This is an optimization exercise on Yosys and OpenROAD, whose aim is small area and a short achievable clock period, not a production implementation. RTL that was checked went through simulation tests only; none was proved equivalent to the original. The series may have gaps, and a smaller design here may also do less where the tests do not look. Only the layout flow was run in runs 7 to 9; the RTL was not checked for function there. In run 6 the design's own scripts or RTL, not TritonCTS, make the clock network. The clock port is modelled as an ideal driver, which makes a skipped or thinned clock tree look cheaper than it is; a real chip needs a root buffer or a tree.

File: flow/config.mk
export PLATFORM = sky130hd
export DESIGN_NAME = alu
export DESIGN_NICKNAME = alu
export VERILOG_FILES = /design/flow/design.v
export SDC_FILE = /design/flow/constraint.sdc
export NUM_CORES = 4
export LEC_CHECK = 0
export CAP_MARGIN = 20
export CORE_MARGIN = 2
export CORE_UTILIZATION = 45
export SETUP_SLACK_MARGIN = 5
export SLEW_MARGIN = 20
export SYNTH_HIERARCHICAL = 1
export SYNTH_MINIMUM_KEEP_SIZE = 0
File: flow/constraint.sdc
create_clock -name core_clock -period 9.5 [get_ports {clk}]
set_input_delay 1.9000 -clock core_clock [delete_from_list [all_inputs] [get_ports {clk}]]
set_output_delay 1.9000 -clock core_clock [all_outputs]
set_load 0.01 [all_outputs]
File: flow/design.v
module alu #(parameter DATA_WIDTH = 32, OP = 3)
(
    input wire start,
    input wire clk,
    input wire reset_n,
    input wire [DATA_WIDTH - 1 : 0] A,
    input wire [DATA_WIDTH - 1 : 0] B,
    input wire [OP - 1 : 0] op,
    output wire [DATA_WIDTH - 1 : 0] result,
    output reg done
);
  wire in_mul = (op == 3'b101);
  wire in_sub = (op == 3'b100) | (op == 3'b110);
  wire [32:0] bx = {B, 1'b0};
  reg [31:0] a_r;
  reg [2:0]  op_r;
  reg [15:0] bone_r, btwo_r, nneg_r;
  reg        done_reg;
  integer k;
  always @(posedge clk) begin
    a_r  <= A;
    op_r <= op;
    for (k = 0; k < 16; k = k + 1) begin
      bone_r[k] <= bx[2*k+1] ^ (in_mul ? bx[2*k] : in_sub);
      btwo_r[k] <= (bx[2*k+2] ^ bx[2*k+1]) & ~(bx[2*k+1] ^ bx[2*k]);
      nneg_r[k] <= ~(bx[2*k+2] ^ (in_sub & ~in_mul));
    end
  end
  always @(posedge clk or negedge reset_n) begin
    if (!reset_n) done_reg <= 1'b0;
    else          done_reg <= start && (op != 3'b011);
  end
  wire [31:0] bs;    
  genvar gb;
  generate for (gb = 0; gb < 16; gb = gb + 1) begin : brec
    assign bs[2*gb]   = bone_r[gb];
    assign bs[2*gb+1] = ~nneg_r[gb];
  end endgenerate
  wire is_and = (op_r == 3'b000);
  wire is_or  = (op_r == 3'b001);
  wire is_add = (op_r == 3'b010);
  wire is_sub = (op_r == 3'b100);
  wire is_mul = (op_r == 3'b101);
  wire is_slt = (op_r == 3'b110);
  wire arith = is_add | is_sub | is_slt;
  wire [31:0] nx = ({32{arith}} & a_r) | ({32{is_and}} & (a_r & bs)) | ({32{is_or}} & (a_r | bs));
  wire [31:0] ny = {32{arith}} & bs;
  reg [31:0] x_r, y_r;
  wire [31:0] xd, yd;
  wire mul_n = ~is_mul;
  wire [31:0] nxn = ~nx, nyn = ~ny;
  mul_cs u_mul (.a(a_r), .bone(bone_r), .btwo(btwo_r), .nneg(nneg_r), .seln(mul_n), .nxn(nxn), .nyn(nyn),
                .xd(xd), .yd(yd));
  reg        cinn_r, lt_r;
  always @(posedge clk) begin
    x_r   <= xd;
    y_r   <= yd;
    cinn_r <= ~(is_sub | is_slt);
    lt_r  <= is_slt;
  end
  always @(posedge clk or negedge reset_n) begin
    if (!reset_n) done <= 1'b0;
    else          done <= done_reg;
  end
  pfx_add u_add (.x(x_r), .y(y_r), .cinn(cinn_r), .lt(lt_r), .s(result));
endmodule
module row_mux (input wire seln, input wire an, input wire otn, output wire y);
  assign y = ~((seln | an) & otn);
endmodule
module row_mux_or (input wire seln, input wire an, input wire bn, input wire otn, output wire y);
  assign y = ~((seln | an | bn) & otn);
endmodule
module mul_cs (input wire [31:0] a, input wire [15:0] bone, input wire [15:0] btwo,
               input wire [15:0] nneg, input wire seln, input wire [31:0] nxn, input wire [31:0] nyn,
               output wire [31:0] xd, output wire [31:0] yd);
  wire [31:0] pn0;
  booth_row32 u_row0 (.one(bone[0]), .two(btwo[0]), .a(a[31:0]), .nneg(nneg[0]), .ppn(pn0));
  wire [29:0] pn1;
  booth_row30 u_row1 (.one(bone[1]), .two(btwo[1]), .a(a[29:0]), .nneg(nneg[1]), .ppn(pn1));
  wire [27:0] pn2;
  booth_row28 u_row2 (.one(bone[2]), .two(btwo[2]), .a(a[27:0]), .nneg(nneg[2]), .ppn(pn2));
  wire [25:0] pn3;
  booth_row26 u_row3 (.one(bone[3]), .two(btwo[3]), .a(a[25:0]), .nneg(nneg[3]), .ppn(pn3));
  wire [23:0] pn4;
  booth_row24 u_row4 (.one(bone[4]), .two(btwo[4]), .a(a[23:0]), .nneg(nneg[4]), .ppn(pn4));
  wire [21:0] pn5;
  booth_row22 u_row5 (.one(bone[5]), .two(btwo[5]), .a(a[21:0]), .nneg(nneg[5]), .ppn(pn5));
  wire [19:0] pn6;
  booth_row20 u_row6 (.one(bone[6]), .two(btwo[6]), .a(a[19:0]), .nneg(nneg[6]), .ppn(pn6));
  wire [17:0] pn7;
  booth_row18 u_row7 (.one(bone[7]), .two(btwo[7]), .a(a[17:0]), .nneg(nneg[7]), .ppn(pn7));
  wire [15:0] pn8;
  booth_row16 u_row8 (.one(bone[8]), .two(btwo[8]), .a(a[15:0]), .nneg(nneg[8]), .ppn(pn8));
  wire [13:0] pn9;
  booth_row14 u_row9 (.one(bone[9]), .two(btwo[9]), .a(a[13:0]), .nneg(nneg[9]), .ppn(pn9));
  wire [11:0] pn10;
  booth_row12 u_row10 (.one(bone[10]), .two(btwo[10]), .a(a[11:0]), .nneg(nneg[10]), .ppn(pn10));
  wire [9:0] pn11;
  booth_row10 u_row11 (.one(bone[11]), .two(btwo[11]), .a(a[9:0]), .nneg(nneg[11]), .ppn(pn11));
  wire [7:0] pn12;
  booth_row8 u_row12 (.one(bone[12]), .two(btwo[12]), .a(a[7:0]), .nneg(nneg[12]), .ppn(pn12));
  wire [5:0] pn13;
  booth_row6 u_row13 (.one(bone[13]), .two(btwo[13]), .a(a[5:0]), .nneg(nneg[13]), .ppn(pn13));
  wire [3:0] pn14;
  booth_row4 u_row14 (.one(bone[14]), .two(btwo[14]), .a(a[3:0]), .nneg(nneg[14]), .ppn(pn14));
  wire [1:0] pn15;
  booth_row2 u_row15 (.one(bone[15]), .two(btwo[15]), .a(a[1:0]), .nneg(nneg[15]), .ppn(pn15));
  wire hs2_0, hc2_0;
  csa_xn u_hs2_0 (.a(nneg[1]), .b(pn0[2]), .y(hs2_0));
  wire hs3_1, hc3_1;
  csa_xn u_hs3_1 (.a(pn0[3]), .b(pn1[1]), .y(hs3_1));
  csa_or u_hc3_1 (.a(pn0[3]), .b(pn1[1]), .y(hc3_1));
  wire fs4_2, fc4_2;
  csa_fa u_fs4_2 (.a(nneg[2]), .b(pn0[4]), .c(pn1[2]), .s(fs4_2), .co(fc4_2));
  wire hs4_3, hc4_3;
  csa_xn u_hs4_3 (.a(pn2[0]), .b(hc3_1), .y(hs4_3));
  csa_or u_hc4_3 (.a(pn2[0]), .b(hc3_1), .y(hc4_3));
  wire fs5_4, fc5_4;
  csa_fa u_fs5_4 (.a(pn0[5]), .b(pn1[3]), .c(pn2[1]), .s(fs5_4), .co(fc5_4));
  wire hs5_5, hc5_5;
  csa_xn u_hs5_5 (.a(hc4_3), .b(fc4_2), .y(hs5_5));
  csa_or u_hc5_5 (.a(hc4_3), .b(fc4_2), .y(hc5_5));
  wire fs6_6, fc6_6;
  csa_fa u_fs6_6 (.a(nneg[3]), .b(pn0[6]), .c(pn1[4]), .s(fs6_6), .co(fc6_6));
  wire fs6_7, fc6_7;
  csa_fa u_fs6_7 (.a(pn2[2]), .b(pn3[0]), .c(fc5_4), .s(fs6_7), .co(fc6_7));
  wire hs6_8, hc6_8;
  csa_xn u_hs6_8 (.a(fs6_6), .b(hc5_5), .y(hs6_8));
  csa_or u_hc6_8 (.a(fs6_6), .b(hc5_5), .y(hc6_8));
  wire fs7_9, fc7_9;
  csa_fa u_fs7_9 (.a(pn0[7]), .b(pn1[5]), .c(pn2[3]), .s(fs7_9), .co(fc7_9));
  wire fs7_10, fc7_10;
  csa_fa u_fs7_10 (.a(pn3[1]), .b(fc6_6), .c(fs7_9), .s(fs7_10), .co(fc7_10));
  wire hs7_11, hc7_11;
  csa_xn u_hs7_11 (.a(fc6_7), .b(hc6_8), .y(hs7_11));
  wire fs8_12, fc8_12;
  csa_fa u_fs8_12 (.a(nneg[4]), .b(pn0[8]), .c(pn1[6]), .s(fs8_12), .co(fc8_12));
  wire fs8_13, fc8_13;
  csa_fa u_fs8_13 (.a(pn2[4]), .b(pn3[2]), .c(pn4[0]), .s(fs8_13), .co(fc8_13));
  wire fs8_14, fc8_14;
  csa_fa u_fs8_14 (.a(fc7_9), .b(fs8_12), .c(fs8_13), .s(fs8_14), .co(fc8_14));
  wire hs8_15, hc8_15;
  csa_xn u_hs8_15 (.a(fc7_10), .b(fs8_14), .y(hs8_15));
  csa_or u_hc8_15 (.a(fc7_10), .b(fs8_14), .y(hc8_15));
  wire fs9_16, fc9_16;
  csa_fa u_fs9_16 (.a(pn0[9]), .b(pn1[7]), .c(pn2[5]), .s(fs9_16), .co(fc9_16));
  wire fs9_17, fc9_17;
  csa_fa u_fs9_17 (.a(pn3[3]), .b(pn4[1]), .c(fc8_12), .s(fs9_17), .co(fc9_17));
  wire fs9_18, fc9_18;
  csa_fa u_fs9_18 (.a(fc8_13), .b(fs9_16), .c(fs9_17), .s(fs9_18), .co(fc9_18));
  wire hs9_19, hc9_19;
  csa_xn u_hs9_19 (.a(fc8_14), .b(hc8_15), .y(hs9_19));
  wire fs10_20, fc10_20;
  csa_fa u_fs10_20 (.a(nneg[5]), .b(pn0[10]), .c(pn1[8]), .s(fs10_20), .co(fc10_20));
  wire fs10_21, fc10_21;
  csa_fa u_fs10_21 (.a(pn2[6]), .b(pn3[4]), .c(pn4[2]), .s(fs10_21), .co(fc10_21));
  wire fs10_22, fc10_22;
  csa_fa u_fs10_22 (.a(pn5[0]), .b(fc9_16), .c(fs10_20), .s(fs10_22), .co(fc10_22));
  wire fs10_23, fc10_23;
  csa_fa u_fs10_23 (.a(fs10_21), .b(fc9_17), .c(fs10_22), .s(fs10_23), .co(fc10_23));
  wire hs10_24, hc10_24;
  csa_xn u_hs10_24 (.a(fc9_18), .b(fs10_23), .y(hs10_24));
  wire fs11_25, fc11_25;
  csa_fa u_fs11_25 (.a(pn0[11]), .b(pn1[9]), .c(pn2[7]), .s(fs11_25), .co(fc11_25));
  wire fs11_26, fc11_26;
  csa_fa u_fs11_26 (.a(pn3[5]), .b(pn4[3]), .c(pn5[1]), .s(fs11_26), .co(fc11_26));
  wire fs11_27, fc11_27;
  csa_fa u_fs11_27 (.a(fc10_20), .b(fc10_21), .c(fs11_25), .s(fs11_27), .co(fc11_27));
  wire fs11_28, fc11_28;
  csa_fa u_fs11_28 (.a(fs11_26), .b(fc10_22), .c(fs11_27), .s(fs11_28), .co(fc11_28));
  wire hs11_29, hc11_29;
  csa_xn u_hs11_29 (.a(fc10_23), .b(fs11_28), .y(hs11_29));
  wire fs12_30, fc12_30;
  csa_fa u_fs12_30 (.a(nneg[6]), .b(pn0[12]), .c(pn1[10]), .s(fs12_30), .co(fc12_30));
  wire fs12_31, fc12_31;
  csa_fa u_fs12_31 (.a(pn2[8]), .b(pn3[6]), .c(pn4[4]), .s(fs12_31), .co(fc12_31));
  wire fs12_32, fc12_32;
  csa_fa u_fs12_32 (.a(pn5[2]), .b(pn6[0]), .c(fc11_25), .s(fs12_32), .co(fc12_32));
  wire fs12_33, fc12_33;
  csa_fa u_fs12_33 (.a(fc11_26), .b(fs12_30), .c(fs12_31), .s(fs12_33), .co(fc12_33));
  wire fs12_34, fc12_34;
  csa_fa u_fs12_34 (.a(fc11_27), .b(fs12_32), .c(fs12_33), .s(fs12_34), .co(fc12_34));
  wire hs12_35, hc12_35;
  csa_xn u_hs12_35 (.a(fc11_28), .b(fs12_34), .y(hs12_35));
  csa_or u_hc12_35 (.a(fc11_28), .b(fs12_34), .y(hc12_35));
  wire fs13_36, fc13_36;
  csa_fa u_fs13_36 (.a(pn0[13]), .b(pn1[11]), .c(pn2[9]), .s(fs13_36), .co(fc13_36));
  wire fs13_37, fc13_37;
  csa_fa u_fs13_37 (.a(pn3[7]), .b(pn4[5]), .c(pn5[3]), .s(fs13_37), .co(fc13_37));
  wire fs13_38, fc13_38;
  csa_fa u_fs13_38 (.a(pn6[1]), .b(fc12_30), .c(fc12_31), .s(fs13_38), .co(fc13_38));
  wire fs13_39, fc13_39;
  csa_fa u_fs13_39 (.a(fs13_36), .b(fs13_37), .c(fc12_32), .s(fs13_39), .co(fc13_39));
  wire fs13_40, fc13_40;
  csa_fa u_fs13_40 (.a(fc12_33), .b(fs13_38), .c(fs13_39), .s(fs13_40), .co(fc13_40));
  wire hs13_41, hc13_41;
  csa_xn u_hs13_41 (.a(fc12_34), .b(hc12_35), .y(hs13_41));
  wire fs14_42, fc14_42;
  csa_fa u_fs14_42 (.a(nneg[7]), .b(pn0[14]), .c(pn1[12]), .s(fs14_42), .co(fc14_42));
  wire fs14_43, fc14_43;
  csa_fa u_fs14_43 (.a(pn2[10]), .b(pn3[8]), .c(pn4[6]), .s(fs14_43), .co(fc14_43));
  wire fs14_44, fc14_44;
  csa_fa u_fs14_44 (.a(pn5[4]), .b(pn6[2]), .c(pn7[0]), .s(fs14_44), .co(fc14_44));
  wire fs14_45, fc14_45;
  csa_fa u_fs14_45 (.a(fc13_36), .b(fc13_37), .c(fs14_42), .s(fs14_45), .co(fc14_45));
  wire fs14_46, fc14_46;
  csa_fa u_fs14_46 (.a(fs14_43), .b(fs14_44), .c(fc13_38), .s(fs14_46), .co(fc14_46));
  wire fs14_47, fc14_47;
  csa_fa u_fs14_47 (.a(fs14_45), .b(fc13_39), .c(fs14_46), .s(fs14_47), .co(fc14_47));
  wire hs14_48, hc14_48;
  csa_xn u_hs14_48 (.a(fc13_40), .b(fs14_47), .y(hs14_48));
  wire fs15_49, fc15_49;
  csa_fa u_fs15_49 (.a(pn0[15]), .b(pn1[13]), .c(pn2[11]), .s(fs15_49), .co(fc15_49));
  wire fs15_50, fc15_50;
  csa_fa u_fs15_50 (.a(pn3[9]), .b(pn4[7]), .c(pn5[5]), .s(fs15_50), .co(fc15_50));
  wire fs15_51, fc15_51;
  csa_fa u_fs15_51 (.a(pn6[3]), .b(pn7[1]), .c(fc14_42), .s(fs15_51), .co(fc15_51));
  wire fs15_52, fc15_52;
  csa_fa u_fs15_52 (.a(fc14_43), .b(fc14_44), .c(fs15_49), .s(fs15_52), .co(fc15_52));
  wire fs15_53, fc15_53;
  csa_fa u_fs15_53 (.a(fs15_50), .b(fc14_45), .c(fs15_51), .s(fs15_53), .co(fc15_53));
  wire fs15_54, fc15_54;
  csa_fa u_fs15_54 (.a(fs15_52), .b(fc14_46), .c(fs15_53), .s(fs15_54), .co(fc15_54));
  wire hs15_55, hc15_55;
  csa_xn u_hs15_55 (.a(fc14_47), .b(fs15_54), .y(hs15_55));
  wire fs16_56, fc16_56;
  csa_fa u_fs16_56 (.a(nneg[8]), .b(pn0[16]), .c(pn1[14]), .s(fs16_56), .co(fc16_56));
  wire fs16_57, fc16_57;
  csa_fa u_fs16_57 (.a(pn2[12]), .b(pn3[10]), .c(pn4[8]), .s(fs16_57), .co(fc16_57));
  wire fs16_58, fc16_58;
  csa_fa u_fs16_58 (.a(pn5[6]), .b(pn6[4]), .c(pn7[2]), .s(fs16_58), .co(fc16_58));
  wire fs16_59, fc16_59;
  csa_fa u_fs16_59 (.a(pn8[0]), .b(fc15_49), .c(fc15_50), .s(fs16_59), .co(fc16_59));
  wire fs16_60, fc16_60;
  csa_fa u_fs16_60 (.a(fs16_56), .b(fs16_57), .c(fs16_58), .s(fs16_60), .co(fc16_60));
  wire fs16_61, fc16_61;
  csa_fa u_fs16_61 (.a(fc15_51), .b(fc15_52), .c(fs16_59), .s(fs16_61), .co(fc16_61));
  wire fs16_62, fc16_62;
  csa_fa u_fs16_62 (.a(fs16_60), .b(fc15_53), .c(fs16_61), .s(fs16_62), .co(fc16_62));
  wire hs16_63, hc16_63;
  csa_xn u_hs16_63 (.a(fc15_54), .b(fs16_62), .y(hs16_63));
  wire fs17_64, fc17_64;
  csa_fa u_fs17_64 (.a(pn0[17]), .b(pn1[15]), .c(pn2[13]), .s(fs17_64), .co(fc17_64));
  wire fs17_65, fc17_65;
  csa_fa u_fs17_65 (.a(pn3[11]), .b(pn4[9]), .c(pn5[7]), .s(fs17_65), .co(fc17_65));
  wire fs17_66, fc17_66;
  csa_fa u_fs17_66 (.a(pn6[5]), .b(pn7[3]), .c(pn8[1]), .s(fs17_66), .co(fc17_66));
  wire fs17_67, fc17_67;
  csa_fa u_fs17_67 (.a(fc16_56), .b(fc16_57), .c(fc16_58), .s(fs17_67), .co(fc17_67));
  wire fs17_68, fc17_68;
  csa_fa u_fs17_68 (.a(fs17_64), .b(fs17_65), .c(fs17_66), .s(fs17_68), .co(fc17_68));
  wire fs17_69, fc17_69;
  csa_fa u_fs17_69 (.a(fc16_59), .b(fc16_60), .c(fs17_67), .s(fs17_69), .co(fc17_69));
  wire fs17_70, fc17_70;
  csa_fa u_fs17_70 (.a(fs17_68), .b(fc16_61), .c(fs17_69), .s(fs17_70), .co(fc17_70));
  wire hs17_71, hc17_71;
  csa_xn u_hs17_71 (.a(fc16_62), .b(fs17_70), .y(hs17_71));
  wire fs18_72, fc18_72;
  csa_fa u_fs18_72 (.a(nneg[9]), .b(pn0[18]), .c(pn1[16]), .s(fs18_72), .co(fc18_72));
  wire fs18_73, fc18_73;
  csa_fa u_fs18_73 (.a(pn2[14]), .b(pn3[12]), .c(pn4[10]), .s(fs18_73), .co(fc18_73));
  wire fs18_74, fc18_74;
  csa_fa u_fs18_74 (.a(pn5[8]), .b(pn6[6]), .c(pn7[4]), .s(fs18_74), .co(fc18_74));
  wire fs18_75, fc18_75;
  csa_fa u_fs18_75 (.a(pn8[2]), .b(pn9[0]), .c(fc17_64), .s(fs18_75), .co(fc18_75));
  wire fs18_76, fc18_76;
  csa_fa u_fs18_76 (.a(fc17_65), .b(fc17_66), .c(fs18_72), .s(fs18_76), .co(fc18_76));
  wire fs18_77, fc18_77;
  csa_fa u_fs18_77 (.a(fs18_73), .b(fs18_74), .c(fc17_67), .s(fs18_77), .co(fc18_77));
  wire fs18_78, fc18_78;
  csa_fa u_fs18_78 (.a(fs18_75), .b(fc17_68), .c(fs18_76), .s(fs18_78), .co(fc18_78));
  wire fs18_79, fc18_79;
  csa_fa u_fs18_79 (.a(fs18_77), .b(fc17_69), .c(fs18_78), .s(fs18_79), .co(fc18_79));
  wire hs18_80, hc18_80;
  csa_xn u_hs18_80 (.a(fc17_70), .b(fs18_79), .y(hs18_80));
  csa_or u_hc18_80 (.a(fc17_70), .b(fs18_79), .y(hc18_80));
  wire fs19_81, fc19_81;
  csa_fa u_fs19_81 (.a(pn0[19]), .b(pn1[17]), .c(pn2[15]), .s(fs19_81), .co(fc19_81));
  wire fs19_82, fc19_82;
  csa_fa u_fs19_82 (.a(pn3[13]), .b(pn4[11]), .c(pn5[9]), .s(fs19_82), .co(fc19_82));
  wire fs19_83, fc19_83;
  csa_fa u_fs19_83 (.a(pn6[7]), .b(pn7[5]), .c(pn8[3]), .s(fs19_83), .co(fc19_83));
  wire fs19_84, fc19_84;
  csa_fa u_fs19_84 (.a(pn9[1]), .b(fc18_72), .c(fc18_73), .s(fs19_84), .co(fc19_84));
  wire fs19_85, fc19_85;
  csa_fa u_fs19_85 (.a(fc18_74), .b(fs19_81), .c(fs19_82), .s(fs19_85), .co(fc19_85));
  wire fs19_86, fc19_86;
  csa_fa u_fs19_86 (.a(fs19_83), .b(fc18_75), .c(fc18_76), .s(fs19_86), .co(fc19_86));
  wire fs19_87, fc19_87;
  csa_fa u_fs19_87 (.a(fs19_84), .b(fs19_85), .c(fc18_77), .s(fs19_87), .co(fc19_87));
  wire fs19_88, fc19_88;
  csa_fa u_fs19_88 (.a(fs19_86), .b(fc18_78), .c(fs19_87), .s(fs19_88), .co(fc19_88));
  wire hs19_89, hc19_89;
  csa_xn u_hs19_89 (.a(fc18_79), .b(hc18_80), .y(hs19_89));
  wire fs20_90, fc20_90;
  csa_fa u_fs20_90 (.a(nneg[10]), .b(pn0[20]), .c(pn1[18]), .s(fs20_90), .co(fc20_90));
  wire fs20_91, fc20_91;
  csa_fa u_fs20_91 (.a(pn2[16]), .b(pn3[14]), .c(pn4[12]), .s(fs20_91), .co(fc20_91));
  wire fs20_92, fc20_92;
  csa_fa u_fs20_92 (.a(pn5[10]), .b(pn6[8]), .c(pn7[6]), .s(fs20_92), .co(fc20_92));
  wire fs20_93, fc20_93;
  csa_fa u_fs20_93 (.a(pn8[4]), .b(pn9[2]), .c(pn10[0]), .s(fs20_93), .co(fc20_93));
  wire fs20_94, fc20_94;
  csa_fa u_fs20_94 (.a(fc19_81), .b(fc19_82), .c(fc19_83), .s(fs20_94), .co(fc20_94));
  wire fs20_95, fc20_95;
  csa_fa u_fs20_95 (.a(fs20_90), .b(fs20_91), .c(fs20_92), .s(fs20_95), .co(fc20_95));
  wire fs20_96, fc20_96;
  csa_fa u_fs20_96 (.a(fs20_93), .b(fc19_84), .c(fc19_85), .s(fs20_96), .co(fc20_96));
  wire fs20_97, fc20_97;
  csa_fa u_fs20_97 (.a(fs20_94), .b(fs20_95), .c(fc19_86), .s(fs20_97), .co(fc20_97));
  wire fs20_98, fc20_98;
  csa_fa u_fs20_98 (.a(fs20_96), .b(fc19_87), .c(fs20_97), .s(fs20_98), .co(fc20_98));
  wire hs20_99, hc20_99;
  csa_xn u_hs20_99 (.a(fc19_88), .b(fs20_98), .y(hs20_99));
  wire fs21_100, fc21_100;
  csa_fa u_fs21_100 (.a(pn0[21]), .b(pn1[19]), .c(pn2[17]), .s(fs21_100), .co(fc21_100));
  wire fs21_101, fc21_101;
  csa_fa u_fs21_101 (.a(pn3[15]), .b(pn4[13]), .c(pn5[11]), .s(fs21_101), .co(fc21_101));
  wire fs21_102, fc21_102;
  csa_fa u_fs21_102 (.a(pn6[9]), .b(pn7[7]), .c(pn8[5]), .s(fs21_102), .co(fc21_102));
  wire fs21_103, fc21_103;
  csa_fa u_fs21_103 (.a(pn9[3]), .b(pn10[1]), .c(fc20_90), .s(fs21_103), .co(fc21_103));
  wire fs21_104, fc21_104;
  csa_fa u_fs21_104 (.a(fc20_91), .b(fc20_92), .c(fc20_93), .s(fs21_104), .co(fc21_104));
  wire fs21_105, fc21_105;
  csa_fa u_fs21_105 (.a(fs21_100), .b(fs21_101), .c(fs21_102), .s(fs21_105), .co(fc21_105));
  wire fs21_106, fc21_106;
  csa_fa u_fs21_106 (.a(fc20_94), .b(fs21_103), .c(fc20_95), .s(fs21_106), .co(fc21_106));
  wire fs21_107, fc21_107;
  csa_fa u_fs21_107 (.a(fs21_104), .b(fs21_105), .c(fc20_96), .s(fs21_107), .co(fc21_107));
  wire fs21_108, fc21_108;
  csa_fa u_fs21_108 (.a(fs21_106), .b(fc20_97), .c(fs21_107), .s(fs21_108), .co(fc21_108));
  wire hs21_109, hc21_109;
  csa_xn u_hs21_109 (.a(fc20_98), .b(fs21_108), .y(hs21_109));
  wire fs22_110, fc22_110;
  csa_fa u_fs22_110 (.a(nneg[11]), .b(pn0[22]), .c(pn1[20]), .s(fs22_110), .co(fc22_110));
  wire fs22_111, fc22_111;
  csa_fa u_fs22_111 (.a(pn2[18]), .b(pn3[16]), .c(pn4[14]), .s(fs22_111), .co(fc22_111));
  wire fs22_112, fc22_112;
  csa_fa u_fs22_112 (.a(pn5[12]), .b(pn6[10]), .c(pn7[8]), .s(fs22_112), .co(fc22_112));
  wire fs22_113, fc22_113;
  csa_fa u_fs22_113 (.a(pn8[6]), .b(pn9[4]), .c(pn10[2]), .s(fs22_113), .co(fc22_113));
  wire fs22_114, fc22_114;
  csa_fa u_fs22_114 (.a(pn11[0]), .b(fc21_100), .c(fc21_101), .s(fs22_114), .co(fc22_114));
  wire fs22_115, fc22_115;
  csa_fa u_fs22_115 (.a(fc21_102), .b(fs22_110), .c(fs22_111), .s(fs22_115), .co(fc22_115));
  wire fs22_116, fc22_116;
  csa_fa u_fs22_116 (.a(fs22_112), .b(fs22_113), .c(fc21_103), .s(fs22_116), .co(fc22_116));
  wire fs22_117, fc22_117;
  csa_fa u_fs22_117 (.a(fc21_104), .b(fc21_105), .c(fs22_114), .s(fs22_117), .co(fc22_117));
  wire fs22_118, fc22_118;
  csa_fa u_fs22_118 (.a(fs22_115), .b(fs22_116), .c(fc21_106), .s(fs22_118), .co(fc22_118));
  wire fs22_119, fc22_119;
  csa_fa u_fs22_119 (.a(fs22_117), .b(fc21_107), .c(fs22_118), .s(fs22_119), .co(fc22_119));
  wire hs22_120, hc22_120;
  csa_xn u_hs22_120 (.a(fc21_108), .b(fs22_119), .y(hs22_120));
  wire fs23_121, fc23_121;
  csa_fa u_fs23_121 (.a(pn0[23]), .b(pn1[21]), .c(pn2[19]), .s(fs23_121), .co(fc23_121));
  wire fs23_122, fc23_122;
  csa_fa u_fs23_122 (.a(pn3[17]), .b(pn4[15]), .c(pn5[13]), .s(fs23_122), .co(fc23_122));
  wire fs23_123, fc23_123;
  csa_fa u_fs23_123 (.a(pn6[11]), .b(pn7[9]), .c(pn8[7]), .s(fs23_123), .co(fc23_123));
  wire fs23_124, fc23_124;
  csa_fa u_fs23_124 (.a(pn9[5]), .b(pn10[3]), .c(pn11[1]), .s(fs23_124), .co(fc23_124));
  wire fs23_125, fc23_125;
  csa_fa u_fs23_125 (.a(fc22_110), .b(fc22_111), .c(fc22_112), .s(fs23_125), .co(fc23_125));
  wire fs23_126, fc23_126;
  csa_fa u_fs23_126 (.a(fc22_113), .b(fs23_121), .c(fs23_122), .s(fs23_126), .co(fc23_126));
  wire fs23_127, fc23_127;
  csa_fa u_fs23_127 (.a(fs23_123), .b(fs23_124), .c(fc22_114), .s(fs23_127), .co(fc23_127));
  wire fs23_128, fc23_128;
  csa_fa u_fs23_128 (.a(fc22_115), .b(fs23_125), .c(fs23_126), .s(fs23_128), .co(fc23_128));
  wire fs23_129, fc23_129;
  csa_fa u_fs23_129 (.a(fc22_116), .b(fs23_127), .c(fc22_117), .s(fs23_129), .co(fc23_129));
  wire fs23_130, fc23_130;
  csa_fa u_fs23_130 (.a(fs23_128), .b(fc22_118), .c(fs23_129), .s(fs23_130), .co(fc23_130));
  wire hs23_131, hc23_131;
  csa_xn u_hs23_131 (.a(fc22_119), .b(fs23_130), .y(hs23_131));
  wire fs24_132, fc24_132;
  csa_fa u_fs24_132 (.a(nneg[12]), .b(pn0[24]), .c(pn1[22]), .s(fs24_132), .co(fc24_132));
  wire fs24_133, fc24_133;
  csa_fa u_fs24_133 (.a(pn2[20]), .b(pn3[18]), .c(pn4[16]), .s(fs24_133), .co(fc24_133));
  wire fs24_134, fc24_134;
  csa_fa u_fs24_134 (.a(pn5[14]), .b(pn6[12]), .c(pn7[10]), .s(fs24_134), .co(fc24_134));
  wire fs24_135, fc24_135;
  csa_fa u_fs24_135 (.a(pn8[8]), .b(pn9[6]), .c(pn10[4]), .s(fs24_135), .co(fc24_135));
  wire fs24_136, fc24_136;
  csa_fa u_fs24_136 (.a(pn11[2]), .b(pn12[0]), .c(fc23_121), .s(fs24_136), .co(fc24_136));
  wire fs24_137, fc24_137;
  csa_fa u_fs24_137 (.a(fc23_122), .b(fc23_123), .c(fc23_124), .s(fs24_137), .co(fc24_137));
  wire fs24_138, fc24_138;
  csa_fa u_fs24_138 (.a(fs24_132), .b(fs24_133), .c(fs24_134), .s(fs24_138), .co(fc24_138));
  wire fs24_139, fc24_139;
  csa_fa u_fs24_139 (.a(fs24_135), .b(fc23_125), .c(fs24_136), .s(fs24_139), .co(fc24_139));
  wire fs24_140, fc24_140;
  csa_fa u_fs24_140 (.a(fc23_126), .b(fs24_137), .c(fs24_138), .s(fs24_140), .co(fc24_140));
  wire fs24_141, fc24_141;
  csa_fa u_fs24_141 (.a(fc23_127), .b(fs24_139), .c(fc23_128), .s(fs24_141), .co(fc24_141));
  wire fs24_142, fc24_142;
  csa_fa u_fs24_142 (.a(fs24_140), .b(fc23_129), .c(fs24_141), .s(fs24_142), .co(fc24_142));
  wire hs24_143, hc24_143;
  csa_xn u_hs24_143 (.a(fc23_130), .b(fs24_142), .y(hs24_143));
  wire fs25_144, fc25_144;
  csa_fa u_fs25_144 (.a(pn0[25]), .b(pn1[23]), .c(pn2[21]), .s(fs25_144), .co(fc25_144));
  wire fs25_145, fc25_145;
  csa_fa u_fs25_145 (.a(pn3[19]), .b(pn4[17]), .c(pn5[15]), .s(fs25_145), .co(fc25_145));
  wire fs25_146, fc25_146;
  csa_fa u_fs25_146 (.a(pn6[13]), .b(pn7[11]), .c(pn8[9]), .s(fs25_146), .co(fc25_146));
  wire fs25_147, fc25_147;
  csa_fa u_fs25_147 (.a(pn9[7]), .b(pn10[5]), .c(pn11[3]), .s(fs25_147), .co(fc25_147));
  wire fs25_148, fc25_148;
  csa_fa u_fs25_148 (.a(pn12[1]), .b(fc24_132), .c(fc24_133), .s(fs25_148), .co(fc25_148));
  wire fs25_149, fc25_149;
  csa_fa u_fs25_149 (.a(fc24_134), .b(fc24_135), .c(fs25_144), .s(fs25_149), .co(fc25_149));
  wire fs25_150, fc25_150;
  csa_fa u_fs25_150 (.a(fs25_145), .b(fs25_146), .c(fs25_147), .s(fs25_150), .co(fc25_150));
  wire fs25_151, fc25_151;
  csa_fa u_fs25_151 (.a(fc24_136), .b(fc24_137), .c(fc24_138), .s(fs25_151), .co(fc25_151));
  wire fs25_152, fc25_152;
  csa_fa u_fs25_152 (.a(fs25_148), .b(fs25_149), .c(fs25_150), .s(fs25_152), .co(fc25_152));
  wire fs25_153, fc25_153;
  csa_fa u_fs25_153 (.a(fc24_139), .b(fc24_140), .c(fs25_151), .s(fs25_153), .co(fc25_153));
  wire fs25_154, fc25_154;
  csa_fa u_fs25_154 (.a(fs25_152), .b(fc24_141), .c(fs25_153), .s(fs25_154), .co(fc25_154));
  wire hs25_155, hc25_155;
  csa_xn u_hs25_155 (.a(fc24_142), .b(fs25_154), .y(hs25_155));
  wire fs26_156, fc26_156;
  csa_fa u_fs26_156 (.a(nneg[13]), .b(pn0[26]), .c(pn1[24]), .s(fs26_156), .co(fc26_156));
  wire fs26_157, fc26_157;
  csa_fa u_fs26_157 (.a(pn2[22]), .b(pn3[20]), .c(pn4[18]), .s(fs26_157), .co(fc26_157));
  wire fs26_158, fc26_158;
  csa_fa u_fs26_158 (.a(pn5[16]), .b(pn6[14]), .c(pn7[12]), .s(fs26_158), .co(fc26_158));
  wire fs26_159, fc26_159;
  csa_fa u_fs26_159 (.a(pn8[10]), .b(pn9[8]), .c(pn10[6]), .s(fs26_159), .co(fc26_159));
  wire fs26_160, fc26_160;
  csa_fa u_fs26_160 (.a(pn11[4]), .b(pn12[2]), .c(pn13[0]), .s(fs26_160), .co(fc26_160));
  wire fs26_161, fc26_161;
  csa_fa u_fs26_161 (.a(fc25_144), .b(fc25_145), .c(fc25_146), .s(fs26_161), .co(fc26_161));
  wire fs26_162, fc26_162;
  csa_fa u_fs26_162 (.a(fc25_147), .b(fs26_156), .c(fs26_157), .s(fs26_162), .co(fc26_162));
  wire fs26_163, fc26_163;
  csa_fa u_fs26_163 (.a(fs26_158), .b(fs26_159), .c(fs26_160), .s(fs26_163), .co(fc26_163));
  wire fs26_164, fc26_164;
  csa_fa u_fs26_164 (.a(fc25_148), .b(fc25_149), .c(fc25_150), .s(fs26_164), .co(fc26_164));
  wire fs26_165, fc26_165;
  csa_fa u_fs26_165 (.a(fs26_161), .b(fs26_162), .c(fs26_163), .s(fs26_165), .co(fc26_165));
  wire fs26_166, fc26_166;
  csa_fa u_fs26_166 (.a(fc25_151), .b(fc25_152), .c(fs26_164), .s(fs26_166), .co(fc26_166));
  wire fs26_167, fc26_167;
  csa_fa u_fs26_167 (.a(fs26_165), .b(fc25_153), .c(fs26_166), .s(fs26_167), .co(fc26_167));
  wire hs26_168, hc26_168;
  csa_xn u_hs26_168 (.a(fc25_154), .b(fs26_167), .y(hs26_168));
  wire fs27_169, fc27_169;
  csa_fa u_fs27_169 (.a(pn0[27]), .b(pn1[25]), .c(pn2[23]), .s(fs27_169), .co(fc27_169));
  wire fs27_170, fc27_170;
  csa_fa u_fs27_170 (.a(pn3[21]), .b(pn4[19]), .c(pn5[17]), .s(fs27_170), .co(fc27_170));
  wire fs27_171, fc27_171;
  csa_fa u_fs27_171 (.a(pn6[15]), .b(pn7[13]), .c(pn8[11]), .s(fs27_171), .co(fc27_171));
  wire fs27_172, fc27_172;
  csa_fa u_fs27_172 (.a(pn9[9]), .b(pn10[7]), .c(pn11[5]), .s(fs27_172), .co(fc27_172));
  wire fs27_173, fc27_173;
  csa_fa u_fs27_173 (.a(pn12[3]), .b(pn13[1]), .c(fc26_156), .s(fs27_173), .co(fc27_173));
  wire fs27_174, fc27_174;
  csa_fa u_fs27_174 (.a(fc26_157), .b(fc26_158), .c(fc26_159), .s(fs27_174), .co(fc27_174));
  wire fs27_175, fc27_175;
  csa_fa u_fs27_175 (.a(fc26_160), .b(fs27_169), .c(fs27_170), .s(fs27_175), .co(fc27_175));
  wire fs27_176, fc27_176;
  csa_fa u_fs27_176 (.a(fs27_171), .b(fs27_172), .c(fc26_161), .s(fs27_176), .co(fc27_176));
  wire fs27_177, fc27_177;
  csa_fa u_fs27_177 (.a(fs27_173), .b(fc26_162), .c(fc26_163), .s(fs27_177), .co(fc27_177));
  wire fs27_178, fc27_178;
  csa_fa u_fs27_178 (.a(fs27_174), .b(fs27_175), .c(fc26_164), .s(fs27_178), .co(fc27_178));
  wire fs27_179, fc27_179;
  csa_fa u_fs27_179 (.a(fs27_176), .b(fc26_165), .c(fs27_177), .s(fs27_179), .co(fc27_179));
  wire fs27_180, fc27_180;
  csa_fa u_fs27_180 (.a(fs27_178), .b(fc26_166), .c(fs27_179), .s(fs27_180), .co(fc27_180));
  wire hs27_181, hc27_181;
  csa_xn u_hs27_181 (.a(fc26_167), .b(fs27_180), .y(hs27_181));
  csa_or u_hc27_181 (.a(fc26_167), .b(fs27_180), .y(hc27_181));
  wire fs28_182, fc28_182;
  csa_fa u_fs28_182 (.a(nneg[14]), .b(pn0[28]), .c(pn1[26]), .s(fs28_182), .co(fc28_182));
  wire fs28_183, fc28_183;
  csa_fa u_fs28_183 (.a(pn2[24]), .b(pn3[22]), .c(pn4[20]), .s(fs28_183), .co(fc28_183));
  wire fs28_184, fc28_184;
  csa_fa u_fs28_184 (.a(pn5[18]), .b(pn6[16]), .c(pn7[14]), .s(fs28_184), .co(fc28_184));
  wire fs28_185, fc28_185;
  csa_fa u_fs28_185 (.a(pn8[12]), .b(pn9[10]), .c(pn10[8]), .s(fs28_185), .co(fc28_185));
  wire fs28_186, fc28_186;
  csa_fa u_fs28_186 (.a(pn11[6]), .b(pn12[4]), .c(pn13[2]), .s(fs28_186), .co(fc28_186));
  wire fs28_187, fc28_187;
  csa_fa u_fs28_187 (.a(pn14[0]), .b(fc27_169), .c(fc27_170), .s(fs28_187), .co(fc28_187));
  wire fs28_188, fc28_188;
  csa_fa u_fs28_188 (.a(fc27_171), .b(fc27_172), .c(fs28_182), .s(fs28_188), .co(fc28_188));
  wire fs28_189, fc28_189;
  csa_fa u_fs28_189 (.a(fs28_183), .b(fs28_184), .c(fs28_185), .s(fs28_189), .co(fc28_189));
  wire fs28_190, fc28_190;
  csa_fa u_fs28_190 (.a(fs28_186), .b(fc27_173), .c(fc27_174), .s(fs28_190), .co(fc28_190));
  wire fs28_191, fc28_191;
  csa_fa u_fs28_191 (.a(fc27_175), .b(fs28_187), .c(fs28_188), .s(fs28_191), .co(fc28_191));
  wire fs28_192, fc28_192;
  csa_fa u_fs28_192 (.a(fs28_189), .b(fc27_176), .c(fs28_190), .s(fs28_192), .co(fc28_192));
  wire fs28_193, fc28_193;
  csa_fa u_fs28_193 (.a(fc27_177), .b(fs28_191), .c(fc27_178), .s(fs28_193), .co(fc28_193));
  wire fs28_194, fc28_194;
  csa_fa u_fs28_194 (.a(fs28_192), .b(fc27_179), .c(fs28_193), .s(fs28_194), .co(fc28_194));
  wire hs28_195, hc28_195;
  csa_xn u_hs28_195 (.a(fc27_180), .b(hc27_181), .y(hs28_195));
  wire fs29_196, fc29_196;
  csa_fa u_fs29_196 (.a(pn0[29]), .b(pn1[27]), .c(pn2[25]), .s(fs29_196), .co(fc29_196));
  wire fs29_197, fc29_197;
  csa_fa u_fs29_197 (.a(pn3[23]), .b(pn4[21]), .c(pn5[19]), .s(fs29_197), .co(fc29_197));
  wire fs29_198, fc29_198;
  csa_fa u_fs29_198 (.a(pn6[17]), .b(pn7[15]), .c(pn8[13]), .s(fs29_198), .co(fc29_198));
  wire fs29_199, fc29_199;
  csa_fa u_fs29_199 (.a(pn9[11]), .b(pn10[9]), .c(pn11[7]), .s(fs29_199), .co(fc29_199));
  wire fs29_200, fc29_200;
  csa_fa u_fs29_200 (.a(pn12[5]), .b(pn13[3]), .c(pn14[1]), .s(fs29_200), .co(fc29_200));
  wire fs29_201, fc29_201;
  csa_fa u_fs29_201 (.a(fc28_182), .b(fc28_183), .c(fc28_184), .s(fs29_201), .co(fc29_201));
  wire fs29_202, fc29_202;
  csa_fa u_fs29_202 (.a(fc28_185), .b(fc28_186), .c(fs29_196), .s(fs29_202), .co(fc29_202));
  wire fs29_203, fc29_203;
  csa_fa u_fs29_203 (.a(fs29_197), .b(fs29_198), .c(fs29_199), .s(fs29_203), .co(fc29_203));
  wire fs29_204, fc29_204;
  csa_fa u_fs29_204 (.a(fs29_200), .b(fc28_187), .c(fc28_188), .s(fs29_204), .co(fc29_204));
  wire fs29_205, fc29_205;
  csa_fa u_fs29_205 (.a(fc28_189), .b(fs29_201), .c(fs29_202), .s(fs29_205), .co(fc29_205));
  wire fs29_206, fc29_206;
  csa_fa u_fs29_206 (.a(fs29_203), .b(fc28_190), .c(fc28_191), .s(fs29_206), .co(fc29_206));
  wire fs29_207, fc29_207;
  csa_fa u_fs29_207 (.a(fs29_204), .b(fs29_205), .c(fc28_192), .s(fs29_207), .co(fc29_207));
  wire fs29_208, fc29_208;
  csa_fa u_fs29_208 (.a(fs29_206), .b(fc28_193), .c(fs29_207), .s(fs29_208), .co(fc29_208));
  wire hs29_209, hc29_209;
  csa_xn u_hs29_209 (.a(fc28_194), .b(fs29_208), .y(hs29_209));
  wire fs30_210, fc30_210;
  csa_fa u_fs30_210 (.a(nneg[15]), .b(pn0[30]), .c(pn1[28]), .s(fs30_210), .co(fc30_210));
  wire fs30_211, fc30_211;
  csa_fa u_fs30_211 (.a(pn2[26]), .b(pn3[24]), .c(pn4[22]), .s(fs30_211), .co(fc30_211));
  wire fs30_212, fc30_212;
  csa_fa u_fs30_212 (.a(pn5[20]), .b(pn6[18]), .c(pn7[16]), .s(fs30_212), .co(fc30_212));
  wire fs30_213, fc30_213;
  csa_fa u_fs30_213 (.a(pn8[14]), .b(pn9[12]), .c(pn10[10]), .s(fs30_213), .co(fc30_213));
  wire fs30_214, fc30_214;
  csa_fa u_fs30_214 (.a(pn11[8]), .b(pn12[6]), .c(pn13[4]), .s(fs30_214), .co(fc30_214));
  wire fs30_215, fc30_215;
  csa_fa u_fs30_215 (.a(pn14[2]), .b(pn15[0]), .c(fc29_196), .s(fs30_215), .co(fc30_215));
  wire fs30_216, fc30_216;
  csa_fa u_fs30_216 (.a(fc29_197), .b(fc29_198), .c(fc29_199), .s(fs30_216), .co(fc30_216));
  wire fs30_217, fc30_217;
  csa_fa u_fs30_217 (.a(fc29_200), .b(fs30_210), .c(fs30_211), .s(fs30_217), .co(fc30_217));
  wire fs30_218, fc30_218;
  csa_fa u_fs30_218 (.a(fs30_212), .b(fs30_213), .c(fs30_214), .s(fs30_218), .co(fc30_218));
  wire fs30_219, fc30_219;
  csa_fa u_fs30_219 (.a(fc29_201), .b(fc29_202), .c(fs30_215), .s(fs30_219), .co(fc30_219));
  wire fs30_220, fc30_220;
  csa_fa u_fs30_220 (.a(fc29_203), .b(fs30_216), .c(fs30_217), .s(fs30_220), .co(fc30_220));
  wire fs30_221, fc30_221;
  csa_fa u_fs30_221 (.a(fs30_218), .b(fc29_204), .c(fc29_205), .s(fs30_221), .co(fc30_221));
  wire fs30_222, fc30_222;
  csa_fa u_fs30_222 (.a(fs30_219), .b(fs30_220), .c(fc29_206), .s(fs30_222), .co(fc30_222));
  wire fs30_223, fc30_223;
  csa_fa u_fs30_223 (.a(fs30_221), .b(fc29_207), .c(fs30_222), .s(fs30_223), .co(fc30_223));
  wire hs30_224, hc30_224;
  csa_xn u_hs30_224 (.a(fc29_208), .b(fs30_223), .y(hs30_224));
  wire x31_225;
  csa_xn u_x31_225 (.a(pn0[31]), .b(pn1[29]), .y(x31_225));
  wire x31_226;
  csa_xn u_x31_226 (.a(pn2[27]), .b(pn3[25]), .y(x31_226));
  wire x31_227;
  csa_xn u_x31_227 (.a(pn4[23]), .b(pn5[21]), .y(x31_227));
  wire x31_228;
  csa_xn u_x31_228 (.a(pn6[19]), .b(pn7[17]), .y(x31_228));
  wire x31_229;
  csa_xn u_x31_229 (.a(pn8[15]), .b(pn9[13]), .y(x31_229));
  wire x31_230;
  csa_xn u_x31_230 (.a(pn10[11]), .b(pn11[9]), .y(x31_230));
  wire x31_231;
  csa_xn u_x31_231 (.a(pn12[7]), .b(pn13[5]), .y(x31_231));
  wire x31_232;
  csa_xn u_x31_232 (.a(pn14[3]), .b(pn15[1]), .y(x31_232));
  wire x31_233;
  csa_xn u_x31_233 (.a(x31_225), .b(x31_226), .y(x31_233));
  wire x31_234;
  csa_xn u_x31_234 (.a(x31_227), .b(x31_228), .y(x31_234));
  wire x31_235;
  csa_xn u_x31_235 (.a(x31_229), .b(x31_230), .y(x31_235));
  wire x31_236;
  csa_xn u_x31_236 (.a(x31_231), .b(x31_232), .y(x31_236));
  wire x31_237;
  csa_xn u_x31_237 (.a(x31_233), .b(x31_234), .y(x31_237));
  wire x31_238;
  csa_xn u_x31_238 (.a(x31_235), .b(x31_236), .y(x31_238));
  wire x31_239;
  csa_xn u_x31_239 (.a(fc30_210), .b(fc30_211), .y(x31_239));
  wire x31_240;
  csa_xn u_x31_240 (.a(fc30_212), .b(fc30_213), .y(x31_240));
  wire x31_241;
  csa_xn u_x31_241 (.a(fc30_214), .b(x31_237), .y(x31_241));
  wire x31_242;
  csa_xn u_x31_242 (.a(x31_238), .b(x31_239), .y(x31_242));
  wire x31_243;
  csa_xn u_x31_243 (.a(x31_240), .b(x31_241), .y(x31_243));
  wire x31_244;
  csa_xn u_x31_244 (.a(x31_242), .b(fc30_215), .y(x31_244));
  wire x31_245;
  csa_xn u_x31_245 (.a(fc30_216), .b(fc30_217), .y(x31_245));
  wire x31_246;
  csa_xn u_x31_246 (.a(fc30_218), .b(x31_243), .y(x31_246));
  wire x31_247;
  csa_xn u_x31_247 (.a(x31_244), .b(x31_245), .y(x31_247));
  wire x31_248;
  csa_xn u_x31_248 (.a(x31_246), .b(fc30_219), .y(x31_248));
  wire x31_249;
  csa_xn u_x31_249 (.a(x31_247), .b(fc30_220), .y(x31_249));
  wire x31_250;
  csa_xn u_x31_250 (.a(x31_248), .b(x31_249), .y(x31_250));
  wire x31_251;
  csa_xn u_x31_251 (.a(fc30_221), .b(x31_250), .y(x31_251));
  wire x31_252;
  csa_xn u_x31_252 (.a(x31_251), .b(fc30_222), .y(x31_252));
  wire x31_253;
  csa_xn u_x31_253 (.a(x31_252), .b(fc30_223), .y(x31_253));
  row_mux u_xd0 (.seln(seln), .an(pn0[0]), .otn(nxn[0]), .y(xd[0]));
  row_mux u_yd0 (.seln(seln), .an(nneg[0]), .otn(nyn[0]), .y(yd[0]));
  row_mux u_xd1 (.seln(seln), .an(pn0[1]), .otn(nxn[1]), .y(xd[1]));
  row_mux u_yd1 (.seln(seln), .an(1'b1), .otn(nyn[1]), .y(yd[1]));
  row_mux u_xd2 (.seln(seln), .an(pn1[0]), .otn(nxn[2]), .y(xd[2]));
  row_mux u_yd2 (.seln(seln), .an(hs2_0), .otn(nyn[2]), .y(yd[2]));
  row_mux_or u_xd3 (.seln(seln), .an(nneg[1]), .bn(pn0[2]), .otn(nxn[3]), .y(xd[3]));
  row_mux u_yd3 (.seln(seln), .an(hs3_1), .otn(nyn[3]), .y(yd[3]));
  row_mux u_xd4 (.seln(seln), .an(fs4_2), .otn(nxn[4]), .y(xd[4]));
  row_mux u_yd4 (.seln(seln), .an(hs4_3), .otn(nyn[4]), .y(yd[4]));
  row_mux u_xd5 (.seln(seln), .an(fs5_4), .otn(nxn[5]), .y(xd[5]));
  row_mux u_yd5 (.seln(seln), .an(hs5_5), .otn(nyn[5]), .y(yd[5]));
  row_mux u_xd6 (.seln(seln), .an(fs6_7), .otn(nxn[6]), .y(xd[6]));
  row_mux u_yd6 (.seln(seln), .an(hs6_8), .otn(nyn[6]), .y(yd[6]));
  row_mux u_xd7 (.seln(seln), .an(fs7_10), .otn(nxn[7]), .y(xd[7]));
  row_mux u_yd7 (.seln(seln), .an(hs7_11), .otn(nyn[7]), .y(yd[7]));
  row_mux_or u_xd8 (.seln(seln), .an(fc6_7), .bn(hc6_8), .otn(nxn[8]), .y(xd[8]));
  row_mux u_yd8 (.seln(seln), .an(hs8_15), .otn(nyn[8]), .y(yd[8]));
  row_mux u_xd9 (.seln(seln), .an(fs9_18), .otn(nxn[9]), .y(xd[9]));
  row_mux u_yd9 (.seln(seln), .an(hs9_19), .otn(nyn[9]), .y(yd[9]));
  row_mux_or u_xd10 (.seln(seln), .an(fc8_14), .bn(hc8_15), .otn(nxn[10]), .y(xd[10]));
  row_mux u_yd10 (.seln(seln), .an(hs10_24), .otn(nyn[10]), .y(yd[10]));
  row_mux_or u_xd11 (.seln(seln), .an(fc9_18), .bn(fs10_23), .otn(nxn[11]), .y(xd[11]));
  row_mux u_yd11 (.seln(seln), .an(hs11_29), .otn(nyn[11]), .y(yd[11]));
  row_mux_or u_xd12 (.seln(seln), .an(fc10_23), .bn(fs11_28), .otn(nxn[12]), .y(xd[12]));
  row_mux u_yd12 (.seln(seln), .an(hs12_35), .otn(nyn[12]), .y(yd[12]));
  row_mux u_xd13 (.seln(seln), .an(fs13_40), .otn(nxn[13]), .y(xd[13]));
  row_mux u_yd13 (.seln(seln), .an(hs13_41), .otn(nyn[13]), .y(yd[13]));
  row_mux_or u_xd14 (.seln(seln), .an(fc12_34), .bn(hc12_35), .otn(nxn[14]), .y(xd[14]));
  row_mux u_yd14 (.seln(seln), .an(hs14_48), .otn(nyn[14]), .y(yd[14]));
  row_mux_or u_xd15 (.seln(seln), .an(fc13_40), .bn(fs14_47), .otn(nxn[15]), .y(xd[15]));
  row_mux u_yd15 (.seln(seln), .an(hs15_55), .otn(nyn[15]), .y(yd[15]));
  row_mux_or u_xd16 (.seln(seln), .an(fc14_47), .bn(fs15_54), .otn(nxn[16]), .y(xd[16]));
  row_mux u_yd16 (.seln(seln), .an(hs16_63), .otn(nyn[16]), .y(yd[16]));
  row_mux_or u_xd17 (.seln(seln), .an(fc15_54), .bn(fs16_62), .otn(nxn[17]), .y(xd[17]));
  row_mux u_yd17 (.seln(seln), .an(hs17_71), .otn(nyn[17]), .y(yd[17]));
  row_mux_or u_xd18 (.seln(seln), .an(fc16_62), .bn(fs17_70), .otn(nxn[18]), .y(xd[18]));
  row_mux u_yd18 (.seln(seln), .an(hs18_80), .otn(nyn[18]), .y(yd[18]));
  row_mux u_xd19 (.seln(seln), .an(fs19_88), .otn(nxn[19]), .y(xd[19]));
  row_mux u_yd19 (.seln(seln), .an(hs19_89), .otn(nyn[19]), .y(yd[19]));
  row_mux_or u_xd20 (.seln(seln), .an(fc18_79), .bn(hc18_80), .otn(nxn[20]), .y(xd[20]));
  row_mux u_yd20 (.seln(seln), .an(hs20_99), .otn(nyn[20]), .y(yd[20]));
  row_mux_or u_xd21 (.seln(seln), .an(fc19_88), .bn(fs20_98), .otn(nxn[21]), .y(xd[21]));
  row_mux u_yd21 (.seln(seln), .an(hs21_109), .otn(nyn[21]), .y(yd[21]));
  row_mux_or u_xd22 (.seln(seln), .an(fc20_98), .bn(fs21_108), .otn(nxn[22]), .y(xd[22]));
  row_mux u_yd22 (.seln(seln), .an(hs22_120), .otn(nyn[22]), .y(yd[22]));
  row_mux_or u_xd23 (.seln(seln), .an(fc21_108), .bn(fs22_119), .otn(nxn[23]), .y(xd[23]));
  row_mux u_yd23 (.seln(seln), .an(hs23_131), .otn(nyn[23]), .y(yd[23]));
  row_mux_or u_xd24 (.seln(seln), .an(fc22_119), .bn(fs23_130), .otn(nxn[24]), .y(xd[24]));
  row_mux u_yd24 (.seln(seln), .an(hs24_143), .otn(nyn[24]), .y(yd[24]));
  row_mux_or u_xd25 (.seln(seln), .an(fc23_130), .bn(fs24_142), .otn(nxn[25]), .y(xd[25]));
  row_mux u_yd25 (.seln(seln), .an(hs25_155), .otn(nyn[25]), .y(yd[25]));
  row_mux_or u_xd26 (.seln(seln), .an(fc24_142), .bn(fs25_154), .otn(nxn[26]), .y(xd[26]));
  row_mux u_yd26 (.seln(seln), .an(hs26_168), .otn(nyn[26]), .y(yd[26]));
  row_mux_or u_xd27 (.seln(seln), .an(fc25_154), .bn(fs26_167), .otn(nxn[27]), .y(xd[27]));
  row_mux u_yd27 (.seln(seln), .an(hs27_181), .otn(nyn[27]), .y(yd[27]));
  row_mux u_xd28 (.seln(seln), .an(fs28_194), .otn(nxn[28]), .y(xd[28]));
  row_mux u_yd28 (.seln(seln), .an(hs28_195), .otn(nyn[28]), .y(yd[28]));
  row_mux_or u_xd29 (.seln(seln), .an(fc27_180), .bn(hc27_181), .otn(nxn[29]), .y(xd[29]));
  row_mux u_yd29 (.seln(seln), .an(hs29_209), .otn(nyn[29]), .y(yd[29]));
  row_mux_or u_xd30 (.seln(seln), .an(fc28_194), .bn(fs29_208), .otn(nxn[30]), .y(xd[30]));
  row_mux u_yd30 (.seln(seln), .an(hs30_224), .otn(nyn[30]), .y(yd[30]));
  row_mux_or u_xd31 (.seln(seln), .an(fc29_208), .bn(fs30_223), .otn(nxn[31]), .y(xd[31]));
  row_mux u_yd31 (.seln(seln), .an(x31_253), .otn(nyn[31]), .y(yd[31]));
endmodule
module csa_fa (input wire a, input wire b, input wire c, output wire s, output wire co);
  assign s  = a ^ b ^ c;
  assign co = (a & b) | (a & c) | (b & c);
endmodule
module csa_fx (input wire t, input wire a, input wire c, output wire s, output wire co);
  assign s  = t ^ c;
  assign co = t ? c : a;
endmodule
module csa_x2 (input wire a, input wire b, output wire y);
  assign y = a ^ b;
endmodule
module csa_or (input wire a, input wire b, output wire y);
  assign y = a | b;
endmodule
module booth_row2 (input wire one, input wire two, input wire [1:0] a, input wire nneg,
                   output wire [1:0] ppn);
  assign ppn = (({2{one}} & a) | ({2{two}} & {a[0:0], 1'b0})) ^ {2{nneg}};
endmodule
module booth_row4 (input wire one, input wire two, input wire [3:0] a, input wire nneg,
                   output wire [3:0] ppn);
  assign ppn = (({4{one}} & a) | ({4{two}} & {a[2:0], 1'b0})) ^ {4{nneg}};
endmodule
module booth_row6 (input wire one, input wire two, input wire [5:0] a, input wire nneg,
                   output wire [5:0] ppn);
  assign ppn = (({6{one}} & a) | ({6{two}} & {a[4:0], 1'b0})) ^ {6{nneg}};
endmodule
module booth_row8 (input wire one, input wire two, input wire [7:0] a, input wire nneg,
                   output wire [7:0] ppn);
  assign ppn = (({8{one}} & a) | ({8{two}} & {a[6:0], 1'b0})) ^ {8{nneg}};
endmodule
module booth_row10 (input wire one, input wire two, input wire [9:0] a, input wire nneg,
                   output wire [9:0] ppn);
  assign ppn = (({10{one}} & a) | ({10{two}} & {a[8:0], 1'b0})) ^ {10{nneg}};
endmodule
module booth_row12 (input wire one, input wire two, input wire [11:0] a, input wire nneg,
                   output wire [11:0] ppn);
  assign ppn = (({12{one}} & a) | ({12{two}} & {a[10:0], 1'b0})) ^ {12{nneg}};
endmodule
module booth_row14 (input wire one, input wire two, input wire [13:0] a, input wire nneg,
                   output wire [13:0] ppn);
  assign ppn = (({14{one}} & a) | ({14{two}} & {a[12:0], 1'b0})) ^ {14{nneg}};
endmodule
module booth_row16 (input wire one, input wire two, input wire [15:0] a, input wire nneg,
                   output wire [15:0] ppn);
  assign ppn = (({16{one}} & a) | ({16{two}} & {a[14:0], 1'b0})) ^ {16{nneg}};
endmodule
module booth_row18 (input wire one, input wire two, input wire [17:0] a, input wire nneg,
                   output wire [17:0] ppn);
  assign ppn = (({18{one}} & a) | ({18{two}} & {a[16:0], 1'b0})) ^ {18{nneg}};
endmodule
module booth_row20 (input wire one, input wire two, input wire [19:0] a, input wire nneg,
                   output wire [19:0] ppn);
  assign ppn = (({20{one}} & a) | ({20{two}} & {a[18:0], 1'b0})) ^ {20{nneg}};
endmodule
module booth_row22 (input wire one, input wire two, input wire [21:0] a, input wire nneg,
                   output wire [21:0] ppn);
  assign ppn = (({22{one}} & a) | ({22{two}} & {a[20:0], 1'b0})) ^ {22{nneg}};
endmodule
module booth_row24 (input wire one, input wire two, input wire [23:0] a, input wire nneg,
                   output wire [23:0] ppn);
  assign ppn = (({24{one}} & a) | ({24{two}} & {a[22:0], 1'b0})) ^ {24{nneg}};
endmodule
module booth_row26 (input wire one, input wire two, input wire [25:0] a, input wire nneg,
                   output wire [25:0] ppn);
  assign ppn = (({26{one}} & a) | ({26{two}} & {a[24:0], 1'b0})) ^ {26{nneg}};
endmodule
module booth_row28 (input wire one, input wire two, input wire [27:0] a, input wire nneg,
                   output wire [27:0] ppn);
  assign ppn = (({28{one}} & a) | ({28{two}} & {a[26:0], 1'b0})) ^ {28{nneg}};
endmodule
module booth_row30 (input wire one, input wire two, input wire [29:0] a, input wire nneg,
                   output wire [29:0] ppn);
  assign ppn = (({30{one}} & a) | ({30{two}} & {a[28:0], 1'b0})) ^ {30{nneg}};
endmodule
module booth_row32 (input wire one, input wire two, input wire [31:0] a, input wire nneg,
                   output wire [31:0] ppn);
  assign ppn = (({32{one}} & a) | ({32{two}} & {a[30:0], 1'b0})) ^ {32{nneg}};
endmodule
module csa_xn (input wire a, input wire b, output wire y);
  assign y = ~(a ^ b);
endmodule
module pfx_add (input wire [31:0] x, input wire [31:0] y, input wire cinn, input wire lt,
                output wire [31:0] s);
  wire [31:0] gn, pn;
  genvar gi;
  generate for (gi = 0; gi < 32; gi = gi + 1) begin : bitgp
    pfx_nand u_g (.a(x[gi]), .b(y[gi]), .y(gn[gi]));
    pfx_xnor u_p (.a(x[gi]), .b(y[gi]), .y(pn[gi]));
  end endgenerate
  wire G0_0;
  pfx_oai u_G0_0 (.gn(gn[0]), .pn(pn[0]), .gln(cinn), .y(G0_0));
  wire G0_1;
  pfx_oai u_G0_1 (.gn(gn[1]), .pn(pn[1]), .gln(gn[0]), .y(G0_1));
  wire P0_1;
  pfx_nor u_P0_1 (.a(pn[1]), .b(pn[0]), .y(P0_1));
  wire G0_2;
  pfx_oai u_G0_2 (.gn(gn[2]), .pn(pn[2]), .gln(gn[1]), .y(G0_2));
  wire P0_2;
  pfx_nor u_P0_2 (.a(pn[2]), .b(pn[1]), .y(P0_2));
  wire G0_3;
  pfx_oai u_G0_3 (.gn(gn[3]), .pn(pn[3]), .gln(gn[2]), .y(G0_3));
  wire P0_3;
  pfx_nor u_P0_3 (.a(pn[3]), .b(pn[2]), .y(P0_3));
  wire G0_4;
  pfx_oai u_G0_4 (.gn(gn[4]), .pn(pn[4]), .gln(gn[3]), .y(G0_4));
  wire P0_4;
  pfx_nor u_P0_4 (.a(pn[4]), .b(pn[3]), .y(P0_4));
  wire G0_5;
  pfx_oai u_G0_5 (.gn(gn[5]), .pn(pn[5]), .gln(gn[4]), .y(G0_5));
  wire P0_5;
  pfx_nor u_P0_5 (.a(pn[5]), .b(pn[4]), .y(P0_5));
  wire G0_6;
  pfx_oai u_G0_6 (.gn(gn[6]), .pn(pn[6]), .gln(gn[5]), .y(G0_6));
  wire P0_6;
  pfx_nor u_P0_6 (.a(pn[6]), .b(pn[5]), .y(P0_6));
  wire G0_7;
  pfx_oai u_G0_7 (.gn(gn[7]), .pn(pn[7]), .gln(gn[6]), .y(G0_7));
  wire P0_7;
  pfx_nor u_P0_7 (.a(pn[7]), .b(pn[6]), .y(P0_7));
  wire G0_8;
  pfx_oai u_G0_8 (.gn(gn[8]), .pn(pn[8]), .gln(gn[7]), .y(G0_8));
  wire P0_8;
  pfx_nor u_P0_8 (.a(pn[8]), .b(pn[7]), .y(P0_8));
  wire G0_9;
  pfx_oai u_G0_9 (.gn(gn[9]), .pn(pn[9]), .gln(gn[8]), .y(G0_9));
  wire P0_9;
  pfx_nor u_P0_9 (.a(pn[9]), .b(pn[8]), .y(P0_9));
  wire G0_10;
  pfx_oai u_G0_10 (.gn(gn[10]), .pn(pn[10]), .gln(gn[9]), .y(G0_10));
  wire P0_10;
  pfx_nor u_P0_10 (.a(pn[10]), .b(pn[9]), .y(P0_10));
  wire G0_11;
  pfx_oai u_G0_11 (.gn(gn[11]), .pn(pn[11]), .gln(gn[10]), .y(G0_11));
  wire P0_11;
  pfx_nor u_P0_11 (.a(pn[11]), .b(pn[10]), .y(P0_11));
  wire G0_12;
  pfx_oai u_G0_12 (.gn(gn[12]), .pn(pn[12]), .gln(gn[11]), .y(G0_12));
  wire P0_12;
  pfx_nor u_P0_12 (.a(pn[12]), .b(pn[11]), .y(P0_12));
  wire G0_13;
  pfx_oai u_G0_13 (.gn(gn[13]), .pn(pn[13]), .gln(gn[12]), .y(G0_13));
  wire P0_13;
  pfx_nor u_P0_13 (.a(pn[13]), .b(pn[12]), .y(P0_13));
  wire G0_14;
  pfx_oai u_G0_14 (.gn(gn[14]), .pn(pn[14]), .gln(gn[13]), .y(G0_14));
  wire P0_14;
  pfx_nor u_P0_14 (.a(pn[14]), .b(pn[13]), .y(P0_14));
  wire G0_15;
  pfx_oai u_G0_15 (.gn(gn[15]), .pn(pn[15]), .gln(gn[14]), .y(G0_15));
  wire P0_15;
  pfx_nor u_P0_15 (.a(pn[15]), .b(pn[14]), .y(P0_15));
  wire G0_16;
  pfx_oai u_G0_16 (.gn(gn[16]), .pn(pn[16]), .gln(gn[15]), .y(G0_16));
  wire P0_16;
  pfx_nor u_P0_16 (.a(pn[16]), .b(pn[15]), .y(P0_16));
  wire G0_17;
  pfx_oai u_G0_17 (.gn(gn[17]), .pn(pn[17]), .gln(gn[16]), .y(G0_17));
  wire P0_17;
  pfx_nor u_P0_17 (.a(pn[17]), .b(pn[16]), .y(P0_17));
  wire G0_18;
  pfx_oai u_G0_18 (.gn(gn[18]), .pn(pn[18]), .gln(gn[17]), .y(G0_18));
  wire P0_18;
  pfx_nor u_P0_18 (.a(pn[18]), .b(pn[17]), .y(P0_18));
  wire G0_19;
  pfx_oai u_G0_19 (.gn(gn[19]), .pn(pn[19]), .gln(gn[18]), .y(G0_19));
  wire P0_19;
  pfx_nor u_P0_19 (.a(pn[19]), .b(pn[18]), .y(P0_19));
  wire G0_20;
  pfx_oai u_G0_20 (.gn(gn[20]), .pn(pn[20]), .gln(gn[19]), .y(G0_20));
  wire P0_20;
  pfx_nor u_P0_20 (.a(pn[20]), .b(pn[19]), .y(P0_20));
  wire G0_21;
  pfx_oai u_G0_21 (.gn(gn[21]), .pn(pn[21]), .gln(gn[20]), .y(G0_21));
  wire P0_21;
  pfx_nor u_P0_21 (.a(pn[21]), .b(pn[20]), .y(P0_21));
  wire G0_22;
  pfx_oai u_G0_22 (.gn(gn[22]), .pn(pn[22]), .gln(gn[21]), .y(G0_22));
  wire P0_22;
  pfx_nor u_P0_22 (.a(pn[22]), .b(pn[21]), .y(P0_22));
  wire G0_23;
  pfx_oai u_G0_23 (.gn(gn[23]), .pn(pn[23]), .gln(gn[22]), .y(G0_23));
  wire P0_23;
  pfx_nor u_P0_23 (.a(pn[23]), .b(pn[22]), .y(P0_23));
  wire G0_24;
  pfx_oai u_G0_24 (.gn(gn[24]), .pn(pn[24]), .gln(gn[23]), .y(G0_24));
  wire P0_24;
  pfx_nor u_P0_24 (.a(pn[24]), .b(pn[23]), .y(P0_24));
  wire G0_25;
  pfx_oai u_G0_25 (.gn(gn[25]), .pn(pn[25]), .gln(gn[24]), .y(G0_25));
  wire P0_25;
  pfx_nor u_P0_25 (.a(pn[25]), .b(pn[24]), .y(P0_25));
  wire G0_26;
  pfx_oai u_G0_26 (.gn(gn[26]), .pn(pn[26]), .gln(gn[25]), .y(G0_26));
  wire P0_26;
  pfx_nor u_P0_26 (.a(pn[26]), .b(pn[25]), .y(P0_26));
  wire G0_27;
  pfx_oai u_G0_27 (.gn(gn[27]), .pn(pn[27]), .gln(gn[26]), .y(G0_27));
  wire P0_27;
  pfx_nor u_P0_27 (.a(pn[27]), .b(pn[26]), .y(P0_27));
  wire G0_28;
  pfx_oai u_G0_28 (.gn(gn[28]), .pn(pn[28]), .gln(gn[27]), .y(G0_28));
  wire P0_28;
  pfx_nor u_P0_28 (.a(pn[28]), .b(pn[27]), .y(P0_28));
  wire G0_29;
  pfx_oai u_G0_29 (.gn(gn[29]), .pn(pn[29]), .gln(gn[28]), .y(G0_29));
  wire P0_29;
  pfx_nor u_P0_29 (.a(pn[29]), .b(pn[28]), .y(P0_29));
  wire G0_30;
  pfx_oai u_G0_30 (.gn(gn[30]), .pn(pn[30]), .gln(gn[29]), .y(G0_30));
  wire P0_30;
  pfx_nor u_P0_30 (.a(pn[30]), .b(pn[29]), .y(P0_30));
  wire G0_31;
  pfx_oai u_G0_31 (.gn(gn[31]), .pn(pn[31]), .gln(gn[30]), .y(G0_31));
  wire P0_31;
  pfx_nor u_P0_31 (.a(pn[31]), .b(pn[30]), .y(P0_31));
  wire iv1;
  pfx_inv u_iv1 (.a(cinn), .y(iv1));
  wire G1_1;
  pfx_aoi u_G1_1 (.g(G0_1), .p(P0_1), .gl(iv1), .y(G1_1));
  wire G1_2;
  pfx_aoi u_G1_2 (.g(G0_2), .p(P0_2), .gl(G0_0), .y(G1_2));
  wire G1_3;
  pfx_aoi u_G1_3 (.g(G0_3), .p(P0_3), .gl(G0_1), .y(G1_3));
  wire P1_3;
  pfx_nand u_P1_3 (.a(P0_3), .b(P0_1), .y(P1_3));
  wire G1_4;
  pfx_aoi u_G1_4 (.g(G0_4), .p(P0_4), .gl(G0_2), .y(G1_4));
  wire P1_4;
  pfx_nand u_P1_4 (.a(P0_4), .b(P0_2), .y(P1_4));
  wire G1_5;
  pfx_aoi u_G1_5 (.g(G0_5), .p(P0_5), .gl(G0_3), .y(G1_5));
  wire P1_5;
  pfx_nand u_P1_5 (.a(P0_5), .b(P0_3), .y(P1_5));
  wire G1_6;
  pfx_aoi u_G1_6 (.g(G0_6), .p(P0_6), .gl(G0_4), .y(G1_6));
  wire P1_6;
  pfx_nand u_P1_6 (.a(P0_6), .b(P0_4), .y(P1_6));
  wire G1_7;
  pfx_aoi u_G1_7 (.g(G0_7), .p(P0_7), .gl(G0_5), .y(G1_7));
  wire P1_7;
  pfx_nand u_P1_7 (.a(P0_7), .b(P0_5), .y(P1_7));
  wire G1_8;
  pfx_aoi u_G1_8 (.g(G0_8), .p(P0_8), .gl(G0_6), .y(G1_8));
  wire P1_8;
  pfx_nand u_P1_8 (.a(P0_8), .b(P0_6), .y(P1_8));
  wire G1_9;
  pfx_aoi u_G1_9 (.g(G0_9), .p(P0_9), .gl(G0_7), .y(G1_9));
  wire P1_9;
  pfx_nand u_P1_9 (.a(P0_9), .b(P0_7), .y(P1_9));
  wire G1_10;
  pfx_aoi u_G1_10 (.g(G0_10), .p(P0_10), .gl(G0_8), .y(G1_10));
  wire P1_10;
  pfx_nand u_P1_10 (.a(P0_10), .b(P0_8), .y(P1_10));
  wire G1_11;
  pfx_aoi u_G1_11 (.g(G0_11), .p(P0_11), .gl(G0_9), .y(G1_11));
  wire P1_11;
  pfx_nand u_P1_11 (.a(P0_11), .b(P0_9), .y(P1_11));
  wire G1_12;
  pfx_aoi u_G1_12 (.g(G0_12), .p(P0_12), .gl(G0_10), .y(G1_12));
  wire P1_12;
  pfx_nand u_P1_12 (.a(P0_12), .b(P0_10), .y(P1_12));
  wire G1_13;
  pfx_aoi u_G1_13 (.g(G0_13), .p(P0_13), .gl(G0_11), .y(G1_13));
  wire P1_13;
  pfx_nand u_P1_13 (.a(P0_13), .b(P0_11), .y(P1_13));
  wire G1_14;
  pfx_aoi u_G1_14 (.g(G0_14), .p(P0_14), .gl(G0_12), .y(G1_14));
  wire P1_14;
  pfx_nand u_P1_14 (.a(P0_14), .b(P0_12), .y(P1_14));
  wire G1_15;
  pfx_aoi u_G1_15 (.g(G0_15), .p(P0_15), .gl(G0_13), .y(G1_15));
  wire P1_15;
  pfx_nand u_P1_15 (.a(P0_15), .b(P0_13), .y(P1_15));
  wire G1_16;
  pfx_aoi u_G1_16 (.g(G0_16), .p(P0_16), .gl(G0_14), .y(G1_16));
  wire P1_16;
  pfx_nand u_P1_16 (.a(P0_16), .b(P0_14), .y(P1_16));
  wire G1_17;
  pfx_aoi u_G1_17 (.g(G0_17), .p(P0_17), .gl(G0_15), .y(G1_17));
  wire P1_17;
  pfx_nand u_P1_17 (.a(P0_17), .b(P0_15), .y(P1_17));
  wire G1_18;
  pfx_aoi u_G1_18 (.g(G0_18), .p(P0_18), .gl(G0_16), .y(G1_18));
  wire P1_18;
  pfx_nand u_P1_18 (.a(P0_18), .b(P0_16), .y(P1_18));
  wire G1_19;
  pfx_aoi u_G1_19 (.g(G0_19), .p(P0_19), .gl(G0_17), .y(G1_19));
  wire P1_19;
  pfx_nand u_P1_19 (.a(P0_19), .b(P0_17), .y(P1_19));
  wire G1_20;
  pfx_aoi u_G1_20 (.g(G0_20), .p(P0_20), .gl(G0_18), .y(G1_20));
  wire P1_20;
  pfx_nand u_P1_20 (.a(P0_20), .b(P0_18), .y(P1_20));
  wire G1_21;
  pfx_aoi u_G1_21 (.g(G0_21), .p(P0_21), .gl(G0_19), .y(G1_21));
  wire P1_21;
  pfx_nand u_P1_21 (.a(P0_21), .b(P0_19), .y(P1_21));
  wire G1_22;
  pfx_aoi u_G1_22 (.g(G0_22), .p(P0_22), .gl(G0_20), .y(G1_22));
  wire P1_22;
  pfx_nand u_P1_22 (.a(P0_22), .b(P0_20), .y(P1_22));
  wire G1_23;
  pfx_aoi u_G1_23 (.g(G0_23), .p(P0_23), .gl(G0_21), .y(G1_23));
  wire P1_23;
  pfx_nand u_P1_23 (.a(P0_23), .b(P0_21), .y(P1_23));
  wire G1_24;
  pfx_aoi u_G1_24 (.g(G0_24), .p(P0_24), .gl(G0_22), .y(G1_24));
  wire P1_24;
  pfx_nand u_P1_24 (.a(P0_24), .b(P0_22), .y(P1_24));
  wire G1_25;
  pfx_aoi u_G1_25 (.g(G0_25), .p(P0_25), .gl(G0_23), .y(G1_25));
  wire P1_25;
  pfx_nand u_P1_25 (.a(P0_25), .b(P0_23), .y(P1_25));
  wire G1_26;
  pfx_aoi u_G1_26 (.g(G0_26), .p(P0_26), .gl(G0_24), .y(G1_26));
  wire P1_26;
  pfx_nand u_P1_26 (.a(P0_26), .b(P0_24), .y(P1_26));
  wire G1_27;
  pfx_aoi u_G1_27 (.g(G0_27), .p(P0_27), .gl(G0_25), .y(G1_27));
  wire P1_27;
  pfx_nand u_P1_27 (.a(P0_27), .b(P0_25), .y(P1_27));
  wire G1_28;
  pfx_aoi u_G1_28 (.g(G0_28), .p(P0_28), .gl(G0_26), .y(G1_28));
  wire P1_28;
  pfx_nand u_P1_28 (.a(P0_28), .b(P0_26), .y(P1_28));
  wire G1_29;
  pfx_aoi u_G1_29 (.g(G0_29), .p(P0_29), .gl(G0_27), .y(G1_29));
  wire P1_29;
  pfx_nand u_P1_29 (.a(P0_29), .b(P0_27), .y(P1_29));
  wire G1_30;
  pfx_aoi u_G1_30 (.g(G0_30), .p(P0_30), .gl(G0_28), .y(G1_30));
  wire P1_30;
  pfx_nand u_P1_30 (.a(P0_30), .b(P0_28), .y(P1_30));
  wire G1_31;
  pfx_aoi u_G1_31 (.g(G0_31), .p(P0_31), .gl(G0_29), .y(G1_31));
  wire P1_31;
  pfx_nand u_P1_31 (.a(P0_31), .b(P0_29), .y(P1_31));
  wire G2_3;
  pfx_oai u_G2_3 (.gn(G1_3), .pn(P1_3), .gln(cinn), .y(G2_3));
  wire iv2;
  pfx_inv u_iv2 (.a(G0_0), .y(iv2));
  wire G2_4;
  pfx_oai u_G2_4 (.gn(G1_4), .pn(P1_4), .gln(iv2), .y(G2_4));
  wire G2_5;
  pfx_oai u_G2_5 (.gn(G1_5), .pn(P1_5), .gln(G1_1), .y(G2_5));
  wire G2_6;
  pfx_oai u_G2_6 (.gn(G1_6), .pn(P1_6), .gln(G1_2), .y(G2_6));
  wire G2_7;
  pfx_oai u_G2_7 (.gn(G1_7), .pn(P1_7), .gln(G1_3), .y(G2_7));
  wire P2_7;
  pfx_nor u_P2_7 (.a(P1_7), .b(P1_3), .y(P2_7));
  wire G2_8;
  pfx_oai u_G2_8 (.gn(G1_8), .pn(P1_8), .gln(G1_4), .y(G2_8));
  wire P2_8;
  pfx_nor u_P2_8 (.a(P1_8), .b(P1_4), .y(P2_8));
  wire G2_9;
  pfx_oai u_G2_9 (.gn(G1_9), .pn(P1_9), .gln(G1_5), .y(G2_9));
  wire P2_9;
  pfx_nor u_P2_9 (.a(P1_9), .b(P1_5), .y(P2_9));
  wire G2_10;
  pfx_oai u_G2_10 (.gn(G1_10), .pn(P1_10), .gln(G1_6), .y(G2_10));
  wire P2_10;
  pfx_nor u_P2_10 (.a(P1_10), .b(P1_6), .y(P2_10));
  wire G2_11;
  pfx_oai u_G2_11 (.gn(G1_11), .pn(P1_11), .gln(G1_7), .y(G2_11));
  wire P2_11;
  pfx_nor u_P2_11 (.a(P1_11), .b(P1_7), .y(P2_11));
  wire G2_12;
  pfx_oai u_G2_12 (.gn(G1_12), .pn(P1_12), .gln(G1_8), .y(G2_12));
  wire P2_12;
  pfx_nor u_P2_12 (.a(P1_12), .b(P1_8), .y(P2_12));
  wire G2_13;
  pfx_oai u_G2_13 (.gn(G1_13), .pn(P1_13), .gln(G1_9), .y(G2_13));
  wire P2_13;
  pfx_nor u_P2_13 (.a(P1_13), .b(P1_9), .y(P2_13));
  wire G2_14;
  pfx_oai u_G2_14 (.gn(G1_14), .pn(P1_14), .gln(G1_10), .y(G2_14));
  wire P2_14;
  pfx_nor u_P2_14 (.a(P1_14), .b(P1_10), .y(P2_14));
  wire G2_15;
  pfx_oai u_G2_15 (.gn(G1_15), .pn(P1_15), .gln(G1_11), .y(G2_15));
  wire P2_15;
  pfx_nor u_P2_15 (.a(P1_15), .b(P1_11), .y(P2_15));
  wire G2_16;
  pfx_oai u_G2_16 (.gn(G1_16), .pn(P1_16), .gln(G1_12), .y(G2_16));
  wire P2_16;
  pfx_nor u_P2_16 (.a(P1_16), .b(P1_12), .y(P2_16));
  wire G2_17;
  pfx_oai u_G2_17 (.gn(G1_17), .pn(P1_17), .gln(G1_13), .y(G2_17));
  wire P2_17;
  pfx_nor u_P2_17 (.a(P1_17), .b(P1_13), .y(P2_17));
  wire G2_18;
  pfx_oai u_G2_18 (.gn(G1_18), .pn(P1_18), .gln(G1_14), .y(G2_18));
  wire P2_18;
  pfx_nor u_P2_18 (.a(P1_18), .b(P1_14), .y(P2_18));
  wire G2_19;
  pfx_oai u_G2_19 (.gn(G1_19), .pn(P1_19), .gln(G1_15), .y(G2_19));
  wire P2_19;
  pfx_nor u_P2_19 (.a(P1_19), .b(P1_15), .y(P2_19));
  wire G2_20;
  pfx_oai u_G2_20 (.gn(G1_20), .pn(P1_20), .gln(G1_16), .y(G2_20));
  wire P2_20;
  pfx_nor u_P2_20 (.a(P1_20), .b(P1_16), .y(P2_20));
  wire G2_21;
  pfx_oai u_G2_21 (.gn(G1_21), .pn(P1_21), .gln(G1_17), .y(G2_21));
  wire P2_21;
  pfx_nor u_P2_21 (.a(P1_21), .b(P1_17), .y(P2_21));
  wire G2_22;
  pfx_oai u_G2_22 (.gn(G1_22), .pn(P1_22), .gln(G1_18), .y(G2_22));
  wire P2_22;
  pfx_nor u_P2_22 (.a(P1_22), .b(P1_18), .y(P2_22));
  wire G2_23;
  pfx_oai u_G2_23 (.gn(G1_23), .pn(P1_23), .gln(G1_19), .y(G2_23));
  wire P2_23;
  pfx_nor u_P2_23 (.a(P1_23), .b(P1_19), .y(P2_23));
  wire G2_24;
  pfx_oai u_G2_24 (.gn(G1_24), .pn(P1_24), .gln(G1_20), .y(G2_24));
  wire P2_24;
  pfx_nor u_P2_24 (.a(P1_24), .b(P1_20), .y(P2_24));
  wire G2_25;
  pfx_oai u_G2_25 (.gn(G1_25), .pn(P1_25), .gln(G1_21), .y(G2_25));
  wire P2_25;
  pfx_nor u_P2_25 (.a(P1_25), .b(P1_21), .y(P2_25));
  wire G2_26;
  pfx_oai u_G2_26 (.gn(G1_26), .pn(P1_26), .gln(G1_22), .y(G2_26));
  wire P2_26;
  pfx_nor u_P2_26 (.a(P1_26), .b(P1_22), .y(P2_26));
  wire G2_27;
  pfx_oai u_G2_27 (.gn(G1_27), .pn(P1_27), .gln(G1_23), .y(G2_27));
  wire P2_27;
  pfx_nor u_P2_27 (.a(P1_27), .b(P1_23), .y(P2_27));
  wire G2_28;
  pfx_oai u_G2_28 (.gn(G1_28), .pn(P1_28), .gln(G1_24), .y(G2_28));
  wire P2_28;
  pfx_nor u_P2_28 (.a(P1_28), .b(P1_24), .y(P2_28));
  wire G2_29;
  pfx_oai u_G2_29 (.gn(G1_29), .pn(P1_29), .gln(G1_25), .y(G2_29));
  wire P2_29;
  pfx_nor u_P2_29 (.a(P1_29), .b(P1_25), .y(P2_29));
  wire G2_30;
  pfx_oai u_G2_30 (.gn(G1_30), .pn(P1_30), .gln(G1_26), .y(G2_30));
  wire P2_30;
  pfx_nor u_P2_30 (.a(P1_30), .b(P1_26), .y(P2_30));
  wire G2_31;
  pfx_oai u_G2_31 (.gn(G1_31), .pn(P1_31), .gln(G1_27), .y(G2_31));
  wire P2_31;
  pfx_nor u_P2_31 (.a(P1_31), .b(P1_27), .y(P2_31));
  wire iv3;
  pfx_inv u_iv3 (.a(cinn), .y(iv3));
  wire G3_7;
  pfx_aoi u_G3_7 (.g(G2_7), .p(P2_7), .gl(iv3), .y(G3_7));
  wire G3_8;
  pfx_aoi u_G3_8 (.g(G2_8), .p(P2_8), .gl(G0_0), .y(G3_8));
  wire iv4;
  pfx_inv u_iv4 (.a(G1_1), .y(iv4));
  wire G3_9;
  pfx_aoi u_G3_9 (.g(G2_9), .p(P2_9), .gl(iv4), .y(G3_9));
  wire iv5;
  pfx_inv u_iv5 (.a(G1_2), .y(iv5));
  wire G3_10;
  pfx_aoi u_G3_10 (.g(G2_10), .p(P2_10), .gl(iv5), .y(G3_10));
  wire G3_11;
  pfx_aoi u_G3_11 (.g(G2_11), .p(P2_11), .gl(G2_3), .y(G3_11));
  wire G3_12;
  pfx_aoi u_G3_12 (.g(G2_12), .p(P2_12), .gl(G2_4), .y(G3_12));
  wire G3_13;
  pfx_aoi u_G3_13 (.g(G2_13), .p(P2_13), .gl(G2_5), .y(G3_13));
  wire G3_14;
  pfx_aoi u_G3_14 (.g(G2_14), .p(P2_14), .gl(G2_6), .y(G3_14));
  wire G3_15;
  pfx_aoi u_G3_15 (.g(G2_15), .p(P2_15), .gl(G2_7), .y(G3_15));
  wire P3_15;
  pfx_nand u_P3_15 (.a(P2_15), .b(P2_7), .y(P3_15));
  wire G3_16;
  pfx_aoi u_G3_16 (.g(G2_16), .p(P2_16), .gl(G2_8), .y(G3_16));
  wire P3_16;
  pfx_nand u_P3_16 (.a(P2_16), .b(P2_8), .y(P3_16));
  wire G3_17;
  pfx_aoi u_G3_17 (.g(G2_17), .p(P2_17), .gl(G2_9), .y(G3_17));
  wire P3_17;
  pfx_nand u_P3_17 (.a(P2_17), .b(P2_9), .y(P3_17));
  wire G3_18;
  pfx_aoi u_G3_18 (.g(G2_18), .p(P2_18), .gl(G2_10), .y(G3_18));
  wire P3_18;
  pfx_nand u_P3_18 (.a(P2_18), .b(P2_10), .y(P3_18));
  wire G3_19;
  pfx_aoi u_G3_19 (.g(G2_19), .p(P2_19), .gl(G2_11), .y(G3_19));
  wire P3_19;
  pfx_nand u_P3_19 (.a(P2_19), .b(P2_11), .y(P3_19));
  wire G3_20;
  pfx_aoi u_G3_20 (.g(G2_20), .p(P2_20), .gl(G2_12), .y(G3_20));
  wire P3_20;
  pfx_nand u_P3_20 (.a(P2_20), .b(P2_12), .y(P3_20));
  wire G3_21;
  pfx_aoi u_G3_21 (.g(G2_21), .p(P2_21), .gl(G2_13), .y(G3_21));
  wire P3_21;
  pfx_nand u_P3_21 (.a(P2_21), .b(P2_13), .y(P3_21));
  wire G3_22;
  pfx_aoi u_G3_22 (.g(G2_22), .p(P2_22), .gl(G2_14), .y(G3_22));
  wire P3_22;
  pfx_nand u_P3_22 (.a(P2_22), .b(P2_14), .y(P3_22));
  wire G3_23;
  pfx_aoi u_G3_23 (.g(G2_23), .p(P2_23), .gl(G2_15), .y(G3_23));
  wire P3_23;
  pfx_nand u_P3_23 (.a(P2_23), .b(P2_15), .y(P3_23));
  wire G3_24;
  pfx_aoi u_G3_24 (.g(G2_24), .p(P2_24), .gl(G2_16), .y(G3_24));
  wire P3_24;
  pfx_nand u_P3_24 (.a(P2_24), .b(P2_16), .y(P3_24));
  wire G3_25;
  pfx_aoi u_G3_25 (.g(G2_25), .p(P2_25), .gl(G2_17), .y(G3_25));
  wire P3_25;
  pfx_nand u_P3_25 (.a(P2_25), .b(P2_17), .y(P3_25));
  wire G3_26;
  pfx_aoi u_G3_26 (.g(G2_26), .p(P2_26), .gl(G2_18), .y(G3_26));
  wire P3_26;
  pfx_nand u_P3_26 (.a(P2_26), .b(P2_18), .y(P3_26));
  wire G3_27;
  pfx_aoi u_G3_27 (.g(G2_27), .p(P2_27), .gl(G2_19), .y(G3_27));
  wire P3_27;
  pfx_nand u_P3_27 (.a(P2_27), .b(P2_19), .y(P3_27));
  wire G3_28;
  pfx_aoi u_G3_28 (.g(G2_28), .p(P2_28), .gl(G2_20), .y(G3_28));
  wire P3_28;
  pfx_nand u_P3_28 (.a(P2_28), .b(P2_20), .y(P3_28));
  wire G3_29;
  pfx_aoi u_G3_29 (.g(G2_29), .p(P2_29), .gl(G2_21), .y(G3_29));
  wire P3_29;
  pfx_nand u_P3_29 (.a(P2_29), .b(P2_21), .y(P3_29));
  wire G3_30;
  pfx_aoi u_G3_30 (.g(G2_30), .p(P2_30), .gl(G2_22), .y(G3_30));
  wire P3_30;
  pfx_nand u_P3_30 (.a(P2_30), .b(P2_22), .y(P3_30));
  wire G3_31;
  pfx_aoi u_G3_31 (.g(G2_31), .p(P2_31), .gl(G2_23), .y(G3_31));
  wire P3_31;
  pfx_nand u_P3_31 (.a(P2_31), .b(P2_23), .y(P3_31));
  wire G4_15;
  pfx_oai u_G4_15 (.gn(G3_15), .pn(P3_15), .gln(cinn), .y(G4_15));
  wire iv6;
  pfx_inv u_iv6 (.a(G0_0), .y(iv6));
  wire G4_16;
  pfx_oai u_G4_16 (.gn(G3_16), .pn(P3_16), .gln(iv6), .y(G4_16));
  wire G4_17;
  pfx_oai u_G4_17 (.gn(G3_17), .pn(P3_17), .gln(G1_1), .y(G4_17));
  wire G4_18;
  pfx_oai u_G4_18 (.gn(G3_18), .pn(P3_18), .gln(G1_2), .y(G4_18));
  wire iv7;
  pfx_inv u_iv7 (.a(G2_3), .y(iv7));
  wire G4_19;
  pfx_oai u_G4_19 (.gn(G3_19), .pn(P3_19), .gln(iv7), .y(G4_19));
  wire iv8;
  pfx_inv u_iv8 (.a(G2_4), .y(iv8));
  wire G4_20;
  pfx_oai u_G4_20 (.gn(G3_20), .pn(P3_20), .gln(iv8), .y(G4_20));
  wire iv9;
  pfx_inv u_iv9 (.a(G2_5), .y(iv9));
  wire G4_21;
  pfx_oai u_G4_21 (.gn(G3_21), .pn(P3_21), .gln(iv9), .y(G4_21));
  wire iv10;
  pfx_inv u_iv10 (.a(G2_6), .y(iv10));
  wire G4_22;
  pfx_oai u_G4_22 (.gn(G3_22), .pn(P3_22), .gln(iv10), .y(G4_22));
  wire G4_23;
  pfx_oai u_G4_23 (.gn(G3_23), .pn(P3_23), .gln(G3_7), .y(G4_23));
  wire G4_24;
  pfx_oai u_G4_24 (.gn(G3_24), .pn(P3_24), .gln(G3_8), .y(G4_24));
  wire G4_25;
  pfx_oai u_G4_25 (.gn(G3_25), .pn(P3_25), .gln(G3_9), .y(G4_25));
  wire G4_26;
  pfx_oai u_G4_26 (.gn(G3_26), .pn(P3_26), .gln(G3_10), .y(G4_26));
  wire G4_27;
  pfx_oai u_G4_27 (.gn(G3_27), .pn(P3_27), .gln(G3_11), .y(G4_27));
  wire G4_28;
  pfx_oai u_G4_28 (.gn(G3_28), .pn(P3_28), .gln(G3_12), .y(G4_28));
  wire G4_29;
  pfx_oai u_G4_29 (.gn(G3_29), .pn(P3_29), .gln(G3_13), .y(G4_29));
  wire G4_30;
  pfx_oai u_G4_30 (.gn(G3_30), .pn(P3_30), .gln(G3_14), .y(G4_30));
  wire G4_31;
  pfx_oai u_G4_31 (.gn(G3_31), .pn(P3_31), .gln(G3_15), .y(G4_31));
  wire P4_31;
  pfx_nor u_P4_31 (.a(P3_31), .b(P3_15), .y(P4_31));
  wire iv11;
  pfx_inv u_iv11 (.a(cinn), .y(iv11));
  wire G5_31;
  pfx_aoi u_G5_31 (.g(G4_31), .p(P4_31), .gl(iv11), .y(G5_31));
  wire cout = ~G5_31;
  assign s[0] = lt ? ~cout : (~pn[0] ^ ~cinn);
  assign s[1] = ~lt & (~pn[1] ^ G0_0);
  assign s[2] = ~lt & (~pn[2] ^ ~G1_1);
  assign s[3] = ~lt & (~pn[3] ^ ~G1_2);
  assign s[4] = ~lt & (~pn[4] ^ G2_3);
  assign s[5] = ~lt & (~pn[5] ^ G2_4);
  assign s[6] = ~lt & (~pn[6] ^ G2_5);
  assign s[7] = ~lt & (~pn[7] ^ G2_6);
  assign s[8] = ~lt & (~pn[8] ^ ~G3_7);
  assign s[9] = ~lt & (~pn[9] ^ ~G3_8);
  assign s[10] = ~lt & (~pn[10] ^ ~G3_9);
  assign s[11] = ~lt & (~pn[11] ^ ~G3_10);
  assign s[12] = ~lt & (~pn[12] ^ ~G3_11);
  assign s[13] = ~lt & (~pn[13] ^ ~G3_12);
  assign s[14] = ~lt & (~pn[14] ^ ~G3_13);
  assign s[15] = ~lt & (~pn[15] ^ ~G3_14);
  assign s[16] = ~lt & (~pn[16] ^ G4_15);
  assign s[17] = ~lt & (~pn[17] ^ G4_16);
  assign s[18] = ~lt & (~pn[18] ^ G4_17);
  assign s[19] = ~lt & (~pn[19] ^ G4_18);
  assign s[20] = ~lt & (~pn[20] ^ G4_19);
  assign s[21] = ~lt & (~pn[21] ^ G4_20);
  assign s[22] = ~lt & (~pn[22] ^ G4_21);
  assign s[23] = ~lt & (~pn[23] ^ G4_22);
  assign s[24] = ~lt & (~pn[24] ^ G4_23);
  assign s[25] = ~lt & (~pn[25] ^ G4_24);
  assign s[26] = ~lt & (~pn[26] ^ G4_25);
  assign s[27] = ~lt & (~pn[27] ^ G4_26);
  assign s[28] = ~lt & (~pn[28] ^ G4_27);
  assign s[29] = ~lt & (~pn[29] ^ G4_28);
  assign s[30] = ~lt & (~pn[30] ^ G4_29);
  assign s[31] = ~lt & (~pn[31] ^ G4_30);
endmodule
module pfx_nand (input wire a, input wire b, output wire y);
  assign y = ~(a & b);
endmodule
module pfx_nor (input wire a, input wire b, output wire y);
  assign y = ~(a | b);
endmodule
module pfx_xnor (input wire a, input wire b, output wire y);
  assign y = ~(a ^ b);
endmodule
module pfx_inv (input wire a, output wire y);
  assign y = ~a;
endmodule
module pfx_aoi (input wire g, input wire p, input wire gl, output wire y);
  assign y = ~(g | (p & gl));
endmodule
module pfx_oai (input wire gn, input wire pn, input wire gln, output wire y);
  assign y = ~(gn & (pn | gln));
endmodule
File: flow/flow/run.sh
#!/bin/bash
# The standard layout flow (standard.sh, ORFS with the standard flow's config), with three changes:
#  - after floorplan, combinational cells are set to drive strength 1 (downsize.tcl), so that
#    the resizer, which sees the placement, chooses the sizes instead of synthesis;
#  - the ports are buffered with buf_2 cells (ORFS would pick clkdlybuf4s50_1 delay cells);
#  - repair_timing aims at a setup slack margin of 4.8 ns.
set -e
export BUFFER_PORTS_ARGS="-buffer_cell sky130_fd_sc_hd__buf_2"
bash standard.sh SETUP_SLACK_MARGIN=4.8 floorplan > standard_floorplan.log 2>&1
ODB_IN=$(ls -d orfs/results/*/alu/base)/2_floorplan.odb openroad -no_splash -exit flow/downsize.tcl > downsize.log 2>&1
bash standard.sh SETUP_SLACK_MARGIN=4.8 finish > standard.log 2>&1
File: flow/flow/downsize.tcl
# Set every combinational cell that synthesis gave a larger drive strength back to its
# drive-1 version; placement's repair_design and repair_timing then size cells for the
# actual loads and wires. Registers and other sequential cells are left as they are.
read_db $::env(ODB_IN)
set db [ord::get_db]
set n 0
foreach inst [[ord::get_db_block] getInsts] {
  set m [$inst getMaster]
  set name [$m getName]
  if {[$m isSequential]} { continue }
  if {[regexp {^(sky130_fd_sc_hd__[a-z0-9]+)_([0-9]+)$} $name -> base size] && $size > 1} {
    if {[string match "*df*" $base] || [string match "*dl*" $base] || [string match "*clk*" $base]} { continue }
    set new [$db findMaster ${base}_1]
    if {$new ne "NULL"} {
      $inst swapMaster $new
      incr n
    }
  }
}
puts "downsized $n instances"
write_db $::env(ODB_IN)
File: flow/standard.sh
#!/bin/bash
# synth_recipe.tcl (not shown) runs the flow's synth.tcl, then flattens the netlist and writes it again
# the make line also repeats each setting of config.mk as NAME=value (left out here)
make -C /OpenROAD-flow-scripts/flow DESIGN_CONFIG=/design/flow/config.mk WORK_HOME=/design/flow/orfs CLKGATE_MAP_FILE= SYNTH_SCRIPT=/design/flow/synth_recipe.tcl "${@:-finish}"
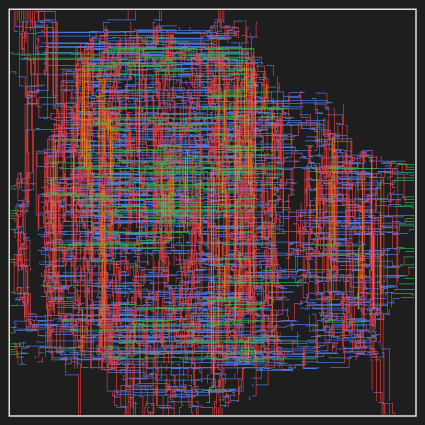
Figure 1: run 1, wiring by layer.
Drawn at 2 px/um.
Green stands for metal 3, wire length 5780 um. Blue stands for metal 1, wire length 23.2 mm. Orange stands for metal 4, wire length 2910 um. Red stands for metal 2, wire length 25.9 mm.
drt total wl: 57800 um
Vias: 14184
drt wl/cell: 24.7 um
All-Layer GR Usage: 28.4%

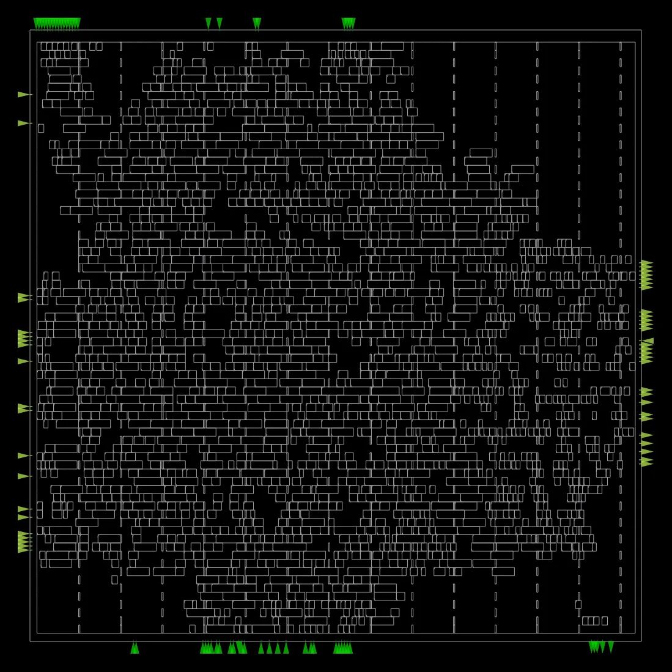
Figure 2: run 1, placement view.
Util after Layout: 46.0%
Rows: 72
fraction of area in registers: 17.0%
number of filler cells placed in the layout: 3786

==> impl_metrics.json, run 1 <==
{
  "cpMostUsedCell": "o21ai_1",
  "status": "timing/DRC/antenna clean",
  "finalSetupViolCount": 0,
  "tns_ps": 0,
  "drv_cap": 0,
  "viasPerCell": 6.06,
  "die_x_um": 203,
  "synth_top_area_cell": "fa_1",
  "top_usage_layer": "met2",
  "grt_use_met2_pct": 44.0,
  "nets": 2075,
  "crit_type": "reg2out",
  "dp_hpwl_um": 38700,
  "clock_skew_ps": 10.3,
  "antenna_found_initial": 0,
  "reg.largest.list": "a_r (32), x_r (32), y_r (32)",
  "cts_max_path_buffers": 2,
  "ys_top_cells_by_area": "fa_1 22%, xnor2_1 19%, dfxtp_1 17%",
  "tightestPinTransition_ps": 1100,
  "dr.pass1.iters": 7,
  "max_clock_freq_mhz": 217,
  "cts_tree": "built",
  "drive_gt1_share_pct": 10.6,
  "finalCritPeriodShare_pct": 48.6,
  "yosysSeqAreaShare_pct": 17.1,
  "antenna_cells": 0,
  "crit_family": "compound AO/OA/AOI/OAI gates",
  "core_um2": 38800,
  "netlist_instances": 1754,
  "hold_path.class": "reg2reg",
  "hold_viol_final": 0,
  "worstPathArrival_ps": 2710,
  "drv_slew": 0,
  "clockRootBuffer": "clkbuf_16",
  "first_iter_violations": 1567,
  "final_cell_mix": "382 x xnor2_1, 256 x a22oi_1, 196 x fa_1",
  "worst_setup_path_end_kind": "primary output",
  "worst_path_max_delay_cell": "o21ai_1",
  "critPathBufInv": 1,
  "drc": 0,
  "post_dp_cell_area_um2": 17200,
  "start_util_pct": 45.7,
  "final_common_cell": "xnor2_1",
  "clock-sinks": 151,
  "cts_htree_levels": 4,
  "syn_avg_cell_area_um2": 10.1,
  "finalWeightedCongestion": 0.950,
  "rsz0062_at_grt": "true",
  "ios": 103,
  "ys_types": 42,
  "cts_hold_buf": 0,
  "final_antenna_net_count": 0,
  "grt_max_degree": 70,
  "syn_nets": 2020,
  "grt_overflow_total": 0,
  "grt_pass1_vias": 14424,
  "syn_to_final_growth_pct": 0.634,
  "path_max_fanout": 5,
  "use_met3_pct": 7.01,
  "path_cells": "xnor2_1 -> o21ai_1 -> a21oi_2 -> o21ai_1 -> a21oi_1 -> o21ai_1 -> xor2_1 -> nor2_1 -> buf_2",
  "startpoint_type": "flip-flop",
  "synth.cell_area_um2": 17700,
  "dieArea_um2": 41000,
  "die_h_um": 203,
  "final_area_um2": 17900,
  "cts-buffers-inserted": 17
}
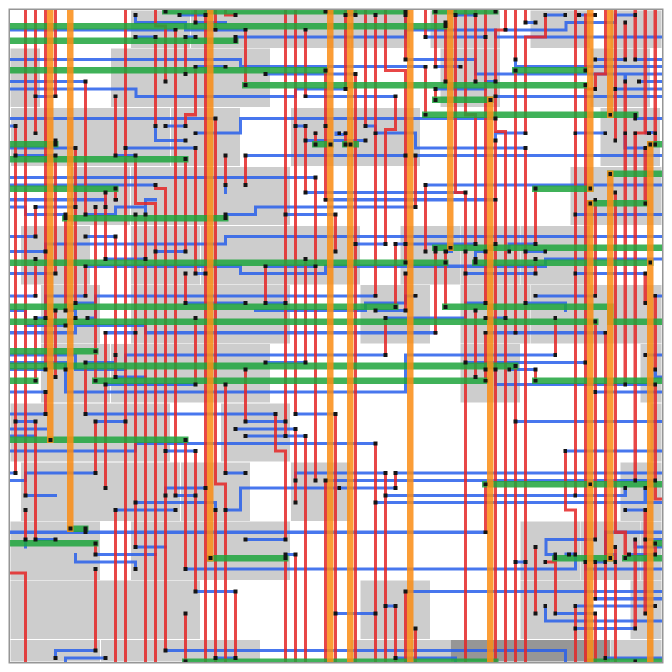
Figure 3: run 1, close-up of the layout.
Region (86, 86) to (116, 116) um. Cells in gray, sequential cells in the stronger gray; small squares are vias.
Blue stands for metal 1. Green stands for metal 3. Red stands for metal 2. Orange stands for metal 4.
Sequential cells in the window: 0. Most frequent: xnor2_1 (14), a22oi_1 (14), fa_1 (13). 44 logic cells have their middle in the window.

## run 1: cell usage after synthesis, drive strengths merged
master	number
a21boi	15
a21o	32
a21oi	57
a22oi	256
buf	97
clkbuf	12
conb	1
dfrtp	2
dfxtp	149
fa	196
inv	28
nand2	156
nand2b	17
nand3	1
nand3b	1
nor2	105
nor2b	2
o21a	1
o21ai	137
o311ai	32
o31ai	21
or2	9
or3	1
xnor2	389
xor2	37
## run 1: cell families after synthesis
kind of cell / Yosys count / synth area share, %
xor+xnor: 426 / 21.0
compound gates: 551 / 26.7
other cells: 1 / 0.0211
flops: 151 / 17.1
simple gates: 292 / 6.95
fa+ha+maj: 196 / 22.1
buf+inv: 137 / 6.12
## run 1: cell type report
cell class	instances	area [um2]	area share, %
inverter	28	105	0.588
multi-input combinational	1466	12600	70.5
tap	518	648	3.63
sequential	151	3040	17.0
clock inverter	14	210	1.18
timing repair buffer	145	833	4.67
clock buffer	18	429	2.40
## run 1: Yosys stat by module (local to each module, per instance), a selection
module | flops+latches | cells inside
booth_row10 | 0 | 23
pfx_oai | 0 | 1
pfx_add | 0 | 69
mul_cs | 0 | 1
booth_row2 | 0 | 4
booth_row22 | 0 | 51
booth_row24 | 0 | 55
pfx_xnor | 0 | 1
booth_row28 | 0 | 65
row_mux | 0 | 1
pfx_nand | 0 | 1
booth_row18 | 0 | 42
booth_row30 | 0 | 70
## run 1: routing by layer
| layer | up-vias | part of all wire (%) |
|---|---|---|
| met5 | - | 0 |
| met4 | 0 | 5.0 |
| met3 | 202 | 10 |
| met2 | 879 | 45 |
| met1 | 6927 | 40 |
| li1 | 6176 | - |
## run 1: path summary, 6_finish.rpt
check	start	end	cells past startpoint	slack, ps
setup / recovery	y_r[0]$_DFF_P_	result[31]	9	4890
hold / removal	done_reg$_DFF_PN0_	done$_DFF_PN0_	0	360
setup reg to reg	a_r[21]$_DFF_P_	x_r[24]$_DFF_P_	8	5030
hold reg to reg	done_reg$_DFF_PN0_	done$_DFF_PN0_	0	360
max in group asynchronous	reset_n	done_reg$_DFF_PN0_	1	8200
min in group asynchronous	reset_n	done$_DFF_PN0_	1	1210
## run 1: per-stage QoR
| stage | setup WS, ps | cells | hold WS [ps] |
|---|---|---|---|
| CTS | 4810 | 2340 | 357 |
| floorplan | 5130 | 1754 | 331 |
| detailed placement | 5090 | 2308 | 341 |
| global placement | 5120 | 2308 | 333 |
| finish | 4890 | 2340 | 355 |
| global route | 4680 | 2340 | 365 |
## run 1: repair_timing
action / in CTS / in global routing
setup endpoints to repair: 1 / 8
resized for setup: 2 / 8
buffers inserted: 0 / 0
## Run 2: what changed since run 1
--- a/flow/flow/run.sh
+++ b/flow/flow/run.sh
@@ -5,7 +5,7 @@
 #  - the ports are buffered with buf_2 cells (ORFS would pick clkdlybuf4s50_1 delay cells);
-#  - repair_timing aims at a setup slack margin of 4.8 ns.
+#  - repair_timing aims at a setup slack margin of 5.15 ns.
 set -e
 export BUFFER_PORTS_ARGS="-buffer_cell sky130_fd_sc_hd__buf_2"
-bash standard.sh SETUP_SLACK_MARGIN=4.8 floorplan > standard_floorplan.log 2>&1
+bash standard.sh SETUP_SLACK_MARGIN=5.15 floorplan > standard_floorplan.log 2>&1
 ODB_IN=$(ls -d orfs/results/*/alu/base)/2_floorplan.odb openroad -no_splash -exit flow/downsize.tcl > downsize.log 2>&1
-bash standard.sh SETUP_SLACK_MARGIN=4.8 finish > standard.log 2>&1
+bash standard.sh SETUP_SLACK_MARGIN=5.15 finish > standard.log 2>&1
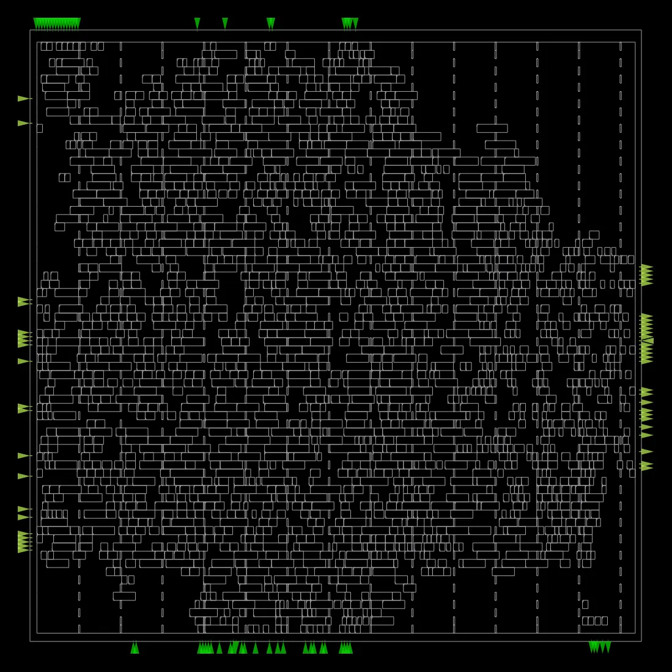
Figure 4: run 2, placement view.
fraction of area in registers: 16.4%
non-filler cells, final: 2382
FFs & Latches: 151

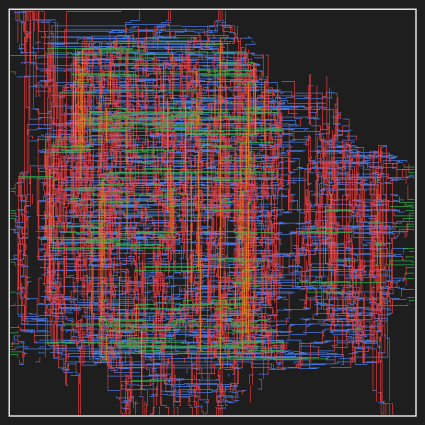
Figure 5: run 2, wiring by layer.
Drawn at 2 px/um.
Blue stands for metal 1, wire length 23.4 mm. Orange stands for metal 4, wire length 2270 um. Green stands for metal 3, wire length 5570 um. Red stands for metal 2, wire length 27.2 mm.
drt wl/cell: 24.5 um
Vias: 14412
All-Layer GR Usage: 28.5%
drt total wl: 58400 um

==> run 2 against run 1 <==
  * Still clean
  * Clock skew shrank 2.5 ps
  * Worst hold slack better by 3.5 ps
  * Largest cell class unchanged
==> impl_metrics.json, run 2 <==
{
  "worst_path_max_delay_cell": "dfxtp_1",
  "final_cell_mix": "357 x xnor2_1, 256 x a22oi_1, 196 x fa_1",
  "multi_input_area_um2": 13100,
  "grt_max_degree": 70,
  "drive_gt1_share_pct": 18.1,
  "hold_path.class": "reg2reg",
  "finalSetupViolCount": 0,
  "grt_overflow_total": 0,
  "critPathBufInv": 2,
  "cts_hold_buf": 0,
  "worstPathArrival_ps": 2400,
  "tns_ps": 0,
  "core_um2": 38800,
  "path_cells": "xnor2_2 -> buf_4 -> nor2_2 -> nand2_1 -> nor2_1 -> a21oi_2 -> o21ai_2 -> xor2_1 -> nor2_1 -> buf_2",
  "yosysSeqAreaShare_pct": 17.1,
  "async_flop_share_pct": 1.32,
  "tightestPinTransition_ps": 757,
  "start_util_pct": 45.7,
  "clk-insertion-delay-late_ps": 450,
  "cts_tree": "built",
  "grt_pass1_vias": 14734,
  "slew_headroom_pct": 49.6,
  "synthFlopType": "dfxtp_1",
  "cts-buffers-inserted": 17,
  "synth.most_common_cell": "xnor2_1",
  "drv_cap": 0,
  "syn_to_final_growth_pct": 5.46,
  "startpoint_type": "flip-flop",
  "clock-sinks": 151,
  "cts_htree_levels": 4,
  "dp_hpwl_um": 38900,
  "syn_avg_cell_area_um2": 10.1,
  "clockRootBuffer": "clkbuf_16",
  "netlist_instances": 1754,
  "nets": 2117,
  "clk_pin_slew_ps": 70,
  "first_iter_violations": 1822,
  "path_max_fanout": 3,
  "finalWeightedCongestion": 0.924,
  "cpMostUsedCell": "nor2_1",
  "synth_enable_flop_cells": 0,
  "hold_ws_ps": 359,
  "num_rows": 72,
  "final_common_cell": "xnor2_1",
  "dieArea_um2": 41000,
  "die_h_um": 203,
  "synth.top_cells.by_count": "389 x xnor2_1, 196 x fa_1, 155 x nand2_1",
  "die_x_um": 203,
  "syn_nets": 2020,
  "ys_types": 42,
  "antenna_found_initial": 0,
  "drc": 0,
  "dr.pass1.iters": 8,
  "finalCritPeriodShare_pct": 45.3,
  "crit_type": "reg2out",
  "post-place-ws_ps": 5030,
  "ios": 103,
  "synth.cell_area_um2": 17700,
  "fin_ws_ps": 5200,
  "grt_pass1_wl_um": 88600,
  "crit_family": "simple AND/OR/NAND/NOR gates",
  "ys_top_cells_by_area": "fa_1 22%, xnor2_1 19%, dfxtp_1 17%",
  "reg.largest.list": "a_r (32), x_r (32), y_r (32)",
  "status": "timing/DRC/antenna clean",
  "antenna_cells": 0,
  "hold_viol_final": 0,
  "viasPerCell": 6.05,
  "synth_top_area_cell": "fa_1",
  "drv_slew": 0,
  "max_clock_freq_mhz": 233,
  "final_antenna_net_count": 0,
  "cts_max_path_buffers": 2,
  "clock_skew_ps": 7.82,
  "rsz0062_at_grt": "true",
  "final_area_um2": 18700,
  "worst_setup_path_end_kind": "primary output",
  "nFillCells": 3726,
  "post_dp_cell_area_um2": 17200
}
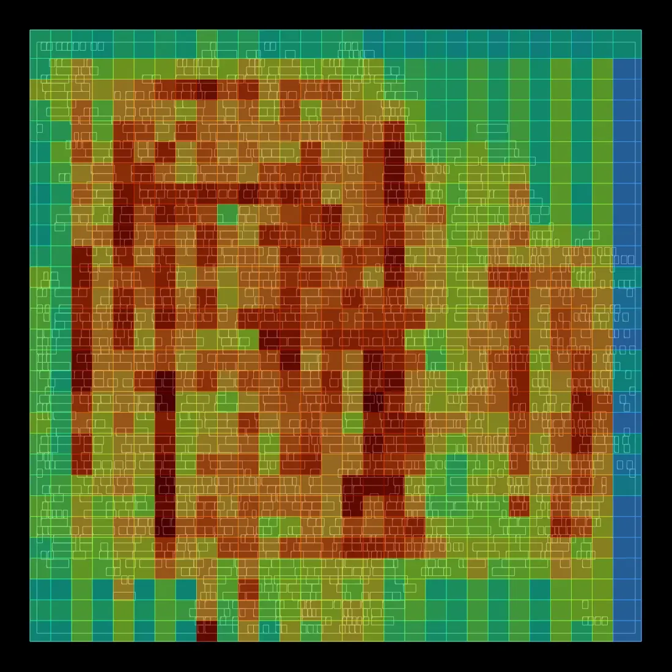
Figure 6: run 2, routing congestion.
M2 GR Usage: 45.5%
GRT Max-Usage Layer: met2
Util after Layout: 48.2%
grt met3 use: 5.71%

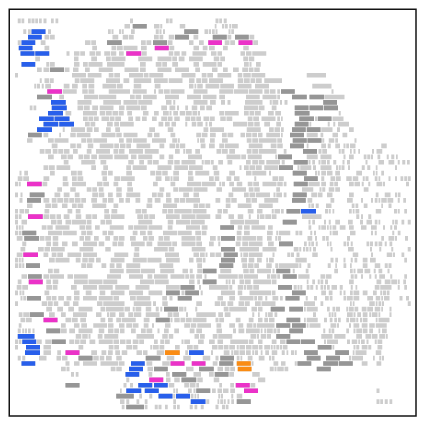
Figure 7: run 2, register map, names as in the netlist.
Drawn at 2 px/um.
Blue stands for a_r, placed flops 32. Orange stands for op_r, placed flops 3. Magenta stands for bone_r, placed flops 16.
Another 100 sequential cells are not colored.
Reg area: 3080 um2

[run 2: cell counts after synthesis]
No cell type changed its count.
[run 2: final cells by class]
| class | count | area share (%) |
|---|---|---|
| Inverter | 28 | 0.561 |
| Multi-Input combinational cell | 1466 | 69.9 |
| Timing Repair Buffer | 187 | 6.38 |
| Tap cell | 518 | 3.46 |
| Clock inverter | 13 | 0.989 |
| Clock buffer | 19 | 2.31 |
| Sequential cell | 151 | 16.4 |
[run 2: per-stage QoR]
stage          instances
2_1_floorplan       1754
3_3_place_gp        2308
3_5_place_dp        2308
4_1_cts             2348
5_1_grt             2382
6_report            2382
[run 2: metal layers]
metal | GRT usage [%] | wire length, um | up-vias
met5 | 0 | 0 | -
li1 | - | - | 6254
met3 | 5.71 | 5570 | 164
met2 | 45.5 | 27200 | 904
met1 | 37.1 | 23400 | 7090
met4 | 13.5 | 2270 | 0
[run 2: repair_timing]
| item | in CTS | in global routing |
|---|---|---|
| resized for setup | 55 | 81 |
| pin swaps | 5 | 27 |
| endpoints found under the hold margin | 0 | 0 |
| cloned | 0 | 0 |
| endpoints found under the setup margin | 30 | 26 |
| buffers inserted | 8 | 34 |
[run 2: logic make-up after synthesis]
logic type,after synthesis,synth area share (%)
DFF,151,17.1
and+or+nand+nor,292,6.95
other,1,0.0211
AOI/OAI and AO/OA,551,26.7
adders and majority gates,196,22.1
buffers and inverters,137,6.12
xor gates and xnor gates,426,21.0
[run 2: final timing paths]
kind,startpoint,to,slack (ps),depth (start not counted)
worst max register to register,nneg_r[2]$_DFF_P_,y_r[30]$_DFF_P_,5270,10
worst min register to register,done_reg$_DFF_PN0_,done$_DFF_PN0_,360,0
min in group asynchronous,reset_n,done$_DFF_PN0_,1220,1
worst max-delay path,y_r[7]$_DFF_P_,result[31],5200,10
worst min-delay path,done_reg$_DFF_PN0_,done$_DFF_PN0_,360,0
max in group asynchronous,reset_n,done_reg$_DFF_PN0_,8190,1
[run 2: Yosys stat by module, one instance, submodules excluded, a selection]
| module | cell area [um2] | cells |
|---|---|---|
| booth_row24 | 439 | 55 |
| booth_row6 | 104 | 13 |
| booth_row14 | 299 | 32 |
| row_mux_or | 12.5 | 1 |
| booth_row18 | 413 | 42 |
| csa_or | 6.26 | 1 |
| booth_row20 | 434 | 46 |
| booth_row16 | 369 | 37 |
| pfx_aoi | 8.76 | 1 |
| booth_row26 | 632 | 61 |
| booth_row22 | 510 | 51 |
| csa_fa | 20.0 | 1 |
| csa_xn | 8.76 | 1 |
| alu | 4750 | 418 |
## Run 3: what changed since run 2
==> flow/flow/run.sh (replaced) <==
#!/bin/bash
# The standard layout flow (standard.sh: ORFS with the standard flow's config and standard synthesis),
# with these changes:
#  - after floorplan, combinational cells are set to drive strength 1 (downsize.tcl), so that
#    the resizer, which sees the placement, chooses the sizes instead of synthesis;
#  - the ports are buffered with buf_2 cells (ORFS would pick clkdlybuf4s50_1 delay cells);
#  - clock tree synthesis uses clkbuf_4 / clkbuf_8 and adds no dummy loads;
#  - repair_timing aims at a setup slack margin of 5 ns.
set -e
export BUFFER_PORTS_ARGS="-buffer_cell sky130_fd_sc_hd__buf_2"
export CTS_ARGS="-sink_clustering_enable -repair_clock_nets -dont_use_dummy_load -buf_list {sky130_fd_sc_hd__clkbuf_4 sky130_fd_sc_hd__clkbuf_8}"
bash standard.sh SETUP_SLACK_MARGIN=5 floorplan > standard_floorplan.log 2>&1
ODB_IN=$(ls -d orfs/results/*/alu/base)/2_floorplan.odb openroad -no_splash -exit flow/downsize.tcl > downsize.log 2>&1
bash standard.sh SETUP_SLACK_MARGIN=5 finish > standard.log 2>&1
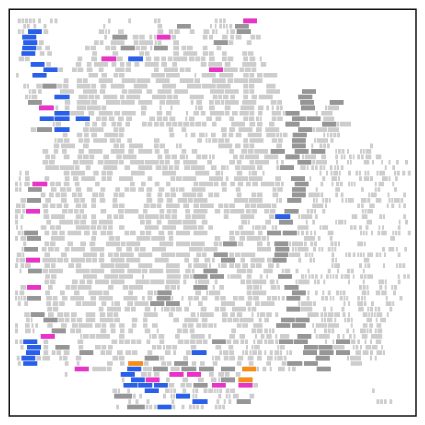
Figure 8: run 3, register map, names as in the netlist.
Drawn at 2 px/um.
Orange stands for op_r, placed flops 3. Blue stands for a_r, placed flops 32. Magenta stands for bone_r, placed flops 16.
Another 100 sequential cells are not colored.
Reg area: 3060 um2
fraction of area in registers: 17.2%

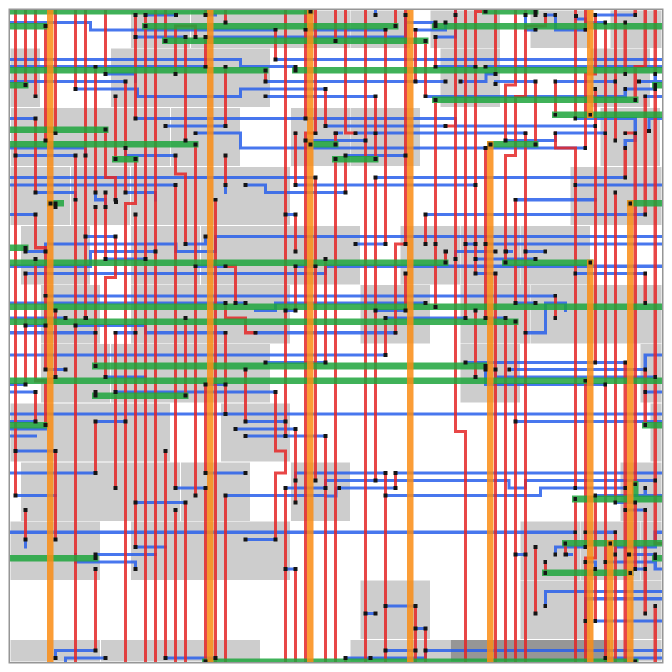
Figure 9: run 3, close-up of the layout.
Region (86, 86) to (116, 116) um. Cells in gray, sequential cells in the stronger gray; small squares are vias.
Green stands for metal 3. Orange stands for metal 4. Blue stands for metal 1. Red stands for metal 2.
44 logic cells have their middle in the window. Most frequent: xnor2_1 (14), a22oi_1 (14), fa_1 (13). Sequential cells in the window: 0.

==> run 3 against run 2 <==
  * Via count decreased by 1.4%
  * Worst hold slack improved by 2.1 ps
  * Fmax decreased by 2.1%
  * Die area unchanged
  * Critical path type unchanged
  * Largest cell class unchanged
==> impl_metrics.json, run 3 <==
{
  "status": "timing/DRC/antenna clean",
  "final_area_um2": 17800,
  "dr.pass1.iters": 8,
  "synth.cell_area_um2": 17700,
  "clock_skew_ps": 30.8,
  "tightestPinTransition_ps": 929,
  "finalWeightedCongestion": 0.950,
  "first_iter_violations": 1460,
  "synth-simple-area-share_pct": 6.95,
  "hold_ws_ps": 361,
  "synth.top_cells.by_count": "389 x xnor2_1, 196 x fa_1, 155 x nand2_1",
  "synth_top_area_share_pct": 22.1,
  "grt_pass1_vias": 14467,
  "cts_max_path_buffers": 2,
  "die_x_um": 203,
  "grt_overflow_total": 0,
  "ys_top_cells_by_area": "fa_1 22%, xnor2_1 19%, dfxtp_1 17%",
  "clock-sinks": 151,
  "cts-buffers-inserted": 17,
  "synthAdderAreaFrac_pct": 22.1,
  "antenna_found_initial": 1,
  "slew_headroom_pct": 38.0,
  "clk_pin_slew_ps": 90,
  "dieArea_um2": 41000,
  "post_dp_cell_area_um2": 17200,
  "final_common_cell": "xnor2_1",
  "finalSetupViolCount": 0,
  "synthFlopType": "dfxtp_1",
  "worst_setup_path_end_kind": "primary output",
  "final_antenna_net_count": 0,
  "async_flop_share_pct": 1.32,
  "hold_path.class": "reg2reg",
  "final_cell_mix": "359 x xnor2_1, 256 x a22oi_1, 196 x fa_1",
  "synth_enable_flop_cells": 0,
  "rsz0062_at_grt": "true",
  "crit_type": "reg2out",
  "io_buffers": 102,
  "min_period_ps": 4390,
  "netlist_instances": 1754,
  "r2r_setup_slack_ps": 5210,
  "synthMuxAreaShare_pct": 0,
  "holdPathStages": 0,
  "synth.most_common_cell": "xnor2_1",
  "r2r-start": "btwo_r[7]$_DFF_P_",
  "clk-insertion-delay-late_ps": 500,
  "ys_ff_latch": 151,
  "r2r_end": "y_r[29]$_DFF_P_",
  "viasPerCell": 6.08,
  "dpl.cell_count": 2308,
  "reg.largest.list": "a_r (32), x_r (32), y_r (32)",
  "die_h_um": 203,
  "stdcell_count": 2337,
  "drv_slew": 0,
  "synth_compound_area_share_pct": 26.7,
  "max_clock_freq_mhz": 228,
  "grt_pass1_wl_um": 88000,
  "tns_ps": 0,
  "ios": 103,
  "start_util_pct": 45.7,
  "drive_gt1_share_pct": 13.4,
  "core_um2": 38800,
  "startpoint_type": "flip-flop",
  "min_from": "done_reg$_DFF_PN0_",
  "drc": 0,
  "synth_top_family_by_area": "compound AO/OA/AOI/OAI gates",
  "syn_to_final_growth_pct": 0.289,
  "syn_avg_cell_area_um2": 10.1,
  "cts_htree_levels": 4,
  "rr_worst_depth": 10,
  "synthXorXnorAreaFrac_pct": 21.0,
  "grt_max_degree": 70,
  "nets": 2086,
  "holdPathEnd": "done$_DFF_PN0_",
  "drv_cap": 0,
  "dp_hpwl_um": 38700,
  "critPathRequiredTime_ps": 7600,
  "yosysSeqAreaShare_pct": 17.1,
  "routed_wl_um": 57800,
  "hold_viol_final": 0,
  "num_rows": 72,
  "cts_tree": "built",
  "synth_top_area_cell": "fa_1",
  "ys_types": 42,
  "finalCritPeriodShare_pct": 46.2,
  "syn_nets": 2020,
  "cts_hold_buf": 0,
  "path_max_fanout": 5,
  "worstPathArrival_ps": 2490,
  "clockRootBuffer": "clkbuf_8",
  "yosysWarnings": 7
}
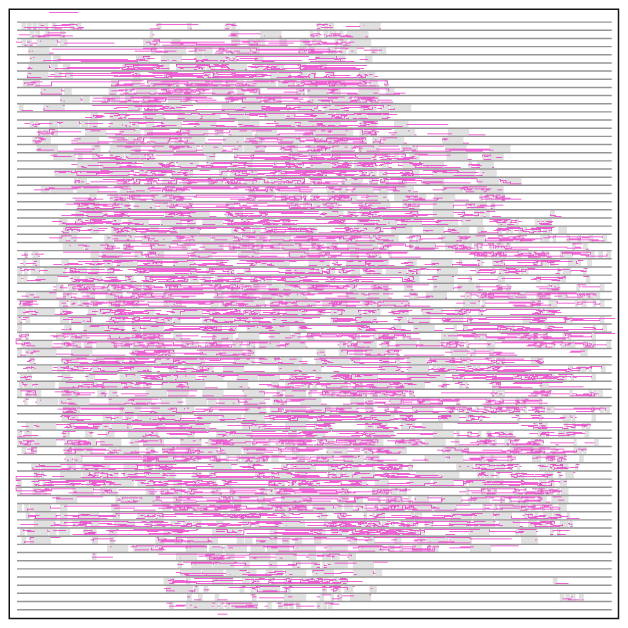
Figure 10: run 3, metal 1.
Drawn at 3 px/um. Supply wires on this layer in gray.
The layer holds 40% of the routed length. 1876 nets have wire on it. The longest straight run is 79.6 um. The layer carries 22.9 mm of wire.
grt met1 use: 36.8%
Vias: 14208

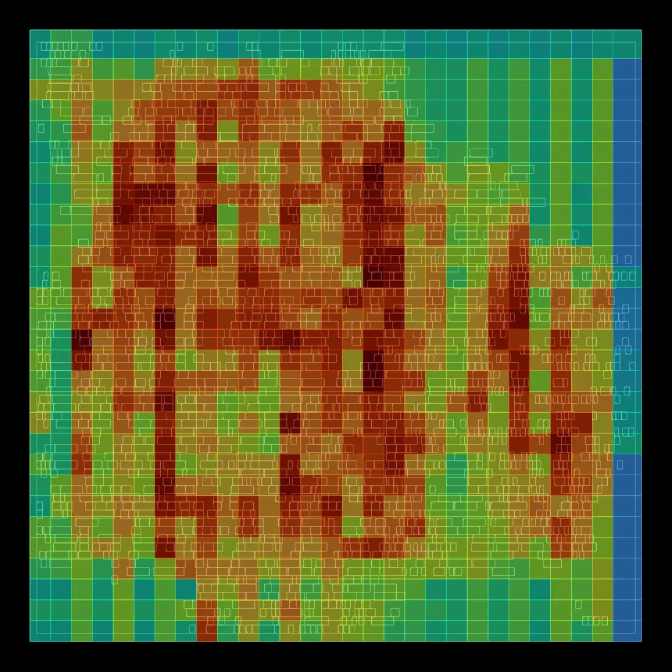
Figure 11: run 3, routing congestion.
grt met3 use: 6.58%
drt wl/cell: 24.7 um
M2 GR Usage: 44.4%
All-Layer GR Usage: 28.3%

-- run 3: cell counts after synthesis --
Identical to the previous run, type by type.
-- run 3: worst max path at each step --
stage / from / end / cells past startpoint
5_1_grt: y_r[28]$_DFF_P_ / result[31] / 9
2_1_floorplan: a_r[4]$_DFF_P_ / y_r[30]$_DFF_P_ / 10
6_report: y_r[0]$_DFF_P_ / result[29] / 9
3_3_place_gp: a_r[13]$_DFF_P_ / y_r[30]$_DFF_P_ / 10
3_5_place_dp: a_r[13]$_DFF_P_ / y_r[30]$_DFF_P_ / 10
4_1_cts: y_r[10]$_DFF_P_ / result[31] / 9
-- run 3: kinds of logic after synthesis --
family,Yosys count
AOI/OAI and AO/OA,551
xor gates and xnor gates,426
adders and majority gates,196
buffers and inverters,137
DFF,151
other,1
and+or+nand+nor,292
-- run 3: modules after synthesis (local to each module, per instance), a selection --
module	flip-flops and latches	cells inside	area, um2
csa_or	0	1	6.26
pfx_nor	0	1	3.75
alu	151	418	4750
pfx_inv	0	1	3.75
booth_row6	0	13	104
csa_fa	0	1	20.0
pfx_add	0	69	504
pfx_aoi	0	1	8.76
-- run 3: final cells by class --
type	instances	area, um2
flip-flops and latches	151	3060
clock buffers	17	234
inverters	28	105
well taps	518	648
repair buffers	156	920
diodes	1	2.50
fillers	3782	21000
multi-input cells	1466	12800
-- run 3: critical path, stage by stage, from the launching register on --
cell	delay [ps]
dfxtp_1	350
xnor2_2	170
o21ai_2	300
inv_1	110
o21ai_2	320
a21oi_2	120
o21ai_1	180
xor2_1	220
nor2_1	60
buf_2	160
-- run 3: per-stage QoR --
| step | util (%) | worst slack [ps] |
|---|---|---|
| floorplan | - | 5130 |
| global placement | 44.2 | 5120 |
| detailed placement | 44.2 | 5090 |
| CTS | 45.3 | 4970 |
| global route | 45.8 | 4960 |
| finish | 45.8 | 5110 |
-- run 3: what timing repair did --
item	4_1_cts	5_1_grt
buffers inserted	1	10
pin swaps	1	10
endpoints found under the setup margin	18	18
cloned	0	0
endpoints found under the hold margin	0	0
gates resized for setup	31	33
-- run 3: metal layers --
metal / global-route usage (%) / wire length, um
met1: 36.8 / 22900
met2: 44.4 / 26400
met3: 6.58 / 5830
met4: 14.2 / 2690
met5: 0 / 8
## Run 4: what changed since run 3
--- a/flow/flow/run.sh
+++ b/flow/flow/run.sh
@@ -6,3 +6,3 @@
 #  - the ports are buffered with buf_2 cells (ORFS would pick clkdlybuf4s50_1 delay cells);
-#  - clock tree synthesis uses clkbuf_4 / clkbuf_8 and adds no dummy loads;
+#  - clock tree synthesis: no dummy loads, other buffer list and sink clustering (CTS_ARGS);
 #  - repair_timing aims at a setup slack margin of 5 ns.
@@ -10,3 +10,3 @@
 export BUFFER_PORTS_ARGS="-buffer_cell sky130_fd_sc_hd__buf_2"
-export CTS_ARGS="-sink_clustering_enable -repair_clock_nets -dont_use_dummy_load -buf_list {sky130_fd_sc_hd__clkbuf_4 sky130_fd_sc_hd__clkbuf_8}"
+export CTS_ARGS="-sink_clustering_enable -repair_clock_nets -dont_use_dummy_load -buf_list {sky130_fd_sc_hd__clkbuf_4 sky130_fd_sc_hd__clkbuf_8} -sink_clustering_size 30 -sink_clustering_max_diameter 150"
 bash standard.sh SETUP_SLACK_MARGIN=5 floorplan > standard_floorplan.log 2>&1
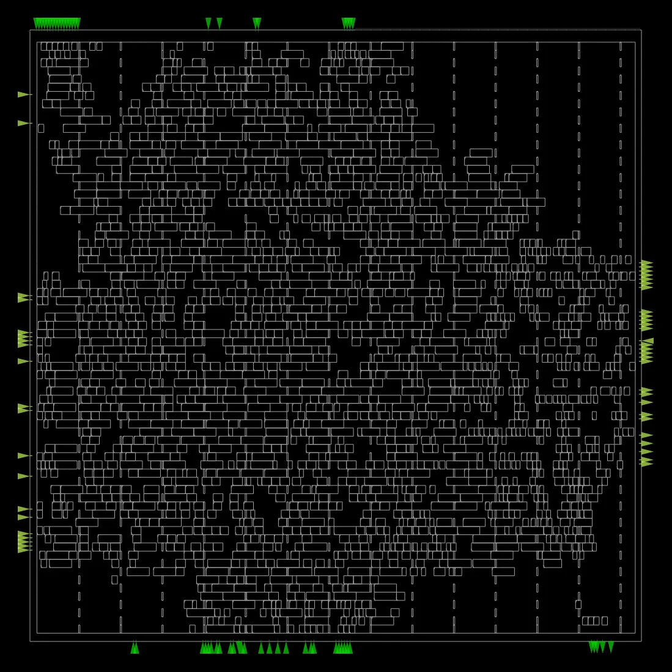
Figure 12: run 4, placement view.
Util after Layout: 45.8%
non-filler cells, final: 2337
number of filler cells placed in the layout: 3782

==> run 4 against run 3 <==
  * Critical path type unchanged
  * Synthesized cell count unchanged
  * Fmax unchanged
==> impl_metrics.json, run 4 <==
{
  "hold_ws_ps": 361,
  "rsz0062_at_grt": "true",
  "r2r_setup_slack_ps": 5210,
  "synth.cell_area_um2": 17700,
  "viasPerCell": 6.08,
  "critPathBufInv": 2,
  "cts_max_path_buffers": 2,
  "slew_headroom_pct": 38.0,
  "final_common_cell": "xnor2_1",
  "antenna_found_initial": 1,
  "drt-met1-wl_um": 22900,
  "r2r-start": "btwo_r[7]$_DFF_P_",
  "top_layer_used": "met5",
  "hold_path.class": "reg2reg",
  "startpoint": "y_r[0]$_DFF_P_",
  "async_flop_share_pct": 1.32,
  "ios": 103,
  "clk_pin_slew_ps": 90,
  "syn_avg_cell_area_um2": 10.1,
  "grt_pass1_wl_um": 88000,
  "synth_top_area_cell": "fa_1",
  "min_from": "done_reg$_DFF_PN0_",
  "worst_path_max_delay_cell": "dfxtp_1",
  "synth_top_area_share_pct": 22.1,
  "worst_setup_path_end_kind": "primary output",
  "dr.pass1.iters": 8,
  "min_period_ps": 4390,
  "netlist_instances": 1754,
  "synth.most_common_cell": "xnor2_1",
  "status": "timing/DRC/antenna clean",
  "hold_viol_final": 0,
  "clock_skew_ps": 30.8,
  "cts_hold_buf": 0,
  "reg.largest.list": "a_r (32), x_r (32), y_r (32)",
  "vias": 14208,
  "num_rows": 72,
  "fin_ws_ps": 5110,
  "yosysWarnings": 7,
  "cts_htree_levels": 4,
  "rr_worst_depth": 10,
  "wl_met2_um": 26400,
  "crit_family": "compound AO/OA/AOI/OAI gates",
  "yosysSeqAreaShare_pct": 17.1,
  "grt_max_degree": 70,
  "synth.top_cells.by_count": "389 x xnor2_1, 196 x fa_1, 155 x nand2_1",
  "cts_tree": "built",
  "path_cells": "xnor2_2 -> o21ai_2 -> inv_1 -> o21ai_2 -> a21oi_2 -> o21ai_1 -> xor2_1 -> nor2_1 -> buf_2",
  "clk-insertion-delay-late_ps": 500,
  "cts-buffers-inserted": 17,
  "wl_met3_um": 5830,
  "path_max_fanout": 5,
  "ys_ff_latch": 151,
  "die_h_um": 203,
  "startpoint_type": "flip-flop",
  "nets": 2086,
  "synthFlopType": "dfxtp_1",
  "grt_overflow_total": 0,
  "syn_nets": 2020,
  "ys_top_cells_by_area": "fa_1 22%, xnor2_1 19%, dfxtp_1 17%",
  "first_iter_violations": 1460,
  "start_util_pct": 45.7,
  "final_cell_mix": "359 x xnor2_1, 256 x a22oi_1, 196 x fa_1",
  "max_clock_freq_mhz": 228,
  "critPathRequiredTime_ps": 7600,
  "dp_hpwl_um": 38700,
  "drc": 0,
  "synth_enable_flop_cells": 0,
  "dpl.cell_count": 2308,
  "tightestPinTransition_ps": 929,
  "cpMostUsedCell": "o21ai_2",
  "cpPeakStageDelay_ps": 350,
  "r2r_end": "y_r[29]$_DFF_P_",
  "ys_types": 42,
  "final_antenna_net_count": 0,
  "tns_ps": 0,
  "wl_per_cell_um": 24.7,
  "finalWeightedCongestion": 0.950,
  "finalSetupViolCount": 0,
  "drv_cap": 0,
  "post-place-ws_ps": 5090,
  "worstPathArrival_ps": 2490,
  "groute.usage.overall_pct": 28.3,
  "drv_slew": 0,
  "clock-sinks": 151,
  "crit_type": "reg2out",
  "clockRootBuffer": "clkbuf_8",
  "io_buffers": 102,
  "die_x_um": 203,
  "holdPathEnd": "done$_DFF_PN0_",
  "grt_pass1_vias": 14467,
  "finalCritPeriodShare_pct": 46.2,
  "syn_to_final_growth_pct": 0.289,
  "core_um2": 38800,
  "holdPathStages": 0,
  "dieArea_um2": 41000,
  "drive_gt1_share_pct": 13.4
}
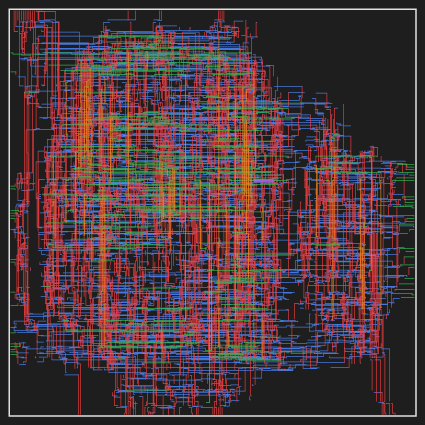
Figure 13: run 4, wiring by layer.
Drawn at 2 px/um.
Purple stands for metal 5, wire length 8.50 um. Blue stands for metal 1, wire length 22.9 mm. Green stands for metal 3, wire length 5830 um. Red stands for metal 2, wire length 26.4 mm. Orange stands for metal 4, wire length 2690 um.
drt total wl: 57800 um

[run 4: cell counts after synthesis]
No cell type changed its count.
[run 4: modules after synthesis (local to each module, per instance), excerpt]
module | copies in the design | area, um2 | flip-flops and latches
csa_fa | 196 | 20.0 | 0
mul_cs | 1 | 3.75 | 0
booth_row32 | 1 | 591 | 0
booth_row26 | 1 | 632 | 0
pfx_nand | 78 | 3.75 | 0
alu | 1 | 4750 | 151
booth_row22 | 1 | 510 | 0
booth_row12 | 1 | 262 | 0
pfx_aoi | 57 | 8.76 | 0
booth_row2 | 1 | 33.8 | 0
booth_row4 | 1 | 76.3 | 0
booth_row16 | 1 | 369 | 0
booth_row28 | 1 | 654 | 0
csa_or | 8 | 6.26 | 0
row_mux | 43 | 5.00 | 0
pfx_add | 1 | 504 | 0
[run 4: layout make-up]
class,count,area (um2)
antenna,1,2.50
tap,518,648
inverter,28,105
sequential,151,3060
fill,3782,21000
timing repair buffer,156,920
multi-input combinational,1466,12800
clock buffer,17,234
[run 4: worst register-to-register path, delay by kind of cell, from the launching register on]
kind	cells	cell delay, ps
AO/OA/AOI/OAI	2	270
adder cells (fa/ha/maj)	6	2650
flip-flops	1	860
XOR/XNOR	2	380
[run 4: worst max-delay path by stage]
stage / to / slack, ps / depth (start not counted)
after floorplan: y_r[30]$_DFF_P_ / 5130 / 10
after global placement: y_r[30]$_DFF_P_ / 5120 / 10
after detailed placement: y_r[30]$_DFF_P_ / 5090 / 10
after CTS: result[31] / 4970 / 9
after global routing: result[31] / 4960 / 9
final: result[29] / 5110 / 9
[run 4: cell families (layout without fill, tap and decap cells)]
group                    count (synthesis)  after routing  share of synthesized area [%]
AO/OA/AOI/OAI                          551            551                           26.7
XOR/XNOR                               426            426                           21.0
adder cells (fa/ha/maj)                196            196                           22.1
buffers and inverters                  137            201                           6.12
flip-flops                             151            151                           17.1
other                                    1              2                         0.0211
AND/OR/NAND/NOR                        292            292                           6.95
[run 4: stage by stage]
| step | util, % | cell area, um2 |
|---|---|---|
| 2_1_floorplan | - | 17700 |
| 3_3_place_gp | 44.2 | 17200 |
| 3_5_place_dp | 44.2 | 17200 |
| 4_1_cts | 45.3 | 17600 |
| 5_1_grt | 45.8 | 17800 |
| 6_report | 45.8 | 17800 |
[run 4: timing repair]
action | 4_1_cts | 5_1_grt
gates resized for setup | 31 | 33
pin swaps | 1 | 10
setup endpoints to repair | 18 | 18
buffers inserted | 1 | 10
[run 4: layer usage]
layer	vias up	GRT usage (%)
met2	893	44.4
met4	2	14.2
met5	-	0
met3	174	6.58
li1	6186	-
met1	6953	36.8
## Run 5: what changed since run 4
--- a/flow/flow/run.sh
+++ b/flow/flow/run.sh
@@ -10,3 +10,3 @@
 export BUFFER_PORTS_ARGS="-buffer_cell sky130_fd_sc_hd__buf_2"
-export CTS_ARGS="-sink_clustering_enable -repair_clock_nets -dont_use_dummy_load -buf_list {sky130_fd_sc_hd__clkbuf_4 sky130_fd_sc_hd__clkbuf_8} -sink_clustering_size 30 -sink_clustering_max_diameter 150"
+export CTS_ARGS="-sink_clustering_enable -repair_clock_nets -dont_use_dummy_load -buf_list {sky130_fd_sc_hd__clkbuf_8 sky130_fd_sc_hd__clkbuf_16} -sink_clustering_size 50 -sink_clustering_max_diameter 300"
 bash standard.sh SETUP_SLACK_MARGIN=5 floorplan > standard_floorplan.log 2>&1
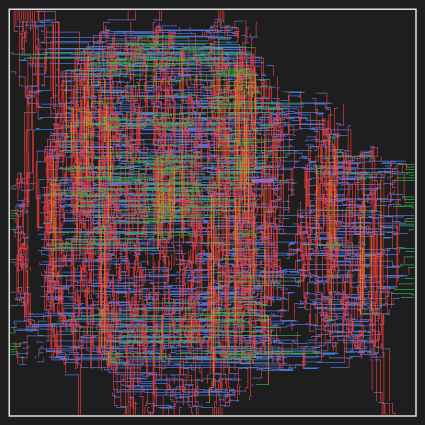
Figure 14: run 5, wiring by layer.
Drawn at 2 px/um.
Red stands for metal 2, wire length 26.3 mm. Purple stands for metal 5, wire length 9.20 um. Orange stands for metal 4, wire length 2510 um. Blue stands for metal 1, wire length 23.1 mm. Green stands for metal 3, wire length 5730 um.
All-Layer GR Usage: 28.2%
Vias: 14218

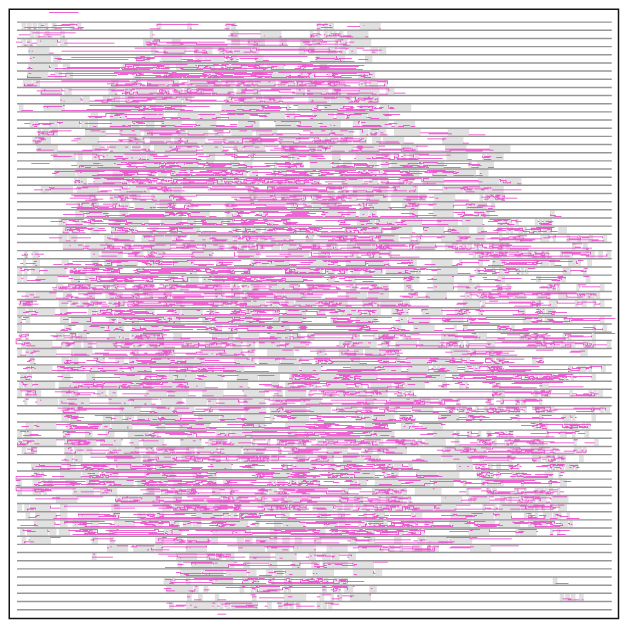
Figure 15: run 5, metal 1.
Drawn at 3 px/um. Supply wires on this layer in gray.
The layer holds 40% of the routed length. The wires run mostly horizontal. The layer carries 23.1 mm of wire.
drt total wl: 57600 um
grt met1 use: 36.9%

==> run 5 against run 4 <==
  * Critical endpoint is now result[31]
  * Utilization is 0.35 points higher
  * Largest cell class unchanged
  * Critical path type unchanged
  * Highest routed layer unchanged
  * Clock skew is 10 ps lower
  * Worst setup slack improved by 36 ps
  * First-iteration DRC count rose by 6.0%
  * Still clean on timing, DRC and antenna
==> impl_metrics.json, run 5 <==
{
  "status": "timing/DRC/antenna clean",
  "die_h_um": 203,
  "grt_max_degree": 70,
  "dp_hpwl_um": 38700,
  "antenna_found_initial": 1,
  "dr.pass1.iters": 9,
  "finalSetupViolCount": 0,
  "synth.most_common_cell": "xnor2_1",
  "cts_max_path_buffers": 2,
  "dieArea_um2": 41000,
  "tightestPinTransition_ps": 939,
  "finalCritPeriodShare_pct": 45.8,
  "critPathRequiredTime_ps": 7600,
  "syn_to_final_growth_pct": 1.06,
  "yosysSeqAreaShare_pct": 17.1,
  "startpoint_type": "flip-flop",
  "final_cell_mix": "360 x xnor2_1, 256 x a22oi_1, 196 x fa_1",
  "start_util_pct": 45.7,
  "final_common_cell": "xnor2_1",
  "num_rows": 72,
  "clock-sinks": 151,
  "hold_path.class": "reg2reg",
  "final_antenna_net_count": 0,
  "reg.largest.list": "a_r (32), x_r (32), y_r (32)",
  "seqCellArea_um2": 3060,
  "clk-insertion-delay-late_ps": 450,
  "synth_enable_flop_cells": 0,
  "clk_pin_slew_ps": 70,
  "cpPeakStageDelay_ps": 430,
  "hold_ws_ps": 355,
  "die_x_um": 203,
  "grt_overflow_total": 0,
  "syn_avg_cell_area_um2": 10.1,
  "netlist_instances": 1754,
  "async_flop_share_pct": 1.32,
  "cts_hold_buf": 0,
  "synth_top_area_share_pct": 22.1,
  "ys_top_cells_by_area": "fa_1 22%, xnor2_1 19%, dfxtp_1 17%",
  "grt_pass1_vias": 14497,
  "synth.top_cells.by_count": "389 x xnor2_1, 196 x fa_1, 155 x nand2_1",
  "crit_type": "reg2out",
  "syn_nets": 2020,
  "grt_pass1_wl_um": 87700,
  "tns_ps": 0,
  "max_clock_freq_mhz": 230,
  "path_max_fanout": 2,
  "cts_htree_levels": 4,
  "path_cells": "nand2_1 -> o21ai_1 -> a21oi_1 -> o21ai_1 -> a21oi_2 -> o21ai_2 -> xor2_1 -> nor2_1 -> buf_2",
  "cts-buffers-inserted": 17,
  "synth_top_area_cell": "fa_1",
  "clock_skew_ps": 20.4,
  "cpMostUsedCell": "o21ai_1",
  "worst_setup_path_end_kind": "primary output",
  "ys_types": 42,
  "wl_per_cell_um": 24.7,
  "drive_gt1_share_pct": 12.7,
  "multi_input_area_um2": 12800,
  "rsz0062_at_grt": "false",
  "viasPerCell": 6.09,
  "worstPathArrival_ps": 2450,
  "synthFlopType": "dfxtp_1",
  "synth.cell_area_um2": 17700,
  "io_buffers": 102,
  "drv_cap": 0,
  "slew_headroom_pct": 37.3,
  "ys_ff_latch": 151,
  "cts_tree": "built",
  "first_iter_violations": 1548,
  "finalWeightedCongestion": 0.950,
  "drc": 0,
  "nets": 2082,
  "yosysWarnings": 7,
  "clockRootBuffer": "clkbuf_16",
  "hold_viol_final": 0,
  "drv_slew": 0,
  "ios": 103,
  "min_period_ps": 4350,
  "core_um2": 38800,
  "worst_path_max_delay_cell": "dfxtp_1"
}
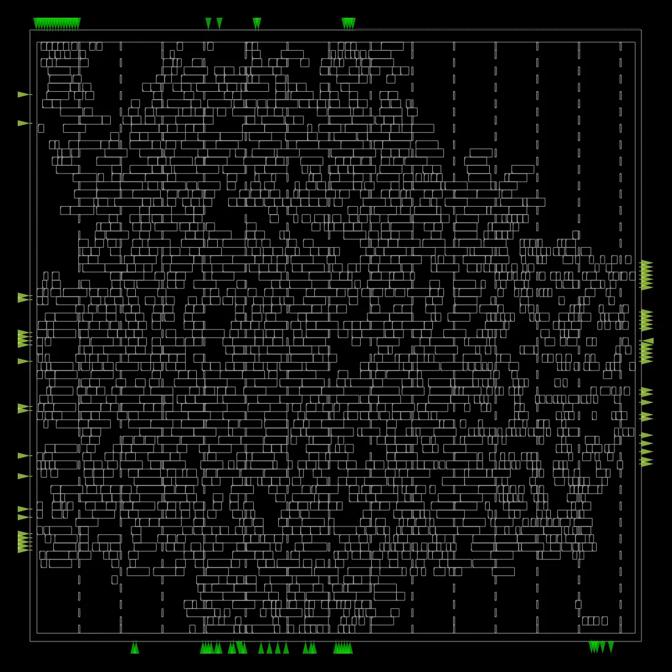
Figure 16: run 5, placement view.
Util after Layout: 46.2%
fraction of area in registers: 17.0%
number of filler cells placed in the layout: 3763

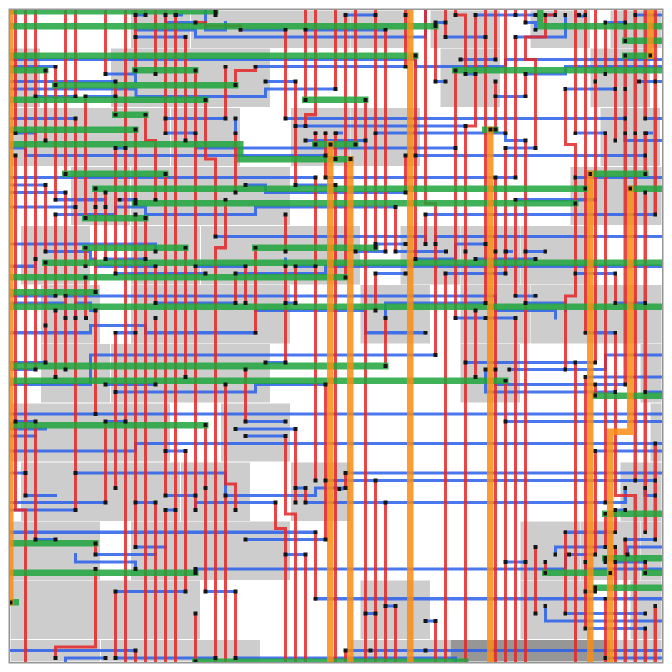
Figure 17: run 5, close-up of the layout.
Region (86, 86) to (116, 116) um. Cells in gray, sequential cells in the stronger gray; small squares are vias.
Green stands for metal 3. Red stands for metal 2. Orange stands for metal 4. Blue stands for metal 1.
Sequential cells in the window: 0. 44 logic cells have their middle in the window. Most frequent: xnor2_1 (14), a22oi_1 (14), fa_1 (13).

==> run 5: area by class of cell <==
class / count / share of cell area [%]
Tap cell: 518 / 3.61
Multi-Input combinational cell: 1466 / 71.4
Timing Repair Buffer: 152 / 4.96
Sequential cell: 151 / 17.0
Clock buffer: 17 / 2.37
Inverter: 28 / 0.586
Antenna cell: 1 / 0.0140
==> run 5: cells by family after synthesis <==
family | Yosys count | synth area share (%)
AO/OA/AOI/OAI | 551 | 26.7
buffers and inverters | 137 | 6.12
XOR/XNOR | 426 | 21.0
other | 1 | 0.0211
flip-flops | 151 | 17.1
adder cells (fa/ha/maj) | 196 | 22.1
AND/OR/NAND/NOR | 292 | 6.95
==> run 5: final timing paths <==
path | start | to | slack, ps | depth (start not counted)
setup / recovery | y_r[7]$_DFF_P_ | result[31] | 5150 | 9
hold / removal | done_reg$_DFF_PN0_ | done$_DFF_PN0_ | 360 | 0
setup reg to reg | btwo_r[7]$_DFF_P_ | y_r[29]$_DFF_P_ | 5150 | 10
hold reg to reg | done_reg$_DFF_PN0_ | done$_DFF_PN0_ | 360 | 0
max in group asynchronous | reset_n | done_reg$_DFF_PN0_ | 8190 | 1
min in group asynchronous | reset_n | done$_DFF_PN0_ | 1210 | 1
==> run 5: stage by stage <==
stage,setup slack (ps),instance area (um2),utilization [%],instances
floorplan,5130,17700,-,1754
global placement,5120,17200,44.2,2308
detailed placement,5090,17200,44.2,2308
CTS,4980,17700,45.6,2325
global route,4960,17900,46.2,2332
finish,5150,17900,46.2,2333
==> run 5: critical path: cells and delay by family (launching register included) <==
kind	cells	cell delay, ps
AND/OR/NAND/NOR	2	160
AO/OA/AOI/OAI	5	1070
flip-flops	1	430
buffers and inverters	1	160
XOR/XNOR	1	180
==> run 5: layer usage <==
metal  track usage [%]  up-vias  wire [um]
li1                  -     6175          -
met1              36.9     6981      23100
met2              44.5      880      26300
met3              6.66      180       5730
met4              12.6        2       2510
met5                 0        -          9
==> run 5: repair_timing <==
item / 4_1_cts / 5_1_grt
setup endpoints to repair: 12 / 19
pin swaps: 0 / 6
resized for setup: 19 / 37
setup buffers: 0 / 7
==> run 5: per-module statistics from Yosys, one instance, submodules excluded, a selection <==
module,flops+latches,cells,area [um2],times used
booth_row2,0,4,33.8,1
pfx_aoi,0,1,8.76,57
csa_or,0,1,6.26,8
csa_fa,0,1,20.0,196
pfx_oai,0,1,5.00,78
booth_row14,0,32,299,1
booth_row20,0,46,434,1
booth_row4,0,9,76.3,1
pfx_nand,0,1,3.75,78
booth_row12,0,27,262,1
booth_row10,0,23,243,1
csa_xn,0,1,8.76,58
pfx_xnor,0,1,8.76,32
row_mux_or,0,1,12.5,21
booth_row28,0,65,654,1
## Run 6: what changed since run 5
==> flow/flow/run.sh (replaced) <==
#!/bin/bash
# The standard layout flow (standard.sh: ORFS with the standard flow's config and standard synthesis),
# with these changes:
#  - after floorplan, prep.tcl sets combinational cells to drive strength 1 (and gives
#    registers with a large fanout a stronger drive), so that the resizer, which sees the
#    placement, chooses the sizes;
#  - the ports are buffered with buf_2 cells (ORFS would pick clkdlybuf4s50_1 delay cells);
#  - the clock tree is two levels of clkbuf_16 buffers: 4 driven by the clock port, 8 leaf
#    buffers each at the centre of a group of registers (clock_tree.tcl, run by ORFS's cts
#    step in place of TritonCTS);
#  - repair_timing aims at a setup slack margin of 5 ns.
set -e
export BUFFER_PORTS_ARGS="-buffer_cell sky130_fd_sc_hd__buf_2"
export PRE_CTS_TCL=$(pwd)/flow/clock_tree.tcl
export CLK_GROUPS=8
export CLK_ROOTS=4
bash standard.sh SETUP_SLACK_MARGIN=5 floorplan > standard_floorplan.log 2>&1
ODB_IN=$(ls -d orfs/results/*/alu/base)/2_floorplan.odb FLOP_FANOUT=8 openroad -no_splash -exit flow/prep.tcl > prep.log 2>&1
bash standard.sh SETUP_SLACK_MARGIN=5 finish > standard.log 2>&1
==> flow/flow/clock_tree.tcl (new file) <==
# Clock tree built directly, in two levels: the clock port drives CLK_ROOTS clkbuf_16
# buffers, which drive CLK_GROUPS clkbuf_16 leaf buffers, each placed at the centre of one
# group of registers (the registers split by position) and driving that group's clock pins.
# Used in place of TritonCTS through the PRE_CTS_TCL hook of ORFS's cts step; the rest of the
# step (placement legalization, timing repair) runs as usual.
rename clock_tree_synthesis __orfs_clock_tree_synthesis
proc split_groups {items n} {
  set groups [list $items]
  set axis 0
  while {[llength $groups] < $n} {
    set new {}
    foreach g $groups {
      set g [lsort -integer -index $axis $g]
      set h [expr {[llength $g] / 2}]
      lappend new [lrange $g 0 [expr {$h - 1}]] [lrange $g $h end]
    }
    set groups $new
    set axis [expr {1 - $axis}]
  }
  return $groups
}
proc centre {g} {
  set sx 0; set sy 0
  foreach s $g { incr sx [lindex $s 0]; incr sy [lindex $s 1] }
  return [list [expr {$sx / [llength $g]}] [expr {$sy / [llength $g]}]]
}
proc clock_tree_synthesis {args} {
  set block [ord::get_db_block]
  set bufm [[ord::get_db] findMaster sky130_fd_sc_hd__clkbuf_16]
  set clknet [$block findNet clk]
  set sinks {}
  foreach it [$clknet getITerms] {
    set bb [[$it getInst] getBBox]
    lappend sinks [list [expr {([$bb xMin] + [$bb xMax]) / 2}] [expr {([$bb yMin] + [$bb yMax]) / 2}] $it]
  }
  # leaf buffers
  set leaves {}
  set i 0
  foreach g [split_groups $sinks $::env(CLK_GROUPS)] {
    lassign [centre $g] cx cy
    set buf [odb::dbInst_create $block $bufm "clkbuf_leaf_$i"]
    $buf setLocation $cx $cy
    $buf setPlacementStatus PLACED
    set net [odb::dbNet_create $block "clknet_leaf_$i"]
    $net setSigType CLOCK
    [$buf findITerm X] connect $net
    foreach s $g {
      set it [lindex $s 2]
      $it disconnect
      $it connect $net
    }
    lappend leaves [list $cx $cy [$buf findITerm A]]
    puts "clock leaf $i: [llength $g] registers at $cx $cy"
    incr i
  }
  # root buffers, driven by the clock port
  set i 0
  foreach g [split_groups $leaves $::env(CLK_ROOTS)] {
    lassign [centre $g] cx cy
    set buf [odb::dbInst_create $block $bufm "clkbuf_root_$i"]
    $buf setLocation $cx $cy
    $buf setPlacementStatus PLACED
    set net [odb::dbNet_create $block "clknet_root_$i"]
    $net setSigType CLOCK
    [$buf findITerm A] connect $clknet
    [$buf findITerm X] connect $net
    foreach s $g { [lindex $s 2] connect $net }
    puts "clock root $i: [llength $g] leaf buffers at $cx $cy"
    incr i
  }
  $clknet setSigType CLOCK
  global_connect
}
==> flow/flow/prep.tcl (new file) <==
# Set every combinational cell that synthesis gave a larger drive strength back to its
# drive-1 version; placement's repair_design and repair_timing then size cells for the
# actual loads and wires. Registers and other sequential cells are left as they are.
read_db $::env(ODB_IN)
set db [ord::get_db]
set n 0
foreach inst [[ord::get_db_block] getInsts] {
  set m [$inst getMaster]
  set name [$m getName]
  if {[$m isSequential]} { continue }
  if {[regexp {^(sky130_fd_sc_hd__[a-z0-9]+)_([0-9]+)$} $name -> base size] && $size > 1} {
    if {[string match "*df*" $base] || [string match "*dl*" $base] || [string match "*clk*" $base]} { continue }
    set new [$db findMaster ${base}_1]
    if {$new ne "NULL"} {
      $inst swapMaster $new
      incr n
    }
  }
}
puts "downsized $n instances"
write_db $::env(ODB_IN)
removed: flow/flow/downsize.tcl
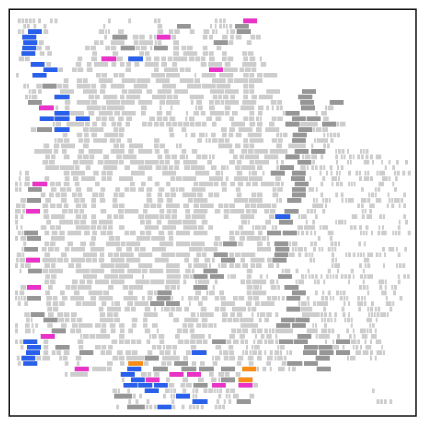
Figure 18: run 6, register map, names as in the netlist.
Drawn at 2 px/um.
Magenta stands for bone_r, placed flops 16. Blue stands for a_r, placed flops 32. Orange stands for op_r, placed flops 3.
Another 100 sequential cells are not colored.
fraction of area in registers: 17.4%
Util after Layout: 45.2%

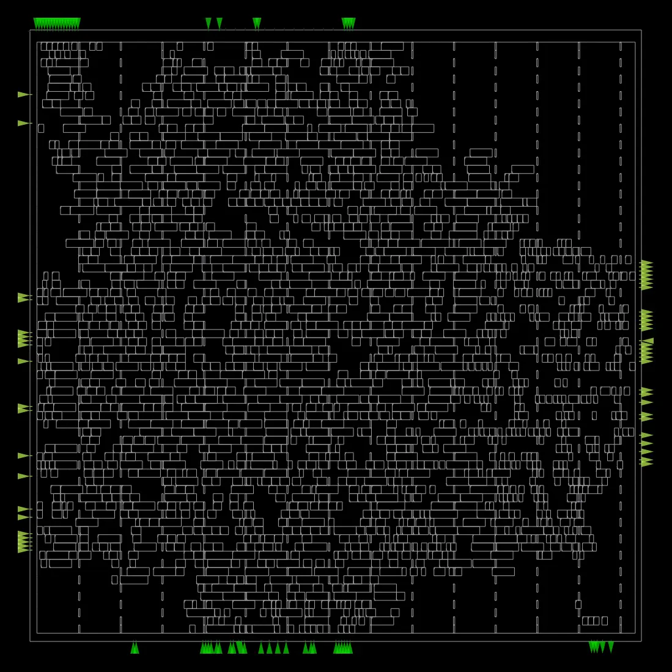
Figure 19: run 6, placement view.
number of filler cells placed in the layout: 3813
non-filler cells, final: 2320
num tapcells: 518
core region area: 38800 um2

==> run 6 against run 5 <==
  * Flip-flop and latch count stayed put
  * Largest cell class unchanged
  * Worst setup slack worse by 14 ps
  * Still clean on timing, DRC and antenna
  * Clock skew is 13 ps higher
  * Register-to-register slack hardly changed
  * Utilization is 0.98 points lower
  * Routed wire length hardly changed
  * Synthesized cell count stayed put
  * Highest routed layer unchanged
  * Final area is 2.1% lower
==> impl_metrics.json, run 6 <==
{
  "antenna_found_initial": 1,
  "critPathBufInv": 1,
  "first_iter_violations": 1496,
  "clock_skew_ps": 33.6,
  "synthXorXnorAreaFrac_pct": 21.0,
  "io_buffers": 102,
  "viasPerCell": 6.07,
  "grt_pass1_vias": 14378,
  "tightestPinTransition_ps": 932,
  "syn_nets": 2020,
  "drv_cap": 0,
  "crit_cells": 9,
  "drive_gt1_share_pct": 10.6,
  "postCtsResizedCells": 0,
  "rr_worst_depth": 10,
  "netlist_instances": 1754,
  "post_cts_buffers": 0,
  "groute.usage.overall_pct": 27.7,
  "holdPathStages": 0,
  "synth.cell_area_um2": 17700,
  "nets": 2070,
  "r2r_setup_slack_ps": 5140,
  "dpl.cell_count": 2308,
  "grt_max_degree": 70,
  "finalWeightedCongestion": 0.950,
  "cts_hold_buf": 0,
  "die_h_um": 203,
  "die_x_um": 203,
  "hold_path.class": "reg2reg",
  "synthFlopType": "dfxtp_1",
  "worst_setup_path_end_kind": "primary output",
  "slew_headroom_pct": 37.8,
  "tns_ps": 0,
  "reg.largest.list": "a_r (32), x_r (32), y_r (32)",
  "drv_slew": 0,
  "synth-simple-area-share_pct": 6.95,
  "critPathRequiredTime_ps": 7600,
  "dr.pass1.iters": 6,
  "worst_path_max_delay_cell": "xnor2_1",
  "yosysWarnings": 7,
  "worstPathArrival_ps": 2470,
  "clk_pin_slew_ps": 90,
  "wl_per_cell_um": 24.9,
  "crit_type": "reg2out",
  "synth.top_cells.by_count": "389 x xnor2_1, 196 x fa_1, 155 x nand2_1",
  "drc": 0,
  "syn_avg_cell_area_um2": 10.1,
  "grt_pass1_wl_um": 87700,
  "cpPeakStageDelay_ps": 450,
  "ys_ff_latch": 151,
  "rsz0062_at_grt": "true",
  "synth_enable_flop_cells": 0,
  "yosysSeqAreaShare_pct": 17.1,
  "async_flop_share_pct": 1.32,
  "path_max_fanout": 4,
  "grt_overflow_total": 0,
  "synth.most_common_cell": "xnor2_1",
  "start_util_pct": 45.7,
  "ios": 103,
  "syn_to_final_growth_pct": -1.08,
  "synth_top_family_by_area": "compound AO/OA/AOI/OAI gates",
  "max_clock_freq_mhz": 229,
  "final_antenna_net_count": 0,
  "final_cell_mix": "381 x xnor2_1, 256 x a22oi_1, 196 x fa_1",
  "hold_ws_ps": 349,
  "ys_types": 42,
  "clk-insertion-delay-late_ps": 300,
  "finalCritPeriodShare_pct": 46.0,
  "finalSetupViolCount": 0,
  "num_rows": 72,
  "ys_top_cells_by_area": "fa_1 22%, xnor2_1 19%, dfxtp_1 17%",
  "dieArea_um2": 41000,
  "synth_top_area_cell": "fa_1",
  "dp_hpwl_um": 38700,
  "status": "timing/DRC/antenna clean"
}
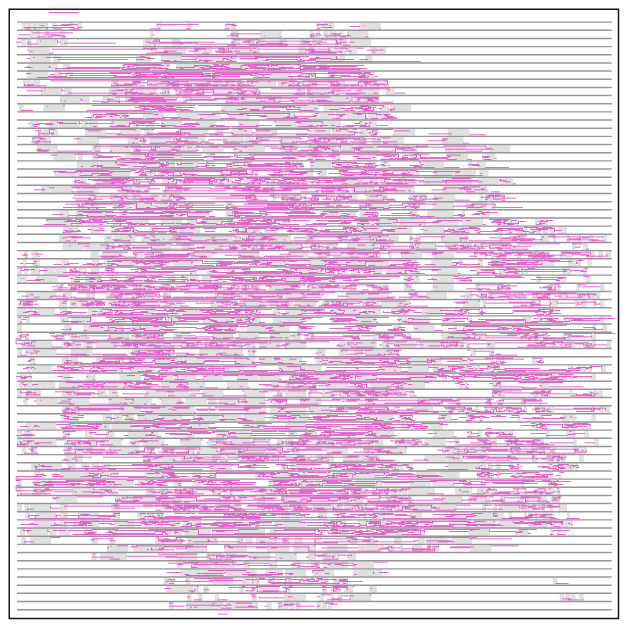
Figure 20: run 6, metal 1.
Drawn at 3 px/um. Supply wires on this layer in gray.
The longest straight run is 58.4 um. The layer carries 23.2 mm of wire.
grt met1 use: 36.7%
drt total wl: 57700 um
Vias: 14086

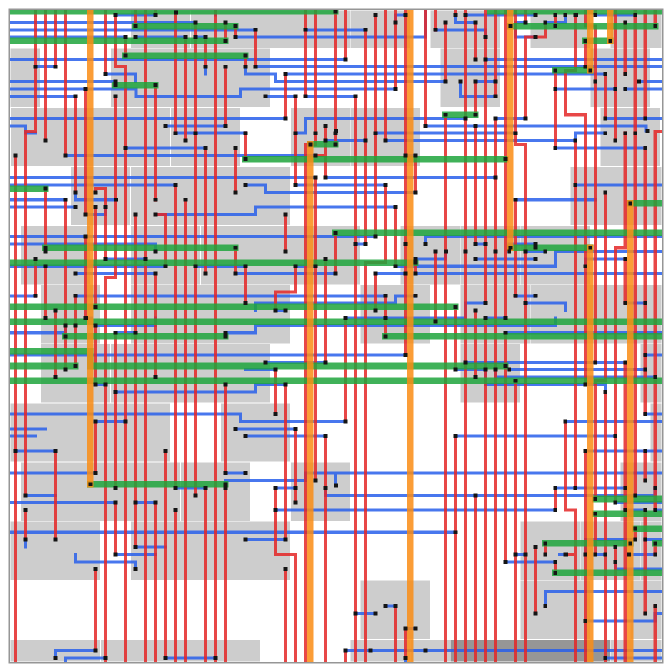
Figure 21: run 6, close-up of the layout.
Region (86, 86) to (116, 116) um. Cells in gray, sequential cells in the stronger gray; small squares are vias.
Blue stands for metal 1. Green stands for metal 3. Orange stands for metal 4. Red stands for metal 2.
Most frequent: xnor2_1 (14), a22oi_1 (14), fa_1 (13). 43 logic cells have their middle in the window. Sequential cells in the window: 0.

==> run 6: cells by family (layout without fill, tap and decap cells) <==
| family | Yosys count | count (layout) |
|---|---|---|
| buffers and inverters | 137 | 185 |
| and+or+nand+nor | 292 | 292 |
| DFF | 151 | 151 |
| AOI/OAI and AO/OA | 551 | 551 |
| xor gates and xnor gates | 426 | 426 |
| adders and majority gates | 196 | 196 |
| other | 1 | 1 |
==> run 6: metal layers <==
metal	up-vias	GRT usage (%)	share of wire, %
met4	2	11.4	4.4
li1	6146	-	-
met1	6949	36.7	40
met3	154	5.15	9.5
met2	835	44.5	46
met5	-	0	0.023
==> run 6: area by class of cell <==
cell class / instances / area (um2) / share of cell area (%)
buffer: 12 / 300 / 1.71
inverter: 28 / 105 / 0.599
timing repair buffer: 145 / 837 / 4.77
multi-input combinational: 1466 / 12600 / 71.8
tap: 518 / 648 / 3.69
sequential: 151 / 3060 / 17.4
==> run 6: modules after synthesis, one instance, submodules excluded, a selection <==
module | times used | cells inside
alu | 1 | 418
booth_row14 | 1 | 32
booth_row26 | 1 | 61
booth_row28 | 1 | 65
booth_row8 | 1 | 18
csa_fa | 196 | 1
mul_cs | 1 | 1
pfx_aoi | 57 | 1
pfx_nor | 57 | 1
row_mux | 43 | 1
row_mux_or | 21 | 1
==> run 6: worst paths after layout <==
check	from	to
setup / recovery	x_r[9]$_DFF_P_	result[31]
hold / removal	done_reg$_DFF_PN0_	done$_DFF_PN0_
setup reg to reg	btwo_r[7]$_DFF_P_	y_r[30]$_DFF_P_
hold reg to reg	done_reg$_DFF_PN0_	done$_DFF_PN0_
max in group asynchronous	reset_n	done_reg$_DFF_PN0_
min in group asynchronous	reset_n	done$_DFF_PN0_
==> run 6: stage by stage <==
stage          instance area, um2  worst slack [ps]
6_report                    17600              5130
5_1_grt                     17600              4920
4_1_cts                     17500              5090
3_5_place_dp                17200              5090
3_3_place_gp                17200              5120
2_1_floorplan               17700              5130
## Run 7: large edit since run 6, in outline
flow/design.v: 1327 -> 1357 lines; modules unchanged: 12
  alu: edited, 66 -> 71 lines
  row_mux4: new, 3 lines
  mul_cs: edited, 616 -> 689 lines
  booth_pp1: new, 4 lines
  booth_pp3: new, 4 lines
  booth_pp4: new, 4 lines
  booth_pp5: new, 4 lines
  booth_pp04: new, 3 lines
  removed: row_mux, row_mux_or, booth_row2, booth_row4, booth_row6, booth_row8, booth_row10, booth_row12, booth_row14, booth_row16, booth_row18, booth_row20, booth_row22, booth_row24, booth_row26, booth_row28, booth_row30, booth_row32
==> module booth_pp3 as of run 7 <==
module booth_pp3 (input wire [2:0] one, input wire [2:0] two, input wire [3:0] a,
                  input wire [2:0] nneg, output wire [2:0] ppn);
  assign ppn = ((one & a[3:1]) | (two & a[2:0])) ^ nneg;
endmodule
==> module booth_pp4 as of run 7 <==
module booth_pp4 (input wire [3:0] one, input wire [3:0] two, input wire [4:0] a,
                  input wire [3:0] nneg, output wire [3:0] ppn);
  assign ppn = ((one & a[4:1]) | (two & a[3:0])) ^ nneg;
endmodule
==> module alu as of run 7 <==
module alu #(parameter DATA_WIDTH = 32, OP = 3)
(
    input wire start,
    input wire clk,
    input wire reset_n,
    input wire [DATA_WIDTH - 1 : 0] A,
    input wire [DATA_WIDTH - 1 : 0] B,
    input wire [OP - 1 : 0] op,
    output wire [DATA_WIDTH - 1 : 0] result,
    output reg done
);
  wire in_mul = (op == 3'b101);
  wire in_sub = (op == 3'b100) | (op == 3'b110);
  wire [32:0] bx = {B, 1'b0};
  reg [31:0] a_r;
  reg [2:0]  op_r;
  reg [15:0] bone_r, btwo_r, nneg_r;
  reg        done_reg;
  integer k;
  always @(posedge clk) begin
    a_r  <= A;
    op_r <= op;
    for (k = 0; k < 16; k = k + 1) begin
      bone_r[k] <= bx[2*k+1] ^ (in_mul ? bx[2*k] : in_sub);
      btwo_r[k] <= (bx[2*k+2] ^ bx[2*k+1]) & ~(bx[2*k+1] ^ bx[2*k]);
      nneg_r[k] <= ~(bx[2*k+2] ^ (in_sub & ~in_mul));
    end
  end
  always @(posedge clk or negedge reset_n) begin
    if (!reset_n) done_reg <= 1'b0;
    else          done_reg <= start && (op != 3'b011);
  end
  wire [31:0] bs;    
  genvar gb;
  generate for (gb = 0; gb < 16; gb = gb + 1) begin : brec
    assign bs[2*gb]   = bone_r[gb];
    assign bs[2*gb+1] = ~nneg_r[gb];
  end endgenerate
  wire [31:0] mxn, myn;
  mul_cs u_mul (.a(a_r), .bone(bone_r), .btwo(btwo_r), .nneg(nneg_r), .xn(mxn), .yn(myn));
  wire is_and = (op_r == 3'b000);
  wire is_or  = (op_r == 3'b001);
  wire is_add = (op_r == 3'b010);
  wire is_sub = (op_r == 3'b100);
  wire is_mul = (op_r == 3'b101);
  wire is_slt = (op_r == 3'b110);
  wire arith = is_add | is_sub | is_slt;
  wire [31:0] nx = ({32{arith}} & a_r) | ({32{is_and}} & (a_r & bs)) | ({32{is_or}} & (a_r | bs));
  wire [31:0] ny = {32{arith}} & bs;
  reg [31:0] x_r, y_r;
  wire [31:0] xd, yd;
  wire mul_n = ~is_mul;
  wire [31:0] nxn = ~nx, nyn = ~ny;
  genvar gm;
  generate for (gm = 0; gm < 32; gm = gm + 4) begin : rowmux
    row_mux4 u_x (.seln({4{mul_n}}), .an(mxn[gm+3:gm]), .bn(nxn[gm+3:gm]), .y(xd[gm+3:gm]));
    row_mux4 u_y (.seln({4{mul_n}}), .an(myn[gm+3:gm]), .bn(nyn[gm+3:gm]), .y(yd[gm+3:gm]));
  end endgenerate
  reg        cinn_r, lt_r;
  always @(posedge clk) begin
    x_r   <= xd;
    y_r   <= yd;
    cinn_r <= ~(is_sub | is_slt);
    lt_r  <= is_slt;
  end
  always @(posedge clk or negedge reset_n) begin
    if (!reset_n) done <= 1'b0;
    else          done <= done_reg;
  end
  pfx_add u_add (.x(x_r), .y(y_r), .cinn(cinn_r), .lt(lt_r), .s(result));
endmodule
==> module row_mux4 as of run 7 <==
module row_mux4 (input wire [3:0] seln, input wire [3:0] an, input wire [3:0] bn, output wire [3:0] y);
  assign y = ~((seln | an) & bn);
endmodule
==> module booth_pp1 as of run 7 <==
module booth_pp1 (input wire [0:0] one, input wire [0:0] two, input wire [1:0] a,
                  input wire [0:0] nneg, output wire [0:0] ppn);
  assign ppn = ((one & a[1:1]) | (two & a[0:0])) ^ nneg;
endmodule
==> module booth_pp5 as of run 7 <==
module booth_pp5 (input wire [4:0] one, input wire [4:0] two, input wire [5:0] a,
                  input wire [4:0] nneg, output wire [4:0] ppn);
  assign ppn = ((one & a[5:1]) | (two & a[4:0])) ^ nneg;
endmodule
==> module booth_pp04 as of run 7 <==
module booth_pp04 (input wire [3:0] one, input wire [3:0] a0, input wire [3:0] nneg, output wire [3:0] ppn);
  assign ppn = (one & a0) ^ nneg;
endmodule
==> flow/run.sh (new file) <==
#!/bin/bash
# synth_recipe.tcl (not shown) runs the flow's synth.tcl, then flattens the netlist and writes it again
# the make line also repeats each setting of config.mk as NAME=value (left out here)
make -C /OpenROAD-flow-scripts/flow DESIGN_CONFIG=/design/flow/config.mk WORK_HOME=/design/flow/orfs CLKGATE_MAP_FILE= SYNTH_SCRIPT=/design/flow/synth_recipe.tcl finish
removed: flow/flow/run.sh
removed: flow/flow/clock_tree.tcl
removed: flow/flow/prep.tcl
removed: flow/standard.sh
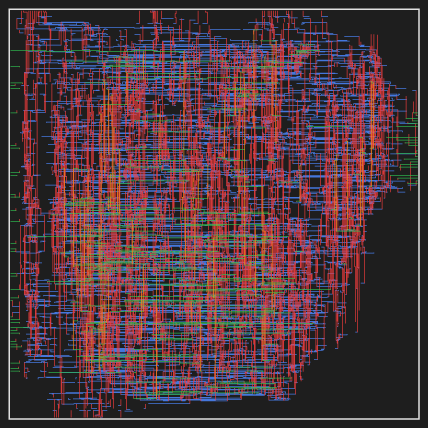
Figure 22: run 7, wiring by layer.
Drawn at 2 px/um.
Blue stands for metal 1, wire length 24.6 mm. Red stands for metal 2, wire length 28.2 mm. Green stands for metal 3, wire length 4310 um. Orange stands for metal 4, wire length 2260 um.
Vias: 14376
drt total wl: 59400 um
All-Layer GR Usage: 29.1%
drt wl/cell: 24.7 um

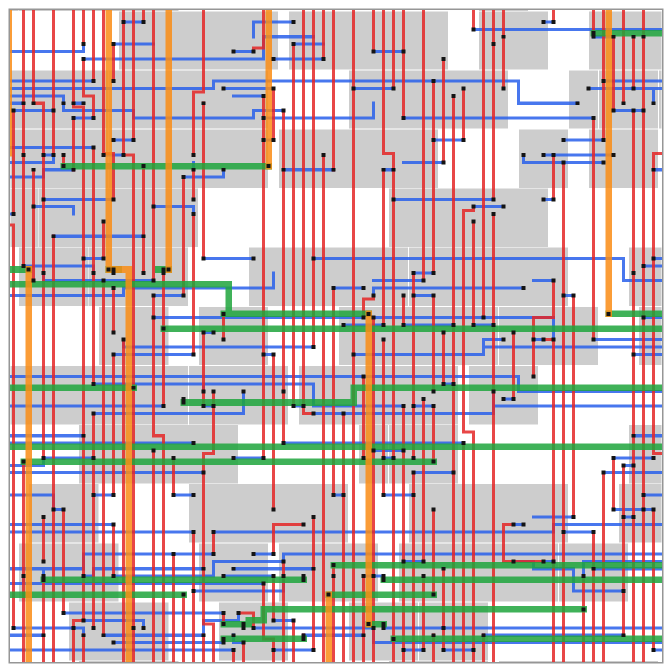
Figure 23: run 7, close-up of the layout.
Region (87, 87) to (117, 117) um. Cells in gray, sequential cells in the stronger gray; small squares are vias.
Red stands for metal 2. Blue stands for metal 1. Green stands for metal 3. Orange stands for metal 4.
45 logic cells have their middle in the window. Most frequent: fa_1 (16), xnor2_1 (14), a22oi_2 (8). Sequential cells in the window: 0.

==> run 7 against run 6 <==
  * Die area grew 1.5%
  * Synthesized cell count is essentially flat
  * Clock skew shrank 12 ps
  * Area after synthesis grew 1.5%
  * Worst hold slack gained 12 ps
  * Global-route usage grew 1.4 points
==> impl_metrics.json, run 7 <==
{
  "path_cells": "xnor2_2 -> o21ai_2 -> a21oi_2 -> buf_4 -> o21ai_2 -> a21oi_2 -> o21ai_4 -> xor2_4 -> nor2_4 -> clkdlybuf4s50_1",
  "post-place-ws_ps": 4760,
  "max_clock_freq_mhz": 214,
  "critPathRequiredTime_ps": 7600,
  "dp_hpwl_um": 39200,
  "syn_to_final_growth_pct": 17.9,
  "drc": 0,
  "post_dp_cell_area_um2": 19300,
  "clock_skew_ps": 22.1,
  "cts_htree_levels": 4,
  "min_period_ps": 4670,
  "hold_path.class": "reg2reg",
  "yosysSeqAreaShare_pct": 16.8,
  "dieArea_um2": 41600,
  "start_util_pct": 45.4,
  "tightestPinTransition_ps": 945,
  "worst_setup_path_end_kind": "primary output",
  "yosysWarnings": 7,
  "min_from": "done_reg$_DFF_PN0_",
  "finalWeightedCongestion": 0.891,
  "wl_met2_um": 28200,
  "startpoint": "y_r[2]$_DFF_P_",
  "die_x_um": 204,
  "finalSetupViolCount": 0,
  "dr.pass1.iters": 5,
  "slew_headroom_pct": 36.9,
  "synth.most_common_cell": "xnor2_1",
  "grt_pass1_wl_um": 91600,
  "syn_avg_cell_area_um2": 10.3,
  "finalCritPeriodShare_pct": 49.2,
  "ys_top_cells_by_area": "fa_1 22%, xnor2_1 19%, a22oi_2 18%",
  "clk-insertion-delay-late_ps": 460,
  "clockRootBuffer": "clkbuf_16",
  "status": "timing/DRC/antenna clean",
  "path_max_fanout": 4,
  "rsz0062_at_grt": "true",
  "r2r-start": "bone_r[5]$_DFF_P_",
  "netlist_instances": 1753,
  "nFillCells": 3539,
  "fin_ws_ps": 4830,
  "grt_max_degree": 68,
  "critPathBufInv": 2,
  "wl_met3_um": 4310,
  "crit_type": "reg2out",
  "ys_ff_latch": 151,
  "drv_slew": 0,
  "final_antenna_net_count": 0,
  "worstPathArrival_ps": 2770,
  "grt_pass1_vias": 15118,
  "cts_max_path_buffers": 2,
  "num_rows": 73,
  "first_iter_violations": 1206,
  "cpPeakStageDelay_ps": 530,
  "synth.top_cells.by_count": "389 x xnor2_1, 256 x a22oi_2, 196 x fa_1",
  "startpoint_type": "flip-flop",
  "final_area_um2": 21200,
  "drt-met1-wl_um": 24600,
  "dpl.cell_count": 2329,
  "cts_hold_buf": 0,
  "synth_top_area_cell": "fa_1",
  "final_common_cell": "xnor2_1",
  "worst_path_max_delay_cell": "clkdlybuf4s50_1",
  "async_flop_share_pct": 1.32,
  "hold_viol_final": 0,
  "clock-sinks": 151,
  "cts_tree": "built",
  "stdcell_count": 2410,
  "io_buffers": 102,
  "reg.largest.list": "a_r (32), x_r (32), y_r (32)",
  "clk_pin_slew_ps": 70,
  "synth.cell_area_um2": 18000,
  "syn_nets": 2019,
  "viasPerCell": 5.97
}
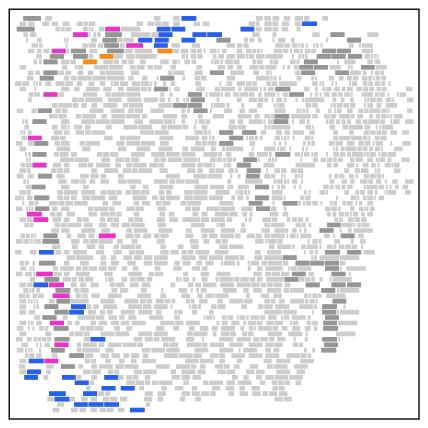
Figure 24: run 7, register map, names as in the netlist.
Drawn at 2 px/um.
Orange stands for op_r, placed flops 3. Blue stands for a_r, placed flops 32. Magenta stands for bone_r, placed flops 16.
Another 100 sequential cells are not colored.
fraction of area in registers: 14.7%
Reg area: 3120 um2
Util after Layout: 53.6%

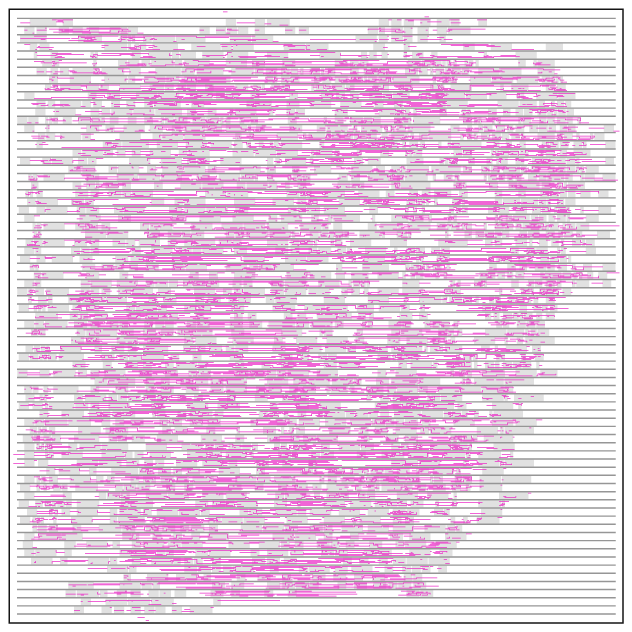
Figure 25: run 7, metal 1.
Drawn at 3 px/um. Supply wires on this layer in gray.
1927 nets have wire on it. The longest straight run is 78.0 um. The layer carries 24.6 mm of wire. The layer holds 41% of the routed length.
grt met1 use: 37.4%

run 7: path summary, 6_finish.rpt:
kind	depth (start not counted)	endpoint	slack [ps]
worst max-delay path	10	result[25]	4830
worst min-delay path	0	done$_DFF_PN0_	360
worst max register to register	10	x_r[31]$_DFF_P_	5100
worst min register to register	0	done$_DFF_PN0_	360
max in group asynchronous	1	done_reg$_DFF_PN0_	7780
min in group asynchronous	1	done$_DFF_PN0_	1600
run 7: routing by layer:
metal | GRT usage, % | up-vias
li1 | - | 6319
met1 | 37.4 | 7254
met2 | 48.3 | 642
met3 | 5.72 | 161
met4 | 11.3 | 0
met5 | 0 | -
run 7: cells by family (layout without fill, tap and decap cells):
group           count (synthesis)  in the layout  share of synthesized area [%]
compound gates                551            551                           28.7
xor+xnor                      426            426                           20.7
fa+ha+maj                     196            196                           21.8
buf+inv                       115            246                           4.32
flops                         151            151                           16.8
other cells                     1              2                         0.0208
simple gates                  313            313                           7.58
run 7: cell type report:
cell class,count,share of cell area [%]
antenna,1,0.0118
clock buffer,19,2.09
clock inverter,13,0.630
inverter,28,0.495
multi-input combinational,1487,70.8
sequential,151,14.7
tap,525,3.09
timing repair buffer,186,8.23
run 7: repair_timing:
item                       CTS  global route
setup buffers               33            15
resized for setup          131            91
pin swaps                   29            22
setup endpoints to repair   34            28
run 7: Yosys stat by module, one instance, submodules excluded, a selection:
module	cell area, um2	flops+latches
booth_pp5	106	0
booth_pp3	63.8	0
pfx_oai	5.00	0
pfx_xnor	8.76	0
csa_or	6.26	0
row_mux4	20.0	0
mul_cs	462	0
run 7: through the flow:
stage	hold slack, ps
6_report	360
5_1_grt	364
4_1_cts	363
3_5_place_dp	348
3_3_place_gp	339
2_1_floorplan	331
--- run 8: outline of the changes from run 7 ---
flow/design.v: 1357 -> 1381 lines; modules unchanged: 9
  alu: edited, 71 -> 65 lines
  mul_cs: edited, 689 -> 699 lines
  gen_mux2: new, 3 lines
  gen_mux3: new, 3 lines
  row_mux: new, 3 lines
  booth_row2: new, 4 lines
  booth_row4: new, 4 lines
  booth_row6: new, 4 lines
  booth_row8: new, 4 lines
  booth_row10: new, 4 lines
  booth_row12: new, 4 lines
  booth_row14: new, 4 lines
  booth_row16: new, 4 lines
  booth_row18: new, 4 lines
  booth_row20: new, 4 lines
  booth_row22: new, 4 lines
  booth_row24: new, 4 lines
  booth_row26: new, 4 lines
  booth_row28: new, 4 lines
  booth_row30: new, 4 lines
  booth_row32: new, 4 lines
  add_out: new, 513 lines
  pfx_xor: new, 3 lines
  removed: row_mux4, csa_fx, csa_x2, booth_pp1, booth_pp3, booth_pp4, booth_pp5, booth_pp04, pfx_add
==> module alu as of run 8 <==
module alu #(parameter DATA_WIDTH = 32, OP = 3)
(
    input wire start,
    input wire clk,
    input wire reset_n,
    input wire [DATA_WIDTH - 1 : 0] A,
    input wire [DATA_WIDTH - 1 : 0] B,
    input wire [OP - 1 : 0] op,
    output wire [DATA_WIDTH - 1 : 0] result,
    output reg done
);
  wire in_mul = (op == 3'b101);
  wire in_sub = (op == 3'b100) | (op == 3'b110);
  wire [32:0] bx = {B, 1'b0};
  reg [31:0] a_r;
  reg [2:0]  op_r;
  reg [15:0] bone_r, btwo_r, nneg_r;
  reg        done_reg;
  integer k;
  always @(posedge clk) begin
    a_r  <= A;
    op_r <= op;
    for (k = 0; k < 16; k = k + 1) begin
      bone_r[k] <= bx[2*k+1] ^ (in_mul ? bx[2*k] : in_sub);
      btwo_r[k] <= (bx[2*k+2] ^ bx[2*k+1]) & ~(bx[2*k+1] ^ bx[2*k]);
      nneg_r[k] <= ~(bx[2*k+2] ^ (in_sub & ~in_mul));
    end
  end
  always @(posedge clk or negedge reset_n) begin
    if (!reset_n) done_reg <= 1'b0;
    else          done_reg <= start && (op != 3'b011);
  end
  wire [31:0] bs;    
  genvar gb;
  generate for (gb = 0; gb < 16; gb = gb + 1) begin : brec
    assign bs[2*gb]   = bone_r[gb];
    assign bs[2*gb+1] = ~nneg_r[gb];
  end endgenerate
  wire is_and = (op_r == 3'b000);
  wire is_or  = (op_r == 3'b001);
  wire is_add = (op_r == 3'b010);
  wire is_sub = (op_r == 3'b100) | (op_r == 3'b110);    
  wire is_mul = (op_r == 3'b101);
  wire is_slt = (op_r == 3'b110);
  wire [31:0] ab_and = a_r & bs;
  wire [31:0] ab_xor = a_r ^ bs;
  wire [31:0] ng = ({32{is_add}} & ab_and) | ({32{is_sub}} & {ab_and[31:1], a_r[0] | bs[0]});
  wire [31:0] np = ({32{is_add}} & ab_xor) | ({32{is_sub}} & {ab_xor[31:1], ~ab_xor[0]})
                 | ({32{is_and}} & ab_and) | ({32{is_or}} & (a_r | bs));
  wire [31:0] gd, pd;
  mul_cs u_mul (.a(a_r), .bone(bone_r), .btwo(btwo_r), .nneg(nneg_r), .seln(~is_mul), .ngn(~ng), .npn(~np),
                .gd(gd), .pd(pd));
  reg [31:0] g_r, p_r;
  reg        lt_r;
  always @(posedge clk) begin
    g_r  <= gd;
    p_r  <= pd;
    lt_r <= is_slt;
  end
  always @(posedge clk or negedge reset_n) begin
    if (!reset_n) done <= 1'b0;
    else          done <= done_reg;
  end
  add_out u_add (.g(g_r), .p(p_r), .lt(lt_r), .s(result));
endmodule
==> module booth_row22 as of run 8 <==
module booth_row22 (input wire one, input wire two, input wire [21:0] a, input wire nneg,
                   output wire [21:0] ppn);
  assign ppn = (({22{one}} & a) | ({22{two}} & {a[20:0], 1'b0})) ^ {22{nneg}};
endmodule
==> module booth_row12 as of run 8 <==
module booth_row12 (input wire one, input wire two, input wire [11:0] a, input wire nneg,
                   output wire [11:0] ppn);
  assign ppn = (({12{one}} & a) | ({12{two}} & {a[10:0], 1'b0})) ^ {12{nneg}};
endmodule
==> module gen_mux2 as of run 8 <==
module gen_mux2 (input wire seln, input wire [1:0] bn, input wire otn, output wire y);
  assign y = ~((seln | (|bn)) & otn);
endmodule
==> module booth_row10 as of run 8 <==
module booth_row10 (input wire one, input wire two, input wire [9:0] a, input wire nneg,
                   output wire [9:0] ppn);
  assign ppn = (({10{one}} & a) | ({10{two}} & {a[8:0], 1'b0})) ^ {10{nneg}};
endmodule
==> module booth_row30 as of run 8 <==
module booth_row30 (input wire one, input wire two, input wire [29:0] a, input wire nneg,
                   output wire [29:0] ppn);
  assign ppn = (({30{one}} & a) | ({30{two}} & {a[28:0], 1'b0})) ^ {30{nneg}};
endmodule
==> module booth_row18 as of run 8 <==
module booth_row18 (input wire one, input wire two, input wire [17:0] a, input wire nneg,
                   output wire [17:0] ppn);
  assign ppn = (({18{one}} & a) | ({18{two}} & {a[16:0], 1'b0})) ^ {18{nneg}};
endmodule
==> module booth_row32 as of run 8 <==
module booth_row32 (input wire one, input wire two, input wire [31:0] a, input wire nneg,
                   output wire [31:0] ppn);
  assign ppn = (({32{one}} & a) | ({32{two}} & {a[30:0], 1'b0})) ^ {32{nneg}};
endmodule
==> module row_mux as of run 8 <==
module row_mux (input wire seln, input wire an, input wire otn, output wire y);
  assign y = ~((seln | an) & otn);
endmodule
==> module gen_mux3 as of run 8 <==
module gen_mux3 (input wire seln, input wire [2:0] bn, input wire otn, output wire y);
  assign y = ~((seln | (|bn)) & otn);
endmodule
==> module booth_row8 as of run 8 <==
module booth_row8 (input wire one, input wire two, input wire [7:0] a, input wire nneg,
                   output wire [7:0] ppn);
  assign ppn = (({8{one}} & a) | ({8{two}} & {a[6:0], 1'b0})) ^ {8{nneg}};
endmodule
==> module booth_row6 as of run 8 <==
module booth_row6 (input wire one, input wire two, input wire [5:0] a, input wire nneg,
                   output wire [5:0] ppn);
  assign ppn = (({6{one}} & a) | ({6{two}} & {a[4:0], 1'b0})) ^ {6{nneg}};
endmodule
==> module booth_row16 as of run 8 <==
module booth_row16 (input wire one, input wire two, input wire [15:0] a, input wire nneg,
                   output wire [15:0] ppn);
  assign ppn = (({16{one}} & a) | ({16{two}} & {a[14:0], 1'b0})) ^ {16{nneg}};
endmodule
==> module booth_row26 as of run 8 <==
module booth_row26 (input wire one, input wire two, input wire [25:0] a, input wire nneg,
                   output wire [25:0] ppn);
  assign ppn = (({26{one}} & a) | ({26{two}} & {a[24:0], 1'b0})) ^ {26{nneg}};
endmodule
==> module booth_row20 as of run 8 <==
module booth_row20 (input wire one, input wire two, input wire [19:0] a, input wire nneg,
                   output wire [19:0] ppn);
  assign ppn = (({20{one}} & a) | ({20{two}} & {a[18:0], 1'b0})) ^ {20{nneg}};
endmodule
==> module booth_row4 as of run 8 <==
module booth_row4 (input wire one, input wire two, input wire [3:0] a, input wire nneg,
                   output wire [3:0] ppn);
  assign ppn = (({4{one}} & a) | ({4{two}} & {a[2:0], 1'b0})) ^ {4{nneg}};
endmodule
==> module booth_row24 as of run 8 <==
module booth_row24 (input wire one, input wire two, input wire [23:0] a, input wire nneg,
                   output wire [23:0] ppn);
  assign ppn = (({24{one}} & a) | ({24{two}} & {a[22:0], 1'b0})) ^ {24{nneg}};
endmodule
==> module pfx_xor as of run 8 <==
module pfx_xor (input wire a, input wire b, output wire y);
  assign y = a ^ b;
endmodule
==> module booth_row14 as of run 8 <==
module booth_row14 (input wire one, input wire two, input wire [13:0] a, input wire nneg,
                   output wire [13:0] ppn);
  assign ppn = (({14{one}} & a) | ({14{two}} & {a[12:0], 1'b0})) ^ {14{nneg}};
endmodule
==> module booth_row2 as of run 8 <==
module booth_row2 (input wire one, input wire two, input wire [1:0] a, input wire nneg,
                   output wire [1:0] ppn);
  assign ppn = (({2{one}} & a) | ({2{two}} & {a[0:0], 1'b0})) ^ {2{nneg}};
endmodule
==> module booth_row28 as of run 8 <==
module booth_row28 (input wire one, input wire two, input wire [27:0] a, input wire nneg,
                   output wire [27:0] ppn);
  assign ppn = (({28{one}} & a) | ({28{two}} & {a[26:0], 1'b0})) ^ {28{nneg}};
endmodule
==> flow/flow/run.sh (new file) <==
#!/bin/bash
# The standard layout flow (standard.sh, ORFS with the standard flow's config), with two changes:
#  - the ports are buffered with buf_2 cells (ORFS would pick clkdlybuf4s50_1 delay cells);
#  - repair_timing aims at a setup slack margin of 5 ns.
export BUFFER_PORTS_ARGS="-buffer_cell sky130_fd_sc_hd__buf_2"
bash standard.sh SETUP_SLACK_MARGIN=5 finish > standard.log 2>&1
==> flow/standard.sh (new file) <==
#!/bin/bash
# synth_recipe.tcl (not shown) runs the flow's synth.tcl, then flattens the netlist and writes it again
# the make line also repeats each setting of config.mk as NAME=value (left out here)
make -C /OpenROAD-flow-scripts/flow DESIGN_CONFIG=/design/flow/config.mk WORK_HOME=/design/flow/orfs CLKGATE_MAP_FILE= SYNTH_SCRIPT=/design/flow/synth_recipe.tcl "${@:-finish}"
removed: flow/run.sh
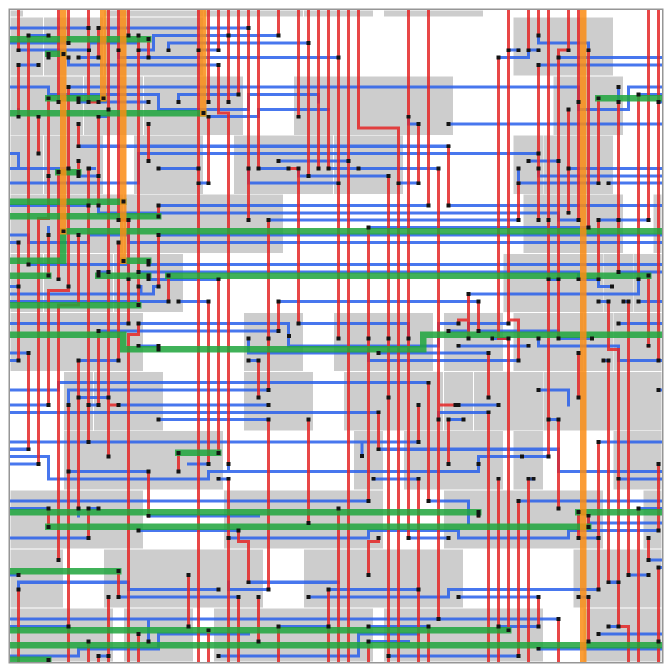
Figure 26: run 8, close-up of the layout.
Region (90, 90) to (120, 120) um. Cells in gray, sequential cells in the stronger gray; small squares are vias.
Blue stands for metal 1. Red stands for metal 2. Orange stands for metal 4. Green stands for metal 3.
Most frequent: fa_1 (12), xnor2_1 (12), a22oi_2 (6). 49 logic cells have their middle in the window. Sequential cells in the window: 0.

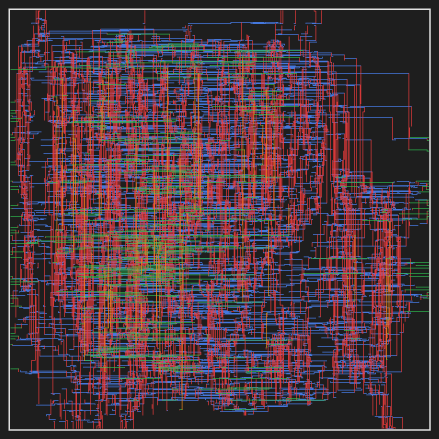
Figure 27: run 8, wiring by layer.
Drawn at 2 px/um.
Red stands for metal 2, wire length 27.9 mm. Green stands for metal 3, wire length 4950 um. Orange stands for metal 4, wire length 2010 um. Blue stands for metal 1, wire length 25.8 mm.
drt wl/cell: 24.3 um
drt total wl: 60700 um
Vias: 14775
All-Layer GR Usage: 27.4%

==> run 8 against run 7 <==
  * Still clean
  * Cell count rose by 3.7%
  * Via count rose by 2.8%
  * Worst hold slack got worse by 12 ps
  * Largest cell class unchanged
==> impl_metrics.json, run 8 <==
{
  "cts_max_path_buffers": 2,
  "critPathBufInv": 1,
  "worst_setup_path_end_kind": "primary output",
  "startpoint_type": "flip-flop",
  "startpoint": "g_r[0]$_DFF_P_",
  "tns_ps": 0,
  "synth.most_common_cell": "xnor2_1",
  "cts_hold_buf": 0,
  "ys_ff_latch": 150,
  "clock-sinks": 150,
  "dieArea_um2": 44000,
  "final_common_cell": "xnor2_1",
  "slew_headroom_pct": 38.1,
  "drc": 0,
  "critPathRequiredTime_ps": 7600,
  "worst_path_max_delay_cell": "dfxtp_1",
  "cts_tree": "built",
  "syn_nets": 2203,
  "syn_avg_cell_area_um2": 10.2,
  "finalCritPeriodShare_pct": 46.1,
  "first_iter_violations": 1141,
  "final_cell_mix": "384 x xnor2_1, 194 x fa_1, 132 x nand2_1, 132 x a22oi_2, 122 x a22oi_1",
  "path_max_fanout": 6,
  "die_h_um": 210,
  "crit_end": "result[0]",
  "seqCellArea_um2": 3110,
  "grt_pass1_vias": 15343,
  "multi_input_area_um2": 14900,
  "viasPerCell": 5.91,
  "max_clock_freq_mhz": 228,
  "r2r_end": "p_r[30]$_DFF_P_",
  "finalWeightedCongestion": 0.874,
  "crit_cells": 7,
  "num_rows": 75,
  "syn_to_final_growth_pct": 9.71,
  "crit_type": "reg2out",
  "cts_htree_levels": 4,
  "crit_family": "compound AO/OA/AOI/OAI gates",
  "r2r-start": "a_r[20]$_DFF_P_",
  "antenna_cells": 0,
  "antenna_found_initial": 0,
  "ys_top_cells_by_area": "fa_1 21%, xnor2_1 18%, dfxtp_1 16%",
  "dp_hpwl_um": 41400,
  "finalSetupViolCount": 0,
  "start_util_pct": 45.5,
  "final_antenna_net_count": 0,
  "clock_skew_ps": 12.4,
  "grt_overflow_total": 0,
  "synth_top_area_share_pct": 20.6,
  "synth_enable_flop_cells": 0,
  "yosysSeqAreaShare_pct": 15.8,
  "clockRootBuffer": "clkbuf_16",
  "drv_slew": 0,
  "cts-buffers-inserted": 17,
  "nets": 2276,
  "core_um2": 41900,
  "ys_types": 39,
  "path_cells": "a21oi_2 -> o21ai_2 -> a21oi_2 -> o21ai_1 -> a21oi_2 -> mux2_1 -> buf_2",
  "synthFlopType": "dfxtp_1",
  "io_buffers": 102,
  "netlist_instances": 1873,
  "hold_ws_ps": 349,
  "dr.pass1.iters": 5,
  "hold_path.class": "reg2reg",
  "cpMostUsedCell": "a21oi_2",
  "async_flop_share_pct": 1.33,
  "drv_cap": 0,
  "ios": 103,
  "reg.largest.list": "a_r (32), g_r (32), p_r (32)",
  "tightestPinTransition_ps": 929,
  "drive_gt1_share_pct": 25.4,
  "nFillCells": 3887,
  "rsz0062_at_grt": "true",
  "rr_worst_depth": 11,
  "r2r_setup_slack_ps": 5140,
  "synth.cell_area_um2": 19000,
  "synth.top_cells.by_count": "388 x xnor2_1, 196 x fa_1, 148 x dfxtp_1",
  "die_x_um": 210,
  "worstPathArrival_ps": 2480,
  "grt_pass1_wl_um": 92000,
  "min_period_ps": 4380,
  "yosysWarnings": 7,
  "clk-insertion-delay-late_ps": 460,
  "clk_pin_slew_ps": 70,
  "grt_max_degree": 70,
  "status": "timing/DRC/antenna clean",
  "synth_top_area_cell": "fa_1",
  "cpPeakStageDelay_ps": 530,
  "hold_viol_final": 0
}
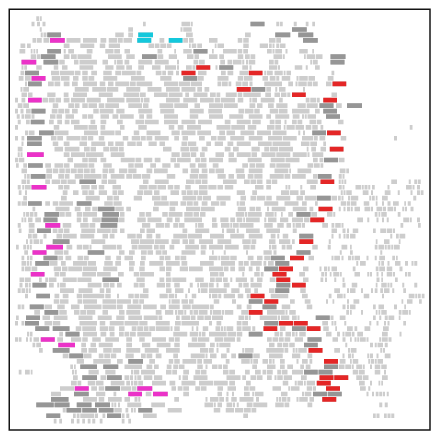
Figure 28: run 8, register map, names as in the netlist.
Drawn at 2 px/um.
Magenta stands for bone_r, placed flops 16. Cyan stands for op_r, placed flops 3. Red stands for p_r, placed flops 32.
Util after Layout: 49.9%
fraction of area in registers: 14.9%

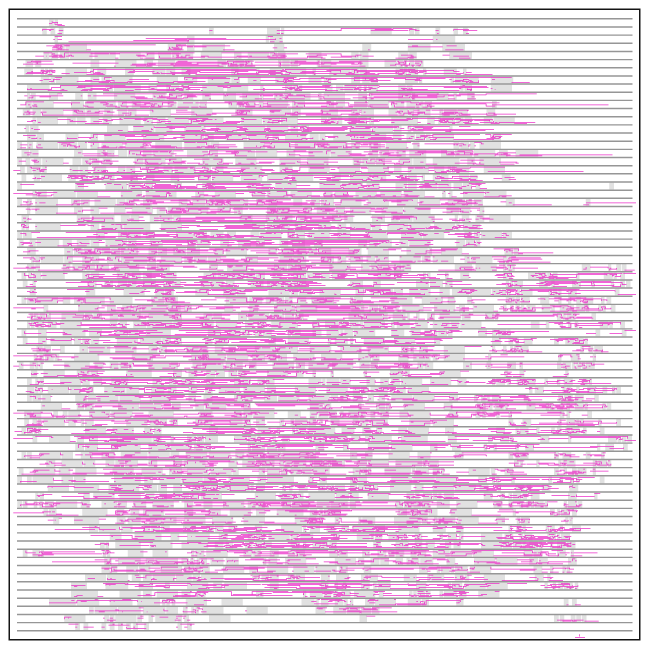
Figure 29: run 8, metal 1.
Drawn at 3 px/um. Supply wires on this layer in gray.
The layer holds 43% of the routed length. The longest straight run is 71.3 um.
grt met1 use: 36.9%

==> run 8: metal layers <==
metal  wire (um)  GRT usage, %  up-vias
li1            -             -     6554
met1       25800          36.9     7380
met2       27900          44.3      700
met3        4950          4.97      141
met4        2010          9.71        0
met5           0             0        -
==> run 8: how the worst min path moves through the flow <==
stage / endpoint / from / slack [ps] / cells past startpoint
2_1_floorplan: done$_DFF_PN0_ / done_reg$_DFF_PN0_ / 330 / 0
3_5_place_dp: done$_DFF_PN0_ / done_reg$_DFF_PN0_ / 340 / 0
3_3_place_gp: done$_DFF_PN0_ / done_reg$_DFF_PN0_ / 330 / 0
6_report: done$_DFF_PN0_ / done_reg$_DFF_PN0_ / 350 / 0
4_1_cts: done$_DFF_PN0_ / done_reg$_DFF_PN0_ / 350 / 0
5_1_grt: done$_DFF_PN0_ / done_reg$_DFF_PN0_ / 370 / 0
==> run 8: kinds of logic (layout without fill, tap and decap cells) <==
kind of cell	after synthesis	in the layout	synth area share, %
other	1	1	0.0197
AND/OR/NAND/NOR	309	309	7.52
AO/OA/AOI/OAI	511	511	24.2
flip-flops	150	150	15.8
XOR/XNOR	424	424	19.5
adder cells (fa/ha/maj)	260	260	24.8
buffers and inverters	184	270	6.33
multiplexers	34	34	1.79
==> run 8: cell type report <==
type / count / share of cell area (%)
clock inverters: 15 / 0.773
inverters: 74 / 1.33
flip-flops and latches: 150 / 14.9
repair buffers: 164 / 6.51
well taps: 539 / 3.23
clock buffers: 17 / 2.04
multi-input cells: 1539 / 71.2
==> run 8: repair_timing <==
item | in CTS | in global routing
cloned | 0 | 5
resized for setup | 43 | 96
setup buffers | 0 | 15
setup endpoints to repair | 18 | 9
pin swaps | 0 | 5
==> run 8: metrics by stage <==
step / instance area, um2 / setup slack (ps) / std cells
floorplan: 19000 / 5010 / 1873
global placement: 19600 / 4680 / 2446
detailed placement: 19600 / 4650 / 2446
CTS: 20300 / 5010 / 2478
global route: 20900 / 4990 / 2498
finish: 20900 / 5120 / 2498
==> run 8: Yosys stat by module, one instance, submodules excluded, excerpt <==
module       copies in the design  cells
gen_mux3                       21      1
mul_cs                          1      1
booth_row16                     1     37
booth_row4                      1      9
add_out                         1     66
booth_row2                      1      4
pfx_oai                        54      1
gen_mux2                       11      1
pfx_nor                        44      1
pfx_inv                        10      1
csa_xn                         89      1
booth_row32                     1     74
csa_or                         29      1
booth_row18                     1     42
booth_row20                     1     46
## Run 9: what changed since run 8
--- a/flow/design.v
+++ b/flow/design.v
@@ -44,9 +44,14 @@
   wire is_slt = (op_r == 3'b110);
-  wire [31:0] ab_and = a_r & bs;
-  wire [31:0] ab_xor = a_r ^ bs;
-  wire [31:0] ng = ({32{is_add}} & ab_and) | ({32{is_sub}} & {ab_and[31:1], a_r[0] | bs[0]});
-  wire [31:0] np = ({32{is_add}} & ab_xor) | ({32{is_sub}} & {ab_xor[31:1], ~ab_xor[0]})
-                 | ({32{is_and}} & ab_and) | ({32{is_or}} & (a_r | bs));
+  wire arith = is_add | is_sub;
+  wire k_and = is_and | is_or;
+  wire k_xor = arith | is_or;
+  wire [31:0] ngn, npn;
+  generate for (gb = 1; gb < 32; gb = gb + 1) begin : nmgp
+    nm_gp u_nm (.a(a_r[gb]), .b(bs[gb]), .arith(arith), .k_and(k_and), .k_xor(k_xor), .gn(ngn[gb]), .pn(npn[gb]));
+  end endgenerate
+  assign ngn[0] = ~((is_add & a_r[0] & bs[0]) | (is_sub & (a_r[0] | bs[0])));
+  assign npn[0] = ~((is_add & (a_r[0] ^ bs[0])) | (is_sub & ~(a_r[0] ^ bs[0]))
+                   | (is_and & a_r[0] & bs[0]) | (is_or & (a_r[0] | bs[0])));
   wire [31:0] gd, pd;
-  mul_cs u_mul (.a(a_r), .bone(bone_r), .btwo(btwo_r), .nneg(nneg_r), .seln(~is_mul), .ngn(~ng), .npn(~np),
+  mul_cs u_mul (.a(a_r), .bone(bone_r), .btwo(btwo_r), .nneg(nneg_r), .seln(~is_mul), .ngn(ngn), .npn(npn),
                 .gd(gd), .pd(pd));
@@ -1316,4 +1321,4 @@
   pfx_aoi u_G4_31 (.g(G3_31), .p(P3_31), .gl(G3_15), .y(G4_31));
-  wire cy = ~G4_31;
-  assign s[0] = lt ? ~cy : p[0];
+  wire cy = G4_31;
+  res0_muxn u_s0 (.lt(lt), .pn(~p[0]), .cyn(cy), .y(s[0]));
   assign s[1] = ~lt & (p[1] ^ gb[0]);
@@ -1365,2 +1370,15 @@
 endmodule
+module nm_gp (input wire a, input wire b, input wire arith, input wire k_and, input wire k_xor,
+              output wire gn, output wire pn);
+  wire ab = a & b;
+  wire ax = a ^ b;
+  assign gn = ~(arith & ab);
+  assign pn = ~((k_xor & ax) | (k_and & ab));
+endmodule
+module res0_mux (input wire lt, input wire pn, input wire cy, output wire y);
+  assign y = ~((lt | pn) & (~lt | cy));
+endmodule
+module res0_muxn (input wire lt, input wire pn, input wire cyn, output wire y);
+  assign y = ~((lt | pn) & (~lt | ~cyn));
+endmodule
 module pfx_aoi (input wire g, input wire p, input wire gl, output wire y);
==> flow/flow/run.sh (replaced) <==
#!/bin/bash
# The standard layout flow (standard.sh, ORFS with the standard flow's config), with three changes:
#  - after floorplan, combinational cells are set to drive strength 1 (downsize.tcl), so that
#    the resizer, which sees the placement, chooses the sizes instead of synthesis;
#  - the ports are buffered with buf_2 cells (ORFS would pick clkdlybuf4s50_1 delay cells);
#  - repair_timing aims at a setup slack margin of 5 ns.
set -e
export BUFFER_PORTS_ARGS="-buffer_cell sky130_fd_sc_hd__buf_2"
bash standard.sh SETUP_SLACK_MARGIN=5 floorplan > standard_floorplan.log 2>&1
ODB_IN=$(ls -d orfs/results/*/alu/base)/2_floorplan.odb openroad -no_splash -exit flow/downsize.tcl > downsize.log 2>&1
bash standard.sh SETUP_SLACK_MARGIN=5 finish > standard.log 2>&1
==> flow/flow/downsize.tcl (new file) <==
# Set every combinational cell that synthesis gave a larger drive strength back to its
# drive-1 version; placement's repair_design and repair_timing then size cells for the
# actual loads and wires. Registers and other sequential cells are left as they are.
read_db $::env(ODB_IN)
set db [ord::get_db]
set n 0
foreach inst [[ord::get_db_block] getInsts] {
  set m [$inst getMaster]
  set name [$m getName]
  if {[$m isSequential]} { continue }
  if {[regexp {^(sky130_fd_sc_hd__[a-z0-9]+)_([0-9]+)$} $name -> base size] && $size > 1} {
    if {[string match "*df*" $base] || [string match "*dl*" $base] || [string match "*clk*" $base]} { continue }
    set new [$db findMaster ${base}_1]
    if {$new ne "NULL"} {
      $inst swapMaster $new
      incr n
    }
  }
}
puts "downsized $n instances"
write_db $::env(ODB_IN)
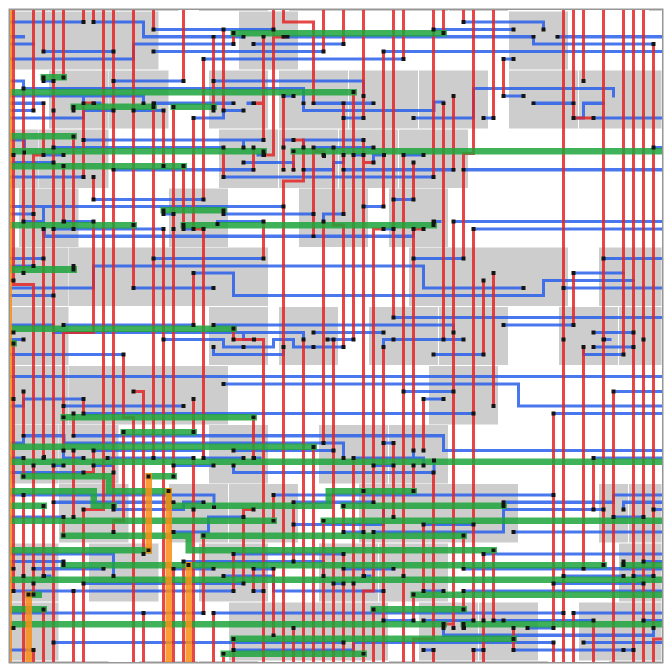
Figure 30: run 9, close-up of the layout.
Region (87, 87) to (117, 117) um. Cells in gray, sequential cells in the stronger gray; small squares are vias.
Green stands for metal 3. Blue stands for metal 1. Orange stands for metal 4. Red stands for metal 2.
54 logic cells have their middle in the window. Most frequent: a22oi_1 (24), xnor2_1 (21), fa_1 (6). Sequential cells in the window: 0.

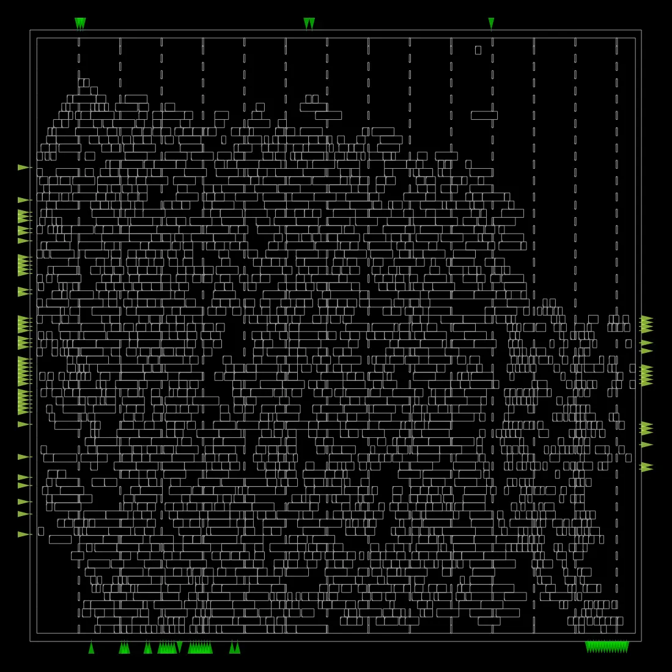
Figure 31: run 9, placement view.
FFs & Latches: 150
number of filler cells placed in the layout: 3862

==> run 9 against run 8 <==
  * Critical path type is now reg2reg
  * Still clean
  * Highest routed layer unchanged
  * Non-clock buffer count shrank 20
  * First-iteration DRC count grew 55%
  * Worst setup slack improved by 18 ps
  * Count of clock-buffer cells in the layout rose by 2
  * Synthesized cell count fell by 8.3%
  * Flip-flop and latch count did not move
==> impl_metrics.json, run 9 <==
{
  "cts-buffers-inserted": 17,
  "clockRootBuffer": "clkbuf_16",
  "ios": 103,
  "netlist_instances": 1718,
  "cpMostUsedCell": "fa_1",
  "hold_path.class": "reg2reg",
  "syn_avg_cell_area_um2": 10.5,
  "core_um2": 39600,
  "first_iter_violations": 1764,
  "finalSetupViolCount": 0,
  "start_util_pct": 45.4,
  "final_cell_mix": "387 x xnor2_1, 286 x a22oi_1, 196 x fa_1",
  "slew_headroom_pct": 28.1,
  "status": "timing/DRC/antenna clean",
  "crit_type": "reg2reg",
  "yosysSeqAreaShare_pct": 16.7,
  "hold_viol_final": 0,
  "rsz0062_at_grt": "true",
  "cts_max_path_buffers": 2,
  "syn_to_final_growth_pct": 1.83,
  "worstPathArrival_ps": 4680,
  "max_clock_freq_mhz": 229,
  "clock_skew_ps": 13.9,
  "post_dp_cell_area_um2": 17300,
  "startpoint_type": "flip-flop",
  "tightestPinTransition_ps": 1080,
  "final_antenna_net_count": 0,
  "ys_types": 40,
  "num_rows": 73,
  "r2r_setup_slack_ps": 5130,
  "synth_top_area_share_pct": 21.8,
  "drc": 0,
  "grt_pass1_vias": 14317,
  "finalWeightedCongestion": 0.884,
  "finalCritPeriodShare_pct": 45.9,
  "clock-sinks": 150,
  "synth.most_common_cell": "xnor2_1",
  "antenna_cells": 0,
  "drv_cap": 0,
  "viasPerCell": 6.02,
  "synth.top_cells.by_count": "389 x xnor2_1, 196 x fa_1, 162 x a22oi_2",
  "path_cells": "buf_6 -> a22oi_1 -> xnor2_1 -> fa_1 -> fa_1 -> fa_1 -> fa_1 -> fa_1 -> or2_1 -> xnor2_1 -> xnor2_1 -> o21ai_1",
  "synth.cell_area_um2": 18000,
  "critPathRequiredTime_ps": 9810,
  "synth_top_area_cell": "fa_1",
  "ys_ff_latch": 150,
  "final_common_cell": "xnor2_1",
  "grt_pass1_wl_um": 86400,
  "cts_hold_buf": 0,
  "seqCellArea_um2": 3090,
  "cts_tree": "built",
  "dr.pass1.iters": 7,
  "cts_htree_levels": 4,
  "path_max_fanout": 28,
  "antenna_found_initial": 0,
  "synth_enable_flop_cells": 0,
  "drv_slew": 0,
  "synthFlopType": "dfxtp_1",
  "nets": 2087,
  "drive_gt1_share_pct": 12.5,
  "clk_pin_slew_ps": 70,
  "final_area_um2": 18300,
  "fin_ws_ps": 5130,
  "tns_ps": 0,
  "yosysWarnings": 7,
  "syn_nets": 2016,
  "worst_setup_path_end_kind": "flip-flop",
  "clk-insertion-delay-late_ps": 450,
  "min_period_ps": 4370,
  "dieArea_um2": 41600,
  "io_buffers": 102,
  "grt_overflow_total": 0,
  "dp_hpwl_um": 38700,
  "ys_top_cells_by_area": "fa_1 22%, xnor2_1 19%, dfxtp_1 16%",
  "die_x_um": 204,
  "die_h_um": 204,
  "worst_path_max_delay_cell": "fa_1",
  "async_flop_share_pct": 1.33,
  "multi_input_area_um2": 12700,
  "reg.largest.list": "a_r (32), g_r (32), p_r (32)",
  "post-place-ws_ps": 4900,
  "cpPeakStageDelay_ps": 540,
  "grt_max_degree": 65
}
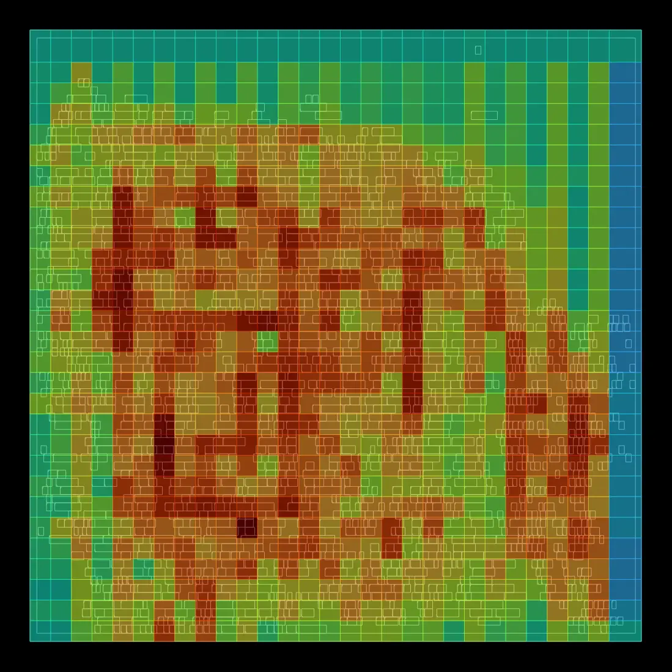
Figure 32: run 9, routing congestion.
Util after Layout: 46.2%
All-Layer GR Usage: 27.3%
drt wl/cell: 24.5 um
M2 GR Usage: 43.7%

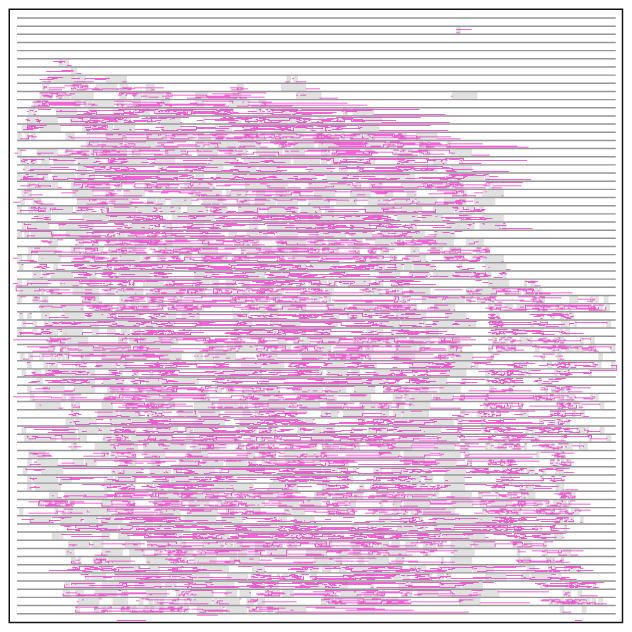
Figure 33: run 9, metal 1.
Drawn at 3 px/um. Supply wires on this layer in gray.
The layer holds 42% of the routed length. The wires run mostly horizontal. The longest straight run is 77.3 um. The layer carries 23.9 mm of wire.
drt total wl: 57000 um
Vias: 14002
grt met1 use: 37.0%

run 9: cell type report:
class | instances | share of cell area, %
clock inverters | 12 | 0.915
inverters | 29 | 0.594
repair buffers | 144 | 6.09
flip-flops and latches | 150 | 16.9
clock buffers | 19 | 2.42
well taps | 525 | 3.59
multi-input cells | 1447 | 69.5
run 9: worst max-delay path, delay by kind of cell, from the launching register on:
family	cells	cell delay, ps
buf+inv	1	300
fa+ha+maj	5	2380
compound gates	2	220
flops	1	320
simple gates	1	290
xor+xnor	3	680
run 9: through the flow:
stage	cells	hold WS, ps	utilization [%]
after detailed placement	2291	337	43.7
after floorplan	1718	331	-
after global placement	2291	335	43.7
final	2326	361	46.2
after global routing	2326	374	46.2
after CTS	2322	358	45.3
run 9: final timing paths:
path                                     from                 end  depth (start not counted)
setup / recovery               a_r[5]$_DFF_P_     p_r[28]$_DFF_P_                         12
hold / removal             done_reg$_DFF_PN0_      done$_DFF_PN0_                          0
setup reg to reg               a_r[5]$_DFF_P_     p_r[28]$_DFF_P_                         12
hold reg to reg            done_reg$_DFF_PN0_      done$_DFF_PN0_                          0
max in group asynchronous             reset_n      done$_DFF_PN0_                          1
min in group asynchronous             reset_n  done_reg$_DFF_PN0_                          1
run 9: per-layer routing:
layer / wire length [um] / track usage, %
met5: 0 / 0
met4: 1460 / 8.33
met3: 5560 / 5.98
met2: 26100 / 43.7
met1: 23900 / 37.0
run 9: logic make-up (layout without fill, tap and decap cells):
| group | after synthesis | in the layout | share of synthesized area, % |
|---|---|---|---|
| AO/OA/AOI/OAI | 516 | 516 | 26.6 |
| XOR/XNOR | 425 | 425 | 20.7 |
| adder cells (fa/ha/maj) | 228 | 228 | 24.0 |
| buffers and inverters | 121 | 204 | 5.33 |
| flip-flops | 150 | 150 | 16.7 |
| multiplexers | 1 | 1 | 0.0556 |
| other | 1 | 1 | 0.0208 |
| AND/OR/NAND/NOR | 276 | 276 | 6.53 |
run 9: what timing repair did:
item                       4_1_cts  5_1_grt
pin swaps                        0        0
buffers inserted                 0        1
gates resized for setup         15       98
cloned                           0        3
setup endpoints to repair        7       13
run 9: per-module statistics from Yosys (local to each module, per instance), excerpt:
module / copies in the design / flops+latches / area, um2 / cells
booth_row32: 1 / 0 / 591 / 74
booth_row22: 1 / 0 / 510 / 51
booth_row24: 1 / 0 / 439 / 55
booth_row20: 1 / 0 / 434 / 46
booth_row18: 1 / 0 / 413 / 42
booth_row6: 1 / 0 / 104 / 13
booth_row4: 1 / 0 / 76.3 / 9
nm_gp: 31 / 0 / 28.8 / 3
csa_fa: 196 / 0 / 20.0 / 1
gen_mux3: 21 / 0 / 16.3 / 1
gen_mux2: 11 / 0 / 12.5 / 1
pfx_nor: 44 / 0 / 3.75 / 1
==> run 10: too many edits to list; what changed since run 9 <==
flow/design.v: 1399 -> 1321 lines; modules unchanged: 0
  alu: edited, 70 -> 1321 lines
  removed: mul_cs, gen_mux2, gen_mux3, row_mux, booth_row2, booth_row4, booth_row6, booth_row8, booth_row10, booth_row12, booth_row14, booth_row16, booth_row18, booth_row20, booth_row22, booth_row24, booth_row26, booth_row28, booth_row30, booth_row32, add_out, pfx_nand, pfx_nor, pfx_xnor, pfx_xor, pfx_inv, nm_gp, res0_mux, res0_muxn, pfx_aoi and 4 more
==> flow/run.sh (new file) <==
#!/bin/bash
# synth_recipe.tcl (not shown) runs the flow's synth.tcl, then flattens the netlist and writes it again
# the make line also repeats each setting of config.mk as NAME=value (left out here)
make -C /OpenROAD-flow-scripts/flow DESIGN_CONFIG=/design/flow/config.mk WORK_HOME=/design/flow/orfs CLKGATE_MAP_FILE= SYNTH_SCRIPT=/design/flow/synth_recipe.tcl finish
--- a/flow/config.mk
+++ b/flow/config.mk
@@ -11,4 +11,2 @@
 export SETUP_SLACK_MARGIN = 5
 export SLEW_MARGIN = 20
-export SYNTH_HIERARCHICAL = 1
-export SYNTH_MINIMUM_KEEP_SIZE = 0
removed: flow/flow/run.sh
removed: flow/flow/downsize.tcl
removed: flow/standard.sh
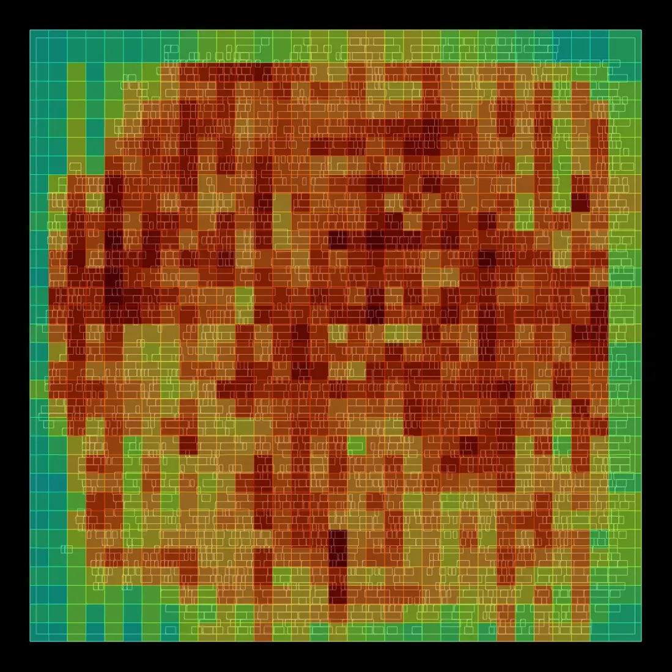
Figure 34: run 10, routing congestion.
All-Layer GR Usage: 42.0%
grt met1 use: 53.3%
Util after Layout: 58.7%
M2 GR Usage: 60.9%

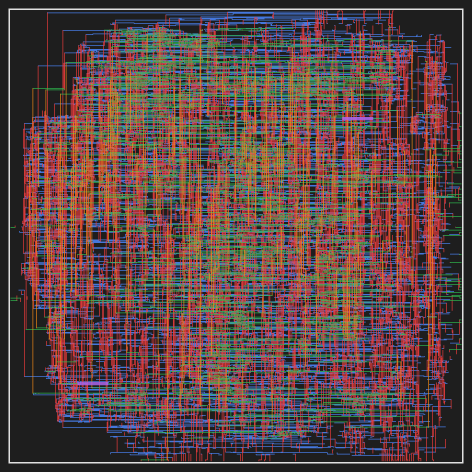
Figure 35: run 10, wiring by layer.
Drawn at 2 px/um.
Purple stands for metal 5, wire length 27.6 um. Red stands for metal 2, wire length 44.5 mm. Orange stands for metal 4, wire length 7650 um. Blue stands for metal 1, wire length 40.6 mm. Green stands for metal 3, wire length 15600 um.
drt total wl: 108000 um
Vias: 25101

==> run 10 against run 9 <==
  * Still clean on timing, DRC and antenna
  * Final area rose by 56%
  * Count of clock-buffer cells in the layout fell by 2
  * Routed wire length rose by 90%
  * Global-route usage rose by 15 points
  * Synthesized cell count rose by 76%
  * Critical path type unchanged
  * Highest routed layer is now met5
==> impl_metrics.json, run 10 <==
{
  "clock-sinks": 132,
  "synthFlopType": "dfxtp_1",
  "multi_input_area_um2": 19000,
  "nets": 3498,
  "core_um2": 48700,
  "netlist_instances": 3022,
  "startpoint_type": "flip-flop",
  "clk-insertion-delay-late_ps": 500,
  "final_area_um2": 28600,
  "yosysWarnings": 1,
  "crit_family": "adder cells",
  "clk_pin_slew_ps": 70,
  "rsz0062_at_grt": "true",
  "ys_types": 68,
  "die_h_um": 226,
  "first_iter_violations": 3920,
  "dp_hpwl_um": 67600,
  "wl_per_cell_um": 28.8,
  "start_util_pct": 45.5,
  "rr_worst_depth": 22,
  "drv_slew": 0,
  "syn_to_final_growth_pct": 29.2,
  "grt_overflow_total": 0,
  "cts_htree_levels": 4,
  "finalWeightedCongestion": 0.976,
  "cpPeakStageDelay_ps": 570,
  "drc": 0,
  "num_rows": 81,
  "min_from": "done_reg$_DFF_PN0_",
  "status": "timing/DRC/antenna clean",
  "dieArea_um2": 51100,
  "ys_top_cells_by_area": "fa_1 18%, dfxtp_1 12%, ha_1 8.8%",
  "tns_ps": 0,
  "crit_type": "reg2reg",
  "grt_max_degree": 77,
  "grt_pass1_vias": 23412,
  "cpMostUsedCell": "xnor2_1",
  "ios": 103,
  "synth_top_area_share_pct": 17.7,
  "nFillCells": 4355,
  "critPathRequiredTime_ps": 9880,
  "clock_skew_ps": 30.2,
  "worst_setup_path_end_kind": "flip-flop",
  "r2r_end": "p_r[31]$_DFF_P_",
  "r2r_setup_slack_ps": 3890,
  "grt_pass1_wl_um": 156000,
  "hold_path.class": "reg2reg",
  "path_max_fanout": 15,
  "cts_tree": "built",
  "viasPerCell": 6.69,
  "synth.top_cells.by_count": "317 x a21oi_1, 284 x inv_1, 276 x o21ai_0",
  "worstPathArrival_ps": 5990,
  "async_flop_share_pct": 1.52,
  "synth.cell_area_um2": 22200,
  "ys_ff_latch": 132,
  "synth.most_common_cell": "a21oi_1",
  "slew_headroom_pct": 33.8
}
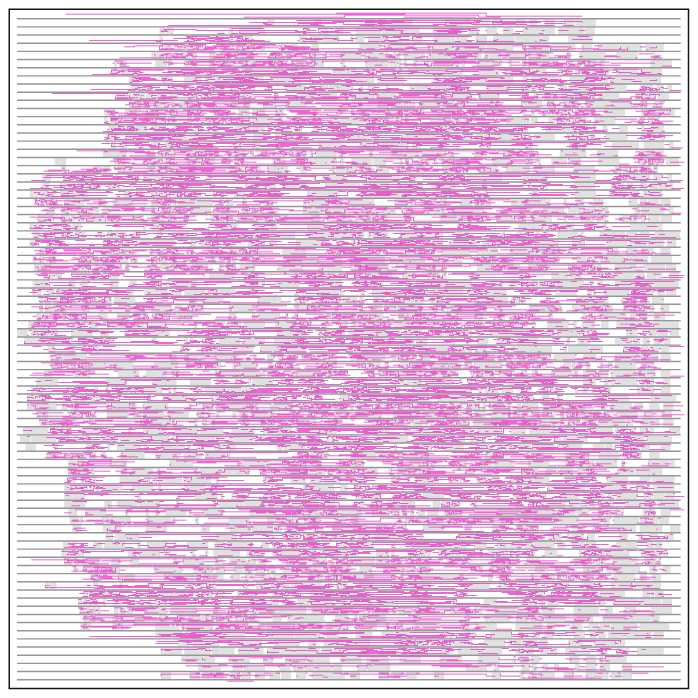
Figure 36: run 10, metal 1.
Drawn at 3 px/um. Supply wires on this layer in gray.
3202 nets have wire on it. The layer carries 40.6 mm of wire.

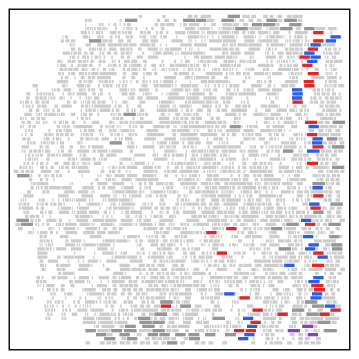
Figure 37: run 10, register map, names as in the netlist.
Drawn at 1.5 px/um.
Purple stands for op_r, placed flops 3. Blue stands for g_r, placed flops 31, where a column on the right. Red stands for p_r, placed flops 32.
Another 66 sequential cells are not colored.
Reg area: 2830 um2

-- run 10: changes by cell type after synthesis, moves of 87 or more --
cell      previous run  this run
a21oi_1              0       317
nor2_1              91       241
xnor2_1            389        78
clkbuf_1             1       260
ha_1                32       156
a22oi_2            162         0
nand2_1            132       245
o21ai_1             87         0
o21ai_0             17       276
inv_1               29       284
-- run 10: layout make-up --
cell class	count	area share (%)
diodes	1	0.00874
clock inverters	15	0.647
multi-input cells	2264	66.3
well taps	664	2.90
repair buffers	360	14.3
clock buffers	17	1.49
flip-flops and latches	132	9.88
inverters	301	4.47
-- run 10: cells by family after synthesis --
family	Yosys count	share of synthesized area, %
flip-flops	132	12.0
multiplexers	40	1.82
AO/OA/AOI/OAI	1177	34.0
XOR/XNOR	106	4.19
buffers and inverters	628	10.7
adder cells (fa/ha/maj)	353	26.6
AND/OR/NAND/NOR	586	10.8
-- run 10: how the worst max path moves through the flow --
stage,from,endpoint,depth (start not counted)
6_report,b_r[1]$_DFF_P_,p_r[31]$_DFF_P_,22
5_1_grt,b_r[8]$_DFF_P_,p_r[31]$_DFF_P_,24
4_1_cts,b_r[1]$_DFF_P_,p_r[31]$_DFF_P_,24
3_5_place_dp,b_r[18]$_DFF_P_,p_r[31]$_DFF_P_,19
3_3_place_gp,b_r[18]$_DFF_P_,p_r[31]$_DFF_P_,19
2_1_floorplan,b_r[2]$_DFF_P_,p_r[31]$_DFF_P_,25
-- run 10: what timing repair did --
| item | 4_1_cts | 5_1_grt |
|---|---|---|
| cloned | 22 | 1 |
| buffers inserted | 149 | 22 |
| endpoints found under the setup margin | 70 | 57 |
| resized for setup | 656 | 132 |
| hold buffers | 0 | 0 |
| pin swaps | 163 | 121 |
-- run 10: metrics by stage --
step	worst slack, ps	instances	hold WS, ps
final	3890	3754	358
after global routing	3770	3753	366
after CTS	3950	3730	362
after detailed placement	2710	3527	346
after global placement	2800	3527	337
after floorplan	4200	3022	331
-- run 10: routing by layer --
layer  vias to the layer above  wire length [um]  GRT usage, %
met1                     11912             40600          53.3
li1                      10746                 -             -
met2                      1973             44500          60.9
met3                       466             15600          15.5
met5                         -                27             0
met4                         4              7650          24.2
## Run 11: what changed since run 10
--- a/flow/config.mk
+++ b/flow/config.mk
@@ -10,3 +10,3 @@
 export CORE_UTILIZATION = 45
-export SETUP_SLACK_MARGIN = 5
+export SETUP_SLACK_MARGIN = 3
 export SLEW_MARGIN = 20
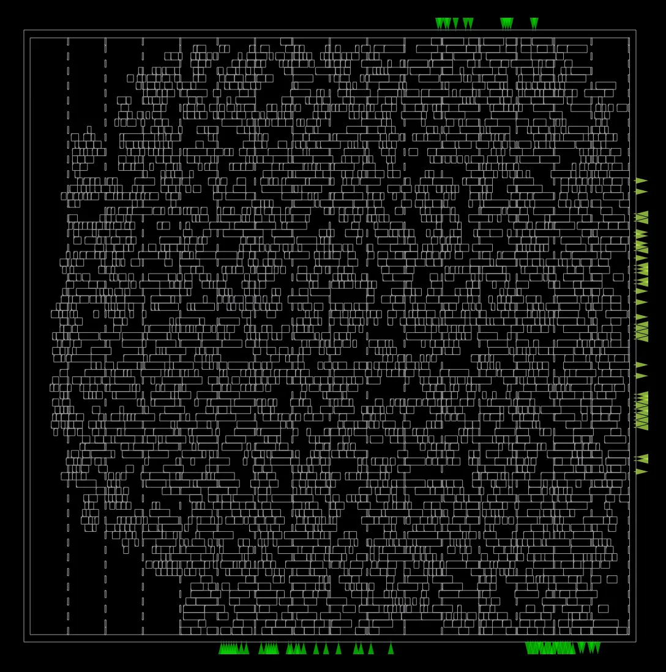
Figure 38: run 11, placement view.
Util after Layout: 50.0%
Rows: 81
non-filler cells, final: 3596
FFs & Latches: 132
core region area: 48700 um2

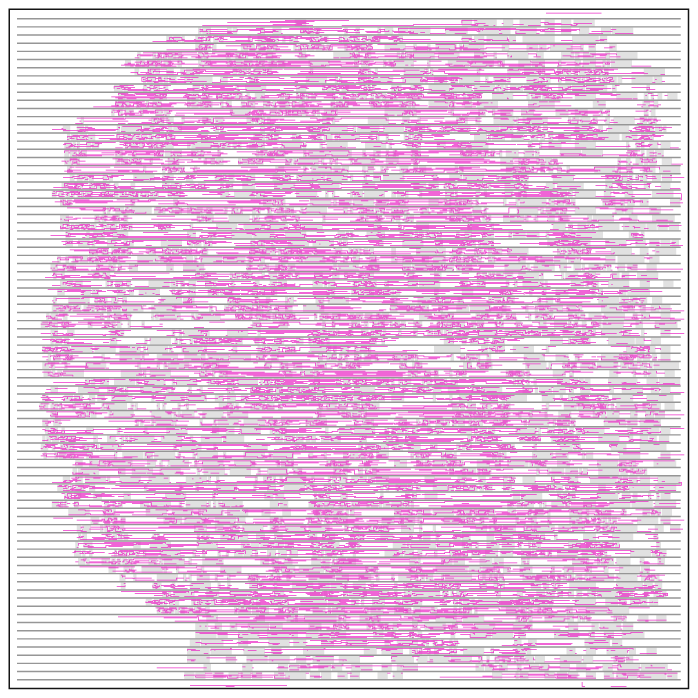
Figure 39: run 11, metal 1.
Drawn at 3 px/um. Supply wires on this layer in gray.
The longest straight run is 113 um. The layer carries 38.1 mm of wire.
drt total wl: 95600 um
grt met1 use: 49.7%
Vias: 23431

==> run 11 against run 10 <==
  * Final area fell by 15%
  * Register-to-register slack worse by 630 ps
  * First-iteration DRC count shrank 7.1%
  * Cell count is 4.2% lower
  * Die area did not move
  * Via count decreased by 6.7%
  * Area after synthesis stayed put
  * Critical endpoint unchanged
==> impl_metrics.json, run 11 <==
{
  "cpMostUsedCell": "xnor2_1",
  "first_iter_violations": 3643,
  "ios": 103,
  "syn_nets": 3444,
  "cpPeakStageDelay_ps": 580,
  "final_common_cell": "a21oi_1",
  "antenna_found_initial": 2,
  "worstPathArrival_ps": 6590,
  "dieArea_um2": 51100,
  "drv_slew": 0,
  "ys_types": 68,
  "tightestPinTransition_ps": 980,
  "cts_htree_levels": 4,
  "status": "timing/DRC/antenna clean",
  "dp_hpwl_um": 68100,
  "die_h_um": 226,
  "cts-buffers-inserted": 17,
  "drive_gt1_share_pct": 7.23,
  "yosysSeqAreaShare_pct": 12.0,
  "async_flop_share_pct": 1.52,
  "clock_skew_ps": 23.2,
  "final_cell_mix": "317 x a21oi_1, 279 x inv_1, 276 x o21ai_0",
  "synth.most_common_cell": "a21oi_1",
  "cts_hold_buf": 0,
  "ys_ff_latch": 132,
  "grt_pass1_wl_um": 140000,
  "synth_enable_flop_cells": 0,
  "finalWeightedCongestion": 0.987,
  "die_x_um": 226,
  "max_clock_freq_mhz": 160,
  "drv_cap": 0,
  "min_period_ps": 6240,
  "clockRootBuffer": "clkbuf_16",
  "rsz0062_at_grt": "false",
  "grt_overflow_total": 0,
  "startpoint_type": "flip-flop",
  "worst_setup_path_end_kind": "flip-flop",
  "worst_path_max_delay_cell": "fa_1",
  "hold_viol_final": 0,
  "dpl.cell_count": 3541,
  "clk-insertion-delay-late_ps": 460,
  "start_util_pct": 45.5,
  "synth_top_area_cell": "fa_1",
  "synth_top_area_share_pct": 17.7,
  "antenna_cells": 0,
  "ys_top_cells_by_area": "fa_1 18%, dfxtp_1 12%, ha_1 8.8%",
  "slew_headroom_pct": 34.5,
  "viasPerCell": 6.52,
  "synth.cell_area_um2": 22200,
  "finalCritPeriodShare_pct": 65.7,
  "yosysWarnings": 1,
  "dr.pass1.iters": 6,
  "path_max_fanout": 29,
  "synthFlopType": "dfxtp_1",
  "critPathBufInv": 3,
  "netlist_instances": 3022,
  "syn_avg_cell_area_um2": 7.34,
  "crit_family": "adder cells",
  "clk_pin_slew_ps": 70,
  "critPathRequiredTime_ps": 9850,
  "cts_max_path_buffers": 2,
  "crit_type": "reg2reg",
  "final_antenna_net_count": 0,
  "tns_ps": 0,
  "nets": 3341,
  "grt_max_degree": 81,
  "hold_path.class": "reg2reg",
  "path_cells": "buf_4 -> inv_2 -> nor2_2 -> a22oi_1 -> o221ai_1 -> fa_1 -> fa_1 -> fa_1 -> fa_1 -> fa_1 -> inv_1 -> ha_1 -> xor2_1 -> xnor2_1 -> xnor2_1 -> xnor2_1 -> xnor2_1 -> xnor2_1 -> xnor2_1 -> a31o_2",
  "io_buffers": 102,
  "reg.largest.list": "a_r (32), b_r (32), p_r (32)",
  "drc": 0,
  "cts_tree": "built",
  "finalSetupViolCount": 0,
  "grt_pass1_vias": 21357,
  "clock-sinks": 132,
  "syn_to_final_growth_pct": 10.0,
  "synth.top_cells.by_count": "317 x a21oi_1, 284 x inv_1, 276 x o21ai_0"
}
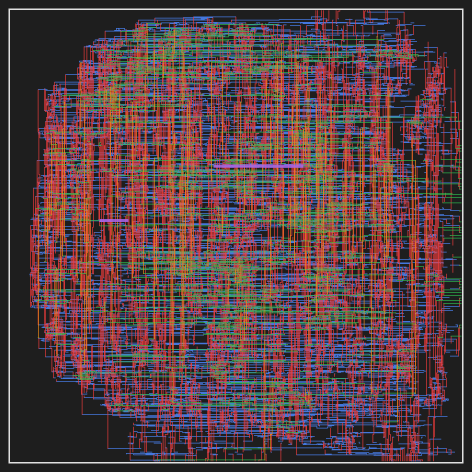
Figure 40: run 11, wiring by layer.
Drawn at 2 px/um.
Orange stands for metal 4, wire length 5710 um. Blue stands for metal 1, wire length 38.1 mm. Green stands for metal 3, wire length 11100 um. Purple stands for metal 5, wire length 56.1 um. Red stands for metal 2, wire length 40.6 mm.
All-Layer GR Usage: 36.8%
drt wl/cell: 26.6 um

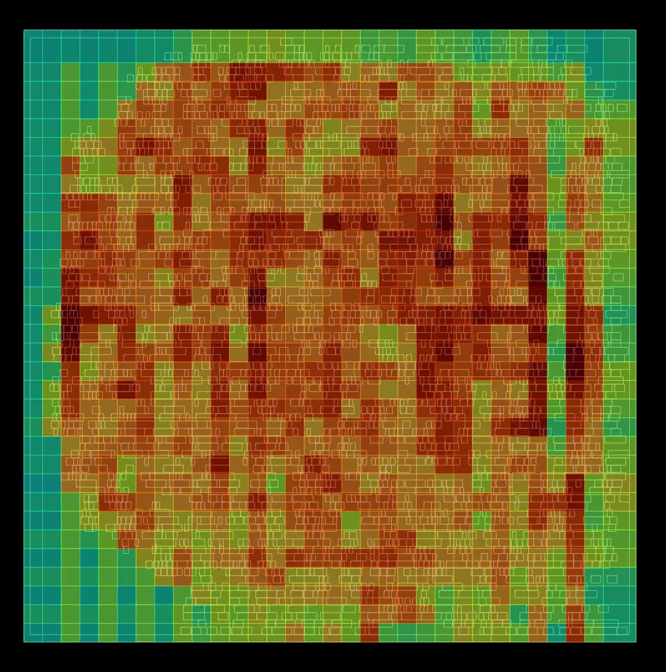
Figure 41: run 11, routing congestion.
grt met3 use: 9.06%
M2 GR Usage: 54.7%

-- run 11: path summary, 6_finish.rpt --
kind / startpoint / end / slack [ps] / depth (start not counted)
min: done_reg$_DFF_PN0_ / done$_DFF_PN0_ / 360 / 0
max reg2reg: b_r[12]$_DFF_P_ / p_r[31]$_DFF_P_ / 3260 / 20
min reg2reg: done_reg$_DFF_PN0_ / done$_DFF_PN0_ / 360 / 0
min in group asynchronous: reset_n / done_reg$_DFF_PN0_ / 1610 / 1
max in group asynchronous: reset_n / done$_DFF_PN0_ / 7770 / 1
max: b_r[12]$_DFF_P_ / p_r[31]$_DFF_P_ / 3260 / 20
-- run 11: cells by family after synthesis --
group                    Yosys count  synth area share, %
adder cells (fa/ha/maj)          353                 26.6
XOR/XNOR                         106                 4.19
buffers and inverters            628                 10.7
AND/OR/NAND/NOR                  586                 10.8
multiplexers                      40                 1.82
AO/OA/AOI/OAI                   1177                 34.0
flip-flops                       132                 12.0
-- run 11: final cells by class --
class,count,area (um2)
Clock inverter,14,175
Timing Repair inverter,1,5.00
Multi-Input combinational cell,2262,17200
Timing Repair Buffer,204,1870
Fill cell,4754,24400
Clock buffer,18,439
Inverter,301,1170
Tap cell,664,831
Sequential cell,132,2700
-- run 11: layer usage --
layer  up-vias  share of wire (%)  global-route usage [%]
li1      10367                  -                       -
met1     11099                 40                    49.7
met2      1640                 42                    54.7
met3       321                 12                    9.06
met4         4                6.0                    18.2
met5         -              0.059                       0
-- run 11: timing repair --
item | CTS | global route
gates resized for setup | 14 | 42
buffers inserted | 2 | 20
endpoints found under the setup margin | 2 | 4
gates cloned | 1 | 0
pin swaps | 0 | 0
-- run 11: through the flow --
step | util (%) | hold WS, ps | setup WS, ps | cell area, um2
after floorplan | - | 331 | 3500 | 22200
after global placement | 48.0 | 336 | 2530 | 23400
after detailed placement | 48.0 | 347 | 2520 | 23400
after CTS | 49.4 | 361 | 3000 | 24100
after global routing | 50.0 | 366 | 3000 | 24400
final | 50.0 | 355 | 3260 | 24400
-- run 11: worst register-to-register path, delay by kind of cell, from the launching register on --
| kind | cells | cell delay [ps] |
|---|---|---|
| AO/OA/AOI/OAI | 3 | 740 |
| AND/OR/NAND/NOR | 1 | 560 |
| XOR/XNOR | 7 | 1060 |
| buffers and inverters | 3 | 650 |
| adder cells (fa/ha/maj) | 6 | 2800 |
| flip-flops | 1 | 320 |
## Run 12: what changed since run 11
--- a/flow/config.mk
+++ b/flow/config.mk
@@ -10,3 +10,2 @@
 export CORE_UTILIZATION = 45
-export SETUP_SLACK_MARGIN = 3
 export SLEW_MARGIN = 20
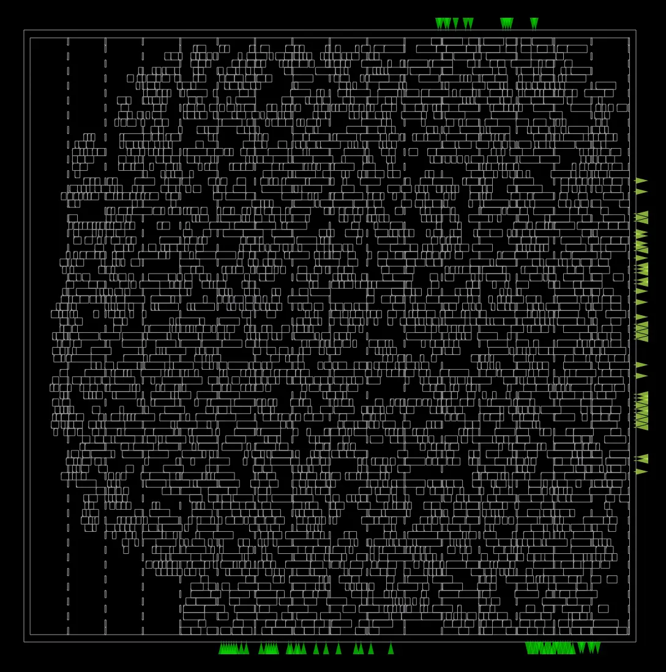
Figure 42: run 12, placement view.
Util after Layout: 49.4%
fraction of area in registers: 11.1%
number of filler cells placed in the layout: 4763
non-filler cells, final: 3574

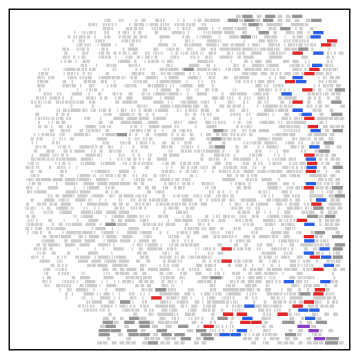
Figure 43: run 12, register map, names as in the netlist.
Drawn at 1.5 px/um.
Red stands for p_r, placed flops 32. Purple stands for op_r, placed flops 3. Blue stands for g_r, placed flops 31, where a column on the right.
Reg area: 2680 um2

==> run 12 against run 11 <==
  * Still clean
  * Fmax decreased by 13%
  * Routed wire length decreased by 1.0%
  * First-iteration DRC count is 1.5% lower
  * Flip-flop and latch count unchanged
  * Register-to-register slack worse by 920 ps
  * Synthesized cell count did not move
  * Worst hold slack barely moved
  * Die area did not move
  * Area after synthesis is the same
==> impl_metrics.json, run 12 <==
{
  "status": "timing/DRC/antenna clean",
  "async_flop_share_pct": 1.52,
  "synth_top_area_cell": "fa_1",
  "min_period_ps": 7160,
  "antenna_cells": 0,
  "finalSetupViolCount": 0,
  "synth.most_common_cell": "a21oi_1",
  "startpoint": "b_r[18]$_DFF_P_",
  "first_iter_violations": 3587,
  "hold_path.class": "reg2reg",
  "die_x_um": 226,
  "max_clock_freq_mhz": 140,
  "syn_nets": 3444,
  "post_cts_buffers": 0,
  "cts_max_path_buffers": 2,
  "clk_pin_slew_ps": 80,
  "hold_viol_final": 0,
  "yosysSeqAreaShare_pct": 12.0,
  "cts_htree_levels": 4,
  "dp_hpwl_um": 68100,
  "core_um2": 48700,
  "grt_max_degree": 81,
  "die_h_um": 226,
  "post-place-ws_ps": 2520,
  "cts_tree": "built",
  "antenna_found_initial": 2,
  "hold_ws_ps": 355,
  "grt_pass1_vias": 21345,
  "top_usage_layer": "met2",
  "yosysWarnings": 1,
  "synth.top_cells.by_count": "317 x a21oi_1, 284 x inv_1, 276 x o21ai_0",
  "nets": 3319,
  "clock_skew_ps": 26.4,
  "final_cell_mix": "317 x a21oi_1, 283 x inv_1, 276 x o21ai_0",
  "synth_enable_flop_cells": 0,
  "path_max_fanout": 19,
  "netlist_instances": 3022,
  "clockRootBuffer": "clkbuf_16",
  "crit_type": "reg2reg",
  "synthFlopType": "dfxtp_1",
  "startpoint_type": "flip-flop",
  "fin_ws_ps": 2340,
  "tightestPinTransition_ps": 1100,
  "final_antenna_net_count": 0,
  "num_rows": 81,
  "clock-sinks": 132,
  "tns_ps": 0,
  "finalWeightedCongestion": 0.987,
  "grt_pass1_wl_um": 140000,
  "syn_to_final_growth_pct": 8.56,
  "final_common_cell": "a21oi_1",
  "r2r-start": "b_r[18]$_DFF_P_",
  "critPathRequiredTime_ps": 9860,
  "synth_top_area_share_pct": 17.7,
  "io_buffers": 102,
  "drive_gt1_share_pct": 5.53,
  "drv_slew": 0,
  "postCtsResizedCells": 0,
  "final_area_um2": 24100,
  "syn_avg_cell_area_um2": 7.34,
  "ys_ff_latch": 132,
  "cts_hold_buf": 0,
  "start_util_pct": 45.5,
  "cts-buffers-inserted": 17,
  "reg.largest.list": "a_r (32), b_r (32), p_r (32)",
  "clk-insertion-delay-late_ps": 470,
  "worst_setup_path_end_kind": "flip-flop",
  "drv_cap": 0,
  "ys_types": 68,
  "grt_overflow_total": 0,
  "rsz0062_at_grt": "false",
  "ios": 103,
  "dieArea_um2": 51100,
  "post_dp_cell_area_um2": 23400,
  "slew_headroom_pct": 26.6,
  "min_from": "done_reg$_DFF_PN0_",
  "drc": 0,
  "ys_top_cells_by_area": "fa_1 18%, dfxtp_1 12%, ha_1 8.8%",
  "synth.cell_area_um2": 22200,
  "grt_use_met1_pct": 49.5,
  "dr.pass1.iters": 9,
  "worstPathArrival_ps": 7510,
  "viasPerCell": 6.50,
  "grt_use_met2_pct": 54.0,
  "multi_input_area_um2": 17200,
  "finalCritPeriodShare_pct": 75.3
}
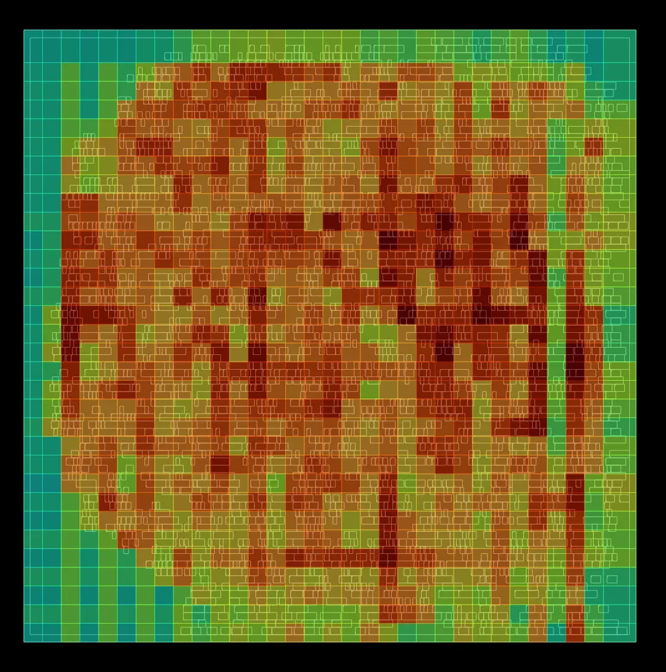
Figure 44: run 12, routing congestion.
drt wl/cell: 26.5 um
grt met3 use: 9.16%

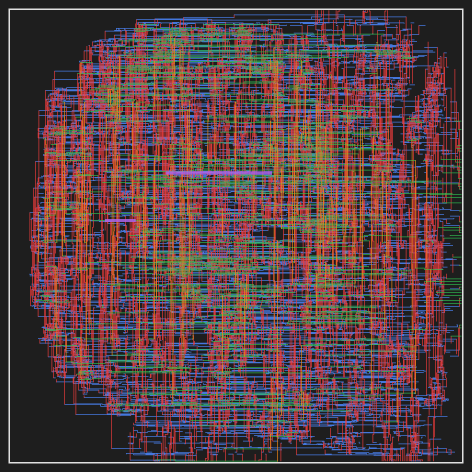
Figure 45: run 12, wiring by layer.
Drawn at 2 px/um.
Purple stands for metal 5, wire length 65.3 um. Orange stands for metal 4, wire length 5760 um. Red stands for metal 2, wire length 39.9 mm. Green stands for metal 3, wire length 11400 um. Blue stands for metal 1, wire length 37.5 mm.
Vias: 23247
All-Layer GR Usage: 36.7%
drt total wl: 94600 um

==> run 12: metrics by stage <==
step	std cells
2_1_floorplan	3022
3_3_place_gp	3541
3_5_place_dp	3541
4_1_cts	3573
5_1_grt	3574
6_report	3574
==> run 12: path summary, 6_finish.rpt <==
path                       cells past startpoint                 end  slack (ps)
max in group asynchronous                      1      done$_DFF_PN0_        7770
min                                            0      done$_DFF_PN0_         360
max reg2reg                                   22     p_r[31]$_DFF_P_        2340
max                                           22     p_r[31]$_DFF_P_        2340
min reg2reg                                    0      done$_DFF_PN0_         360
min in group asynchronous                      1  done_reg$_DFF_PN0_        1610
==> run 12: critical path: stages, from the launching register on <==
cell and delay [ps]:
dfxtp_1 770, clkinv_1 790, nor2_1 690, a22oi_1 130, o221ai_1 460, fa_1 350, fa_1 470, fa_1 440
inv_1 90, fa_1 170, inv_1 50, fa_1 520, fa_1 550, inv_1 40, ha_1 190, xor2_1 150
xnor2_1 190, xnor2_1 160, xnor2_1 160, xnor2_1 160, xnor2_1 150, xnor2_1 100, a31o_2 260
==> run 12: final cells by class <==
type,count,area share (%)
inverters,301,4.70
repair buffers,183,6.85
clock inverters,14,0.728
flip-flops and latches,132,11.1
clock buffers,18,1.82
multi-input cells,2262,71.3
well taps,664,3.45
==> run 12: logic make-up (layout without fill, tap and decap cells) <==
kind of cell / after synthesis / in the layout / synth area share [%]
compound gates: 1177 / 1177 / 34.0
buf+inv: 628 / 516 / 10.7
simple gates: 586 / 586 / 10.8
fa+ha+maj: 353 / 353 / 26.6
flops: 132 / 132 / 12.0
xor+xnor: 106 / 106 / 4.19
mux: 40 / 40 / 1.82
==> run 12: metal layers <==
layer  vias to the layer above  wire, um
li1                      10323         -
met1                     11021     37500
met2                      1583     39900
met3                       316     11400
met4                         4      5760
met5                         -        65

==> re-timing with driven ports <==
No port has a modelled driver above. Below, the same layouts with a new extraction and two added sets of constraints. Step 1: set_driving_cell puts a clkbuf_16 on clk and a buf_2 on each other input, an assumption about the parent block. Step 2 adds t to the input delays and takes it off the output delays; t is the mean of the earliest and latest rising clock arrival at the registers after step 1. Input paths then give back, and output paths get back, about the clock's delay inside the block. Slacks: no drivers / after step 1 / after step 2; pairs: no drivers / after step 1.
run | t (ns) | setup WS [ns] | worst data-port slew with drivers (ns)
run 1 | 0.512 | 4.887 / 4.830 / 5.028 | 0.06
run 2 | 0.505 | 5.199 / 5.145 / 5.270 | 0.05
run 3 | 0.534 | 5.109 / 5.058 / 5.205 | 0.05
run 4 | 0.534 | 5.109 / 5.058 / 5.205 | 0.05
run 5 | 0.502 | 5.145 / 5.086 / 5.148 | 0.05
run 6 | 0.405 | 5.132 / 5.008 / 5.144 | 0.06
run 7 | 0.506 | 4.828 / 4.774 / 5.096 | 0.05
run 8 | 0.506 | 5.117 / 5.063 / 5.143 | 0.06
run 9 | 0.497 | 5.135 / 5.135 / 5.135 | 0.06
run 10 | 0.542 | 3.891 / 3.891 / 3.891 | 0.07
run 11 | 0.502 | 3.263 / 3.263 / 3.263 | 0.05
run 12 | 0.504 | 2.342 / 2.342 / 2.342 | 0.05
After both steps every run listed still meets setup and hold.
